Source: an optimization exercise on an open RTL-to-GDS flow (aim: small area). Production flows keep margins and buffers that such runs may drop.
Function was checked by simulation only, so behaviour that the tests miss may differ from the original.
The series may have gaps, and a smaller design here may also do less where the tests do not look.

--- run.sh ---
#!/bin/bash
# synth_recipe.tcl (not shown) runs the flow's synth.tcl, then flattens the netlist and writes it again
# the make line also repeats each setting of config.mk as NAME=value (left out here)
make -C /OpenROAD-flow-scripts/flow DESIGN_CONFIG=/design/flow/config.mk WORK_HOME=/design/flow/orfs CLKGATE_MAP_FILE= SYNTH_SCRIPT=/design/flow/synth_recipe.tcl finish
--- config.mk ---
export PLATFORM = sky130hd
export DESIGN_NAME = r22sdf_64pt
export DESIGN_NICKNAME = r22sdf_64pt
export VERILOG_FILES = /design/flow/design.v
export SDC_FILE = /design/flow/constraint.sdc
export NUM_CORES = 4
export LEC_CHECK = 0
export CAP_MARGIN = 20
export CORE_MARGIN = 2
export CORE_UTILIZATION = 40
export SLEW_MARGIN = 20
--- constraint.sdc ---
create_clock -name core_clock -period 10.0 [get_ports {sys_clk}]
set_input_delay 2.0000 -clock core_clock [delete_from_list [all_inputs] [get_ports {sys_clk}]]
set_output_delay 2.0000 -clock core_clock [all_outputs]
set_load 0.01 [all_outputs]
--- design.v ---
function integer clog2;
	input integer value;
	begin  
		value = value-1;
		for (clog2=0; value>0; clog2=clog2+1)
			value = value>>1;
		end  
endfunction
function integer clog4;
	input integer value2;
	begin  
		value2 = value2-1;
		for (clog4=0; value2>0; clog4=clog4+1)
			value2 = value2>>2;
		end  
endfunction
`timescale 1 ns/ 1 ps
module cordic#(
	parameter pipeline = 16
)(
	input				sys_clk,
	input				sys_nrst,
	input				sys_en,
	input	[15 : 0]	phase_in,
	output	[16 : 0]	eps,
	output	[16 : 0]	sin,
	output	[16 : 0]	cos
);
	localparam const_k = 16'h9b74;
	wire			[15 : 0]	rot			[15 : 0];
	assign rot[0]		= 16'h2000;     
	assign rot[1]		= 16'h12e4;     
	assign rot[2]		= 16'h09fb;     
	assign rot[3]		= 16'h0511;     
	assign rot[4]		= 16'h028b;     
	assign rot[5]		= 16'h0145;     
	assign rot[6]		= 16'h00a3;     
	assign rot[7]		= 16'h0051;     
	assign rot[8]		= 16'h0028;     
	assign rot[9]		= 16'h0014;     
	assign rot[10]		= 16'h000a;     
	assign rot[11]		= 16'h0005;     
	assign rot[12]		= 16'h0003;     
	assign rot[13]		= 16'h0002;     
	assign rot[14]		= 16'h0001;     
	assign rot[15]		= 16'h0000;     
	reg signed		[16 : 0]	eps_r;
	reg signed		[16 : 0]	sin_r;
	reg signed		[16 : 0]	cos_r;
	reg signed		[16 : 0]	x			[pipeline : 0];
	reg signed		[16 : 0]	y			[pipeline : 0];
	reg signed		[16 : 0]	z			[pipeline : 0];
	reg				[1 : 0]		quadrant	[pipeline : 0];
	always@(posedge sys_clk or negedge sys_nrst)begin
		if(!sys_nrst)begin
			x[0] <= 17'b0;
			y[0] <= 17'b0;
			z[0] <= 17'b0;
		end else begin
			if(sys_en)begin
				x[0] <= {1'b0, const_k};
				y[0] <= 17'b0;
				z[0] <= {3'b0,phase_in[13:0]};
			end
		end
	end
	always@(posedge sys_clk or negedge sys_nrst)begin
		if(!sys_nrst)begin
			x[1] <= 17'b0;
			y[1] <= 17'b0;
			z[1] <= 17'b0;
		end else begin
			if(sys_en)begin
				if(z[0][16])begin
					x[1] <= x[0] + y[0];
					y[1] <= x[0] - y[0];
					z[1] <= z[0] + rot[0];
				end else begin
					x[1] <= x[0] - y[0]; 
					y[1] <= x[0] + y[0]; 
					z[1] <= z[0] - rot[0]; 
				end
			end
		end
	end
	generate
		genvar j;
		for(j = 2; j <= pipeline; j = j + 1)begin : pipeline_comp_loop0
			always@(posedge sys_clk or negedge sys_nrst)begin
				if(!sys_nrst)begin
					x[j] <= 17'b0;
					y[j] <= 17'b0;
					z[j] <= 17'b0;
				end else begin
					if(sys_en)begin
						if(z[j-1][16])begin
							x[j] <= x[j-1] + (y[j-1]>>>(j-1));
							y[j] <= y[j-1] - (x[j-1]>>>(j-1));
							z[j] <= z[j-1] + rot[j-1]; 
						end else begin
							x[j] <= x[j-1] - (y[j-1]>>>(j-1));
							y[j] <= y[j-1] + (x[j-1]>>>(j-1));
							z[j] <= z[j-1] - rot[j-1]; 
						end
					end
				end
			end
		end
	endgenerate
	always@(posedge sys_clk or negedge sys_nrst)begin
		if(!sys_nrst)begin
			quadrant[0] <= 'b0;
		end else begin
			if(sys_en)begin
				quadrant[0] <= phase_in[15:14];
			end
		end
	end
	generate
		genvar i;
		for(i = 1; i <= pipeline; i = i + 1)begin : pipeline_loop0
			always@(posedge sys_clk or negedge sys_nrst)begin
				if(!sys_nrst)begin
					quadrant[i] <= 'b0;
				end else begin
					if(sys_en)begin
						quadrant[i] <= quadrant[i-1];
					end
				end
			end
		end
	endgenerate
	assign sin = sin_r;
	assign cos = cos_r;
	assign eps = eps_r;
	always@(posedge sys_clk or negedge sys_nrst)begin
		if(!sys_nrst)begin
			eps_r <= 'd0;
		end else begin
			if(sys_en)begin
				eps_r <= z[16];
			end
		end
	end
	always@(posedge sys_clk or negedge sys_nrst)begin
		if(!sys_nrst)begin
			cos_r <= 'd0;
			sin_r <= 'd0;
		end else begin
			if(sys_en)begin
				case(quadrant[16])
					2'b00:begin
						cos_r <= $signed(x[16]);
						sin_r <= $signed(y[16]);
					end
					2'b01:begin
						cos_r <= -$signed(y[16]); 
						sin_r <= $signed(x[16]); 
					end
					2'b10:begin
						cos_r <= -$signed(x[16]); 
						sin_r <= -$signed(y[16]); 
					end
					2'b11:begin
						cos_r <= $signed(y[16]); 
						sin_r <= -$signed(x[16]); 
					end
				endcase
			end
		end
	end
endmodule
`timescale 1 ns/ 1 ps
module twiddle_mod#(
	parameter division		= 16,
	parameter fft_length	= 16,
	parameter ff_in_en		= 0,
	parameter ff_out_en		= 0,
	parameter dsp_ff_num	= 0
)(
	input							sys_clk,
	input							sys_nrst,
	input							sys_en,
	output	[16 : 0]				tw_fac_r,
	output	[16 : 0]				tw_fac_i,
	output							cordic_rdy
);
function integer clog2;
	input integer value;
	begin  
		value = value-1;
		for (clog2=0; value>0; clog2=clog2+1)
			value = value>>1;
		end  
endfunction
function integer clog4;
	input integer value2;
	begin  
		value2 = value2-1;
		for (clog4=0; value2>0; clog4=clog4+1)
			value2 = value2>>2;
		end  
endfunction
	localparam phase_bw = 16;
	localparam cordic_bw = clog2(division);
	localparam tick_bw = clog2(fft_length);
	localparam pwr_cmp = clog4(fft_length) - clog4(division);
	localparam offset = (pwr_cmp > 0) ? 1 : 0;
	localparam tick_ff_path_dsp = (dsp_ff_num > 0) ? pwr_cmp * dsp_ff_num : 0;
	localparam tick_ff_path_num = (ff_in_en + ff_out_en) * 2;
	localparam cordic_offset = (tick_ff_path_num) * (pwr_cmp + 1) + tick_ff_path_dsp;
	localparam cordic_rdy_cnt = 17 + (fft_length / 4) - cordic_offset;
	localparam cordic_init_cnt = (division / 4) * offset - cordic_offset;
	reg							cordic_rdy_r;
	reg		[tick_bw : 0]		cordic_init;
	reg		[cordic_bw-1 : 0]	phase_cnt;
	always@(posedge sys_clk or negedge sys_nrst)begin
		if(!sys_nrst)begin
			phase_cnt <= 'd0;
		end else begin
			if(sys_en)begin
				if(cordic_init[0+:(cordic_bw-2)] == {(cordic_bw-2){1'b1}})begin
					phase_cnt <= 'd0;
				end else begin
					phase_cnt <= phase_cnt - 
						{{(cordic_bw-2){1'b0}}, cordic_init[cordic_bw-2], cordic_init[cordic_bw-1]};
				end
			end
		end
	end
	cordic#(
		.pipeline		(16)
	)cordic_s0(
		.sys_clk		(sys_clk),
		.sys_nrst		(sys_nrst),
		.sys_en			(sys_en),
		.phase_in		({phase_cnt, {(phase_bw-cordic_bw){1'b0}}}),
		.cos			(tw_fac_r),
		.sin			(tw_fac_i),
		.eps			()
	);
	always@(posedge sys_clk or negedge sys_nrst)begin
		if(!sys_nrst)begin
			cordic_init <= cordic_init_cnt;
		end else if(sys_en)begin
			cordic_init <= cordic_init + 'd1;
		end
	end
	always@(posedge sys_clk)begin
		if(!sys_nrst)begin
			cordic_rdy_r <= 1'b0;
		end else if(sys_en)begin
			if(cordic_init == cordic_rdy_cnt)begin
				cordic_rdy_r <= 1'b1;
			end
		end
	end
	assign cordic_rdy = cordic_rdy_r;
endmodule
`timescale 1 ns/ 1 ps
module mult_r22sdf#(
	parameter data_resolution = 16,
	parameter pipeline_num = 0
)(
	input								sys_clk,
	input								sys_nrst,
	input								sys_en,
	input	[data_resolution-1 : 0]		din_r,
	input	[data_resolution-1 : 0]		din_i,
	input	[data_resolution : 0]		tw_fac_r,
	input	[data_resolution : 0]		tw_fac_i,
	output	[data_resolution-1 : 0]		dout_r,
	output	[data_resolution-1 : 0]		dout_i
);
	wire	[data_resolution*2+1 : 0]		mul_r;
	wire	[data_resolution*2+1 : 0]		mul_i;
	wire									glb_rst;
	assign glb_rst = !sys_nrst;
	generate
		if(pipeline_num == 1)begin: BALANCE_PIPELINE
			reg		[data_resolution*2 : 0]		r_ac;
			reg		[data_resolution*2 : 0]		r_bd;
			reg		[data_resolution*2 : 0]		r_bc;
			reg		[data_resolution*2 : 0]		r_ad;
			always@(posedge sys_clk)begin
				if(glb_rst)begin
					r_ac <= 'd0;
					r_bd <= 'd0;
					r_bc <= 'd0;
					r_ad <= 'd0;
				end else if(sys_en) begin
					r_ac <= $signed(din_r) * $signed(tw_fac_r);
					r_bd <= $signed(din_i) * $signed(tw_fac_i);
					r_bc <= $signed(din_i) * $signed(tw_fac_r);
					r_ad <= $signed(din_r) * $signed(tw_fac_i);
				end
			end
			assign mul_r = $signed(r_ac) - $signed(r_bd);
			assign mul_i = $signed(r_bc) + $signed(r_ad);
		end else if(pipeline_num == 2)begin: INTERMEDIATE_OUT_PIPELINE
			reg		[data_resolution*2 : 0]		r_ac;
			reg		[data_resolution*2 : 0]		r_bd;
			reg		[data_resolution*2 : 0]		r_bc;
			reg		[data_resolution*2 : 0]		r_ad;
			reg		[data_resolution*2+1 : 0]	mul_r_r;
			reg		[data_resolution*2+1 : 0]	mul_i_r;
			always@(posedge sys_clk)begin
				if(glb_rst)begin
					r_ac <= 'd0;
					r_bd <= 'd0;
					r_bc <= 'd0;
					r_ad <= 'd0;
				end else if(sys_en) begin
					r_ac <= $signed(din_r) * $signed(tw_fac_r);
					r_bd <= $signed(din_i) * $signed(tw_fac_i);
					r_bc <= $signed(din_i) * $signed(tw_fac_r);
					r_ad <= $signed(din_r) * $signed(tw_fac_i);
				end
			end
			always@(posedge sys_clk)begin
				if(glb_rst)begin
					mul_r_r <= 'd0;
					mul_i_r <= 'd0;
				end else if(sys_en) begin
					mul_r_r <= $signed(r_ac) - $signed(r_bd);
					mul_i_r <= $signed(r_bc) + $signed(r_ad);
				end
			end
			assign mul_r = mul_r_r;
			assign mul_i = mul_i_r;
		end else if(pipeline_num == 3)begin: IO_INTER_PIPELINE
			reg		[data_resolution-1 : 0]		din_r_r;
			reg		[data_resolution-1 : 0]		din_i_r;
			reg		[data_resolution : 0]		tw_fac_r_r;
			reg		[data_resolution : 0]		tw_fac_i_r;
			reg		[data_resolution*2 : 0]		r_ac;
			reg		[data_resolution*2 : 0]		r_bd;
			reg		[data_resolution*2 : 0]		r_bc;
			reg		[data_resolution*2 : 0]		r_ad;
			reg		[data_resolution*2+1 : 0]	mul_r_r;
			reg		[data_resolution*2+1 : 0]	mul_i_r;
			always@(posedge sys_clk)begin
				if(glb_rst)begin
					din_r_r <= 'd0;
					din_i_r <= 'd0;
					tw_fac_r_r <= 'd0;
					tw_fac_i_r <= 'd0;
				end else if(sys_en) begin
					din_r_r <= din_r;
					din_i_r <= din_i;
					tw_fac_r_r <= tw_fac_r;
					tw_fac_i_r <= tw_fac_i;
				end
			end
			always@(posedge sys_clk)begin
				if(glb_rst)begin
					r_ac <= 'd0;
					r_bd <= 'd0;
					r_bc <= 'd0;
					r_ad <= 'd0;
				end else if(sys_en) begin
					r_ac <= $signed(din_r_r) * $signed(tw_fac_r_r);
					r_bd <= $signed(din_i_r) * $signed(tw_fac_i_r);
					r_bc <= $signed(din_i_r) * $signed(tw_fac_r_r);
					r_ad <= $signed(din_r_r) * $signed(tw_fac_i_r);
				end
			end
			always@(posedge sys_clk)begin
				if(glb_rst)begin
					mul_r_r <= 'd0;
					mul_i_r <= 'd0;
				end else if(sys_en) begin
					mul_r_r <= $signed(r_ac) - $signed(r_bd);
					mul_i_r <= $signed(r_bc) + $signed(r_ad);
				end
			end
			assign mul_r = mul_r_r;
			assign mul_i = mul_i_r;
		end else begin: NO_PIPELINE
			assign mul_r = $signed(din_r) * $signed(tw_fac_r) - $signed(din_i) * $signed(tw_fac_i);
			assign mul_i = $signed(din_i) * $signed(tw_fac_r) + $signed(din_r) * $signed(tw_fac_i);
		end
	endgenerate
	assign dout_r = mul_r[16 +: data_resolution];
	assign dout_i = mul_i[16 +: data_resolution];
endmodule
`timescale 1 ns/ 1 ps
module bf2i#(
	parameter data_resolution = 16,
	parameter delay_num = 2,
	parameter ff_in_en = 0,
	parameter ff_out_en = 0
)(
	input								sys_clk,
	input								sys_nrst,
	input								sys_en,
	input								sel,
	input	[data_resolution-1 : 0]		din_r,
	input	[data_resolution-1 : 0]		din_i,
	output	[data_resolution-1 : 0]		dout_r,
	output	[data_resolution-1 : 0]		dout_i
);
function integer clog2;
	input integer value;
	begin  
		value = value-1;
		for (clog2=0; value>0; clog2=clog2+1)
			value = value>>1;
		end  
endfunction
function integer clog4;
	input integer value2;
	begin  
		value2 = value2-1;
		for (clog4=0; value2>0; clog4=clog4+1)
			value2 = value2>>2;
		end  
endfunction
	reg		[data_resolution-1 : 0]		buff_r_d0;
	reg		[data_resolution-1 : 0]		buff_r_d1;
	reg		[data_resolution-1 : 0]		buff_i_d0;
	reg		[data_resolution-1 : 0]		buff_i_d1;
	wire	[data_resolution-1 : 0]		din_r_w;
	wire	[data_resolution-1 : 0]		din_i_w;
	wire								sel_w;
	wire	[data_resolution-1 : 0]		delay_r_w;
	wire	[data_resolution-1 : 0]		delay_i_w;
	genvar i;
	generate
		if(delay_num < 4096)begin : DELAY_FRABIC
			reg		[data_resolution-1 : 0]		delay_r		[delay_num-1 : 0];
			reg		[data_resolution-1 : 0]		delay_i		[delay_num-1 : 0];
			for(i=0;i<delay_num;i=i+1)begin
				always@(posedge sys_clk or negedge sys_nrst)begin
					if(!sys_nrst)begin
						delay_r[i] <= 'd0;
						delay_i[i] <= 'd0;
					end else begin
						if(sys_en)begin
							if(i == 0)begin
								delay_r[0] <= buff_r_d1;
								delay_i[0] <= buff_i_d1;
							end else begin
								delay_r[i] <= delay_r[i-1];
								delay_i[i] <= delay_i[i-1];
							end
						end
					end
				end
			end
			assign delay_r_w = delay_r[delay_num-1];
			assign delay_i_w = delay_i[delay_num-1];
		end else begin : DELAY_BRAM
			reg		[clog2(delay_num)-1 : 0]	delay_bram_tick_in;
			reg		[clog2(delay_num)-1 : 0]	delay_bram_tick_out;
			always@(posedge sys_clk)begin
				if(!sys_nrst)begin
					delay_bram_tick_in <= 'd0;
					delay_bram_tick_out <= 'd1;
				end else if(sys_en)begin
					if(delay_bram_tick_in == (delay_num - 2))begin
						delay_bram_tick_in <= 'd0;
					end else begin
						delay_bram_tick_in <= delay_bram_tick_in + 'd1;
					end
					if(delay_bram_tick_out == (delay_num - 2))begin
						delay_bram_tick_out <= 'd0;
					end else begin
						delay_bram_tick_out <= delay_bram_tick_out + 'd1;
					end
				end
			end
			xilinx_simple_dual_port_2_clock_ram #(
				.RAM_WIDTH			(data_resolution),
				.RAM_DEPTH			(delay_num - 1),
				.RAM_PERFORMANCE	("HIGH_PERFORMANCE"),
				.INIT_FILE			("")
			)delay_line_real(
				.rstb	(!sys_nrst),
				.clka	(sys_clk),
				.wea	(sys_en),
				.addra	(delay_bram_tick_in),
				.dina	(buff_r_d1),
				.clkb	(sys_clk),
				.enb	(sys_en),
				.regceb	(1'b1),
				.addrb	(delay_bram_tick_out),
				.doutb	(delay_r_w)
			);
			xilinx_simple_dual_port_2_clock_ram #(
				.RAM_WIDTH			(data_resolution),
				.RAM_DEPTH			(delay_num - 1),
				.RAM_PERFORMANCE	("HIGH_PERFORMANCE"),
				.INIT_FILE			("")
			)delay_line_imag(
				.rstb	(!sys_nrst),
				.clka	(sys_clk),
				.wea	(sys_en),
				.addra	(delay_bram_tick_in),
				.dina	(buff_i_d1),
				.clkb	(sys_clk),
				.enb	(sys_en),
				.regceb	(1'b1),
				.addrb	(delay_bram_tick_out),
				.doutb	(delay_i_w)
			);
		end
	endgenerate
	always@(*)begin
		case(sel_w)
			1'b0: begin
				buff_r_d0 = $signed(delay_r_w);
				buff_i_d0 = $signed(delay_i_w);
				buff_r_d1 = $signed(din_r_w);
				buff_i_d1 = $signed(din_i_w);
			end
			1'b1: begin
				buff_r_d1 = $signed(delay_r_w) - $signed(din_r_w);
				buff_i_d1 = $signed(delay_i_w) - $signed(din_i_w);
				buff_r_d0 = $signed(delay_r_w) + $signed(din_r_w);
				buff_i_d0 = $signed(delay_i_w) + $signed(din_i_w);
			end
		endcase
	end
	generate
		if(ff_in_en)begin : FF_IN_EN
			reg		[data_resolution-1 : 0]		din_r_r;
			reg		[data_resolution-1 : 0]		din_i_r;
			reg									sel_r;
			always@(posedge sys_clk or negedge sys_nrst)begin
				if(!sys_nrst)begin
					din_r_r <= 'd0;
					din_i_r <= 'd0;
					sel_r <= 1'b0;
				end else begin
					if(sys_en)begin
						din_r_r <= din_r;
						din_i_r <= din_i;
						sel_r <= sel;
					end
				end
			end
			assign din_r_w = din_r_r;
			assign din_i_w = din_i_r;
			assign sel_w = sel_r;
		end else begin
			assign din_r_w = din_r;
			assign din_i_w = din_i;
			assign sel_w = sel;
		end
	endgenerate
	generate
		if(ff_out_en)begin : FF_OUT_EN
			reg	[data_resolution-1 : 0]		buff_r_d0_r;
			reg	[data_resolution-1 : 0]		buff_i_d0_r;
			always@(posedge sys_clk or negedge sys_nrst)begin
				if(!sys_nrst)begin
					buff_r_d0_r <= 'd0;
					buff_i_d0_r <= 'd0;
				end else begin
					if(sys_en)begin
						buff_r_d0_r <= buff_r_d0;
						buff_i_d0_r <= buff_i_d0;
					end
				end
			end
			assign dout_r = buff_r_d0_r;
			assign dout_i = buff_i_d0_r;
		end else begin
			assign dout_r = buff_r_d0;
			assign dout_i = buff_i_d0;
		end
	endgenerate
endmodule
`timescale 1 ns/ 1 ps
module bf2ii#(
	parameter data_resolution = 16,
	parameter delay_num = 1,
	parameter ff_in_en = 0,
	parameter ff_out_en = 0
)(
	input								sys_clk,
	input								sys_nrst,
	input								sys_en,
	input	[1 : 0]						sel,
	input	[data_resolution-1 : 0]		din_r,
	input	[data_resolution-1 : 0]		din_i,
	output	[data_resolution-1 : 0]		dout_r,
	output	[data_resolution-1 : 0]		dout_i
);
function integer clog2;
	input integer value;
	begin  
		value = value-1;
		for (clog2=0; value>0; clog2=clog2+1)
			value = value>>1;
		end  
endfunction
function integer clog4;
	input integer value2;
	begin  
		value2 = value2-1;
		for (clog4=0; value2>0; clog4=clog4+1)
			value2 = value2>>2;
		end  
endfunction
	reg		[data_resolution-1 : 0]		buff_r_d0;
	reg		[data_resolution-1 : 0]		buff_r_d1;
	reg		[data_resolution-1 : 0]		buff_i_d0;
	reg		[data_resolution-1 : 0]		buff_i_d1;
	wire	[data_resolution-1 : 0]		din_r_w;
	wire	[data_resolution-1 : 0]		din_i_w;
	wire	[1 : 0]						sel_w;
	wire	[data_resolution-1 : 0]		delay_r_w;
	wire	[data_resolution-1 : 0]		delay_i_w;
	genvar i;
	generate
		if(delay_num < 4096)begin : DELAY_FRABIC
			reg		[data_resolution-1 : 0]		delay_r		[delay_num-1 : 0];
			reg		[data_resolution-1 : 0]		delay_i		[delay_num-1 : 0];
			for(i=0;i<delay_num;i=i+1)begin
				always@(posedge sys_clk or negedge sys_nrst)begin
					if(!sys_nrst)begin
						delay_r[i] <= 'd0;
						delay_i[i] <= 'd0;
					end else begin
						if(sys_en)begin
							if(i == 0)begin
								delay_r[0] <= buff_r_d1;
								delay_i[0] <= buff_i_d1;
							end else begin
								delay_r[i] <= delay_r[i-1];
								delay_i[i] <= delay_i[i-1];
							end
						end
					end
				end
			end
			assign delay_r_w = delay_r[delay_num-1];
			assign delay_i_w = delay_i[delay_num-1];
		end else begin : DELAY_BRAM
			reg		[clog2(delay_num)-1 : 0]	delay_bram_tick_in;
			reg		[clog2(delay_num)-1 : 0]	delay_bram_tick_out;
			always@(posedge sys_clk)begin
				if(!sys_nrst)begin
					delay_bram_tick_in <= 'd0;
					delay_bram_tick_out <= 'd1;
				end else if(sys_en)begin
					if(delay_bram_tick_in == (delay_num - 2))begin
						delay_bram_tick_in <= 'd0;
					end else begin
						delay_bram_tick_in <= delay_bram_tick_in + 'd1;
					end
					if(delay_bram_tick_out == (delay_num - 2))begin
						delay_bram_tick_out <= 'd0;
					end else begin
						delay_bram_tick_out <= delay_bram_tick_out + 'd1;
					end
				end
			end
			xilinx_simple_dual_port_2_clock_ram #(
				.RAM_WIDTH			(data_resolution),
				.RAM_DEPTH			(delay_num - 1),
				.RAM_PERFORMANCE	("HIGH_PERFORMANCE"),
				.INIT_FILE			("")
			)delay_line_real(
				.rstb	(!sys_nrst),
				.clka	(sys_clk),
				.wea	(sys_en),
				.addra	(delay_bram_tick_in),
				.dina	(buff_r_d1),
				.clkb	(sys_clk),
				.enb	(sys_en),
				.regceb	(1'b1),
				.addrb	(delay_bram_tick_out),
				.doutb	(delay_r_w)
			);
			xilinx_simple_dual_port_2_clock_ram #(
				.RAM_WIDTH			(data_resolution),
				.RAM_DEPTH			(delay_num - 1),
				.RAM_PERFORMANCE	("HIGH_PERFORMANCE"),
				.INIT_FILE			("")
			)delay_line_imag(
				.rstb	(!sys_nrst),
				.clka	(sys_clk),
				.wea	(sys_en),
				.addra	(delay_bram_tick_in),
				.dina	(buff_i_d1),
				.clkb	(sys_clk),
				.enb	(sys_en),
				.regceb	(1'b1),
				.addrb	(delay_bram_tick_out),
				.doutb	(delay_i_w)
			);
		end
	endgenerate
	always@(*)begin
		case(sel_w)
			2'b10, 2'b00: begin
				buff_r_d0 = $signed(delay_r_w);
				buff_i_d0 = $signed(delay_i_w);
				buff_r_d1 = $signed(din_r_w);
				buff_i_d1 = $signed(din_i_w);
			end
			2'b01: begin
				buff_r_d1 = $signed(delay_r_w) - $signed(din_i_w);
				buff_i_d1 = $signed(delay_i_w) + $signed(din_r_w);
				buff_r_d0 = $signed(delay_r_w) + $signed(din_i_w);
				buff_i_d0 = $signed(delay_i_w) - $signed(din_r_w);
			end
			2'b11: begin
				buff_r_d1 = $signed(delay_r_w) - $signed(din_r_w);
				buff_i_d1 = $signed(delay_i_w) - $signed(din_i_w);
				buff_r_d0 = $signed(delay_r_w) + $signed(din_r_w);
				buff_i_d0 = $signed(delay_i_w) + $signed(din_i_w);
			end
		endcase
	end
	generate
		if(ff_in_en)begin : FF_IN_EN
			reg		[data_resolution-1 : 0]		din_r_r;
			reg		[data_resolution-1 : 0]		din_i_r;
			reg		[1 : 0]						sel_r;
			always@(posedge sys_clk or negedge sys_nrst)begin
				if(!sys_nrst)begin
					din_r_r <= 'd0;
					din_i_r <= 'd0;
					sel_r <= 'd0;
				end else begin
					if(sys_en)begin
						din_r_r <= din_r;
						din_i_r <= din_i;
						sel_r <= sel;
					end
				end
			end
			assign din_r_w = din_r_r;
			assign din_i_w = din_i_r;
			assign sel_w = sel_r;
		end else begin
			assign din_r_w = din_r;
			assign din_i_w = din_i;
			assign sel_w = sel;
		end
	endgenerate
	generate
		if(ff_out_en)begin : FF_OUT_EN
			reg	[data_resolution-1 : 0]		buff_r_d0_r;
			reg	[data_resolution-1 : 0]		buff_i_d0_r;
			always@(posedge sys_clk or negedge sys_nrst)begin
				if(!sys_nrst)begin
					buff_r_d0_r <= 'd0;
					buff_i_d0_r <= 'd0;
				end else begin
					if(sys_en)begin
						buff_r_d0_r <= buff_r_d0;
						buff_i_d0_r <= buff_i_d0;
					end
				end
			end
			assign dout_r = buff_r_d0_r;
			assign dout_i = buff_i_d0_r;
		end else begin
			assign dout_r = buff_r_d0;
			assign dout_i = buff_i_d0;
		end
	endgenerate
endmodule
`timescale 1 ns/ 1 ps
module r22sdf_4pt#(
	parameter data_resolution	= 16,
	parameter delay_tick		= 0,
	parameter delay_stage		= 0,
	parameter ff_in_en			= 0,
	parameter ff_out_en			= 0,
	parameter dsp_ff_num		= 0
)(
	input								sys_clk,
	input								sys_nrst,
	input								sys_en,
	input	[data_resolution-1 : 0]		din_r,
	input	[data_resolution-1 : 0]		din_i,
	output	[data_resolution-1 : 0]		dout_r,
	output	[data_resolution-1 : 0]		dout_i
);
function integer clog2;
	input integer value;
	begin  
		value = value-1;
		for (clog2=0; value>0; clog2=clog2+1)
			value = value>>1;
		end  
endfunction
function integer clog4;
	input integer value2;
	begin  
		value2 = value2-1;
		for (clog4=0; value2>0; clog4=clog4+1)
			value2 = value2>>2;
		end  
endfunction
	localparam bf2i_delay = 4**(delay_stage)*2;
	localparam bf2ii_delay = 4**(delay_stage);
	localparam tick_bit_width = clog2(bf2i_delay);
	localparam tickd_ff_path_dsp = (dsp_ff_num * delay_tick);
	localparam tickd_ff_path_in_bf2i	= (ff_in_en > 0) ? (2 * delay_tick + 0) : 0;
	localparam tickd_ff_path_in_bf2ii	= (ff_in_en > 0) ? (2 * delay_tick + 1) : 0;
	localparam tickd_ff_path_out_bf2i	= (ff_out_en > 0) ? (2 * delay_tick + 0) : 0;
	localparam tickd_ff_path_out_bf2ii	= (ff_out_en > 0) ? (2 * delay_tick + 1) : 0;
	localparam tick_cnt_bf2i_init	= -(tickd_ff_path_in_bf2i + tickd_ff_path_out_bf2i + tickd_ff_path_dsp);
	localparam tick_cnt_bf2ii_init	= -(tickd_ff_path_in_bf2ii + tickd_ff_path_out_bf2ii + tickd_ff_path_dsp);
	wire	[data_resolution-1 : 0]		d_bus_r;
	wire	[data_resolution-1 : 0]		d_bus_i;
	reg		[tick_bit_width : 0]		tick_cnt_bf2i;
	always@(posedge sys_clk or negedge sys_nrst)begin
		if(!sys_nrst)begin
			tick_cnt_bf2i <= tick_cnt_bf2i_init;
		end else begin
			if(sys_en)begin
				tick_cnt_bf2i <= tick_cnt_bf2i + 'd1;
			end
		end
	end
	bf2i#(
		.data_resolution	(data_resolution),
		.delay_num			(bf2i_delay),
		.ff_in_en			(ff_in_en),
		.ff_out_en			(ff_out_en)
	)bf2i_inst_s0(
		.sys_clk			(sys_clk),
		.sys_nrst			(sys_nrst),
		.sys_en				(sys_en),
		.sel				(tick_cnt_bf2i[tick_bit_width]),
		.din_r				(din_r),
		.din_i				(din_i),
		.dout_r				(d_bus_r),
		.dout_i				(d_bus_i)
	);
	reg		[tick_bit_width : 0]		tick_cnt_bf2ii;
	always@(posedge sys_clk or negedge sys_nrst)begin
		if(!sys_nrst)begin
			tick_cnt_bf2ii <= tick_cnt_bf2ii_init;
		end else begin
			if(sys_en)begin
				tick_cnt_bf2ii <= tick_cnt_bf2ii + 'd1;
			end
		end
	end
	bf2ii#(
		.data_resolution	(data_resolution),
		.delay_num			(bf2ii_delay),
		.ff_in_en			(ff_in_en),
		.ff_out_en			(ff_out_en)
	)bf2ii_inst_s0(
		.sys_clk			(sys_clk),
		.sys_nrst			(sys_nrst),
		.sys_en				(sys_en),
		.sel				(tick_cnt_bf2ii[tick_bit_width:tick_bit_width-1]),
		.din_r				(d_bus_r),
		.din_i				(d_bus_i),
		.dout_r				(dout_r),
		.dout_i				(dout_i)
	);
endmodule
`timescale 1 ns/ 1 ps
module r22sdf_mod#(
	parameter data_resolution	= 16,
	parameter fft_length		= 4,
	parameter mod_stage			= 0,
	parameter ff_in_en			= 0,
	parameter ff_out_en			= 0,
	parameter dsp_ff_num		= 0
)(
	input								sys_clk,
	input								sys_nrst,
	input								sys_en,
	input	[data_resolution-1 : 0]		din_r,
	input	[data_resolution-1 : 0]		din_i,
	input								sys_en_glb,
	output								cordic_rdy,
	output	[data_resolution-1 : 0]		dout_r,
	output	[data_resolution-1 : 0]		dout_i
);
function integer clog2;
	input integer value;
	begin  
		value = value-1;
		for (clog2=0; value>0; clog2=clog2+1)
			value = value>>1;
		end  
endfunction
function integer clog4;
	input integer value2;
	begin  
		value2 = value2-1;
		for (clog4=0; value2>0; clog4=clog4+1)
			value2 = value2>>2;
		end  
endfunction
	localparam delay_tick		= clog4(fft_length) - 1 - mod_stage;
	localparam delay_stage		= mod_stage;
	localparam division			= 4**(mod_stage + 1);
	wire	[data_resolution-1 : 0]		dout_r_w;
	wire	[data_resolution-1 : 0]		dout_i_w;
	r22sdf_4pt#(
		.data_resolution	(data_resolution),
		.delay_tick			(delay_tick),
		.delay_stage		(mod_stage),
		.ff_in_en			(ff_in_en),
		.ff_out_en			(ff_out_en),
		.dsp_ff_num			(dsp_ff_num)
	)r22sdf_4pt_inst0(
		.sys_clk			(sys_clk),
		.sys_nrst			(sys_nrst),
		.sys_en				(sys_en_glb),
		.din_r				(din_r),
		.din_i				(din_i),
		.dout_r				(dout_r_w),
		.dout_i				(dout_i_w)
	);
	generate
		if(mod_stage > 0)begin: intermediate_stages
			wire	[data_resolution : 0]		tw_fac_r;
			wire	[data_resolution : 0]		tw_fac_i;
			wire	[data_resolution-1 : 0]		dout_r_mul;
			wire	[data_resolution-1 : 0]		dout_i_mul;
			twiddle_mod#(
				.division			(division),
				.fft_length			(fft_length),
				.ff_in_en			(ff_in_en),
				.ff_out_en			(ff_out_en),
				.dsp_ff_num			(dsp_ff_num)
			)twiddle_mod_inst0(
				.sys_clk			(sys_clk),
				.sys_nrst			(sys_nrst),
				.sys_en				(sys_en),
				.tw_fac_r			(tw_fac_r),
				.tw_fac_i			(tw_fac_i),
				.cordic_rdy			(cordic_rdy)
			);
			mult_r22sdf#(
				.data_resolution	(data_resolution),
				.pipeline_num		(dsp_ff_num)
			)mult_r22sdf_inst0(
				.sys_clk			(sys_clk),
				.sys_nrst			(sys_nrst),
				.sys_en				(sys_en),
				.din_r				(dout_r_w),
				.din_i				(dout_i_w),
				.tw_fac_r			(tw_fac_r),
				.tw_fac_i			(tw_fac_i),
				.dout_r				(dout_r_mul),
				.dout_i				(dout_i_mul)
			);
			assign dout_r = dout_r_mul;
			assign dout_i = dout_i_mul;
		end else begin
			assign cordic_rdy = 1;
			assign dout_r = dout_r_w;
			assign dout_i = dout_i_w;
		end
	endgenerate
endmodule
`timescale 1 ns/ 1 ps
module r22sdf_64pt#(
	parameter data_resolution	= 16,
	parameter fft_length		= 64,
	parameter inter_input_ff	= 1,
	parameter inter_output_ff	= 1,
	parameter dsp_ff_num		= 3
)(
	input								sys_clk,
	input								sys_nrst,
	input								sys_en,
	input	[data_resolution-1 : 0]		din_r,
	input	[data_resolution-1 : 0]		din_i,
	output	[data_resolution-1 : 0]		dout_r,
	output	[data_resolution-1 : 0]		dout_i
);
	wire	[data_resolution-1 : 0]		dout_r_2t1;
	wire	[data_resolution-1 : 0]		dout_i_2t1;
	wire	[data_resolution-1 : 0]		dout_r_1t0;
	wire	[data_resolution-1 : 0]		dout_i_1t0;
	wire					sys_en_glb;
	wire	[2 : 0]			cordic_rdy;
	assign sys_en_glb = sys_en & cordic_rdy[2];
	r22sdf_mod#(
		.mod_stage			(2),
		.data_resolution	(data_resolution),
		.fft_length			(fft_length),
		.ff_in_en			(inter_input_ff),
		.ff_out_en			(inter_output_ff),
		.dsp_ff_num			(dsp_ff_num)
	)r22sdf_mod_s2(
		.sys_clk			(sys_clk),
		.sys_nrst			(sys_nrst),
		.sys_en				(sys_en),
		.sys_en_glb			(sys_en_glb),
		.cordic_rdy			(cordic_rdy[2]),
		.din_r				(din_r),
		.din_i				(din_i),
		.dout_r				(dout_r_2t1),
		.dout_i				(dout_i_2t1)
	);
	r22sdf_mod#(
		.mod_stage			(1),
		.data_resolution	(data_resolution),
		.fft_length			(fft_length),
		.ff_in_en			(inter_input_ff),
		.ff_out_en			(inter_output_ff),
		.dsp_ff_num			(dsp_ff_num)
	)r22sdf_mod_s1(
		.sys_clk			(sys_clk),
		.sys_nrst			(sys_nrst),
		.sys_en				(sys_en),
		.sys_en_glb			(sys_en_glb),
		.cordic_rdy			(cordic_rdy[1]),
		.din_r				(dout_r_2t1),
		.din_i				(dout_i_2t1),
		.dout_r				(dout_r_1t0),
		.dout_i				(dout_i_1t0)
	);
	r22sdf_mod#(
		.mod_stage			(0),
		.data_resolution	(data_resolution),
		.fft_length			(fft_length),
		.ff_in_en			(inter_input_ff),
		.ff_out_en			(inter_output_ff),
		.dsp_ff_num			(dsp_ff_num)
	)r22sdf_mod_s0(
		.sys_clk			(sys_clk),
		.sys_nrst			(sys_nrst),
		.sys_en				(sys_en),
		.sys_en_glb			(sys_en_glb),
		.cordic_rdy			(cordic_rdy[0]),
		.din_r				(dout_r_1t0),
		.din_i				(dout_i_1t0),
		.dout_r				(dout_r),
		.dout_i				(dout_i)
	);
endmodule
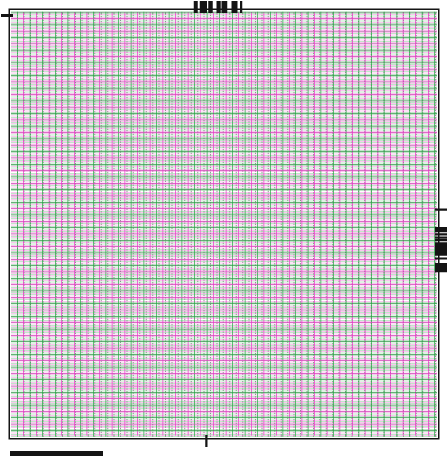
run_1/pdn.png
Scale bar: 200 µm. Pins as bars on the die edge. Tap cells in gray.
Magenta marks VDD. Green marks VSS.
The core has 335 rows. 11121 tap cells. 67 straps on met5. 67 straps on met4.

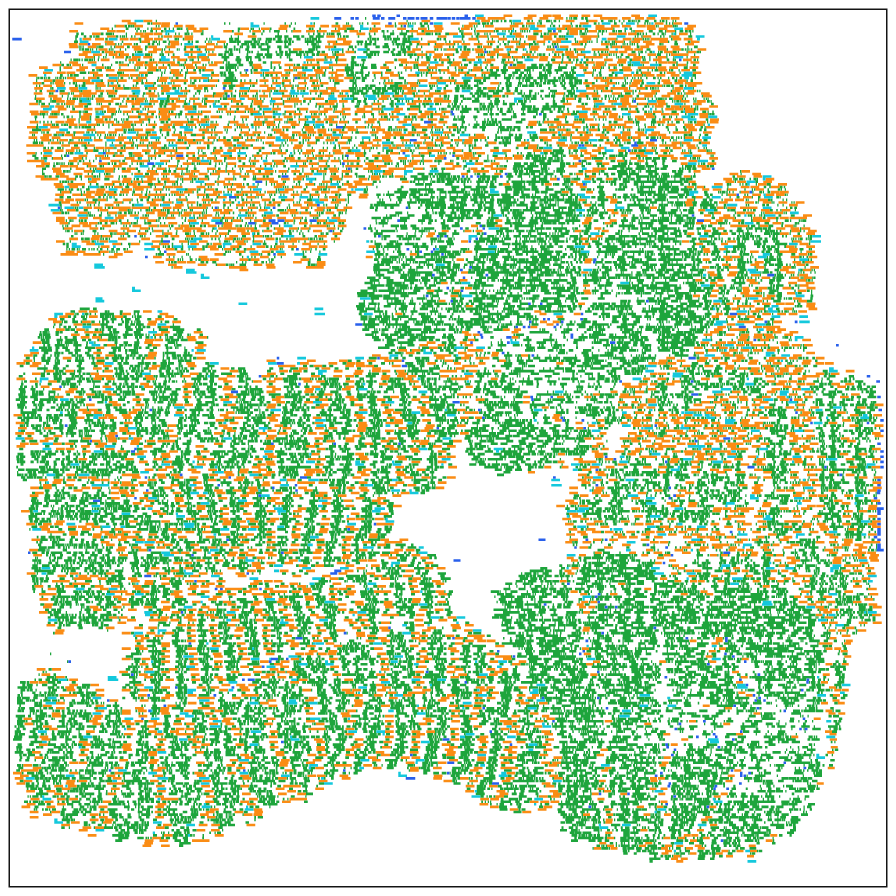
run_1/cell_classes.png
Orange marks flip-flops, cells 4424. Green marks all other logic, cells 31159. Cyan marks clock drivers and dummy loads, cells 975. Blue marks other buffers and delay cells, cells 407.

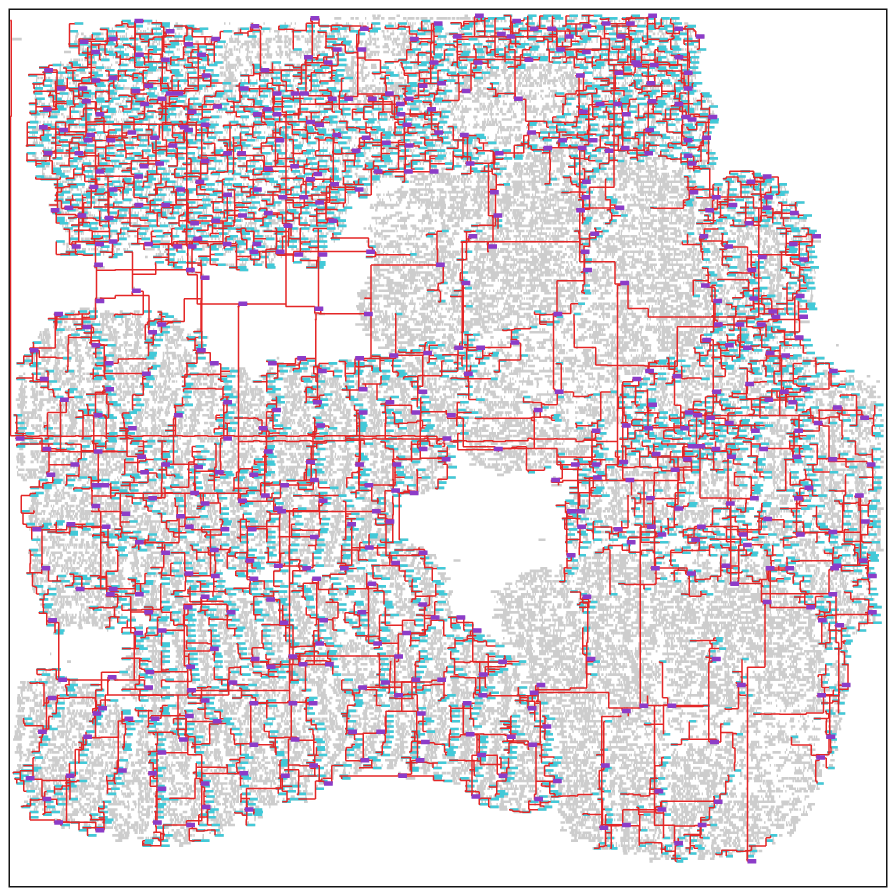
run_1/clock_map.png
Cyan marks flip-flops, count 4424. Purple marks cells driving clock nets, count 542. Red marks clock wires, length 67.6 mm.
Position of the flops: widely spread.

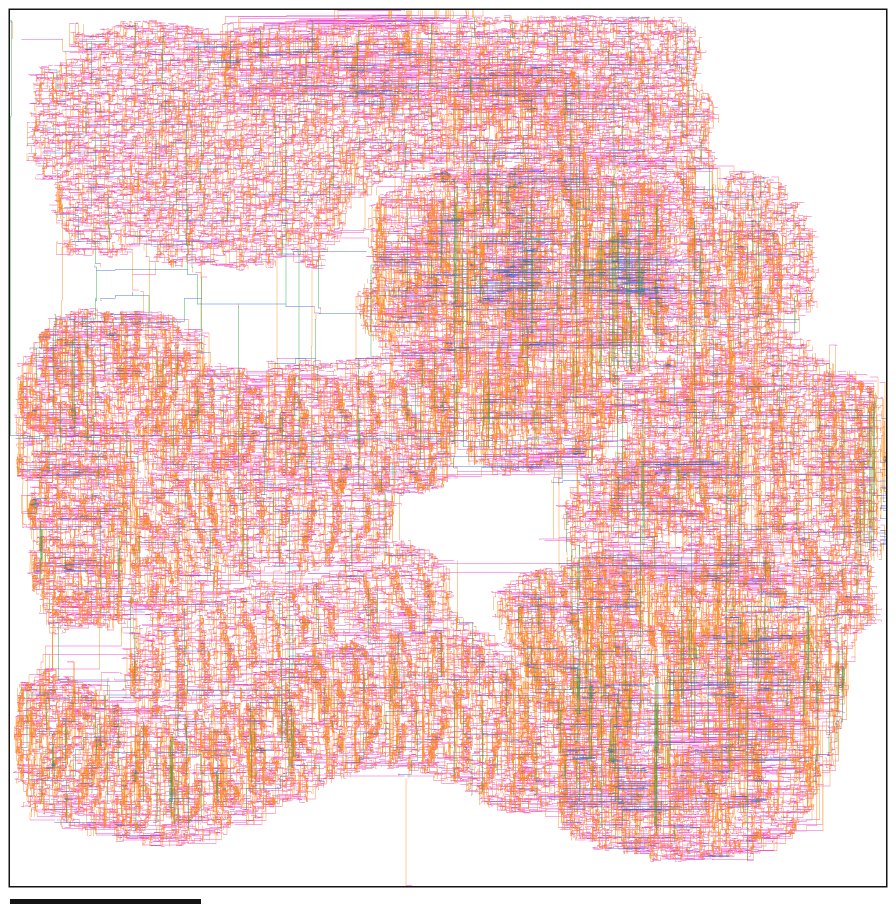
run_1/metal_stack.png
Scale bar: 200 µm.
Green marks met4, wire length 23.9 mm. Magenta marks met1, wire length 397 mm. Orange marks met2, wire length 392 mm. Blue marks met3, wire length 35.8 mm. Cyan marks met5, wire length 12.0 µm.

==> flow_metrics.tcl, run 1 <==
set metrics [dict create \
    status "timing/DRC/antenna clean" \
    synth_fa_ha_area_frac 0.231 \
    yosys.area_share.simple 0.178 \
    ys_top_cells_by_area "dfrtp_1, fa_1, ha_1, nand2_1, inv_1" \
    syn-instance-count 37274 \
    yosysWarningCount 29 \
    num-nonclk-inverters 3646 \
    tap_cells 11121 \
    cts_tree "built" \
    die_w_um 919 \
    crit_chain "buf_4 -> and2_1 -> fa_1 -> fa_1 -> ha_1 -> fa_1 -> inv_1 -> fa_1 -> fa_1 -> inv_1 -> ha_1 -> o21a_1 -> o211ai_1 -> a211oi_1 -> o211a_1 -> a2111oi_1 -> o311ai_1 -> buf_4 -> a2111oi_0 -> o31ai_1 -> xnor2_1 -> o21ai_0" \
    synthTopCellsByCount "nand2_1, dfrtp_1, inv_1, ha_1, fa_1" \
    final_core_util 0.438 \
    setup_tns_ns 0 \
    reg2reg_slack_ns 1.81 \
    wl_met2_mm 392 \
    synthesis.nets 42120 \
    syn_area_per_cell_um2 8.98 \
    post_drt_via_cell_ratio 5.17 \
    yosysSeqAreaShare 0.324 \
    synth_area_um2 335000 \
]
run_1/cts_layout.png
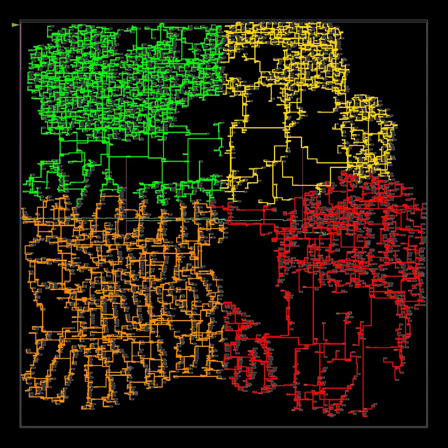

--- run 2 (changed files replaced; the others as in run 1) ---
==> design.v <==
`timescale 1 ns/ 1 ps
module twiddle_mod#(
	parameter mod_stage		= 2
)(
	input		[5 : 0]			phase,
	output reg	[16 : 0]		tw_fac_r,
	output reg	[16 : 0]		tw_fac_i
);
	generate
		if(mod_stage == 2)begin : ROM64
			always@(*)begin
				case(phase)
					6'd0: begin tw_fac_r = 17'h0b507; tw_fac_i = 17'h14afe; end
					6'd1: begin tw_fac_r = 17'h0a274; tw_fac_i = 17'h13a29; end
					6'd2: begin tw_fac_r = 17'h08e37; tw_fac_i = 17'h12b25; end
					6'd3: begin tw_fac_r = 17'h078a8; tw_fac_i = 17'h11e39; end
					6'd4: begin tw_fac_r = 17'h06204; tw_fac_i = 17'h11385; end
					6'd5: begin tw_fac_r = 17'h04a56; tw_fac_i = 17'h10b08; end
					6'd6: begin tw_fac_r = 17'h03201; tw_fac_i = 17'h104ef; end
					6'd7: begin tw_fac_r = 17'h01915; tw_fac_i = 17'h1013c; end
					6'd8: begin tw_fac_r = 17'h0fffd; tw_fac_i = 17'h1fffa; end
					6'd9: begin tw_fac_r = 17'h0f4fa; tw_fac_i = 17'h1b5ae; end
					6'd10: begin tw_fac_r = 17'h0d4dd; tw_fac_i = 17'h171cd; end
					6'd11: begin tw_fac_r = 17'h0a274; tw_fac_i = 17'h13a29; end
					6'd12: begin tw_fac_r = 17'h06204; tw_fac_i = 17'h11385; end
					6'd13: begin tw_fac_r = 17'h01915; tw_fac_i = 17'h1013c; end
					6'd14: begin tw_fac_r = 17'h1ce05; tw_fac_i = 17'h104ed; end
					6'd15: begin tw_fac_r = 17'h1875c; tw_fac_i = 17'h11e37; end
					6'd16: begin tw_fac_r = 17'h14afe; tw_fac_i = 17'h14af9; end
					6'd17: begin tw_fac_r = 17'h11e39; tw_fac_i = 17'h18758; end
					6'd18: begin tw_fac_r = 17'h104ef; tw_fac_i = 17'h1cdff; end
					6'd19: begin tw_fac_r = 17'h1013c; tw_fac_i = 17'h01911; end
					6'd20: begin tw_fac_r = 17'h11381; tw_fac_i = 17'h061fe; end
					6'd21: begin tw_fac_r = 17'h13a25; tw_fac_i = 17'h0a270; end
					6'd22: begin tw_fac_r = 17'h171c9; tw_fac_i = 17'h0d4db; end
					6'd23: begin tw_fac_r = 17'h1b5aa; tw_fac_i = 17'h0f4f8; end
					6'd24: begin tw_fac_r = 17'h0fffd; tw_fac_i = 17'h1fffa; end
					6'd25: begin tw_fac_r = 17'h0fffd; tw_fac_i = 17'h1fffa; end
					6'd26: begin tw_fac_r = 17'h0fffd; tw_fac_i = 17'h1fffa; end
					6'd27: begin tw_fac_r = 17'h0fffd; tw_fac_i = 17'h1fffa; end
					6'd28: begin tw_fac_r = 17'h0fffd; tw_fac_i = 17'h1fffa; end
					6'd29: begin tw_fac_r = 17'h0fffd; tw_fac_i = 17'h1fffa; end
					6'd30: begin tw_fac_r = 17'h0fffd; tw_fac_i = 17'h1fffa; end
					6'd31: begin tw_fac_r = 17'h0fffd; tw_fac_i = 17'h1fffa; end
					6'd32: begin tw_fac_r = 17'h0fffd; tw_fac_i = 17'h1fffa; end
					6'd33: begin tw_fac_r = 17'h0fffd; tw_fac_i = 17'h1fffa; end
					6'd34: begin tw_fac_r = 17'h0fffd; tw_fac_i = 17'h1fffa; end
					6'd35: begin tw_fac_r = 17'h0fffd; tw_fac_i = 17'h1fffa; end
					6'd36: begin tw_fac_r = 17'h0fffd; tw_fac_i = 17'h1fffa; end
					6'd37: begin tw_fac_r = 17'h0fffd; tw_fac_i = 17'h1fffa; end
					6'd38: begin tw_fac_r = 17'h0fffd; tw_fac_i = 17'h1fffa; end
					6'd39: begin tw_fac_r = 17'h0fffd; tw_fac_i = 17'h1fffa; end
					6'd40: begin tw_fac_r = 17'h0fffd; tw_fac_i = 17'h1fffa; end
					6'd41: begin tw_fac_r = 17'h0fb13; tw_fac_i = 17'h1ce05; end
					6'd42: begin tw_fac_r = 17'h0ec7f; tw_fac_i = 17'h19e02; end
					6'd43: begin tw_fac_r = 17'h0d4dd; tw_fac_i = 17'h171cd; end
					6'd44: begin tw_fac_r = 17'h0b507; tw_fac_i = 17'h14afe; end
					6'd45: begin tw_fac_r = 17'h08e37; tw_fac_i = 17'h12b25; end
					6'd46: begin tw_fac_r = 17'h06204; tw_fac_i = 17'h11385; end
					6'd47: begin tw_fac_r = 17'h03201; tw_fac_i = 17'h104ef; end
					6'd48: begin tw_fac_r = 17'h1fffa; tw_fac_i = 17'h10003; end
					6'd49: begin tw_fac_r = 17'h1ce05; tw_fac_i = 17'h104ed; end
					6'd50: begin tw_fac_r = 17'h19e02; tw_fac_i = 17'h11381; end
					6'd51: begin tw_fac_r = 17'h171cd; tw_fac_i = 17'h12b23; end
					6'd52: begin tw_fac_r = 17'h14afe; tw_fac_i = 17'h14af9; end
					6'd53: begin tw_fac_r = 17'h12b25; tw_fac_i = 17'h171c9; end
					6'd54: begin tw_fac_r = 17'h11385; tw_fac_i = 17'h19dfc; end
					6'd55: begin tw_fac_r = 17'h104ef; tw_fac_i = 17'h1cdff; end
					6'd56: begin tw_fac_r = 17'h0fffd; tw_fac_i = 17'h1fffa; end
					6'd57: begin tw_fac_r = 17'h0fec4; tw_fac_i = 17'h1e6ef; end
					6'd58: begin tw_fac_r = 17'h0fb13; tw_fac_i = 17'h1ce05; end
					6'd59: begin tw_fac_r = 17'h0f4fa; tw_fac_i = 17'h1b5ae; end
					6'd60: begin tw_fac_r = 17'h0ec7f; tw_fac_i = 17'h19e02; end
					6'd61: begin tw_fac_r = 17'h0e1c9; tw_fac_i = 17'h1875c; end
					6'd62: begin tw_fac_r = 17'h0d4dd; tw_fac_i = 17'h171cd; end
					6'd63: begin tw_fac_r = 17'h0c5db; tw_fac_i = 17'h15d90; end
				endcase
			end
		end else begin : ROM16
			always@(*)begin
				case(phase[3:0])
					4'd0: begin tw_fac_r = 17'h0b507; tw_fac_i = 17'h14afe; end
					4'd1: begin tw_fac_r = 17'h1fffa; tw_fac_i = 17'h10003; end
					4'd2: begin tw_fac_r = 17'h14afe; tw_fac_i = 17'h14af9; end
					4'd3: begin tw_fac_r = 17'h0fffd; tw_fac_i = 17'h1fffa; end
					4'd4: begin tw_fac_r = 17'h0ec7f; tw_fac_i = 17'h19e02; end
					4'd5: begin tw_fac_r = 17'h0b507; tw_fac_i = 17'h14afe; end
					4'd6: begin tw_fac_r = 17'h06204; tw_fac_i = 17'h11385; end
					4'd7: begin tw_fac_r = 17'h0fffd; tw_fac_i = 17'h1fffa; end
					4'd8: begin tw_fac_r = 17'h06204; tw_fac_i = 17'h11385; end
					4'd9: begin tw_fac_r = 17'h14afe; tw_fac_i = 17'h14af9; end
					4'd10: begin tw_fac_r = 17'h11381; tw_fac_i = 17'h061fe; end
					4'd11: begin tw_fac_r = 17'h0fffd; tw_fac_i = 17'h1fffa; end
					4'd12: begin tw_fac_r = 17'h0fffd; tw_fac_i = 17'h1fffa; end
					4'd13: begin tw_fac_r = 17'h0fffd; tw_fac_i = 17'h1fffa; end
					4'd14: begin tw_fac_r = 17'h0fffd; tw_fac_i = 17'h1fffa; end
					4'd15: begin tw_fac_r = 17'h0fffd; tw_fac_i = 17'h1fffa; end
				endcase
			end
		end
	endgenerate
endmodule
`timescale 1 ns/ 1 ps
module mult_r22sdf#(
	parameter data_resolution = 16
)(
	input								sys_clk,
	input								sys_en,
	input	[data_resolution-1 : 0]		din_r,
	input	[data_resolution-1 : 0]		din_i,
	input	[data_resolution : 0]		tw_fac_r,
	input	[data_resolution : 0]		tw_fac_i,
	output	[data_resolution-1 : 0]		dout_r,
	output	[data_resolution-1 : 0]		dout_i
);
	reg		[data_resolution-1 : 0]		din_r_d0;
	reg		[data_resolution-1 : 0]		din_i_d0;
	reg		[data_resolution-1 : 0]		din_r_d1;
	reg		[data_resolution-1 : 0]		din_i_d1;
	reg		[data_resolution-1 : 0]		dout_r_r;
	reg		[data_resolution-1 : 0]		dout_i_r;
	wire	[31 : 0]	mul_r = $signed(din_r_d1) * $signed(tw_fac_r) - $signed(din_i_d1) * $signed(tw_fac_i);
	wire	[31 : 0]	mul_i = $signed(din_i_d1) * $signed(tw_fac_r) + $signed(din_r_d1) * $signed(tw_fac_i);
	always@(posedge sys_clk)begin
		if(sys_en)begin
			din_r_d0 <= din_r;
			din_i_d0 <= din_i;
			din_r_d1 <= din_r_d0;
			din_i_d1 <= din_i_d0;
			dout_r_r <= mul_r[16 +: data_resolution];
			dout_i_r <= mul_i[16 +: data_resolution];
		end
	end
	assign dout_r = dout_r_r;
	assign dout_i = dout_i_r;
endmodule
`timescale 1 ns/ 1 ps
module bf2i#(
	parameter data_resolution = 16,
	parameter delay_num = 2
)(
	input								sys_clk,
	input								sys_en,
	input								sel,
	input	[data_resolution-1 : 0]		din_r,
	input	[data_resolution-1 : 0]		din_i,
	output	[data_resolution-1 : 0]		dout_r,
	output	[data_resolution-1 : 0]		dout_i
);
	reg		[data_resolution-1 : 0]		din_r_r;
	reg		[data_resolution-1 : 0]		din_i_r;
	reg		[data_resolution-1 : 0]		delay_r		[delay_num-1 : 0];
	reg		[data_resolution-1 : 0]		delay_i		[delay_num-1 : 0];
	reg		[data_resolution-1 : 0]		dout_r_r;
	reg		[data_resolution-1 : 0]		dout_i_r;
	wire	[data_resolution-1 : 0]		delay_r_w = delay_r[delay_num-1];
	wire	[data_resolution-1 : 0]		delay_i_w = delay_i[delay_num-1];
	wire	[data_resolution-1 : 0]		buff_r_d0 = sel ? delay_r_w + din_r_r : delay_r_w;
	wire	[data_resolution-1 : 0]		buff_i_d0 = sel ? delay_i_w + din_i_r : delay_i_w;
	wire	[data_resolution-1 : 0]		buff_r_d1 = sel ? delay_r_w - din_r_r : din_r_r;
	wire	[data_resolution-1 : 0]		buff_i_d1 = sel ? delay_i_w - din_i_r : din_i_r;
	integer k;
	always@(posedge sys_clk)begin
		if(sys_en)begin
			din_r_r <= din_r;
			din_i_r <= din_i;
			delay_r[0] <= buff_r_d1;
			delay_i[0] <= buff_i_d1;
			for(k=1;k<delay_num;k=k+1)begin
				delay_r[k] <= delay_r[k-1];
				delay_i[k] <= delay_i[k-1];
			end
			dout_r_r <= buff_r_d0;
			dout_i_r <= buff_i_d0;
		end
	end
	assign dout_r = dout_r_r;
	assign dout_i = dout_i_r;
endmodule
`timescale 1 ns/ 1 ps
module bf2ii#(
	parameter data_resolution = 16,
	parameter delay_num = 1
)(
	input								sys_clk,
	input								sys_en,
	input	[1 : 0]						sel,
	input	[data_resolution-1 : 0]		din_r,
	input	[data_resolution-1 : 0]		din_i,
	output	[data_resolution-1 : 0]		dout_r,
	output	[data_resolution-1 : 0]		dout_i
);
	reg		[data_resolution-1 : 0]		din_r_r;
	reg		[data_resolution-1 : 0]		din_i_r;
	reg		[data_resolution-1 : 0]		delay_r		[delay_num-1 : 0];
	reg		[data_resolution-1 : 0]		delay_i		[delay_num-1 : 0];
	reg		[data_resolution-1 : 0]		dout_r_r;
	reg		[data_resolution-1 : 0]		dout_i_r;
	wire	[data_resolution-1 : 0]		delay_r_w = delay_r[delay_num-1];
	wire	[data_resolution-1 : 0]		delay_i_w = delay_i[delay_num-1];
	wire								rot = (sel == 2'b01);
	wire								bfly = sel[0];
	wire	[data_resolution-1 : 0]		x_r = rot ? din_i_r : din_r_r;
	wire	[data_resolution-1 : 0]		x_i = rot ? din_r_r : din_i_r;
	wire	[data_resolution-1 : 0]		x_i_add = x_i ^ {data_resolution{rot}};
	wire	[data_resolution-1 : 0]		x_i_sub = x_i ^ {data_resolution{!rot}};
	wire	[data_resolution-1 : 0]		buff_r_d0 = bfly ? delay_r_w + x_r : delay_r_w;
	wire	[data_resolution-1 : 0]		buff_i_d0 = bfly ? delay_i_w + x_i_add + rot : delay_i_w;
	wire	[data_resolution-1 : 0]		buff_r_d1 = bfly ? delay_r_w - x_r : din_r_r;
	wire	[data_resolution-1 : 0]		buff_i_d1 = bfly ? delay_i_w + x_i_sub + !rot : din_i_r;
	integer k;
	always@(posedge sys_clk)begin
		if(sys_en)begin
			din_r_r <= din_r;
			din_i_r <= din_i;
			delay_r[0] <= buff_r_d1;
			delay_i[0] <= buff_i_d1;
			for(k=1;k<delay_num;k=k+1)begin
				delay_r[k] <= delay_r[k-1];
				delay_i[k] <= delay_i[k-1];
			end
			dout_r_r <= buff_r_d0;
			dout_i_r <= buff_i_d0;
		end
	end
	assign dout_r = dout_r_r;
	assign dout_i = dout_i_r;
endmodule
`timescale 1 ns/ 1 ps
module r22sdf_4pt#(
	parameter data_resolution	= 16,
	parameter delay_stage		= 0
)(
	input								sys_clk,
	input								sys_en,
	input								sel_bf2i,
	input	[1 : 0]						sel_bf2ii,
	input	[data_resolution-1 : 0]		din_r,
	input	[data_resolution-1 : 0]		din_i,
	output	[data_resolution-1 : 0]		dout_r,
	output	[data_resolution-1 : 0]		dout_i
);
	localparam bf2i_delay = 4**(delay_stage)*2;
	localparam bf2ii_delay = 4**(delay_stage);
	wire	[data_resolution-1 : 0]		d_bus_r;
	wire	[data_resolution-1 : 0]		d_bus_i;
	bf2i#(
		.data_resolution	(data_resolution),
		.delay_num			(bf2i_delay)
	)bf2i_inst_s0(
		.sys_clk			(sys_clk),
		.sys_en				(sys_en),
		.sel				(sel_bf2i),
		.din_r				(din_r),
		.din_i				(din_i),
		.dout_r				(d_bus_r),
		.dout_i				(d_bus_i)
	);
	bf2ii#(
		.data_resolution	(data_resolution),
		.delay_num			(bf2ii_delay)
	)bf2ii_inst_s0(
		.sys_clk			(sys_clk),
		.sys_en				(sys_en),
		.sel				(sel_bf2ii),
		.din_r				(d_bus_r),
		.din_i				(d_bus_i),
		.dout_r				(dout_r),
		.dout_i				(dout_i)
	);
endmodule
`timescale 1 ns/ 1 ps
module r22sdf_mod#(
	parameter data_resolution	= 16,
	parameter mod_stage			= 0
)(
	input								sys_clk,
	input								sys_en,
	input	[5 : 0]						phase,
	input	[data_resolution-1 : 0]		din_r,
	input	[data_resolution-1 : 0]		din_i,
	output	[data_resolution-1 : 0]		dout_r,
	output	[data_resolution-1 : 0]		dout_i
);
	localparam [5:0] off_bf2i	= (mod_stage == 2) ? 6'd29 : (mod_stage == 1) ? 6'd6 : 6'd3;
	localparam [5:0] off_bf2ii	= (mod_stage == 2) ? 6'd27 : (mod_stage == 1) ? 6'd4 : 6'd1;
	wire	[5 : 0]		ph_bf2i		= phase + off_bf2i;
	wire	[5 : 0]		ph_bf2ii	= phase + off_bf2ii;
	wire	[data_resolution-1 : 0]		dout_r_w;
	wire	[data_resolution-1 : 0]		dout_i_w;
	r22sdf_4pt#(
		.data_resolution	(data_resolution),
		.delay_stage		(mod_stage)
	)r22sdf_4pt_inst0(
		.sys_clk			(sys_clk),
		.sys_en				(sys_en),
		.sel_bf2i			(ph_bf2i[2*mod_stage+1]),
		.sel_bf2ii			(ph_bf2ii[2*mod_stage +: 2]),
		.din_r				(din_r),
		.din_i				(din_i),
		.dout_r				(dout_r_w),
		.dout_i				(dout_i_w)
	);
	generate
		if(mod_stage > 0)begin: intermediate_stages
			wire	[data_resolution : 0]		tw_fac_r;
			wire	[data_resolution : 0]		tw_fac_i;
			twiddle_mod#(
				.mod_stage			(mod_stage)
			)twiddle_mod_inst0(
				.phase				(phase),
				.tw_fac_r			(tw_fac_r),
				.tw_fac_i			(tw_fac_i)
			);
			mult_r22sdf#(
				.data_resolution	(data_resolution)
			)mult_r22sdf_inst0(
				.sys_clk			(sys_clk),
				.sys_en				(sys_en),
				.din_r				(dout_r_w),
				.din_i				(dout_i_w),
				.tw_fac_r			(tw_fac_r),
				.tw_fac_i			(tw_fac_i),
				.dout_r				(dout_r),
				.dout_i				(dout_i)
			);
		end else begin
			assign dout_r = dout_r_w;
			assign dout_i = dout_i_w;
		end
	endgenerate
endmodule
`timescale 1 ns/ 1 ps
module r22sdf_64pt#(
	parameter data_resolution	= 16,
	parameter fft_length		= 64
)(
	input								sys_clk,
	input								sys_nrst,
	input								sys_en,
	input	[data_resolution-1 : 0]		din_r,
	input	[data_resolution-1 : 0]		din_i,
	output	[data_resolution-1 : 0]		dout_r,
	output	[data_resolution-1 : 0]		dout_i
);
	reg		[5 : 0]		phase;
	reg					run_en;		 
	reg					wrapped;	 
	reg					out_vld;	 
	always@(posedge sys_clk or negedge sys_nrst)begin
		if(!sys_nrst)begin
			phase <= 'd0;
			run_en <= 1'b0;
			wrapped <= 1'b0;
			out_vld <= 1'b0;
		end else begin
			if(sys_en)begin
				phase <= phase + 'd1;
				if(phase == 6'd33)
					run_en <= 1'b1;
				if(run_en && phase == 6'd63)
					wrapped <= 1'b1;
				if(wrapped && phase == 6'd50)
					out_vld <= 1'b1;
			end
		end
	end
	wire					sys_en_glb = sys_en & run_en;
	wire	[data_resolution-1 : 0]		dout_r_2t1;
	wire	[data_resolution-1 : 0]		dout_i_2t1;
	wire	[data_resolution-1 : 0]		dout_r_1t0;
	wire	[data_resolution-1 : 0]		dout_i_1t0;
	wire	[data_resolution-1 : 0]		dout_r_w;
	wire	[data_resolution-1 : 0]		dout_i_w;
	r22sdf_mod#(
		.mod_stage			(2),
		.data_resolution	(data_resolution)
	)r22sdf_mod_s2(
		.sys_clk			(sys_clk),
		.sys_en				(sys_en_glb),
		.phase				(phase),
		.din_r				(din_r),
		.din_i				(din_i),
		.dout_r				(dout_r_2t1),
		.dout_i				(dout_i_2t1)
	);
	r22sdf_mod#(
		.mod_stage			(1),
		.data_resolution	(data_resolution)
	)r22sdf_mod_s1(
		.sys_clk			(sys_clk),
		.sys_en				(sys_en_glb),
		.phase				(phase),
		.din_r				(dout_r_2t1),
		.din_i				(dout_i_2t1),
		.dout_r				(dout_r_1t0),
		.dout_i				(dout_i_1t0)
	);
	r22sdf_mod#(
		.mod_stage			(0),
		.data_resolution	(data_resolution)
	)r22sdf_mod_s0(
		.sys_clk			(sys_clk),
		.sys_en				(sys_en_glb),
		.phase				(phase),
		.din_r				(dout_r_1t0),
		.din_i				(dout_i_1t0),
		.dout_r				(dout_r_w),
		.dout_i				(dout_i_w)
	);
	assign dout_r = dout_r_w & {data_resolution{out_vld}};
	assign dout_i = dout_i_w & {data_resolution{out_vld}};
endmodule
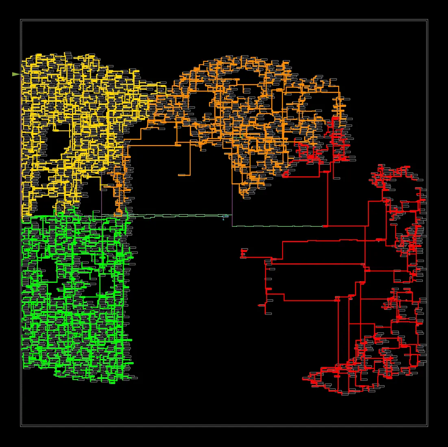
run_2/cts_layout.png
# clock sinks: 2601
CTS H-Tree Depth: 5
Num CTS Buffers: 271

==> run 2 against run 1 <==
Clock skew fell by 0.012 ns. Register-to-register slack got worse by 1.6 ns. Maximum frequency down 16%. Area after synthesis is 47% lower. Largest cell class unchanged. Wire length fell by 49%. Synthesized cell count down 61%. Setup slack lost 1.6 ns. Highest routed layer unchanged. Still clean. Sequential share of layout area grew 9.7 points. Non-clock buffer count is 136 higher. Worst hold slack worse by 0.055 ns.
==> flow_metrics.tcl, run 2 <==
set metrics [dict create \
    wl_met2_mm 211 \
    yosysWarningCount 22 \
    synth_fa_ha_area_frac 0.332 \
    largest_class "multi-input combinational cells" \
    non_clock_buffer_area_share 0.0254 \
    setup_tns_ns 0 \
    synthesis.nets 17781 \
    synthTopCellsByCount "inv_1, edfxtp_1, fa_1, nand2_1, ha_1" \
    fmax_mhz 102 \
    top_layer_used "met5" \
    layout.cells.non_filler 20864 \
    synth_seq_cells 2601 \
    synth_area_um2 178000 \
    yosysSeqAreaShare 0.438 \
    status "timing/DRC/antenna clean" \
    synth_top_cell_by_area "edfxtp_1" \
    buffers 543 \
    reg2reg_slack_ns 0.23 \
    syn-instance-count 14423 \
    wl_per_cell_um 20.7 \
    ys_top_cells_by_area "edfxtp_1, fa_1, ha_1, inv_1, nand2_1" \
    min_period_ns 9.77 \
    fin_nets 18081 \
    post_drt_via_cell_ratio 4.95 \
    crit_required_ns 10.60 \
    cts_tree "built" \
    final_core_util 0.446 \
    die_w_um 672 \
    tap_cells 5928 \
    cp_data_arrival_time_ns 10.37 \
]
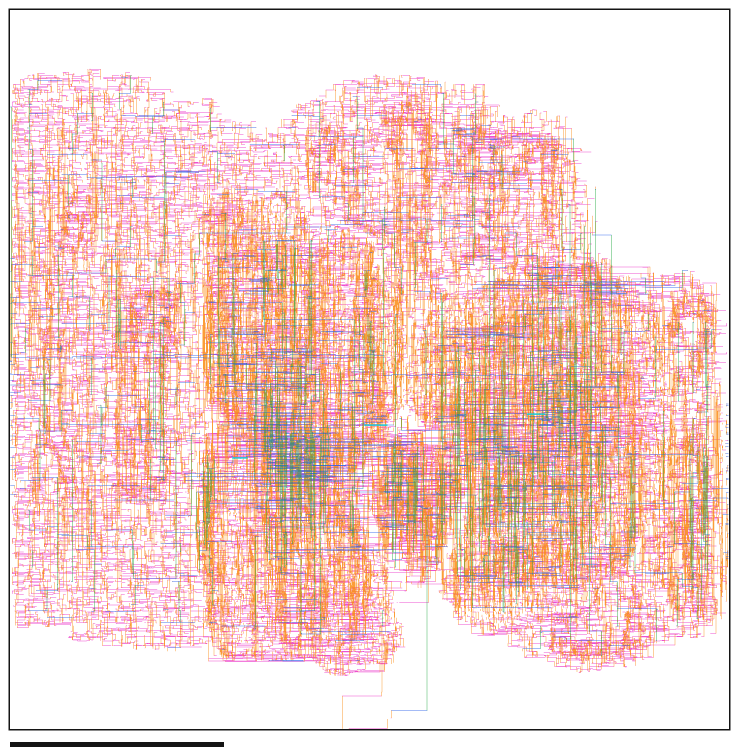
run_2/metal_stack.png
Scale bar: 200 µm.
Blue marks met3, wire length 22.1 mm. Cyan marks met5, wire length 48.8 µm. Green marks met4, wire length 23.9 mm. Magenta marks met1, wire length 176 mm. Orange marks met2, wire length 211 mm.

run_2/pdn.png
Scale bar: 200 µm. Pins as bars on the die edge. Tap cells in gray.
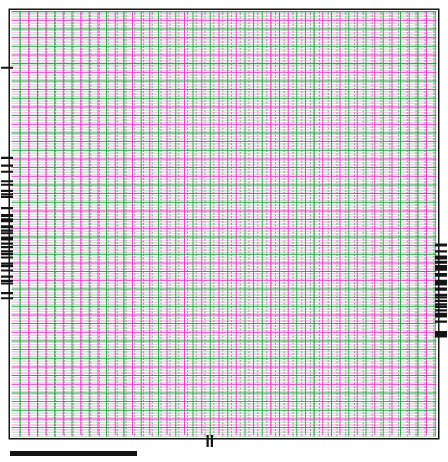

==> run 3: too many edits to list; what changed since run 2 <==
design.v: 413 -> 2025 lines; modules unchanged: 4
  twiddle_mod: edited, 101 -> 102 lines
  mult_r22sdf: edited, 33 -> 43 lines
  cmul_r22sdf: new, 1598 lines
  r22sdf_mod: edited, 60 -> 63 lines
==> module twiddle_mod as of run 3 <==
module twiddle_mod#(
	parameter mod_stage		= 2
)(
	input		[5 : 0]			phase,
	output reg	[16 : 0]		tw_c,		 
	output reg	[17 : 0]		tw_e,		 
	output reg	[17 : 0]		tw_g		 
);
	generate
		if(mod_stage == 2)begin : ROM64
			always@(*)begin
				case(phase)
					6'd0: begin tw_c = 17'h0b507; tw_e = 18'h295f7; tw_g = 18'h3fffb; end
					6'd1: begin tw_c = 17'h0a274; tw_e = 18'h297b5; tw_g = 18'h02363; end
					6'd2: begin tw_c = 17'h08e37; tw_e = 18'h29cee; tw_g = 18'h046a4; end
					6'd3: begin tw_c = 17'h078a8; tw_e = 18'h2a591; tw_g = 18'h0691f; end
					6'd4: begin tw_c = 17'h06204; tw_e = 18'h2b181; tw_g = 18'h08a77; end
					6'd5: begin tw_c = 17'h04a56; tw_e = 18'h2c0b2; tw_g = 18'h0aaa2; end
					6'd6: begin tw_c = 17'h03201; tw_e = 18'h2d2ee; tw_g = 18'h0c910; end
					6'd7: begin tw_c = 17'h01915; tw_e = 18'h2e827; tw_g = 18'h0e5af; end
					6'd8: begin tw_c = 17'h0fffd; tw_e = 18'h2fffd; tw_g = 18'h30009; end
					6'd9: begin tw_c = 17'h0f4fa; tw_e = 18'h2c0b4; tw_g = 18'h35558; end
					6'd10: begin tw_c = 17'h0d4dd; tw_e = 18'h29cf0; tw_g = 18'h3b956; end
					6'd11: begin tw_c = 17'h0a274; tw_e = 18'h297b5; tw_g = 18'h02363; end
					6'd12: begin tw_c = 17'h06204; tw_e = 18'h2b181; tw_g = 18'h08a77; end
					6'd13: begin tw_c = 17'h01915; tw_e = 18'h2e827; tw_g = 18'h0e5af; end
					6'd14: begin tw_c = 17'h1ce05; tw_e = 18'h336e8; tw_g = 18'h12d0e; end
					6'd15: begin tw_c = 17'h1875c; tw_e = 18'h396db; tw_g = 18'h15a6d; end
					6'd16: begin tw_c = 17'h14afe; tw_e = 18'h3fffb; tw_g = 18'h16a09; end
					6'd17: begin tw_c = 17'h11e39; tw_e = 18'h0691f; tw_g = 18'h15a6f; end
					6'd18: begin tw_c = 17'h104ef; tw_e = 18'h0c910; tw_g = 18'h12d12; end
					6'd19: begin tw_c = 17'h1013c; tw_e = 18'h117d5; tw_g = 18'h0e5b3; end
					6'd20: begin tw_c = 17'h11381; tw_e = 18'h14e7d; tw_g = 18'h08a81; end
					6'd21: begin tw_c = 17'h13a25; tw_e = 18'h1684b; tw_g = 18'h0236b; end
					6'd22: begin tw_c = 17'h171c9; tw_e = 18'h16312; tw_g = 18'h3b95c; end
					6'd23: begin tw_c = 17'h1b5aa; tw_e = 18'h13f4e; tw_g = 18'h3555e; end
					6'd24: begin tw_c = 17'h0fffd; tw_e = 18'h2fffd; tw_g = 18'h30009; end
					6'd25: begin tw_c = 17'h0fffd; tw_e = 18'h2fffd; tw_g = 18'h30009; end
					6'd26: begin tw_c = 17'h0fffd; tw_e = 18'h2fffd; tw_g = 18'h30009; end
					6'd27: begin tw_c = 17'h0fffd; tw_e = 18'h2fffd; tw_g = 18'h30009; end
					6'd28: begin tw_c = 17'h0fffd; tw_e = 18'h2fffd; tw_g = 18'h30009; end
					6'd29: begin tw_c = 17'h0fffd; tw_e = 18'h2fffd; tw_g = 18'h30009; end
					6'd30: begin tw_c = 17'h0fffd; tw_e = 18'h2fffd; tw_g = 18'h30009; end
					6'd31: begin tw_c = 17'h0fffd; tw_e = 18'h2fffd; tw_g = 18'h30009; end
					6'd32: begin tw_c = 17'h0fffd; tw_e = 18'h2fffd; tw_g = 18'h30009; end
					6'd33: begin tw_c = 17'h0fffd; tw_e = 18'h2fffd; tw_g = 18'h30009; end
					6'd34: begin tw_c = 17'h0fffd; tw_e = 18'h2fffd; tw_g = 18'h30009; end
					6'd35: begin tw_c = 17'h0fffd; tw_e = 18'h2fffd; tw_g = 18'h30009; end
					6'd36: begin tw_c = 17'h0fffd; tw_e = 18'h2fffd; tw_g = 18'h30009; end
					6'd37: begin tw_c = 17'h0fffd; tw_e = 18'h2fffd; tw_g = 18'h30009; end
					6'd38: begin tw_c = 17'h0fffd; tw_e = 18'h2fffd; tw_g = 18'h30009; end
					6'd39: begin tw_c = 17'h0fffd; tw_e = 18'h2fffd; tw_g = 18'h30009; end
					6'd40: begin tw_c = 17'h0fffd; tw_e = 18'h2fffd; tw_g = 18'h30009; end
					6'd41: begin tw_c = 17'h0fb13; tw_e = 18'h2d2f2; tw_g = 18'h336e8; end
					6'd42: begin tw_c = 17'h0ec7f; tw_e = 18'h2b183; tw_g = 18'h3757f; end
					6'd43: begin tw_c = 17'h0d4dd; tw_e = 18'h29cf0; tw_g = 18'h3b956; end
					6'd44: begin tw_c = 17'h0b507; tw_e = 18'h295f7; tw_g = 18'h3fffb; end
					6'd45: begin tw_c = 17'h08e37; tw_e = 18'h29cee; tw_g = 18'h046a4; end
					6'd46: begin tw_c = 17'h06204; tw_e = 18'h2b181; tw_g = 18'h08a77; end
					6'd47: begin tw_c = 17'h03201; tw_e = 18'h2d2ee; tw_g = 18'h0c910; end
					6'd48: begin tw_c = 17'h1fffa; tw_e = 18'h30009; tw_g = 18'h10003; end
					6'd49: begin tw_c = 17'h1ce05; tw_e = 18'h336e8; tw_g = 18'h12d0e; end
					6'd50: begin tw_c = 17'h19e02; tw_e = 18'h3757f; tw_g = 18'h14e7d; end
					6'd51: begin tw_c = 17'h171cd; tw_e = 18'h3b956; tw_g = 18'h16310; end
					6'd52: begin tw_c = 17'h14afe; tw_e = 18'h3fffb; tw_g = 18'h16a09; end
					6'd53: begin tw_c = 17'h12b25; tw_e = 18'h046a4; tw_g = 18'h16312; end
					6'd54: begin tw_c = 17'h11385; tw_e = 18'h08a77; tw_g = 18'h14e7f; end
					6'd55: begin tw_c = 17'h104ef; tw_e = 18'h0c910; tw_g = 18'h12d12; end
					6'd56: begin tw_c = 17'h0fffd; tw_e = 18'h2fffd; tw_g = 18'h30009; end
					6'd57: begin tw_c = 17'h0fec4; tw_e = 18'h2e82b; tw_g = 18'h31a4d; end
					6'd58: begin tw_c = 17'h0fb13; tw_e = 18'h2d2f2; tw_g = 18'h336e8; end
					6'd59: begin tw_c = 17'h0f4fa; tw_e = 18'h2c0b4; tw_g = 18'h35558; end
					6'd60: begin tw_c = 17'h0ec7f; tw_e = 18'h2b183; tw_g = 18'h3757f; end
					6'd61: begin tw_c = 17'h0e1c9; tw_e = 18'h2a593; tw_g = 18'h396db; end
					6'd62: begin tw_c = 17'h0d4dd; tw_e = 18'h29cf0; tw_g = 18'h3b956; end
					6'd63: begin tw_c = 17'h0c5db; tw_e = 18'h297b5; tw_g = 18'h3dc95; end
				endcase
			end
		end else begin : ROM16
			always@(*)begin
				case(phase[3:0])
					4'd0: begin tw_c = 17'h0b507; tw_e = 18'h295f7; tw_g = 18'h3fffb; end
					4'd1: begin tw_c = 17'h1fffa; tw_e = 18'h30009; tw_g = 18'h10003; end
					4'd2: begin tw_c = 17'h14afe; tw_e = 18'h3fffb; tw_g = 18'h16a09; end
					4'd3: begin tw_c = 17'h0fffd; tw_e = 18'h2fffd; tw_g = 18'h30009; end
					4'd4: begin tw_c = 17'h0ec7f; tw_e = 18'h2b183; tw_g = 18'h3757f; end
					4'd5: begin tw_c = 17'h0b507; tw_e = 18'h295f7; tw_g = 18'h3fffb; end
					4'd6: begin tw_c = 17'h06204; tw_e = 18'h2b181; tw_g = 18'h08a77; end
					4'd7: begin tw_c = 17'h0fffd; tw_e = 18'h2fffd; tw_g = 18'h30009; end
					4'd8: begin tw_c = 17'h06204; tw_e = 18'h2b181; tw_g = 18'h08a77; end
					4'd9: begin tw_c = 17'h14afe; tw_e = 18'h3fffb; tw_g = 18'h16a09; end
					4'd10: begin tw_c = 17'h11381; tw_e = 18'h14e7d; tw_g = 18'h08a81; end
					4'd11: begin tw_c = 17'h0fffd; tw_e = 18'h2fffd; tw_g = 18'h30009; end
					4'd12: begin tw_c = 17'h0fffd; tw_e = 18'h2fffd; tw_g = 18'h30009; end
					4'd13: begin tw_c = 17'h0fffd; tw_e = 18'h2fffd; tw_g = 18'h30009; end
					4'd14: begin tw_c = 17'h0fffd; tw_e = 18'h2fffd; tw_g = 18'h30009; end
					4'd15: begin tw_c = 17'h0fffd; tw_e = 18'h2fffd; tw_g = 18'h30009; end
				endcase
			end
		end
	endgenerate
endmodule
==> module mult_r22sdf as of run 3 <==
module mult_r22sdf#(
	parameter data_resolution = 16
)(
	input								sys_clk,
	input								sys_en,
	input	[data_resolution-1 : 0]		din_r,
	input	[data_resolution-1 : 0]		din_i,
	input	[16 : 0]					tw_c,
	input	[17 : 0]					tw_e,
	input	[17 : 0]					tw_g,
	output	[data_resolution-1 : 0]		dout_r,
	output	[data_resolution-1 : 0]		dout_i
);
	reg		[data_resolution-1 : 0]		din_r_d0;
	reg		[data_resolution-1 : 0]		din_i_d0;
	reg		[data_resolution-1 : 0]		din_r_d1;
	reg		[data_resolution-1 : 0]		din_i_d1;
	reg		[data_resolution-1 : 0]		dout_r_r;
	reg		[data_resolution-1 : 0]		dout_i_r;
	wire	[15 : 0]	mul_r;
	wire	[15 : 0]	mul_i;
	cmul_r22sdf cmul_inst0(
		.a		(din_r_d1),
		.b		(din_i_d1),
		.c		(tw_c),
		.e		(tw_e),
		.g		(tw_g),
		.yr		(mul_r),
		.yi		(mul_i)
	);
	always@(posedge sys_clk)begin
		if(sys_en)begin
			din_r_d0 <= din_r;
			din_i_d0 <= din_i;
			din_r_d1 <= din_r_d0;
			din_i_d1 <= din_i_d0;
			dout_r_r <= mul_r;
			dout_i_r <= mul_i;
		end
	end
	assign dout_r = dout_r_r;
	assign dout_i = dout_i_r;
endmodule
==> module r22sdf_mod as of run 3 <==
module r22sdf_mod#(
	parameter data_resolution	= 16,
	parameter mod_stage			= 0
)(
	input								sys_clk,
	input								sys_en,
	input	[5 : 0]						phase,
	input	[data_resolution-1 : 0]		din_r,
	input	[data_resolution-1 : 0]		din_i,
	output	[data_resolution-1 : 0]		dout_r,
	output	[data_resolution-1 : 0]		dout_i
);
	localparam [5:0] off_bf2i	= (mod_stage == 2) ? 6'd29 : (mod_stage == 1) ? 6'd6 : 6'd3;
	localparam [5:0] off_bf2ii	= (mod_stage == 2) ? 6'd27 : (mod_stage == 1) ? 6'd4 : 6'd1;
	wire	[5 : 0]		ph_bf2i		= phase + off_bf2i;
	wire	[5 : 0]		ph_bf2ii	= phase + off_bf2ii;
	wire	[data_resolution-1 : 0]		dout_r_w;
	wire	[data_resolution-1 : 0]		dout_i_w;
	r22sdf_4pt#(
		.data_resolution	(data_resolution),
		.delay_stage		(mod_stage)
	)r22sdf_4pt_inst0(
		.sys_clk			(sys_clk),
		.sys_en				(sys_en),
		.sel_bf2i			(ph_bf2i[2*mod_stage+1]),
		.sel_bf2ii			(ph_bf2ii[2*mod_stage +: 2]),
		.din_r				(din_r),
		.din_i				(din_i),
		.dout_r				(dout_r_w),
		.dout_i				(dout_i_w)
	);
	generate
		if(mod_stage > 0)begin: intermediate_stages
			wire	[16 : 0]		tw_c;
			wire	[17 : 0]		tw_e;
			wire	[17 : 0]		tw_g;
			twiddle_mod#(
				.mod_stage			(mod_stage)
			)twiddle_mod_inst0(
				.phase				(phase),
				.tw_c				(tw_c),
				.tw_e				(tw_e),
				.tw_g				(tw_g)
			);
			mult_r22sdf#(
				.data_resolution	(data_resolution)
			)mult_r22sdf_inst0(
				.sys_clk			(sys_clk),
				.sys_en				(sys_en),
				.din_r				(dout_r_w),
				.din_i				(dout_i_w),
				.tw_c				(tw_c),
				.tw_e				(tw_e),
				.tw_g				(tw_g),
				.dout_r				(dout_r),
				.dout_i				(dout_i)
			);
		end else begin
			assign dout_r = dout_r_w;
			assign dout_i = dout_i_w;
		end
	endgenerate
endmodule
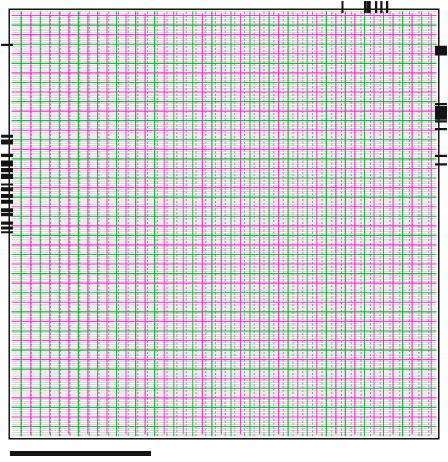
run_3/pdn.png
Scale bar: 200 µm. Pins as bars on the die edge. Tap cells in gray.
Green marks VSS. Magenta marks VDD.
67 signal pins sit on the boundary. 44 straps on met4. The core has 222 rows.

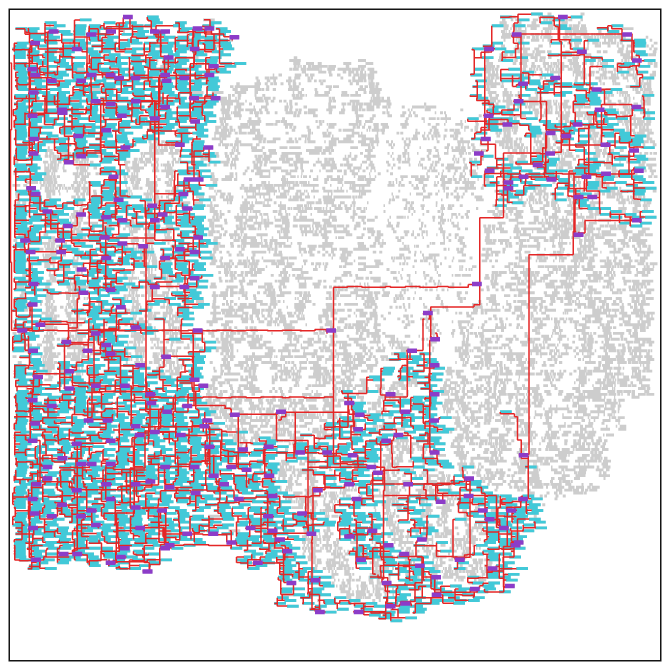
run_3/clock_map.png
Red marks clock wires, length 31.3 mm. Purple marks cells driving clock nets, count 272. Cyan marks flip-flops, count 2601.
Position of the flops: widely spread.

==> run 3 against run 2 <==
Still clean. Critical path depth fell by 4. Wire length is 13% lower. Core utilization is 0.73 points higher. Largest cell class is now sequential cells.
==> flow_metrics.tcl, run 3 <==
set metrics [dict create \
    final_core_util 0.453 \
    syn-instance-count 11506 \
    layout.cells.non_filler 16970 \
    cp_data_arrival_time_ns 10.19 \
    wl_per_cell_um 22.2 \
    yosys.area_share.simple 0.0619 \
    relSlewSlack 0.225 \
    top_layer_used "met5" \
    synth_seq_cells 2601 \
    die_w_um 609 \
    yosysWarningCount 22 \
    yosysSeqAreaShare 0.533 \
    crit_required_ns 10.62 \
    synthesis.nets 13113 \
    post_drt_via_cell_ratio 5.25 \
    fmax_mhz 104 \
    synth_fa_ha_area_frac 0.176 \
    setup_tns_ns 0 \
    fin_nets 13557 \
    non_clock_buffer_area_share 0.0378 \
    syn_area_per_cell_um2 12.7 \
    reg2reg_slack_ns 0.43 \
    htreeDepth 5 \
    finalMaxSlewViolations 0 \
    status "timing/DRC/antenna clean" \
    cts-buffers-inserted 272 \
    min_period_ns 9.57 \
    ys_top_cells_by_area "edfxtp_1, fa_1, ha_1, xnor2_1, inv_1" \
    synthTopCellsByCount "edfxtp_1, inv_1, fa_1, ha_1, xnor2_1" \
    wl_met2_mm 181 \
    num-nonclk-inverters 1209 \
    largest_class "sequential cells" \
]
run_3/cts_layout.png
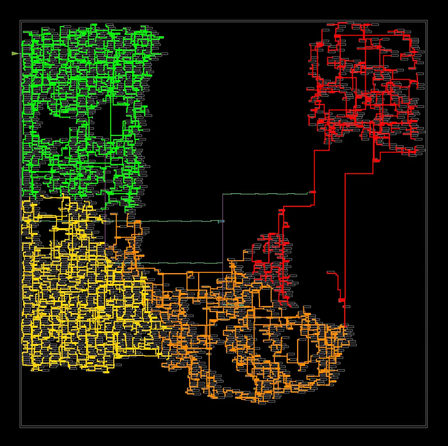

==> inputs of run 4 (changes only) <==
--- a/design.v
+++ b/design.v
@@ -1766,6 +1766,12 @@
 	wire	[data_resolution-1 : 0]		delay_i_w = delay_i[delay_num-1];
-	wire	[data_resolution-1 : 0]		buff_r_d0 = sel ? delay_r_w + din_r_r : delay_r_w;
-	wire	[data_resolution-1 : 0]		buff_i_d0 = sel ? delay_i_w + din_i_r : delay_i_w;
-	wire	[data_resolution-1 : 0]		buff_r_d1 = sel ? delay_r_w - din_r_r : din_r_r;
-	wire	[data_resolution-1 : 0]		buff_i_d1 = sel ? delay_i_w - din_i_r : din_i_r;
+	wire	[data_resolution-1 : 0]		dly_r_g = delay_r_w & {data_resolution{sel}};
+	wire	[data_resolution-1 : 0]		dly_i_g = delay_i_w & {data_resolution{sel}};
+	wire	[data_resolution-1 : 0]		buff_r_d0;
+	wire	[data_resolution-1 : 0]		buff_i_d0;
+	wire	[data_resolution-1 : 0]		buff_r_d1;
+	wire	[data_resolution-1 : 0]		buff_i_d1;
+	rca#(.width(data_resolution)) add_r(.a(delay_r_w), .b(din_r_r & {data_resolution{sel}}), .ci(1'b0), .s(buff_r_d0));
+	rca#(.width(data_resolution)) add_i(.a(delay_i_w), .b(din_i_r & {data_resolution{sel}}), .ci(1'b0), .s(buff_i_d0));
+	rca#(.width(data_resolution)) sub_r(.a(dly_r_g), .b(din_r_r ^ {data_resolution{sel}}), .ci(sel), .s(buff_r_d1));
+	rca#(.width(data_resolution)) sub_i(.a(dly_i_g), .b(din_i_r ^ {data_resolution{sel}}), .ci(sel), .s(buff_i_d1));
 	integer k;
@@ -1788,2 +1794,19 @@
 endmodule
+module rca#(
+	parameter width = 16
+)(
+	input	[width-1 : 0]	a,
+	input	[width-1 : 0]	b,
+	input					ci,
+	output	[width-1 : 0]	s
+);
+	wire	[width : 0]		c;
+	assign c[0] = ci;
+	genvar i;
+	generate
+		for(i=0;i<width;i=i+1)begin : bit_loop
+			assign {c[i+1], s[i]} = a[i] + b[i] + c[i];
+		end
+	endgenerate
+endmodule
 `timescale 1 ns/ 1 ps
@@ -1813,8 +1836,14 @@
 	wire	[data_resolution-1 : 0]		x_i = rot ? din_r_r : din_i_r;
-	wire	[data_resolution-1 : 0]		x_i_add = x_i ^ {data_resolution{rot}};
-	wire	[data_resolution-1 : 0]		x_i_sub = x_i ^ {data_resolution{!rot}};
-	wire	[data_resolution-1 : 0]		buff_r_d0 = bfly ? delay_r_w + x_r : delay_r_w;
-	wire	[data_resolution-1 : 0]		buff_i_d0 = bfly ? delay_i_w + x_i_add + rot : delay_i_w;
-	wire	[data_resolution-1 : 0]		buff_r_d1 = bfly ? delay_r_w - x_r : din_r_r;
-	wire	[data_resolution-1 : 0]		buff_i_d1 = bfly ? delay_i_w + x_i_sub + !rot : din_i_r;
+	wire	[data_resolution-1 : 0]		dly_r_g = delay_r_w & {data_resolution{bfly}};
+	wire	[data_resolution-1 : 0]		dly_i_g = delay_i_w & {data_resolution{bfly}};
+	wire								sub_i0 = bfly & rot;		 
+	wire								sub_i1 = bfly & !rot;		 
+	wire	[data_resolution-1 : 0]		buff_r_d0;
+	wire	[data_resolution-1 : 0]		buff_i_d0;
+	wire	[data_resolution-1 : 0]		buff_r_d1;
+	wire	[data_resolution-1 : 0]		buff_i_d1;
+	rca#(.width(data_resolution)) add_r(.a(delay_r_w), .b(x_r & {data_resolution{bfly}}), .ci(1'b0), .s(buff_r_d0));
+	rca#(.width(data_resolution)) add_i(.a(delay_i_w), .b((x_i & {data_resolution{bfly}}) ^ {data_resolution{sub_i0}}), .ci(sub_i0), .s(buff_i_d0));
+	rca#(.width(data_resolution)) sub_r(.a(dly_r_g), .b(x_r ^ {data_resolution{bfly}}), .ci(bfly), .s(buff_r_d1));
+	rca#(.width(data_resolution)) sub_i(.a(dly_i_g), .b(x_i ^ {data_resolution{sub_i1}}), .ci(sub_i1), .s(buff_i_d1));
 	integer k;
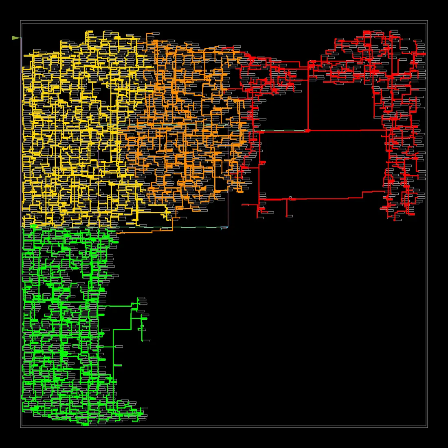
run_4/cts_layout.png
Seq Cell Count: 2601
Num CTS Buffers: 272

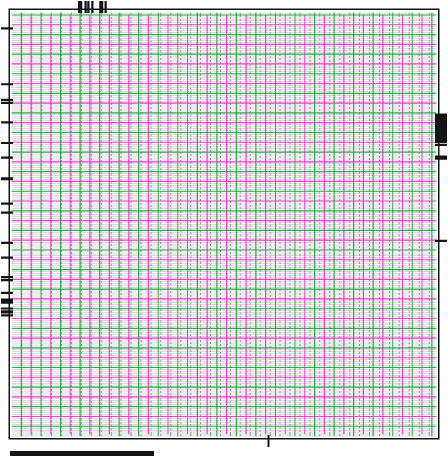
run_4/pdn.png
Scale bar: 200 µm. Pins as bars on the die edge. Tap cells in gray.
Green marks VSS. Magenta marks VDD.
43 straps on met4. The core has 216 rows. 43 straps on met5.

==> run 4 against run 3 <==
Wire length is 7.8% lower. Setup slack worse by 0.13 ns. Still clean. Critical path type unchanged. Clock skew is 0.026 ns lower. Final cell count is 11% lower.
==> flow_metrics.tcl, run 4 <==
set metrics [dict create \
    cts_tree "built" \
    status "timing/DRC/antenna clean" \
    synth_fa_ha_area_frac 0.212 \
    relSlewSlack 0.272 \
    die_w_um 594 \
    crit_required_ns 10.62 \
    postCtsSetupRepairBufs 0 \
    synth_compound_area_frac 0.0663 \
    final_core_util 0.457 \
    reg2reg_slack_ns 0.30 \
    htreeDepth 5 \
    synthTopCellsByCount "edfxtp_1, inv_1, fa_1, a22oi_1, ha_1" \
    yosysSeqAreaShare 0.560 \
    r2r-start "phase[1]" \
    fin_nets 11963 \
    synthesis.nets 11396 \
    ys_top_cells_by_area "edfxtp_1, fa_1, ha_1, inv_1, xnor2_1" \
    buffers 773 \
    largest_class "sequential cells" \
    synth_edf_count 2592 \
    syn-instance-count 9675 \
    finalMaxSlewViolations 0 \
    synth_top_cell_by_area "edfxtp_1" \
    tap_cells 4578 \
    cts.sinks 2601 \
    min_period_ns 9.70 \
    post_drt_via_cell_ratio 5.08 \
    layout.cells.non_filler 15037 \
    wl_per_cell_um 23.1 \
    path_max_fanout 7 \
    clock_buffers 339 \
    critPathKind "flip-flop to flip-flop" \
    yosys.area_share.simple 0.0373 \
    rsz0062_at_grt "no" \
    cp_data_arrival_time_ns 10.32 \
    synth_seq_cells 2601 \
    diodes 6 \
    non_clock_buffer_area_share 0.0413 \
    setup_tns_ns 0 \
    stdcell_area_um2 158000 \
    wl_met2_mm 167 \
    synth_area_um2 139000 \
    gp_congestion 0.961 \
    top_layer_used "met5" \
    syn_area_per_cell_um2 14.4 \
]
run_4/metal_stack.png
Scale bar: 200 µm.
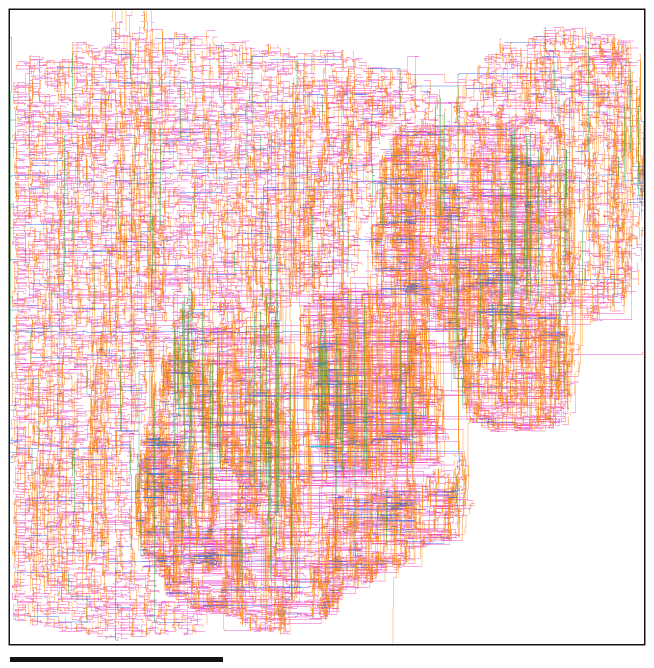

==> inputs of run 5 (changes only) <==
--- a/config.mk
+++ b/config.mk
@@ -9,3 +9,6 @@
 export CORE_MARGIN = 2
-export CORE_UTILIZATION = 40
+export CORE_UTILIZATION = 55
+export CTS_BUF_LIST = sky130_fd_sc_hd__clkbuf_8
+export CTS_CLUSTER_DIAMETER = 60
+export CTS_CLUSTER_SIZE = 16
 export SLEW_MARGIN = 20
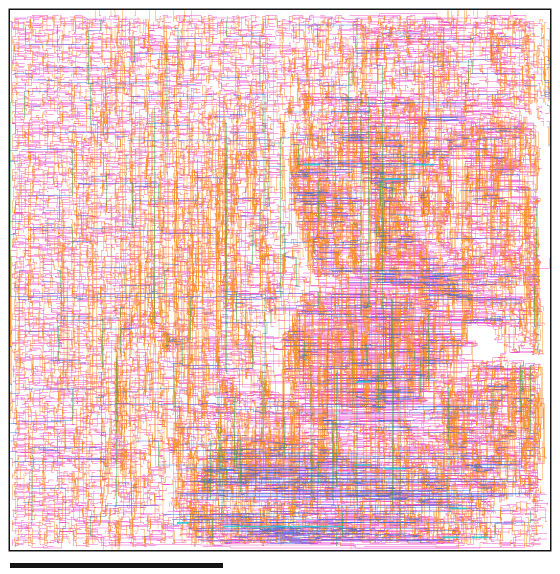
run_5/metal_stack.png
Scale bar: 200 µm.
Blue marks met3, wire length 24.4 mm. Magenta marks met1, wire length 154 mm. Orange marks met2, wire length 151 mm. Cyan marks met5, wire length 250 µm. Green marks met4, wire length 8040 µm.

==> run 5 against run 4 <==
Via count down 0.98%. Global-route usage rose by 6.9 points. Final area shrank 4.9%. Critical path depth fell by 3. Sequential share of layout area is 2.6 points higher. Count of clock-buffer cells in the layout shrank 132. Register-to-register slack improved by 0.09 ns. Die area fell by 27%. First-iteration DRC count rose by 16%. Final cell count down 10%. Clock skew increased by 0.053 ns. Largest cell class unchanged.
==> flow_metrics.tcl, run 5 <==
set metrics [dict create \
    synthFlopType "edfxtp_1" \
    non_clock_buffer_area_share 0.0366 \
    die_w_um 508 \
    fmax_mhz 104 \
    largest_class "sequential cells" \
    num-nonclk-inverters 1329 \
    syn_area_per_cell_um2 14.4 \
    tap_cells 3348 \
    reg2reg_slack_ns 0.39 \
    finalSetupViolations 0 \
    crit_required_ns 10.75 \
    critPathKind "flip-flop to flip-flop" \
    layout.cells.non_filler 13460 \
    wl_met2_mm 151 \
    syn-instance-count 9675 \
    synth_seq_cells 2601 \
    synthesis.nets 11396 \
    finalMaxSlewViolations 0 \
    buffers 654 \
    drtAntennaViolNets 0 \
    final_core_util 0.599 \
    synth_edf_count 2592 \
    yosysSeqAreaShare 0.560 \
    fin_nets 11777 \
    status "timing/DRC/antenna clean" \
    yosys.cell_types.count 104 \
    use_met2 0.399 \
    min_period_ns 9.61 \
    r2r-start "phase[2]" \
    yosysWarningCount 22 \
    stdcell_area_um2 151000 \
    post_drt_via_cell_ratio 5.62 \
    seq_cell_count 2601 \
    cts.sinks 2601 \
    yosys.area_share.simple 0.0373 \
    rsz0062_at_grt "no" \
    postCtsSetupRepairBufs 0 \
    path_max_fanout 15 \
    relSlewSlack 0.223 \
    cp_data_arrival_time_ns 10.36 \
    synth_compound_area_frac 0.0663 \
    coreArea_um2 252000 \
    top_layer_used "met5" \
    synth_fa_ha_area_frac 0.212 \
    synthTopCellsByCount "edfxtp_1, inv_1, fa_1, a22oi_1, ha_1" \
    cts_tree "built" \
    gp_congestion 0.986 \
    clock_buffers 207 \
    synth_top_cell_by_area "edfxtp_1" \
    wl_per_cell_um 25.1 \
    diodes 9 \
]
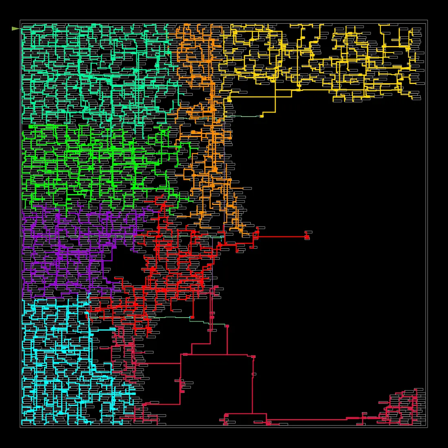
run_5/cts_layout.png
CTS H-Tree Depth: 4
Num CTS Buffers: 205
root buffer cell: clkbuf_8

run_5/cell_classes.png
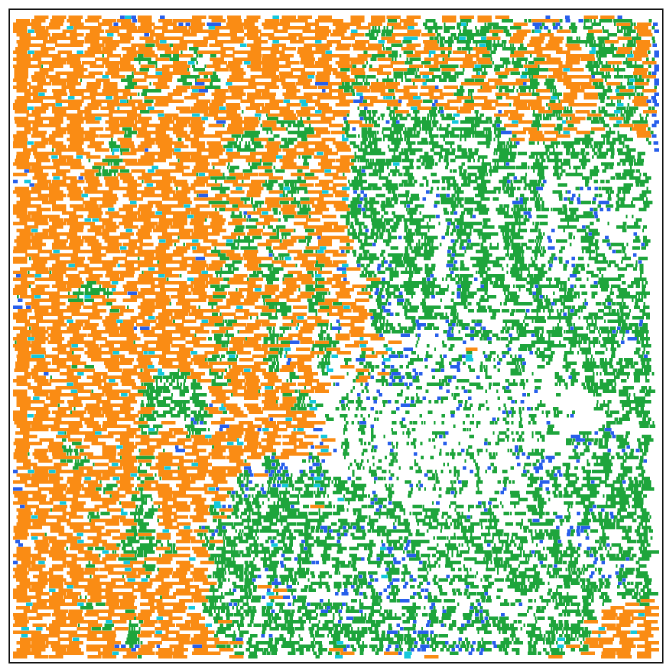

==> inputs of run 6 (changes only) <==
==> flow/run.sh (new file) <==
#!/bin/bash
# The standard layout, with one change to synthesis: the fine stage of
# Yosys's synth runs without its early "abc -fast", so that ORFS's full-adder
# extraction sees the adders as written (no inverters between adder cells).
# Registers, their names and cell types are those of the standard synthesis.
set -euo pipefail
W="$(pwd)"
{
  echo 'proc synth {args} { if {[lsearch -exact $args "fine:"] >= 0} { yosys synth -nofsm -noshare -noabc {*}$args } else { yosys synth -nofsm -noshare {*}$args } }'
  tail -n +2 "$W/synth_recipe.tcl"
} > "$W/noabc_synth.tcl"
head -1 "$W/synth_recipe.tcl" > "$W/flow_check.log"
grep -c "synth_recipe.tcl" "$W/standard.sh" >> "$W/flow_check.log"
sed "s|$W/synth_recipe.tcl|$W/noabc_synth.tcl|g" "$W/standard.sh" > "$W/noabc_standard.sh"
grep -q "noabc_synth.tcl" "$W/noabc_standard.sh"
bash "$W/noabc_standard.sh" > "$W/flow_make.log" 2>&1
==> standard.sh (new file) <==
#!/bin/bash
# synth_recipe.tcl (not shown) runs the flow's synth.tcl, then flattens the netlist and writes it again
# the make line also repeats each setting of config.mk as NAME=value (left out here)
make -C /OpenROAD-flow-scripts/flow DESIGN_CONFIG=/design/flow/config.mk WORK_HOME=/design/flow/orfs CLKGATE_MAP_FILE= SYNTH_SCRIPT=/design/flow/synth_recipe.tcl "${@:-finish}"
removed: run.sh
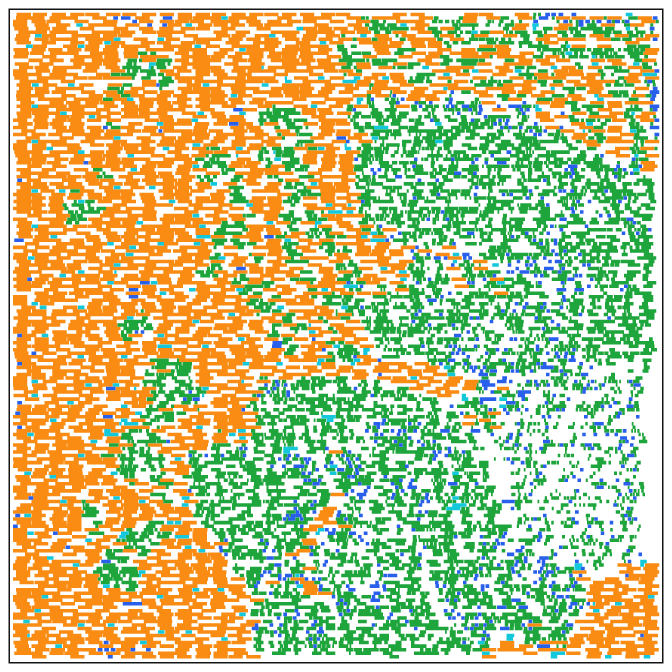
run_6/cell_classes.png
Seq/total area: 0.522
Core Rows: 183

==> run 6 against run 5 <==
Worst hold slack better by 0.0015 ns. Maximum frequency up 0.27%. Clock skew up 0.013 ns. Largest cell class unchanged. Highest routed layer is now met4. Sequential share of layout area up 0.35 points. Wire length down 5.0%. Non-clock buffer count up 196. Synthesized cell count down 11%. Critical path type unchanged. First-iteration DRC count down 8.3%. Sequential cell count unchanged.
==> flow_metrics.tcl, run 6 <==
set metrics [dict create \
    stdcell_area_um2 150000 \
    wl_met2_mm 148 \
    min_period_ns 9.58 \
    diodes 22 \
    largest_class "sequential cells" \
    cts_root_buf "clkbuf_8" \
    synth_fa_ha_area_frac 0.221 \
    synth_top_cell_by_area "edfxtp_1" \
    syn-instance-count 8623 \
    clock_buffers 199 \
    cts_tree "built" \
    ys_top_cells_by_area "edfxtp_1, fa_1, xnor2_1, ha_1, a22oi_1" \
    layout.cells.non_filler 12596 \
    use_met2 0.398 \
    yosys.cell_types.count 106 \
    rsz0062_at_grt "no" \
    postCtsSetupRepairBufs 0 \
    non_clock_buffer_area_share 0.0478 \
    path_max_fanout 20 \
    crit_required_ns 10.76 \
    die_w_um 503 \
    cts.sinks 2601 \
    final_core_util 0.604 \
    synthTopCellsByCount "edfxtp_1, fa_1, xnor2_1, ha_1, a22oi_1" \
    r2r-start "phase[3]" \
    top_layer_used "met4" \
    gp_congestion 0.940 \
    syn_area_per_cell_um2 15.9 \
    drtAntennaViolNets 0 \
    relSlewSlack 0.223 \
    synth_seq_cells 2601 \
    synthFlopType "edfxtp_1" \
    wl_per_cell_um 25.5 \
    fmax_mhz 104 \
    yosysWarningCount 22 \
    status "timing/DRC/antenna clean" \
    htreeDepth 4 \
    num-nonclk-inverters 300 \
    buffers 850 \
    fin_nets 10930 \
    synth_area_um2 137000 \
    setup_tns_ns 0 \
    reg2reg_slack_ns 0.42 \
    tap_cells 3330 \
    coreArea_um2 248000 \
    cts-buffers-inserted 199 \
    yosysSeqAreaShare 0.571 \
    cp_data_arrival_time_ns 10.35 \
]
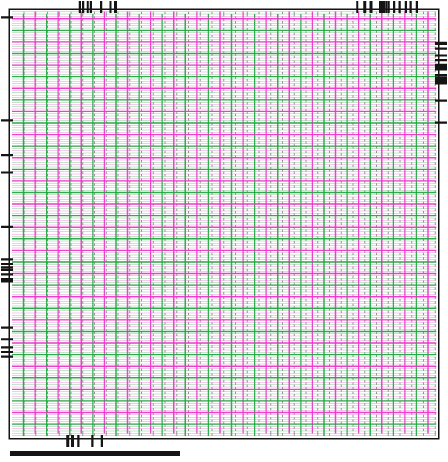
run_6/pdn.png
Scale bar: 200 µm. Pins as bars on the die edge. Tap cells in gray.
Magenta marks VDD. Green marks VSS.
36 straps on met5. 184 met1 rails follow the rows. The core has 183 rows. 3330 tap cells. 67 signal pins sit on the boundary.

run_6/clock_map.png
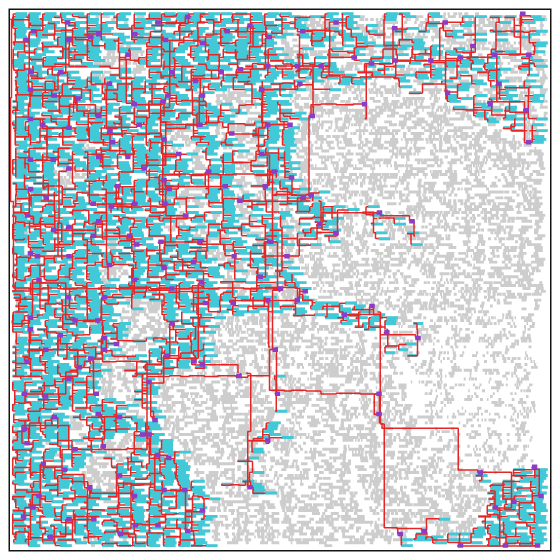

==> run 7: too many edits to list; what changed since run 6 <==
design.v: 2054 -> 2008 lines; modules unchanged: 8
  cmul_r22sdf: edited, 1598 -> 1552 lines
==> run.sh (new file) <==
#!/bin/bash
# synth_recipe.tcl (not shown) runs the flow's synth.tcl, then flattens the netlist and writes it again
# the make line also repeats each setting of config.mk as NAME=value (left out here)
make -C /OpenROAD-flow-scripts/flow DESIGN_CONFIG=/design/flow/config.mk WORK_HOME=/design/flow/orfs CLKGATE_MAP_FILE= SYNTH_SCRIPT=/design/flow/synth_recipe.tcl finish
removed: flow/run.sh
removed: standard.sh
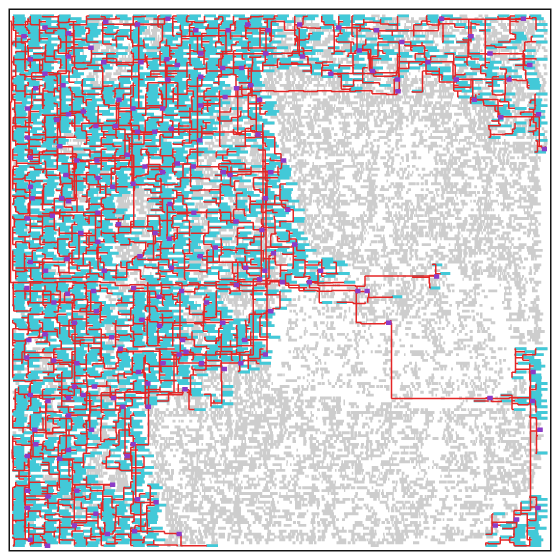
run_7/clock_map.png
Cyan marks flip-flops, count 2601. Purple marks cells driving clock nets, count 196. Red marks clock wires, length 26.7 mm.
There are 197 routed clock nets.

==> run 7 against run 6 <==
Now fails the layout checks on setup timing. Area after synthesis rose by 1.9%. Highest routed layer is now met5. Count of clock-buffer cells in the layout fell by 3. Worst hold slack improved by 0.030 ns.
==> flow_metrics.tcl, run 7 <==
set metrics [dict create \
    critPathKind "flip-flop to flip-flop" \
    synth_area_um2 139000 \
    status "complete, but fails checks" \
    num-nonclk-inverters 1335 \
    buffers 1104 \
    clock_buffers 196 \
    yosysWarningCount 22 \
    ys_top_cells_by_area "edfxtp_1, fa_1, ha_1, xnor2_1, inv_1" \
    synth_top_cell_by_area "edfxtp_1" \
    syn_area_per_cell_um2 14.4 \
    drtAntennaViolNets 0 \
    yosys.cell_types.count 97 \
    layout.cells.non_filler 13908 \
    crit_required_ns 10.75 \
    postCtsSetupRepairBufs 40 \
    synth_seq_cells 2601 \
    cts_tree "built" \
    wl_per_cell_um 25.4 \
    so.violations "setup timing" \
    cp_data_arrival_time_ns 12.19 \
    synth_edf_count 2592 \
    finalSetupViolations 56 \
    cts-buffers-inserted 196 \
    synth_fa_ha_area_frac 0.206 \
    layout_setup_ws_ns -1.44 \
    cts_root_buf "clkbuf_8" \
]
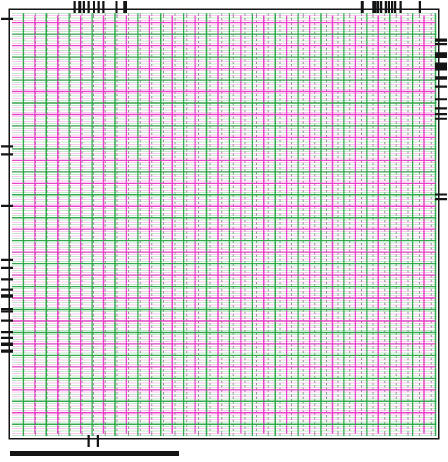
run_7/pdn.png
Scale bar: 200 µm. Pins as bars on the die edge. Tap cells in gray.
Green marks VSS. Magenta marks VDD.
36 straps on met5. The core has 184 rows. 67 signal pins sit on the boundary. 185 met1 rails follow the rows.

run_7/cell_classes.png
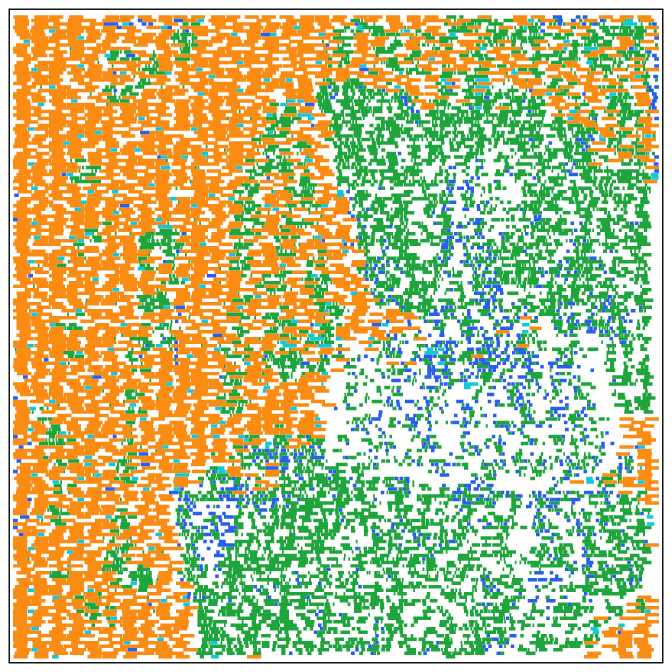

==> inputs of run 8 (changes only) <==
--- a/config.mk
+++ b/config.mk
@@ -11,4 +11,4 @@
 export CTS_BUF_LIST = sky130_fd_sc_hd__clkbuf_8
-export CTS_CLUSTER_DIAMETER = 60
-export CTS_CLUSTER_SIZE = 16
+export CTS_CLUSTER_DIAMETER = 70
+export CTS_CLUSTER_SIZE = 18
 export SLEW_MARGIN = 20
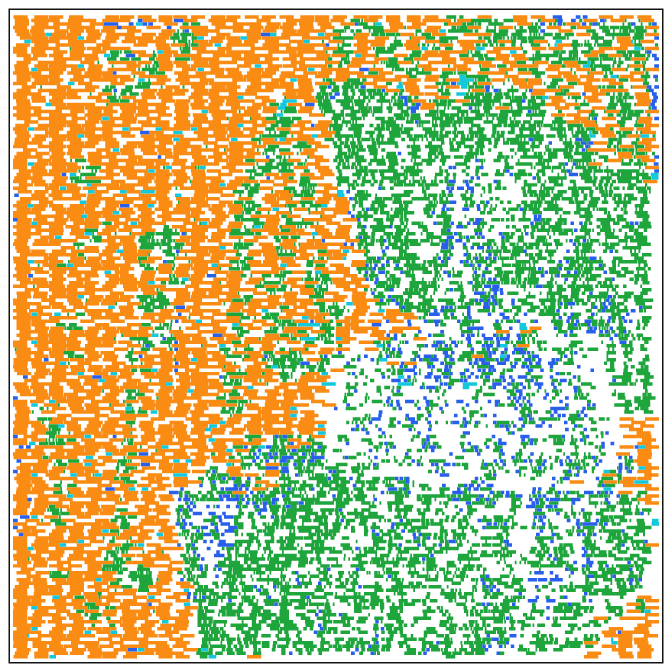
run_8/cell_classes.png
post-route cell area: 156000 µm²
Core Rows: 184
Seq/total area: 0.502
core area: 252000 µm²
Core Util, Final: 0.619

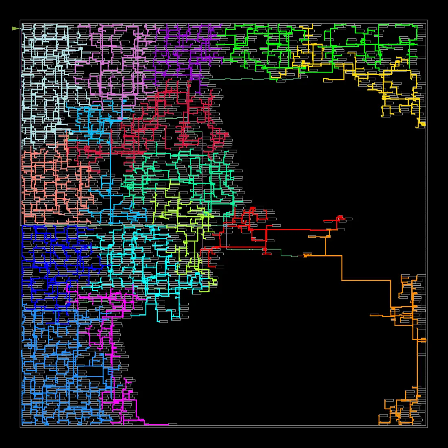
run_8/cts_layout.png
Num CTS Buffers: 173

==> run 8 against run 7 <==
Still fails the layout checks on setup timing. Count of clock-buffer cells in the layout is 23 lower. Setup slack worse by 0.080 ns. Critical path type unchanged. Sequential share of layout area is 0.055 points higher. Worst hold slack worse by 0.035 ns. Sequential cell count stayed put. First-iteration DRC count is 1.2% lower. Highest routed layer unchanged. Wire length is 0.21% lower.
==> flow_metrics.tcl, run 8 <==
set metrics [dict create \
    status "complete, but fails checks" \
    so.violations "setup timing" \
    use_met2 0.419 \
    yosysWarningCount 22 \
    yosys.area_share.simple 0.0374 \
    finalMaxSlewViolations 0 \
    finalSetupViolations 59 \
    non_clock_buffer_area_share 0.0609 \
    relSlewSlack 0.260 \
    postCtsSetupRepairBufs 57 \
    seq_cell_count 2601 \
    top_layer_used "met5" \
    buffers 1121 \
    critPathKind "flip-flop to flip-flop" \
    r2r-start "phase[0]" \
    path_max_fanout 6 \
    syn_area_per_cell_um2 14.4 \
    synth_area_um2 139000 \
    wl_per_cell_um 25.4 \
    muxShareOfSynthArea 0.0117 \
    reg2reg_slack_ns -1.52 \
    yosysSeqAreaShare 0.560 \
    synthFlopType "edfxtp_1" \
    yosys.cell_types.count 97 \
    crit_required_ns 10.77 \
    synthesis.nets 11329 \
    post_drt_via_cell_ratio 5.62 \
    ys_top_cells_by_area "edfxtp_1, fa_1, ha_1, xnor2_1, inv_1" \
    wl_met2_mm 158 \
    die_w_um 507 \
    diodes 15 \
    cts_tree "built" \
    grt_use_met3 0.0470 \
    setup_tns_ns -50.46 \
    syn-instance-count 9677 \
    fmax_mhz 86.8 \
    cp_data_arrival_time_ns 12.29 \
    min_period_ns 11.52 \
    synthTopCellsByCount "edfxtp_1, inv_1, fa_1, xnor2_1, a22oi_1" \
    synth_fa_ha_area_frac 0.206 \
    synth_top_cell_by_area "edfxtp_1" \
    cts.sinks 2601 \
    drtAntennaViolNets 0 \
    layout_setup_ws_ns -1.52 \
    layout.cells.non_filler 13888 \
    clock_buffers 173 \
    fin_nets 12137 \
]
run_8/clock_map.png
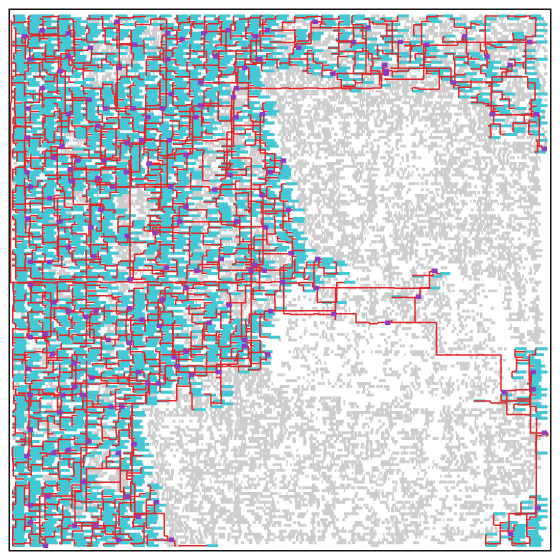

==> run 9: too many edits to list; what changed since run 8 <==
design.v: 2008 -> 2013 lines; modules unchanged: 5
  twiddle_mod: edited, 102 -> 114 lines
  booth_enc: new, 16 lines
  mult_r22sdf: edited, 43 -> 49 lines
  cmul_r22sdf: edited, 1552 -> 1523 lines
  r22sdf_mod: edited, 63 -> 63 lines
==> module r22sdf_mod as of run 9 <==
module r22sdf_mod#(
	parameter data_resolution	= 16,
	parameter mod_stage			= 0
)(
	input								sys_clk,
	input								sys_en,
	input	[5 : 0]						phase,
	input	[data_resolution-1 : 0]		din_r,
	input	[data_resolution-1 : 0]		din_i,
	output	[data_resolution-1 : 0]		dout_r,
	output	[data_resolution-1 : 0]		dout_i
);
	localparam [5:0] off_bf2i	= (mod_stage == 2) ? 6'd29 : (mod_stage == 1) ? 6'd6 : 6'd3;
	localparam [5:0] off_bf2ii	= (mod_stage == 2) ? 6'd27 : (mod_stage == 1) ? 6'd4 : 6'd1;
	wire	[5 : 0]		ph_bf2i		= phase + off_bf2i;
	wire	[5 : 0]		ph_bf2ii	= phase + off_bf2ii;
	wire	[data_resolution-1 : 0]		dout_r_w;
	wire	[data_resolution-1 : 0]		dout_i_w;
	r22sdf_4pt#(
		.data_resolution	(data_resolution),
		.delay_stage		(mod_stage)
	)r22sdf_4pt_inst0(
		.sys_clk			(sys_clk),
		.sys_en				(sys_en),
		.sel_bf2i			(ph_bf2i[2*mod_stage+1]),
		.sel_bf2ii			(ph_bf2ii[2*mod_stage +: 2]),
		.din_r				(din_r),
		.din_i				(din_i),
		.dout_r				(dout_r_w),
		.dout_i				(dout_i_w)
	);
	generate
		if(mod_stage > 0)begin: intermediate_stages
			wire	[26 : 0]		tw_k1;
			wire	[26 : 0]		tw_k2;
			wire	[26 : 0]		tw_k3;
			twiddle_mod#(
				.mod_stage			(mod_stage)
			)twiddle_mod_inst0(
				.phase				(phase),
				.tw_k1				(tw_k1),
				.tw_k2				(tw_k2),
				.tw_k3				(tw_k3)
			);
			mult_r22sdf#(
				.data_resolution	(data_resolution)
			)mult_r22sdf_inst0(
				.sys_clk			(sys_clk),
				.sys_en				(sys_en),
				.din_r				(dout_r_w),
				.din_i				(dout_i_w),
				.tw_k1				(tw_k1),
				.tw_k2				(tw_k2),
				.tw_k3				(tw_k3),
				.dout_r				(dout_r),
				.dout_i				(dout_i)
			);
		end else begin
			assign dout_r = dout_r_w;
			assign dout_i = dout_i_w;
		end
	endgenerate
endmodule
==> module booth_enc as of run 9 <==
module booth_enc#(
	parameter width = 17
)(
	input	[width-1 : 0]	k,
	output	[26 : 0]		dig
);
	wire	[19 : 0]		kk = {{(19-width){k[width-1]}}, k, 1'b0};
	genvar i;
	generate
		for(i=0;i<9;i=i+1)begin : digit_loop
			assign dig[18+i] = kk[2*i+1] ^ kk[2*i];
			assign dig[9+i] = (kk[2*i+2] & ~kk[2*i+1] & ~kk[2*i]) | (~kk[2*i+2] & kk[2*i+1] & kk[2*i]);
			assign dig[i] = kk[2*i+2] & ~(kk[2*i+1] & kk[2*i]);
		end
	endgenerate
endmodule
==> module twiddle_mod as of run 9 <==
module twiddle_mod#(
	parameter mod_stage		= 2
)(
	input		[5 : 0]			phase,
	output		[26 : 0]		tw_k1,		 
	output		[26 : 0]		tw_k2,		 
	output		[26 : 0]		tw_k3		 
);
	generate
		if(mod_stage == 2)begin : ROM64
			reg		[16 : 0]		tw_c;
			reg		[17 : 0]		tw_e;
			reg		[17 : 0]		tw_g;
			booth_enc#(.width(17)) enc_c(.k(tw_c), .dig(tw_k1));
			booth_enc#(.width(18)) enc_e(.k(tw_e), .dig(tw_k2));
			booth_enc#(.width(18)) enc_g(.k(tw_g), .dig(tw_k3));
			always@(*)begin
				case(phase)
					6'd0: begin tw_c = 17'h0b507; tw_e = 18'h295f7; tw_g = 18'h3fffb; end
					6'd1: begin tw_c = 17'h0a274; tw_e = 18'h297b5; tw_g = 18'h02363; end
					6'd2: begin tw_c = 17'h08e37; tw_e = 18'h29cee; tw_g = 18'h046a4; end
					6'd3: begin tw_c = 17'h078a8; tw_e = 18'h2a591; tw_g = 18'h0691f; end
					6'd4: begin tw_c = 17'h06204; tw_e = 18'h2b181; tw_g = 18'h08a77; end
					6'd5: begin tw_c = 17'h04a56; tw_e = 18'h2c0b2; tw_g = 18'h0aaa2; end
					6'd6: begin tw_c = 17'h03201; tw_e = 18'h2d2ee; tw_g = 18'h0c910; end
					6'd7: begin tw_c = 17'h01915; tw_e = 18'h2e827; tw_g = 18'h0e5af; end
					6'd8: begin tw_c = 17'h0fffd; tw_e = 18'h2fffd; tw_g = 18'h30009; end
					6'd9: begin tw_c = 17'h0f4fa; tw_e = 18'h2c0b4; tw_g = 18'h35558; end
					6'd10: begin tw_c = 17'h0d4dd; tw_e = 18'h29cf0; tw_g = 18'h3b956; end
					6'd11: begin tw_c = 17'h0a274; tw_e = 18'h297b5; tw_g = 18'h02363; end
					6'd12: begin tw_c = 17'h06204; tw_e = 18'h2b181; tw_g = 18'h08a77; end
					6'd13: begin tw_c = 17'h01915; tw_e = 18'h2e827; tw_g = 18'h0e5af; end
					6'd14: begin tw_c = 17'h1ce05; tw_e = 18'h336e8; tw_g = 18'h12d0e; end
					6'd15: begin tw_c = 17'h1875c; tw_e = 18'h396db; tw_g = 18'h15a6d; end
					6'd16: begin tw_c = 17'h14afe; tw_e = 18'h3fffb; tw_g = 18'h16a09; end
					6'd17: begin tw_c = 17'h11e39; tw_e = 18'h0691f; tw_g = 18'h15a6f; end
					6'd18: begin tw_c = 17'h104ef; tw_e = 18'h0c910; tw_g = 18'h12d12; end
					6'd19: begin tw_c = 17'h1013c; tw_e = 18'h117d5; tw_g = 18'h0e5b3; end
					6'd20: begin tw_c = 17'h11381; tw_e = 18'h14e7d; tw_g = 18'h08a81; end
					6'd21: begin tw_c = 17'h13a25; tw_e = 18'h1684b; tw_g = 18'h0236b; end
					6'd22: begin tw_c = 17'h171c9; tw_e = 18'h16312; tw_g = 18'h3b95c; end
					6'd23: begin tw_c = 17'h1b5aa; tw_e = 18'h13f4e; tw_g = 18'h3555e; end
					6'd24: begin tw_c = 17'h0fffd; tw_e = 18'h2fffd; tw_g = 18'h30009; end
					6'd25: begin tw_c = 17'h0fffd; tw_e = 18'h2fffd; tw_g = 18'h30009; end
					6'd26: begin tw_c = 17'h0fffd; tw_e = 18'h2fffd; tw_g = 18'h30009; end
					6'd27: begin tw_c = 17'h0fffd; tw_e = 18'h2fffd; tw_g = 18'h30009; end
					6'd28: begin tw_c = 17'h0fffd; tw_e = 18'h2fffd; tw_g = 18'h30009; end
					6'd29: begin tw_c = 17'h0fffd; tw_e = 18'h2fffd; tw_g = 18'h30009; end
					6'd30: begin tw_c = 17'h0fffd; tw_e = 18'h2fffd; tw_g = 18'h30009; end
					6'd31: begin tw_c = 17'h0fffd; tw_e = 18'h2fffd; tw_g = 18'h30009; end
					6'd32: begin tw_c = 17'h0fffd; tw_e = 18'h2fffd; tw_g = 18'h30009; end
					6'd33: begin tw_c = 17'h0fffd; tw_e = 18'h2fffd; tw_g = 18'h30009; end
					6'd34: begin tw_c = 17'h0fffd; tw_e = 18'h2fffd; tw_g = 18'h30009; end
					6'd35: begin tw_c = 17'h0fffd; tw_e = 18'h2fffd; tw_g = 18'h30009; end
					6'd36: begin tw_c = 17'h0fffd; tw_e = 18'h2fffd; tw_g = 18'h30009; end
					6'd37: begin tw_c = 17'h0fffd; tw_e = 18'h2fffd; tw_g = 18'h30009; end
					6'd38: begin tw_c = 17'h0fffd; tw_e = 18'h2fffd; tw_g = 18'h30009; end
					6'd39: begin tw_c = 17'h0fffd; tw_e = 18'h2fffd; tw_g = 18'h30009; end
					6'd40: begin tw_c = 17'h0fffd; tw_e = 18'h2fffd; tw_g = 18'h30009; end
					6'd41: begin tw_c = 17'h0fb13; tw_e = 18'h2d2f2; tw_g = 18'h336e8; end
					6'd42: begin tw_c = 17'h0ec7f; tw_e = 18'h2b183; tw_g = 18'h3757f; end
					6'd43: begin tw_c = 17'h0d4dd; tw_e = 18'h29cf0; tw_g = 18'h3b956; end
					6'd44: begin tw_c = 17'h0b507; tw_e = 18'h295f7; tw_g = 18'h3fffb; end
					6'd45: begin tw_c = 17'h08e37; tw_e = 18'h29cee; tw_g = 18'h046a4; end
					6'd46: begin tw_c = 17'h06204; tw_e = 18'h2b181; tw_g = 18'h08a77; end
					6'd47: begin tw_c = 17'h03201; tw_e = 18'h2d2ee; tw_g = 18'h0c910; end
					6'd48: begin tw_c = 17'h1fffa; tw_e = 18'h30009; tw_g = 18'h10003; end
					6'd49: begin tw_c = 17'h1ce05; tw_e = 18'h336e8; tw_g = 18'h12d0e; end
					6'd50: begin tw_c = 17'h19e02; tw_e = 18'h3757f; tw_g = 18'h14e7d; end
					6'd51: begin tw_c = 17'h171cd; tw_e = 18'h3b956; tw_g = 18'h16310; end
					6'd52: begin tw_c = 17'h14afe; tw_e = 18'h3fffb; tw_g = 18'h16a09; end
					6'd53: begin tw_c = 17'h12b25; tw_e = 18'h046a4; tw_g = 18'h16312; end
					6'd54: begin tw_c = 17'h11385; tw_e = 18'h08a77; tw_g = 18'h14e7f; end
					6'd55: begin tw_c = 17'h104ef; tw_e = 18'h0c910; tw_g = 18'h12d12; end
					6'd56: begin tw_c = 17'h0fffd; tw_e = 18'h2fffd; tw_g = 18'h30009; end
					6'd57: begin tw_c = 17'h0fec4; tw_e = 18'h2e82b; tw_g = 18'h31a4d; end
					6'd58: begin tw_c = 17'h0fb13; tw_e = 18'h2d2f2; tw_g = 18'h336e8; end
					6'd59: begin tw_c = 17'h0f4fa; tw_e = 18'h2c0b4; tw_g = 18'h35558; end
					6'd60: begin tw_c = 17'h0ec7f; tw_e = 18'h2b183; tw_g = 18'h3757f; end
					6'd61: begin tw_c = 17'h0e1c9; tw_e = 18'h2a593; tw_g = 18'h396db; end
					6'd62: begin tw_c = 17'h0d4dd; tw_e = 18'h29cf0; tw_g = 18'h3b956; end
					6'd63: begin tw_c = 17'h0c5db; tw_e = 18'h297b5; tw_g = 18'h3dc95; end
				endcase
			end
		end else begin : ROM16
			reg		[26 : 0]		k1_r;
			reg		[26 : 0]		k2_r;
			reg		[26 : 0]		k3_r;
			assign tw_k1 = k1_r;
			assign tw_k2 = k2_r;
			assign tw_k3 = k3_r;
			always@(*)begin
				case(phase[3:0])
					4'd0: begin k1_r = 27'h7c404c1; k2_r = 27'h5852583; k3_r = 27'h00c0003; end
					4'd1: begin k1_r = 27'h0000602; k2_r = 27'h4040500; k3_r = 27'h40c0001; end
					4'd2: begin k1_r = 27'h7c80332; k2_r = 27'h00c0003; k3_r = 27'h5056460; end
					4'd3: begin k1_r = 27'h40c0002; k2_r = 27'h40c0102; k3_r = 27'h4040500; end
					4'd4: begin k1_r = 27'h5841061; k2_r = 27'h74c11c1; k3_r = 27'h5853149; end
					4'd5: begin k1_r = 27'h7c404c1; k2_r = 27'h5852583; k3_r = 27'h00c0003; end
					4'd6: begin k1_r = 27'h208a000; k2_r = 27'h74411c0; k3_r = 27'h0057403; end
					4'd7: begin k1_r = 27'h40c0002; k2_r = 27'h40c0102; k3_r = 27'h4040500; end
					4'd8: begin k1_r = 27'h208a000; k2_r = 27'h74411c0; k3_r = 27'h0057403; end
					4'd9: begin k1_r = 27'h7c80332; k2_r = 27'h00c0003; k3_r = 27'h5056460; end
					4'd10: begin k1_r = 27'h5c41110; k2_r = 27'h70c3012; k3_r = 27'h0057000; end
					4'd11: begin k1_r = 27'h40c0002; k2_r = 27'h40c0102; k3_r = 27'h4040500; end
					4'd12: begin k1_r = 27'h40c0002; k2_r = 27'h40c0102; k3_r = 27'h4040500; end
					4'd13: begin k1_r = 27'h40c0002; k2_r = 27'h40c0102; k3_r = 27'h4040500; end
					4'd14: begin k1_r = 27'h40c0002; k2_r = 27'h40c0102; k3_r = 27'h4040500; end
					4'd15: begin k1_r = 27'h40c0002; k2_r = 27'h40c0102; k3_r = 27'h4040500; end
				endcase
			end
		end
	endgenerate
endmodule
==> module mult_r22sdf as of run 9 <==
module mult_r22sdf#(
	parameter data_resolution = 16
)(
	input								sys_clk,
	input								sys_en,
	input	[data_resolution-1 : 0]		din_r,
	input	[data_resolution-1 : 0]		din_i,
	input	[26 : 0]					tw_k1,		 
	input	[26 : 0]					tw_k2,		 
	input	[26 : 0]					tw_k3,		 
	output	[data_resolution-1 : 0]		dout_r,
	output	[data_resolution-1 : 0]		dout_i
);
	reg		[data_resolution-1 : 0]		din_r_d0;
	reg		[data_resolution-1 : 0]		din_i_d0;
	reg		[data_resolution-1 : 0]		din_r_d1;
	reg		[data_resolution-1 : 0]		din_i_d1;
	reg		[data_resolution-1 : 0]		dout_r_r;
	reg		[data_resolution-1 : 0]		dout_i_r;
	wire	[15 : 0]	mul_r;
	wire	[15 : 0]	mul_i;
	cmul_r22sdf cmul_inst0(
		.a		(din_r_d1),
		.b		(din_i_d1),
		.k1_one	(tw_k1[26:18]),
		.k1_two	(tw_k1[17:9]),
		.k1_neg	(tw_k1[8:0]),
		.k2_one	(tw_k2[26:18]),
		.k2_two	(tw_k2[17:9]),
		.k2_neg	(tw_k2[8:0]),
		.k3_one	(tw_k3[26:18]),
		.k3_two	(tw_k3[17:9]),
		.k3_neg	(tw_k3[8:0]),
		.yr		(mul_r),
		.yi		(mul_i)
	);
	always@(posedge sys_clk)begin
		if(sys_en)begin
			din_r_d0 <= din_r;
			din_i_d0 <= din_i;
			din_r_d1 <= din_r_d0;
			din_i_d1 <= din_i_d0;
			dout_r_r <= mul_r;
			dout_i_r <= mul_i;
		end
	end
	assign dout_r = dout_r_r;
	assign dout_i = dout_i_r;
endmodule
--- a/config.mk
+++ b/config.mk
@@ -10,5 +10,5 @@
 export CORE_UTILIZATION = 55
 export CTS_BUF_LIST = sky130_fd_sc_hd__clkbuf_8
-export CTS_CLUSTER_DIAMETER = 70
-export CTS_CLUSTER_SIZE = 18
+export CTS_CLUSTER_DIAMETER = 60
+export CTS_CLUSTER_SIZE = 16
 export SLEW_MARGIN = 20
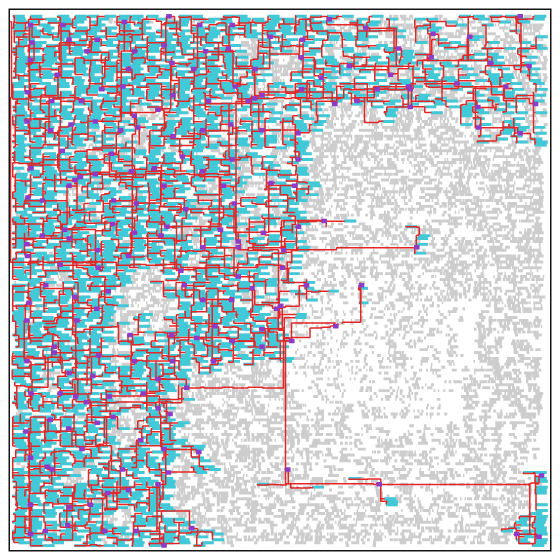
run_9/clock_map.png
Cyan marks flip-flops, count 2601. Purple marks cells driving clock nets, count 195. Red marks clock wires, length 27.0 mm.
There are 196 routed clock nets.

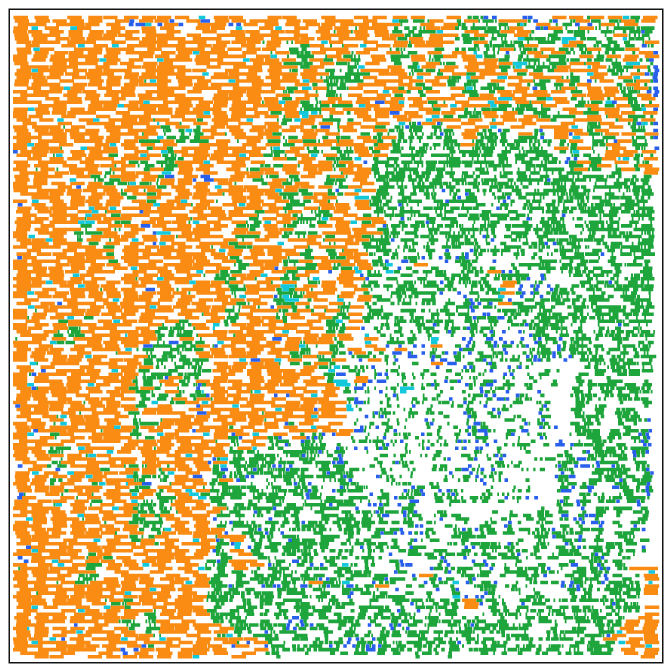
run_9/cell_classes.png
Orange marks flip-flops, cells 2601. Cyan marks clock drivers and dummy loads, cells 248. Blue marks other buffers and delay cells, cells 625. Green marks all other logic, cells 6330.

==> run 9 against run 8 <==
The run now finishes clean. Synthesized cell count is 3.0% lower. Sequential share of layout area up 2.8 points. Via count fell by 6.4%. Global-route usage down 1.5 points. Critical path depth down 21. Maximum frequency rose by 19%. Die area is 2.0% lower. Non-clock buffer count decreased by 496. Highest routed layer unchanged.
==> flow_metrics.tcl, run 9 <==
set metrics [dict create \
    synth_fa_ha_area_frac 0.211 \
    synthTopCellsByCount "edfxtp_1, inv_1, fa_1, ha_1, nand2_1" \
    postCtsSetupRepairBufs 0 \
    num-nonclk-inverters 1349 \
    diodes 9 \
    syn_area_per_cell_um2 14.5 \
    largest_class "sequential cells" \
    coreArea_um2 246000 \
    synth_top_cell_by_area "edfxtp_1" \
    die_w_um 502 \
    yosys.area_share.simple 0.0355 \
    gp_congestion 0.984 \
    synth_seq_cells 2601 \
    synthFlopType "edfxtp_1" \
    status "timing/DRC/antenna clean" \
    syn-instance-count 9388 \
    synth_area_um2 137000 \
    seq_cell_count 2601 \
    tap_cells 3312 \
    finalSetupViolations 0 \
    wl_per_cell_um 24.6 \
    layout_setup_ws_ns 0.329 \
    grt_use_met3 0.0459 \
    relSlewSlack 0.271 \
    wl_met2_mm 148 \
    use_met2 0.401 \
    buffers 625 \
    cp_data_arrival_time_ns 10.37 \
    fmax_mhz 103 \
    stdcell_area_um2 148000 \
    muxShareOfSynthArea 0.00893 \
    ys_top_cells_by_area "edfxtp_1, fa_1, ha_1, inv_1, xnor2_1" \
    setup_tns_ns 0 \
    drtAntennaViolNets 0 \
    final_core_util 0.599 \
    path_max_fanout 12 \
    top_layer_used "met5" \
    synthesis.nets 11076 \
    yosys.cell_types.count 102 \
    htreeDepth 4 \
    non_clock_buffer_area_share 0.0354 \
]
run_9/cts_layout.png
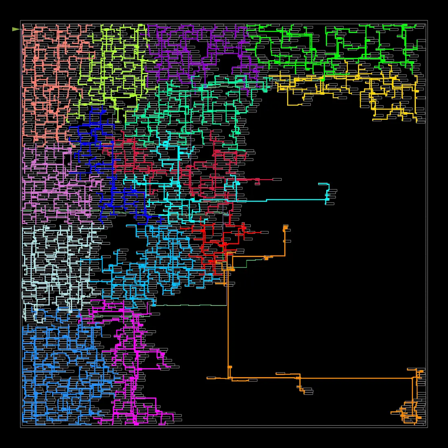

==> inputs of run 10 (changes only) <==
--- a/config.mk
+++ b/config.mk
@@ -12,3 +12,3 @@
 export CTS_CLUSTER_DIAMETER = 60
-export CTS_CLUSTER_SIZE = 16
+export CTS_CLUSTER_SIZE = 18
 export SLEW_MARGIN = 20
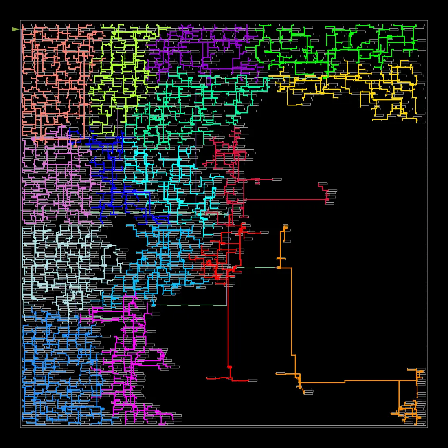
run_10/cts_layout.png
Num CTS Buffers: 179

==> run 10 against run 9 <==
Still clean. Die area unchanged. Setup slack worse by 0.072 ns. Wire length is 0.17% lower. Final area fell by 0.20%. Synthesized cell count unchanged. Worst hold slack better by 0.11 ns. Count of clock-buffer cells in the layout fell by 15. Clock skew down 0.095 ns. Final cell count about the same.
==> flow_metrics.tcl, run 10 <==
set metrics [dict create \
    status "timing/DRC/antenna clean" \
    synth_compound_area_frac 0.0605 \
    fin_nets 11425 \
    wl_met2_mm 147 \
    ys_top_cells_by_area "edfxtp_1, fa_1, ha_1, inv_1, xnor2_1" \
    synthFlopType "edfxtp_1" \
    setup_tns_ns 0 \
    yosys.area_share.simple 0.0355 \
    finalSetupViolations 0 \
    tap_cells 3312 \
    critPathKind "flip-flop to flip-flop" \
    cp_data_arrival_time_ns 10.45 \
    fmax_mhz 103 \
    reg2reg_slack_ns 0.26 \
    yosys.cell_types.count 102 \
    cts_tree "built" \
    diodes 13 \
    use_met2 0.400 \
    coreArea_um2 246000 \
    post_drt_via_cell_ratio 5.55 \
    yosysWarningCount 22 \
    largest_class "sequential cells" \
    postCtsSetupRepairBufs 0 \
    non_clock_buffer_area_share 0.0355 \
]
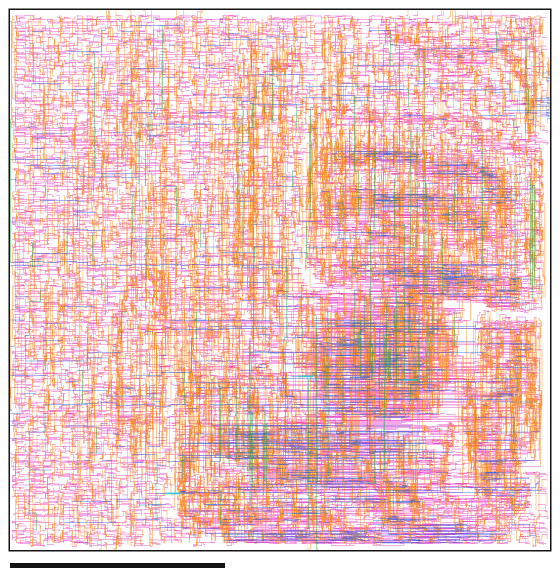
run_10/metal_stack.png
Scale bar: 200 µm.
Cyan marks met5, wire length 37.7 µm. Blue marks met3, wire length 22.2 mm. Orange marks met2, wire length 147 mm. Green marks met4, wire length 9730 µm. Magenta marks met1, wire length 144 mm.

run_10/clock_map.png
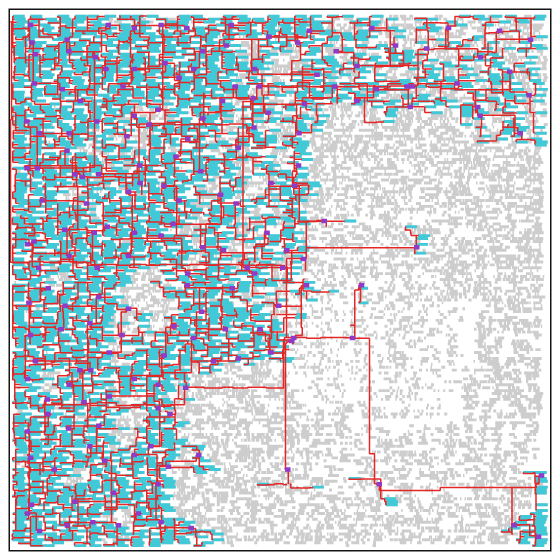

==> inputs of run 11 (changes only) <==
--- a/config.mk
+++ b/config.mk
@@ -12,3 +12,3 @@
 export CTS_CLUSTER_DIAMETER = 60
-export CTS_CLUSTER_SIZE = 18
+export CTS_CLUSTER_SIZE = 20
 export SLEW_MARGIN = 20
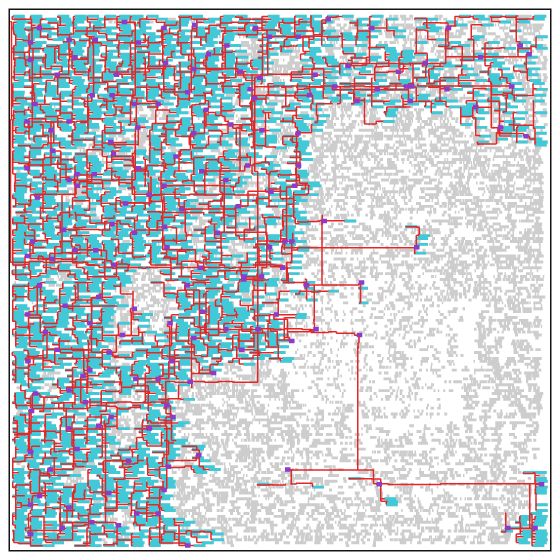
run_11/clock_map.png
Cyan marks flip-flops, count 2601. Red marks clock wires, length 26.5 mm. Purple marks cells driving clock nets, count 168.
There are 169 routed clock nets.

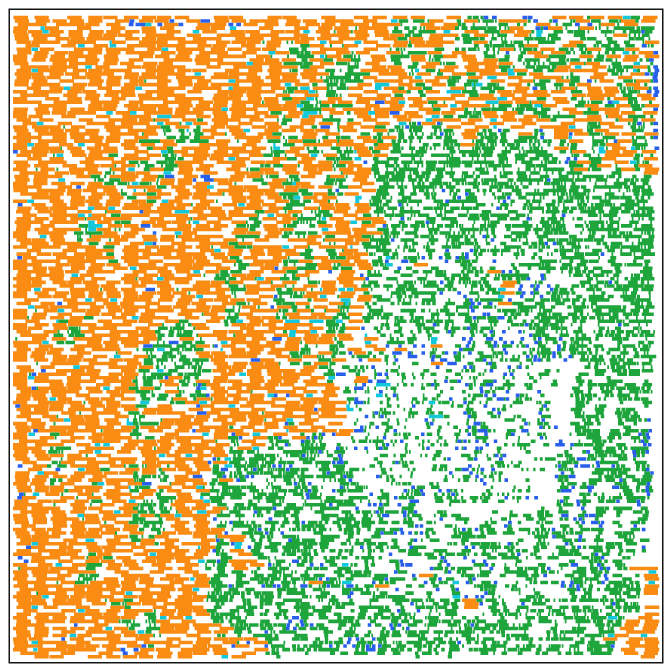
run_11/cell_classes.png
Cyan marks clock drivers and dummy loads, cells 240. Orange marks flip-flops, cells 2601. Blue marks other buffers and delay cells, cells 625. Green marks all other logic, cells 6330.

==> run 11 against run 10 <==
Count of clock-buffer cells in the layout down 12. First-iteration DRC count up 4.7%. Highest routed layer unchanged. Via count down 0.14%. Final cell count about the same. Worst hold slack worse by 0.027 ns. Sequential cell count unchanged.
==> flow_metrics.tcl, run 11 <==
set metrics [dict create \
    path_max_fanout 43 \
    status "timing/DRC/antenna clean" \
    synth_edf_count 2592 \
    buffers 625 \
    gp_congestion 0.984 \
    muxShareOfSynthArea 0.00893 \
    crit_required_ns 10.70 \
    min_period_ns 9.64 \
    synthTopCellsByCount "edfxtp_1, inv_1, fa_1, ha_1, nand2_1" \
    critPathKind "flip-flop to flip-flop" \
    finalMaxSlewViolations 0 \
    setup_tns_ns 0 \
    yosys.cell_types.count 102 \
    layout.cells.non_filler 13118 \
    yosys.area_share.simple 0.0355 \
    synth_seq_cells 2601 \
    synthesis.nets 11076 \
    reg2reg_slack_ns 0.36 \
    synth_top_cell_by_area "edfxtp_1" \
    post_drt_via_cell_ratio 5.54 \
    diodes 10 \
    final_core_util 0.598 \
    synth_fa_ha_area_frac 0.211 \
    coreArea_um2 246000 \
    clock_buffers 168 \
    tap_cells 3312 \
    drtAntennaViolNets 0 \
    synth_compound_area_frac 0.0605 \
    cts_root_buf "clkbuf_8" \
    fin_nets 11414 \
    yosysWarningCount 22 \
    wl_met2_mm 148 \
    syn-instance-count 9388 \
    non_clock_buffer_area_share 0.0354 \
    cts.sinks 2601 \
    seq_area_frac 0.530 \
    ys_top_cells_by_area "edfxtp_1, fa_1, ha_1, inv_1, xnor2_1" \
    use_met2 0.402 \
    die_w_um 502 \
    cp_data_arrival_time_ns 10.34 \
    r2r-start "phase[3]" \
    grt_use_met3 0.0459 \
    largest_class "sequential cells" \
    top_layer_used "met5" \
    finalSetupViolations 0 \
    cts_tree "built" \
    relSlewSlack 0.279 \
    cts-buffers-inserted 168 \
    row_count 182 \
]
run_11/cts_layout.png
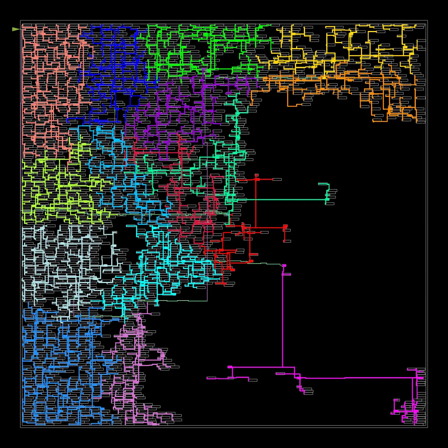

==> inputs of run 12 (changes only) <==
--- a/config.mk
+++ b/config.mk
@@ -9,6 +9,6 @@
 export CORE_MARGIN = 2
-export CORE_UTILIZATION = 55
+export CORE_UTILIZATION = 50
 export CTS_BUF_LIST = sky130_fd_sc_hd__clkbuf_8
 export CTS_CLUSTER_DIAMETER = 60
-export CTS_CLUSTER_SIZE = 20
+export CTS_CLUSTER_SIZE = 18
 export SLEW_MARGIN = 20
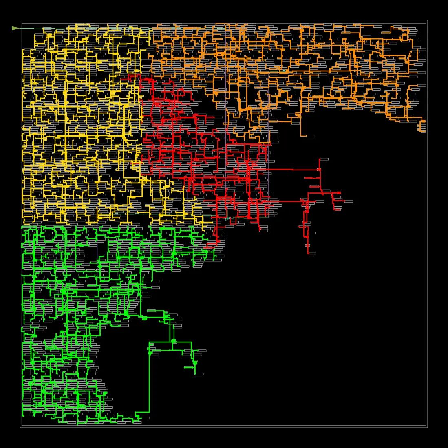
run_12/cts_layout.png
Num CTS Buffers: 186

==> run 12 against run 11 <==
Still clean. Die area grew 9.9%. Via count grew 0.21%. Sequential cell count is the same. Area after synthesis is the same. Maximum frequency grew 0.89%. Setup slack gained 0.086 ns. Global-route usage shrank 2.1 points. Count of clock-buffer cells in the layout grew 19. Register-to-register slack gained 0.09 ns. Final cell count grew 2.4%. Core utilization shrank 5.2 points. Highest routed layer is now met4.
==> flow_metrics.tcl, run 12 <==
set metrics [dict create \
    synth_compound_area_frac 0.0605 \
    stdcell_area_um2 148000 \
    seq_cell_count 2601 \
    htreeDepth 4 \
    cts.sinks 2601 \
    path_max_fanout 13 \
    fin_nets 11476 \
    setup_tns_ns 0 \
    wl_met2_mm 152 \
    buffers 669 \
    post_drt_via_cell_ratio 5.42 \
    yosys.area_share.simple 0.0355 \
    synth_area_um2 137000 \
    final_core_util 0.546 \
    yosysSeqAreaShare 0.572 \
    largest_class "sequential cells" \
    diodes 5 \
    row_count 191 \
    rsz0062_at_grt "no" \
    finalSetupViolations 0 \
    cp_data_arrival_time_ns 10.32 \
    tap_cells 3570 \
    status "timing/DRC/antenna clean" \
    layout.cells.non_filler 13433 \
    yosys.cell_types.count 102 \
]
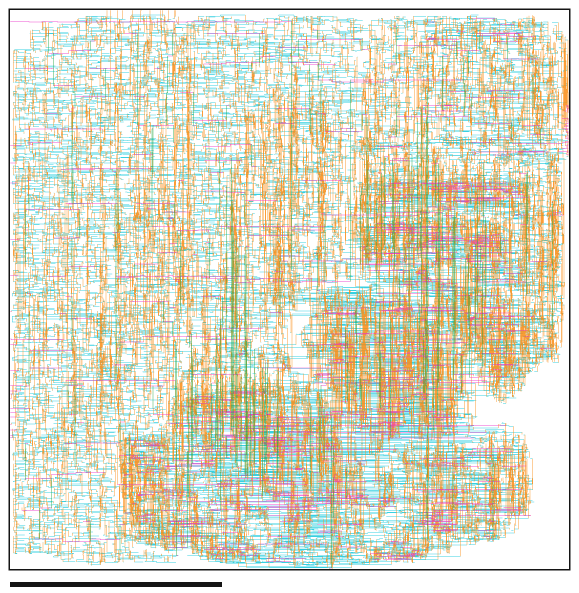
run_12/metal_stack.png
Scale bar: 200 µm.
Magenta marks met3, wire length 17200 µm. Green marks met4, wire length 12300 µm. Orange marks met2, wire length 152 mm. Cyan marks met1, wire length 149 mm.


## Gallery

Placement by cell class.
Plate I
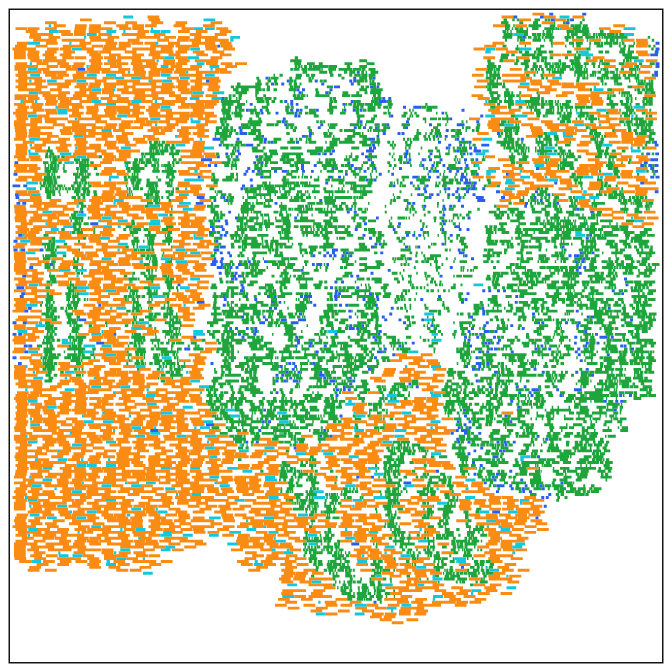
Plate II
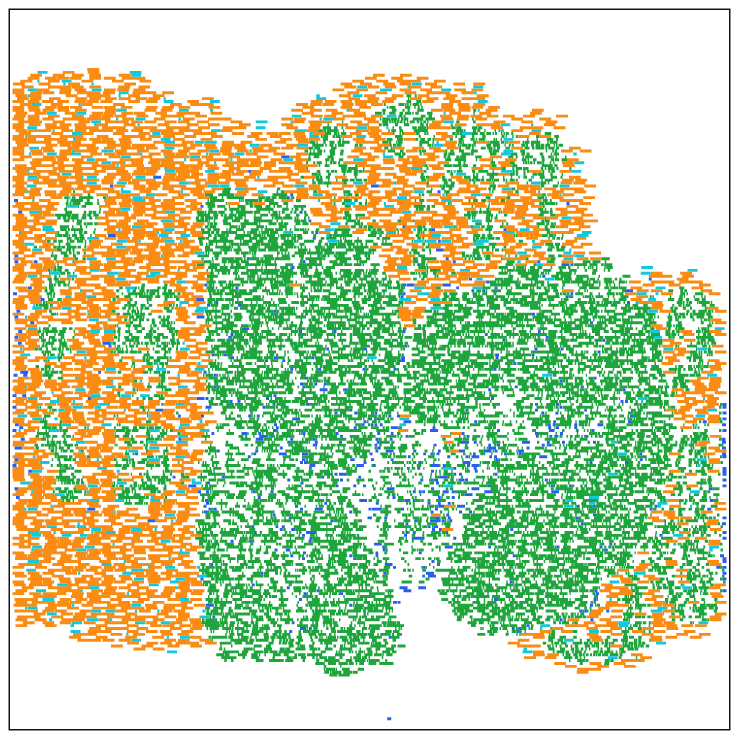
Plate III
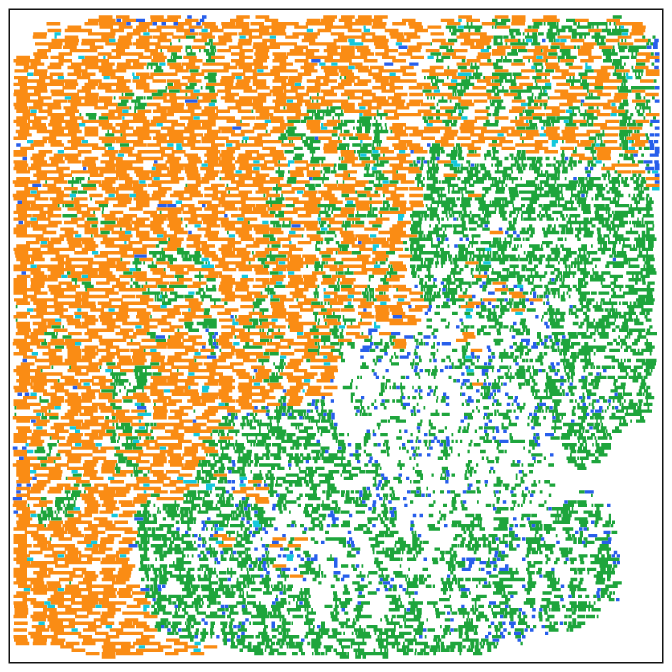
Plate IV
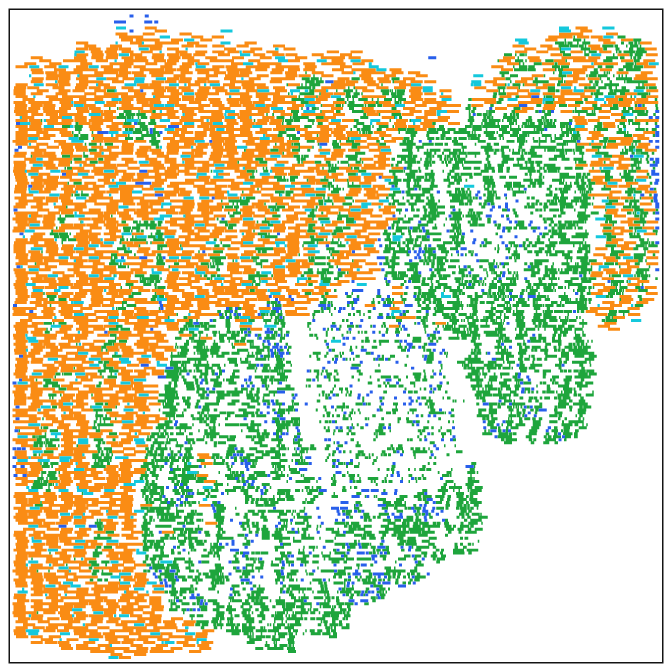
Plate V
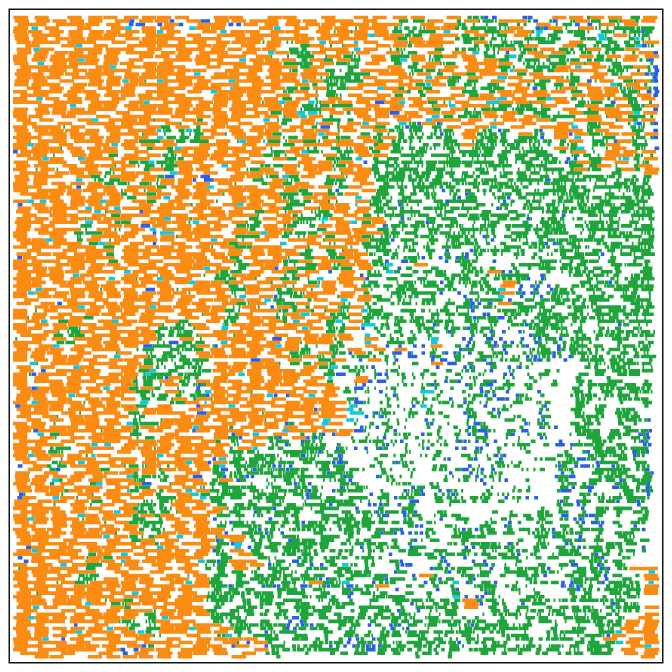
The one with the most cells is Plate II.
- run 4 = Plate IV
- run 10 = Plate V
- run 12 = Plate III
- run 2 = Plate II
- run 3 = Plate I

==> afterwards: timing with drivers on the ports <==
Ports are ideal in the flow. The routed layouts listed here were re-timed in OpenROAD.
Step 1 assumes that a clkbuf_16 drives the clock port and a buf_2 every other input.
Step 2, shift: input delay + t, output delay - t, t = (earliest + latest rising clock arrival at the registers) / 2. This alone moves slack from input paths to output paths.
a / b / c = no drivers / after step 1 / after step 2; a / b = the first two.
| run | t (ns) | slack for setup (ns) | clock arrival spread, ns | pins driven straight from the clock port |
|---|---|---|---|---|
| run 1 | 1.204 | 1.810 / 1.810 / 1.810 | 0.091 / 0.091 | 1 |
| run 2 | 0.986 | 0.231 / 0.231 / 0.231 | 0.083 / 0.083 | 1 |
| run 3 | 0.965 | 0.429 / 0.429 / 0.429 | 0.101 / 0.102 | 1 |
| run 4 | 0.962 | 0.297 / 0.297 / 0.297 | 0.075 / 0.076 | 1 |
| run 5 | 1.040 | 0.391 / 0.391 / 0.391 | 0.133 / 0.133 | 1 |
| run 6 | 1.069 | 0.418 / 0.418 / 0.418 | 0.145 / 0.145 | 1 |
| run 7 | 1.064 | -1.443 / -1.443 / -1.443 | 0.158 / 0.158 | 1 |
| run 8 | 1.066 | -1.524 / -1.524 / -1.524 | 0.140 / 0.140 | 1 |
| run 9 | 1.023 | 0.329 / 0.329 / 0.329 | 0.162 / 0.162 | 1 |
| run 10 | 1.030 | 0.257 / 0.257 / 0.257 | 0.085 / 0.085 | 1 |
| run 11 | 1.034 | 0.356 / 0.356 / 0.356 | 0.131 / 0.131 | 1 |
| run 12 | 1.049 | 0.442 / 0.442 / 0.442 | 0.173 / 0.173 | 1 |
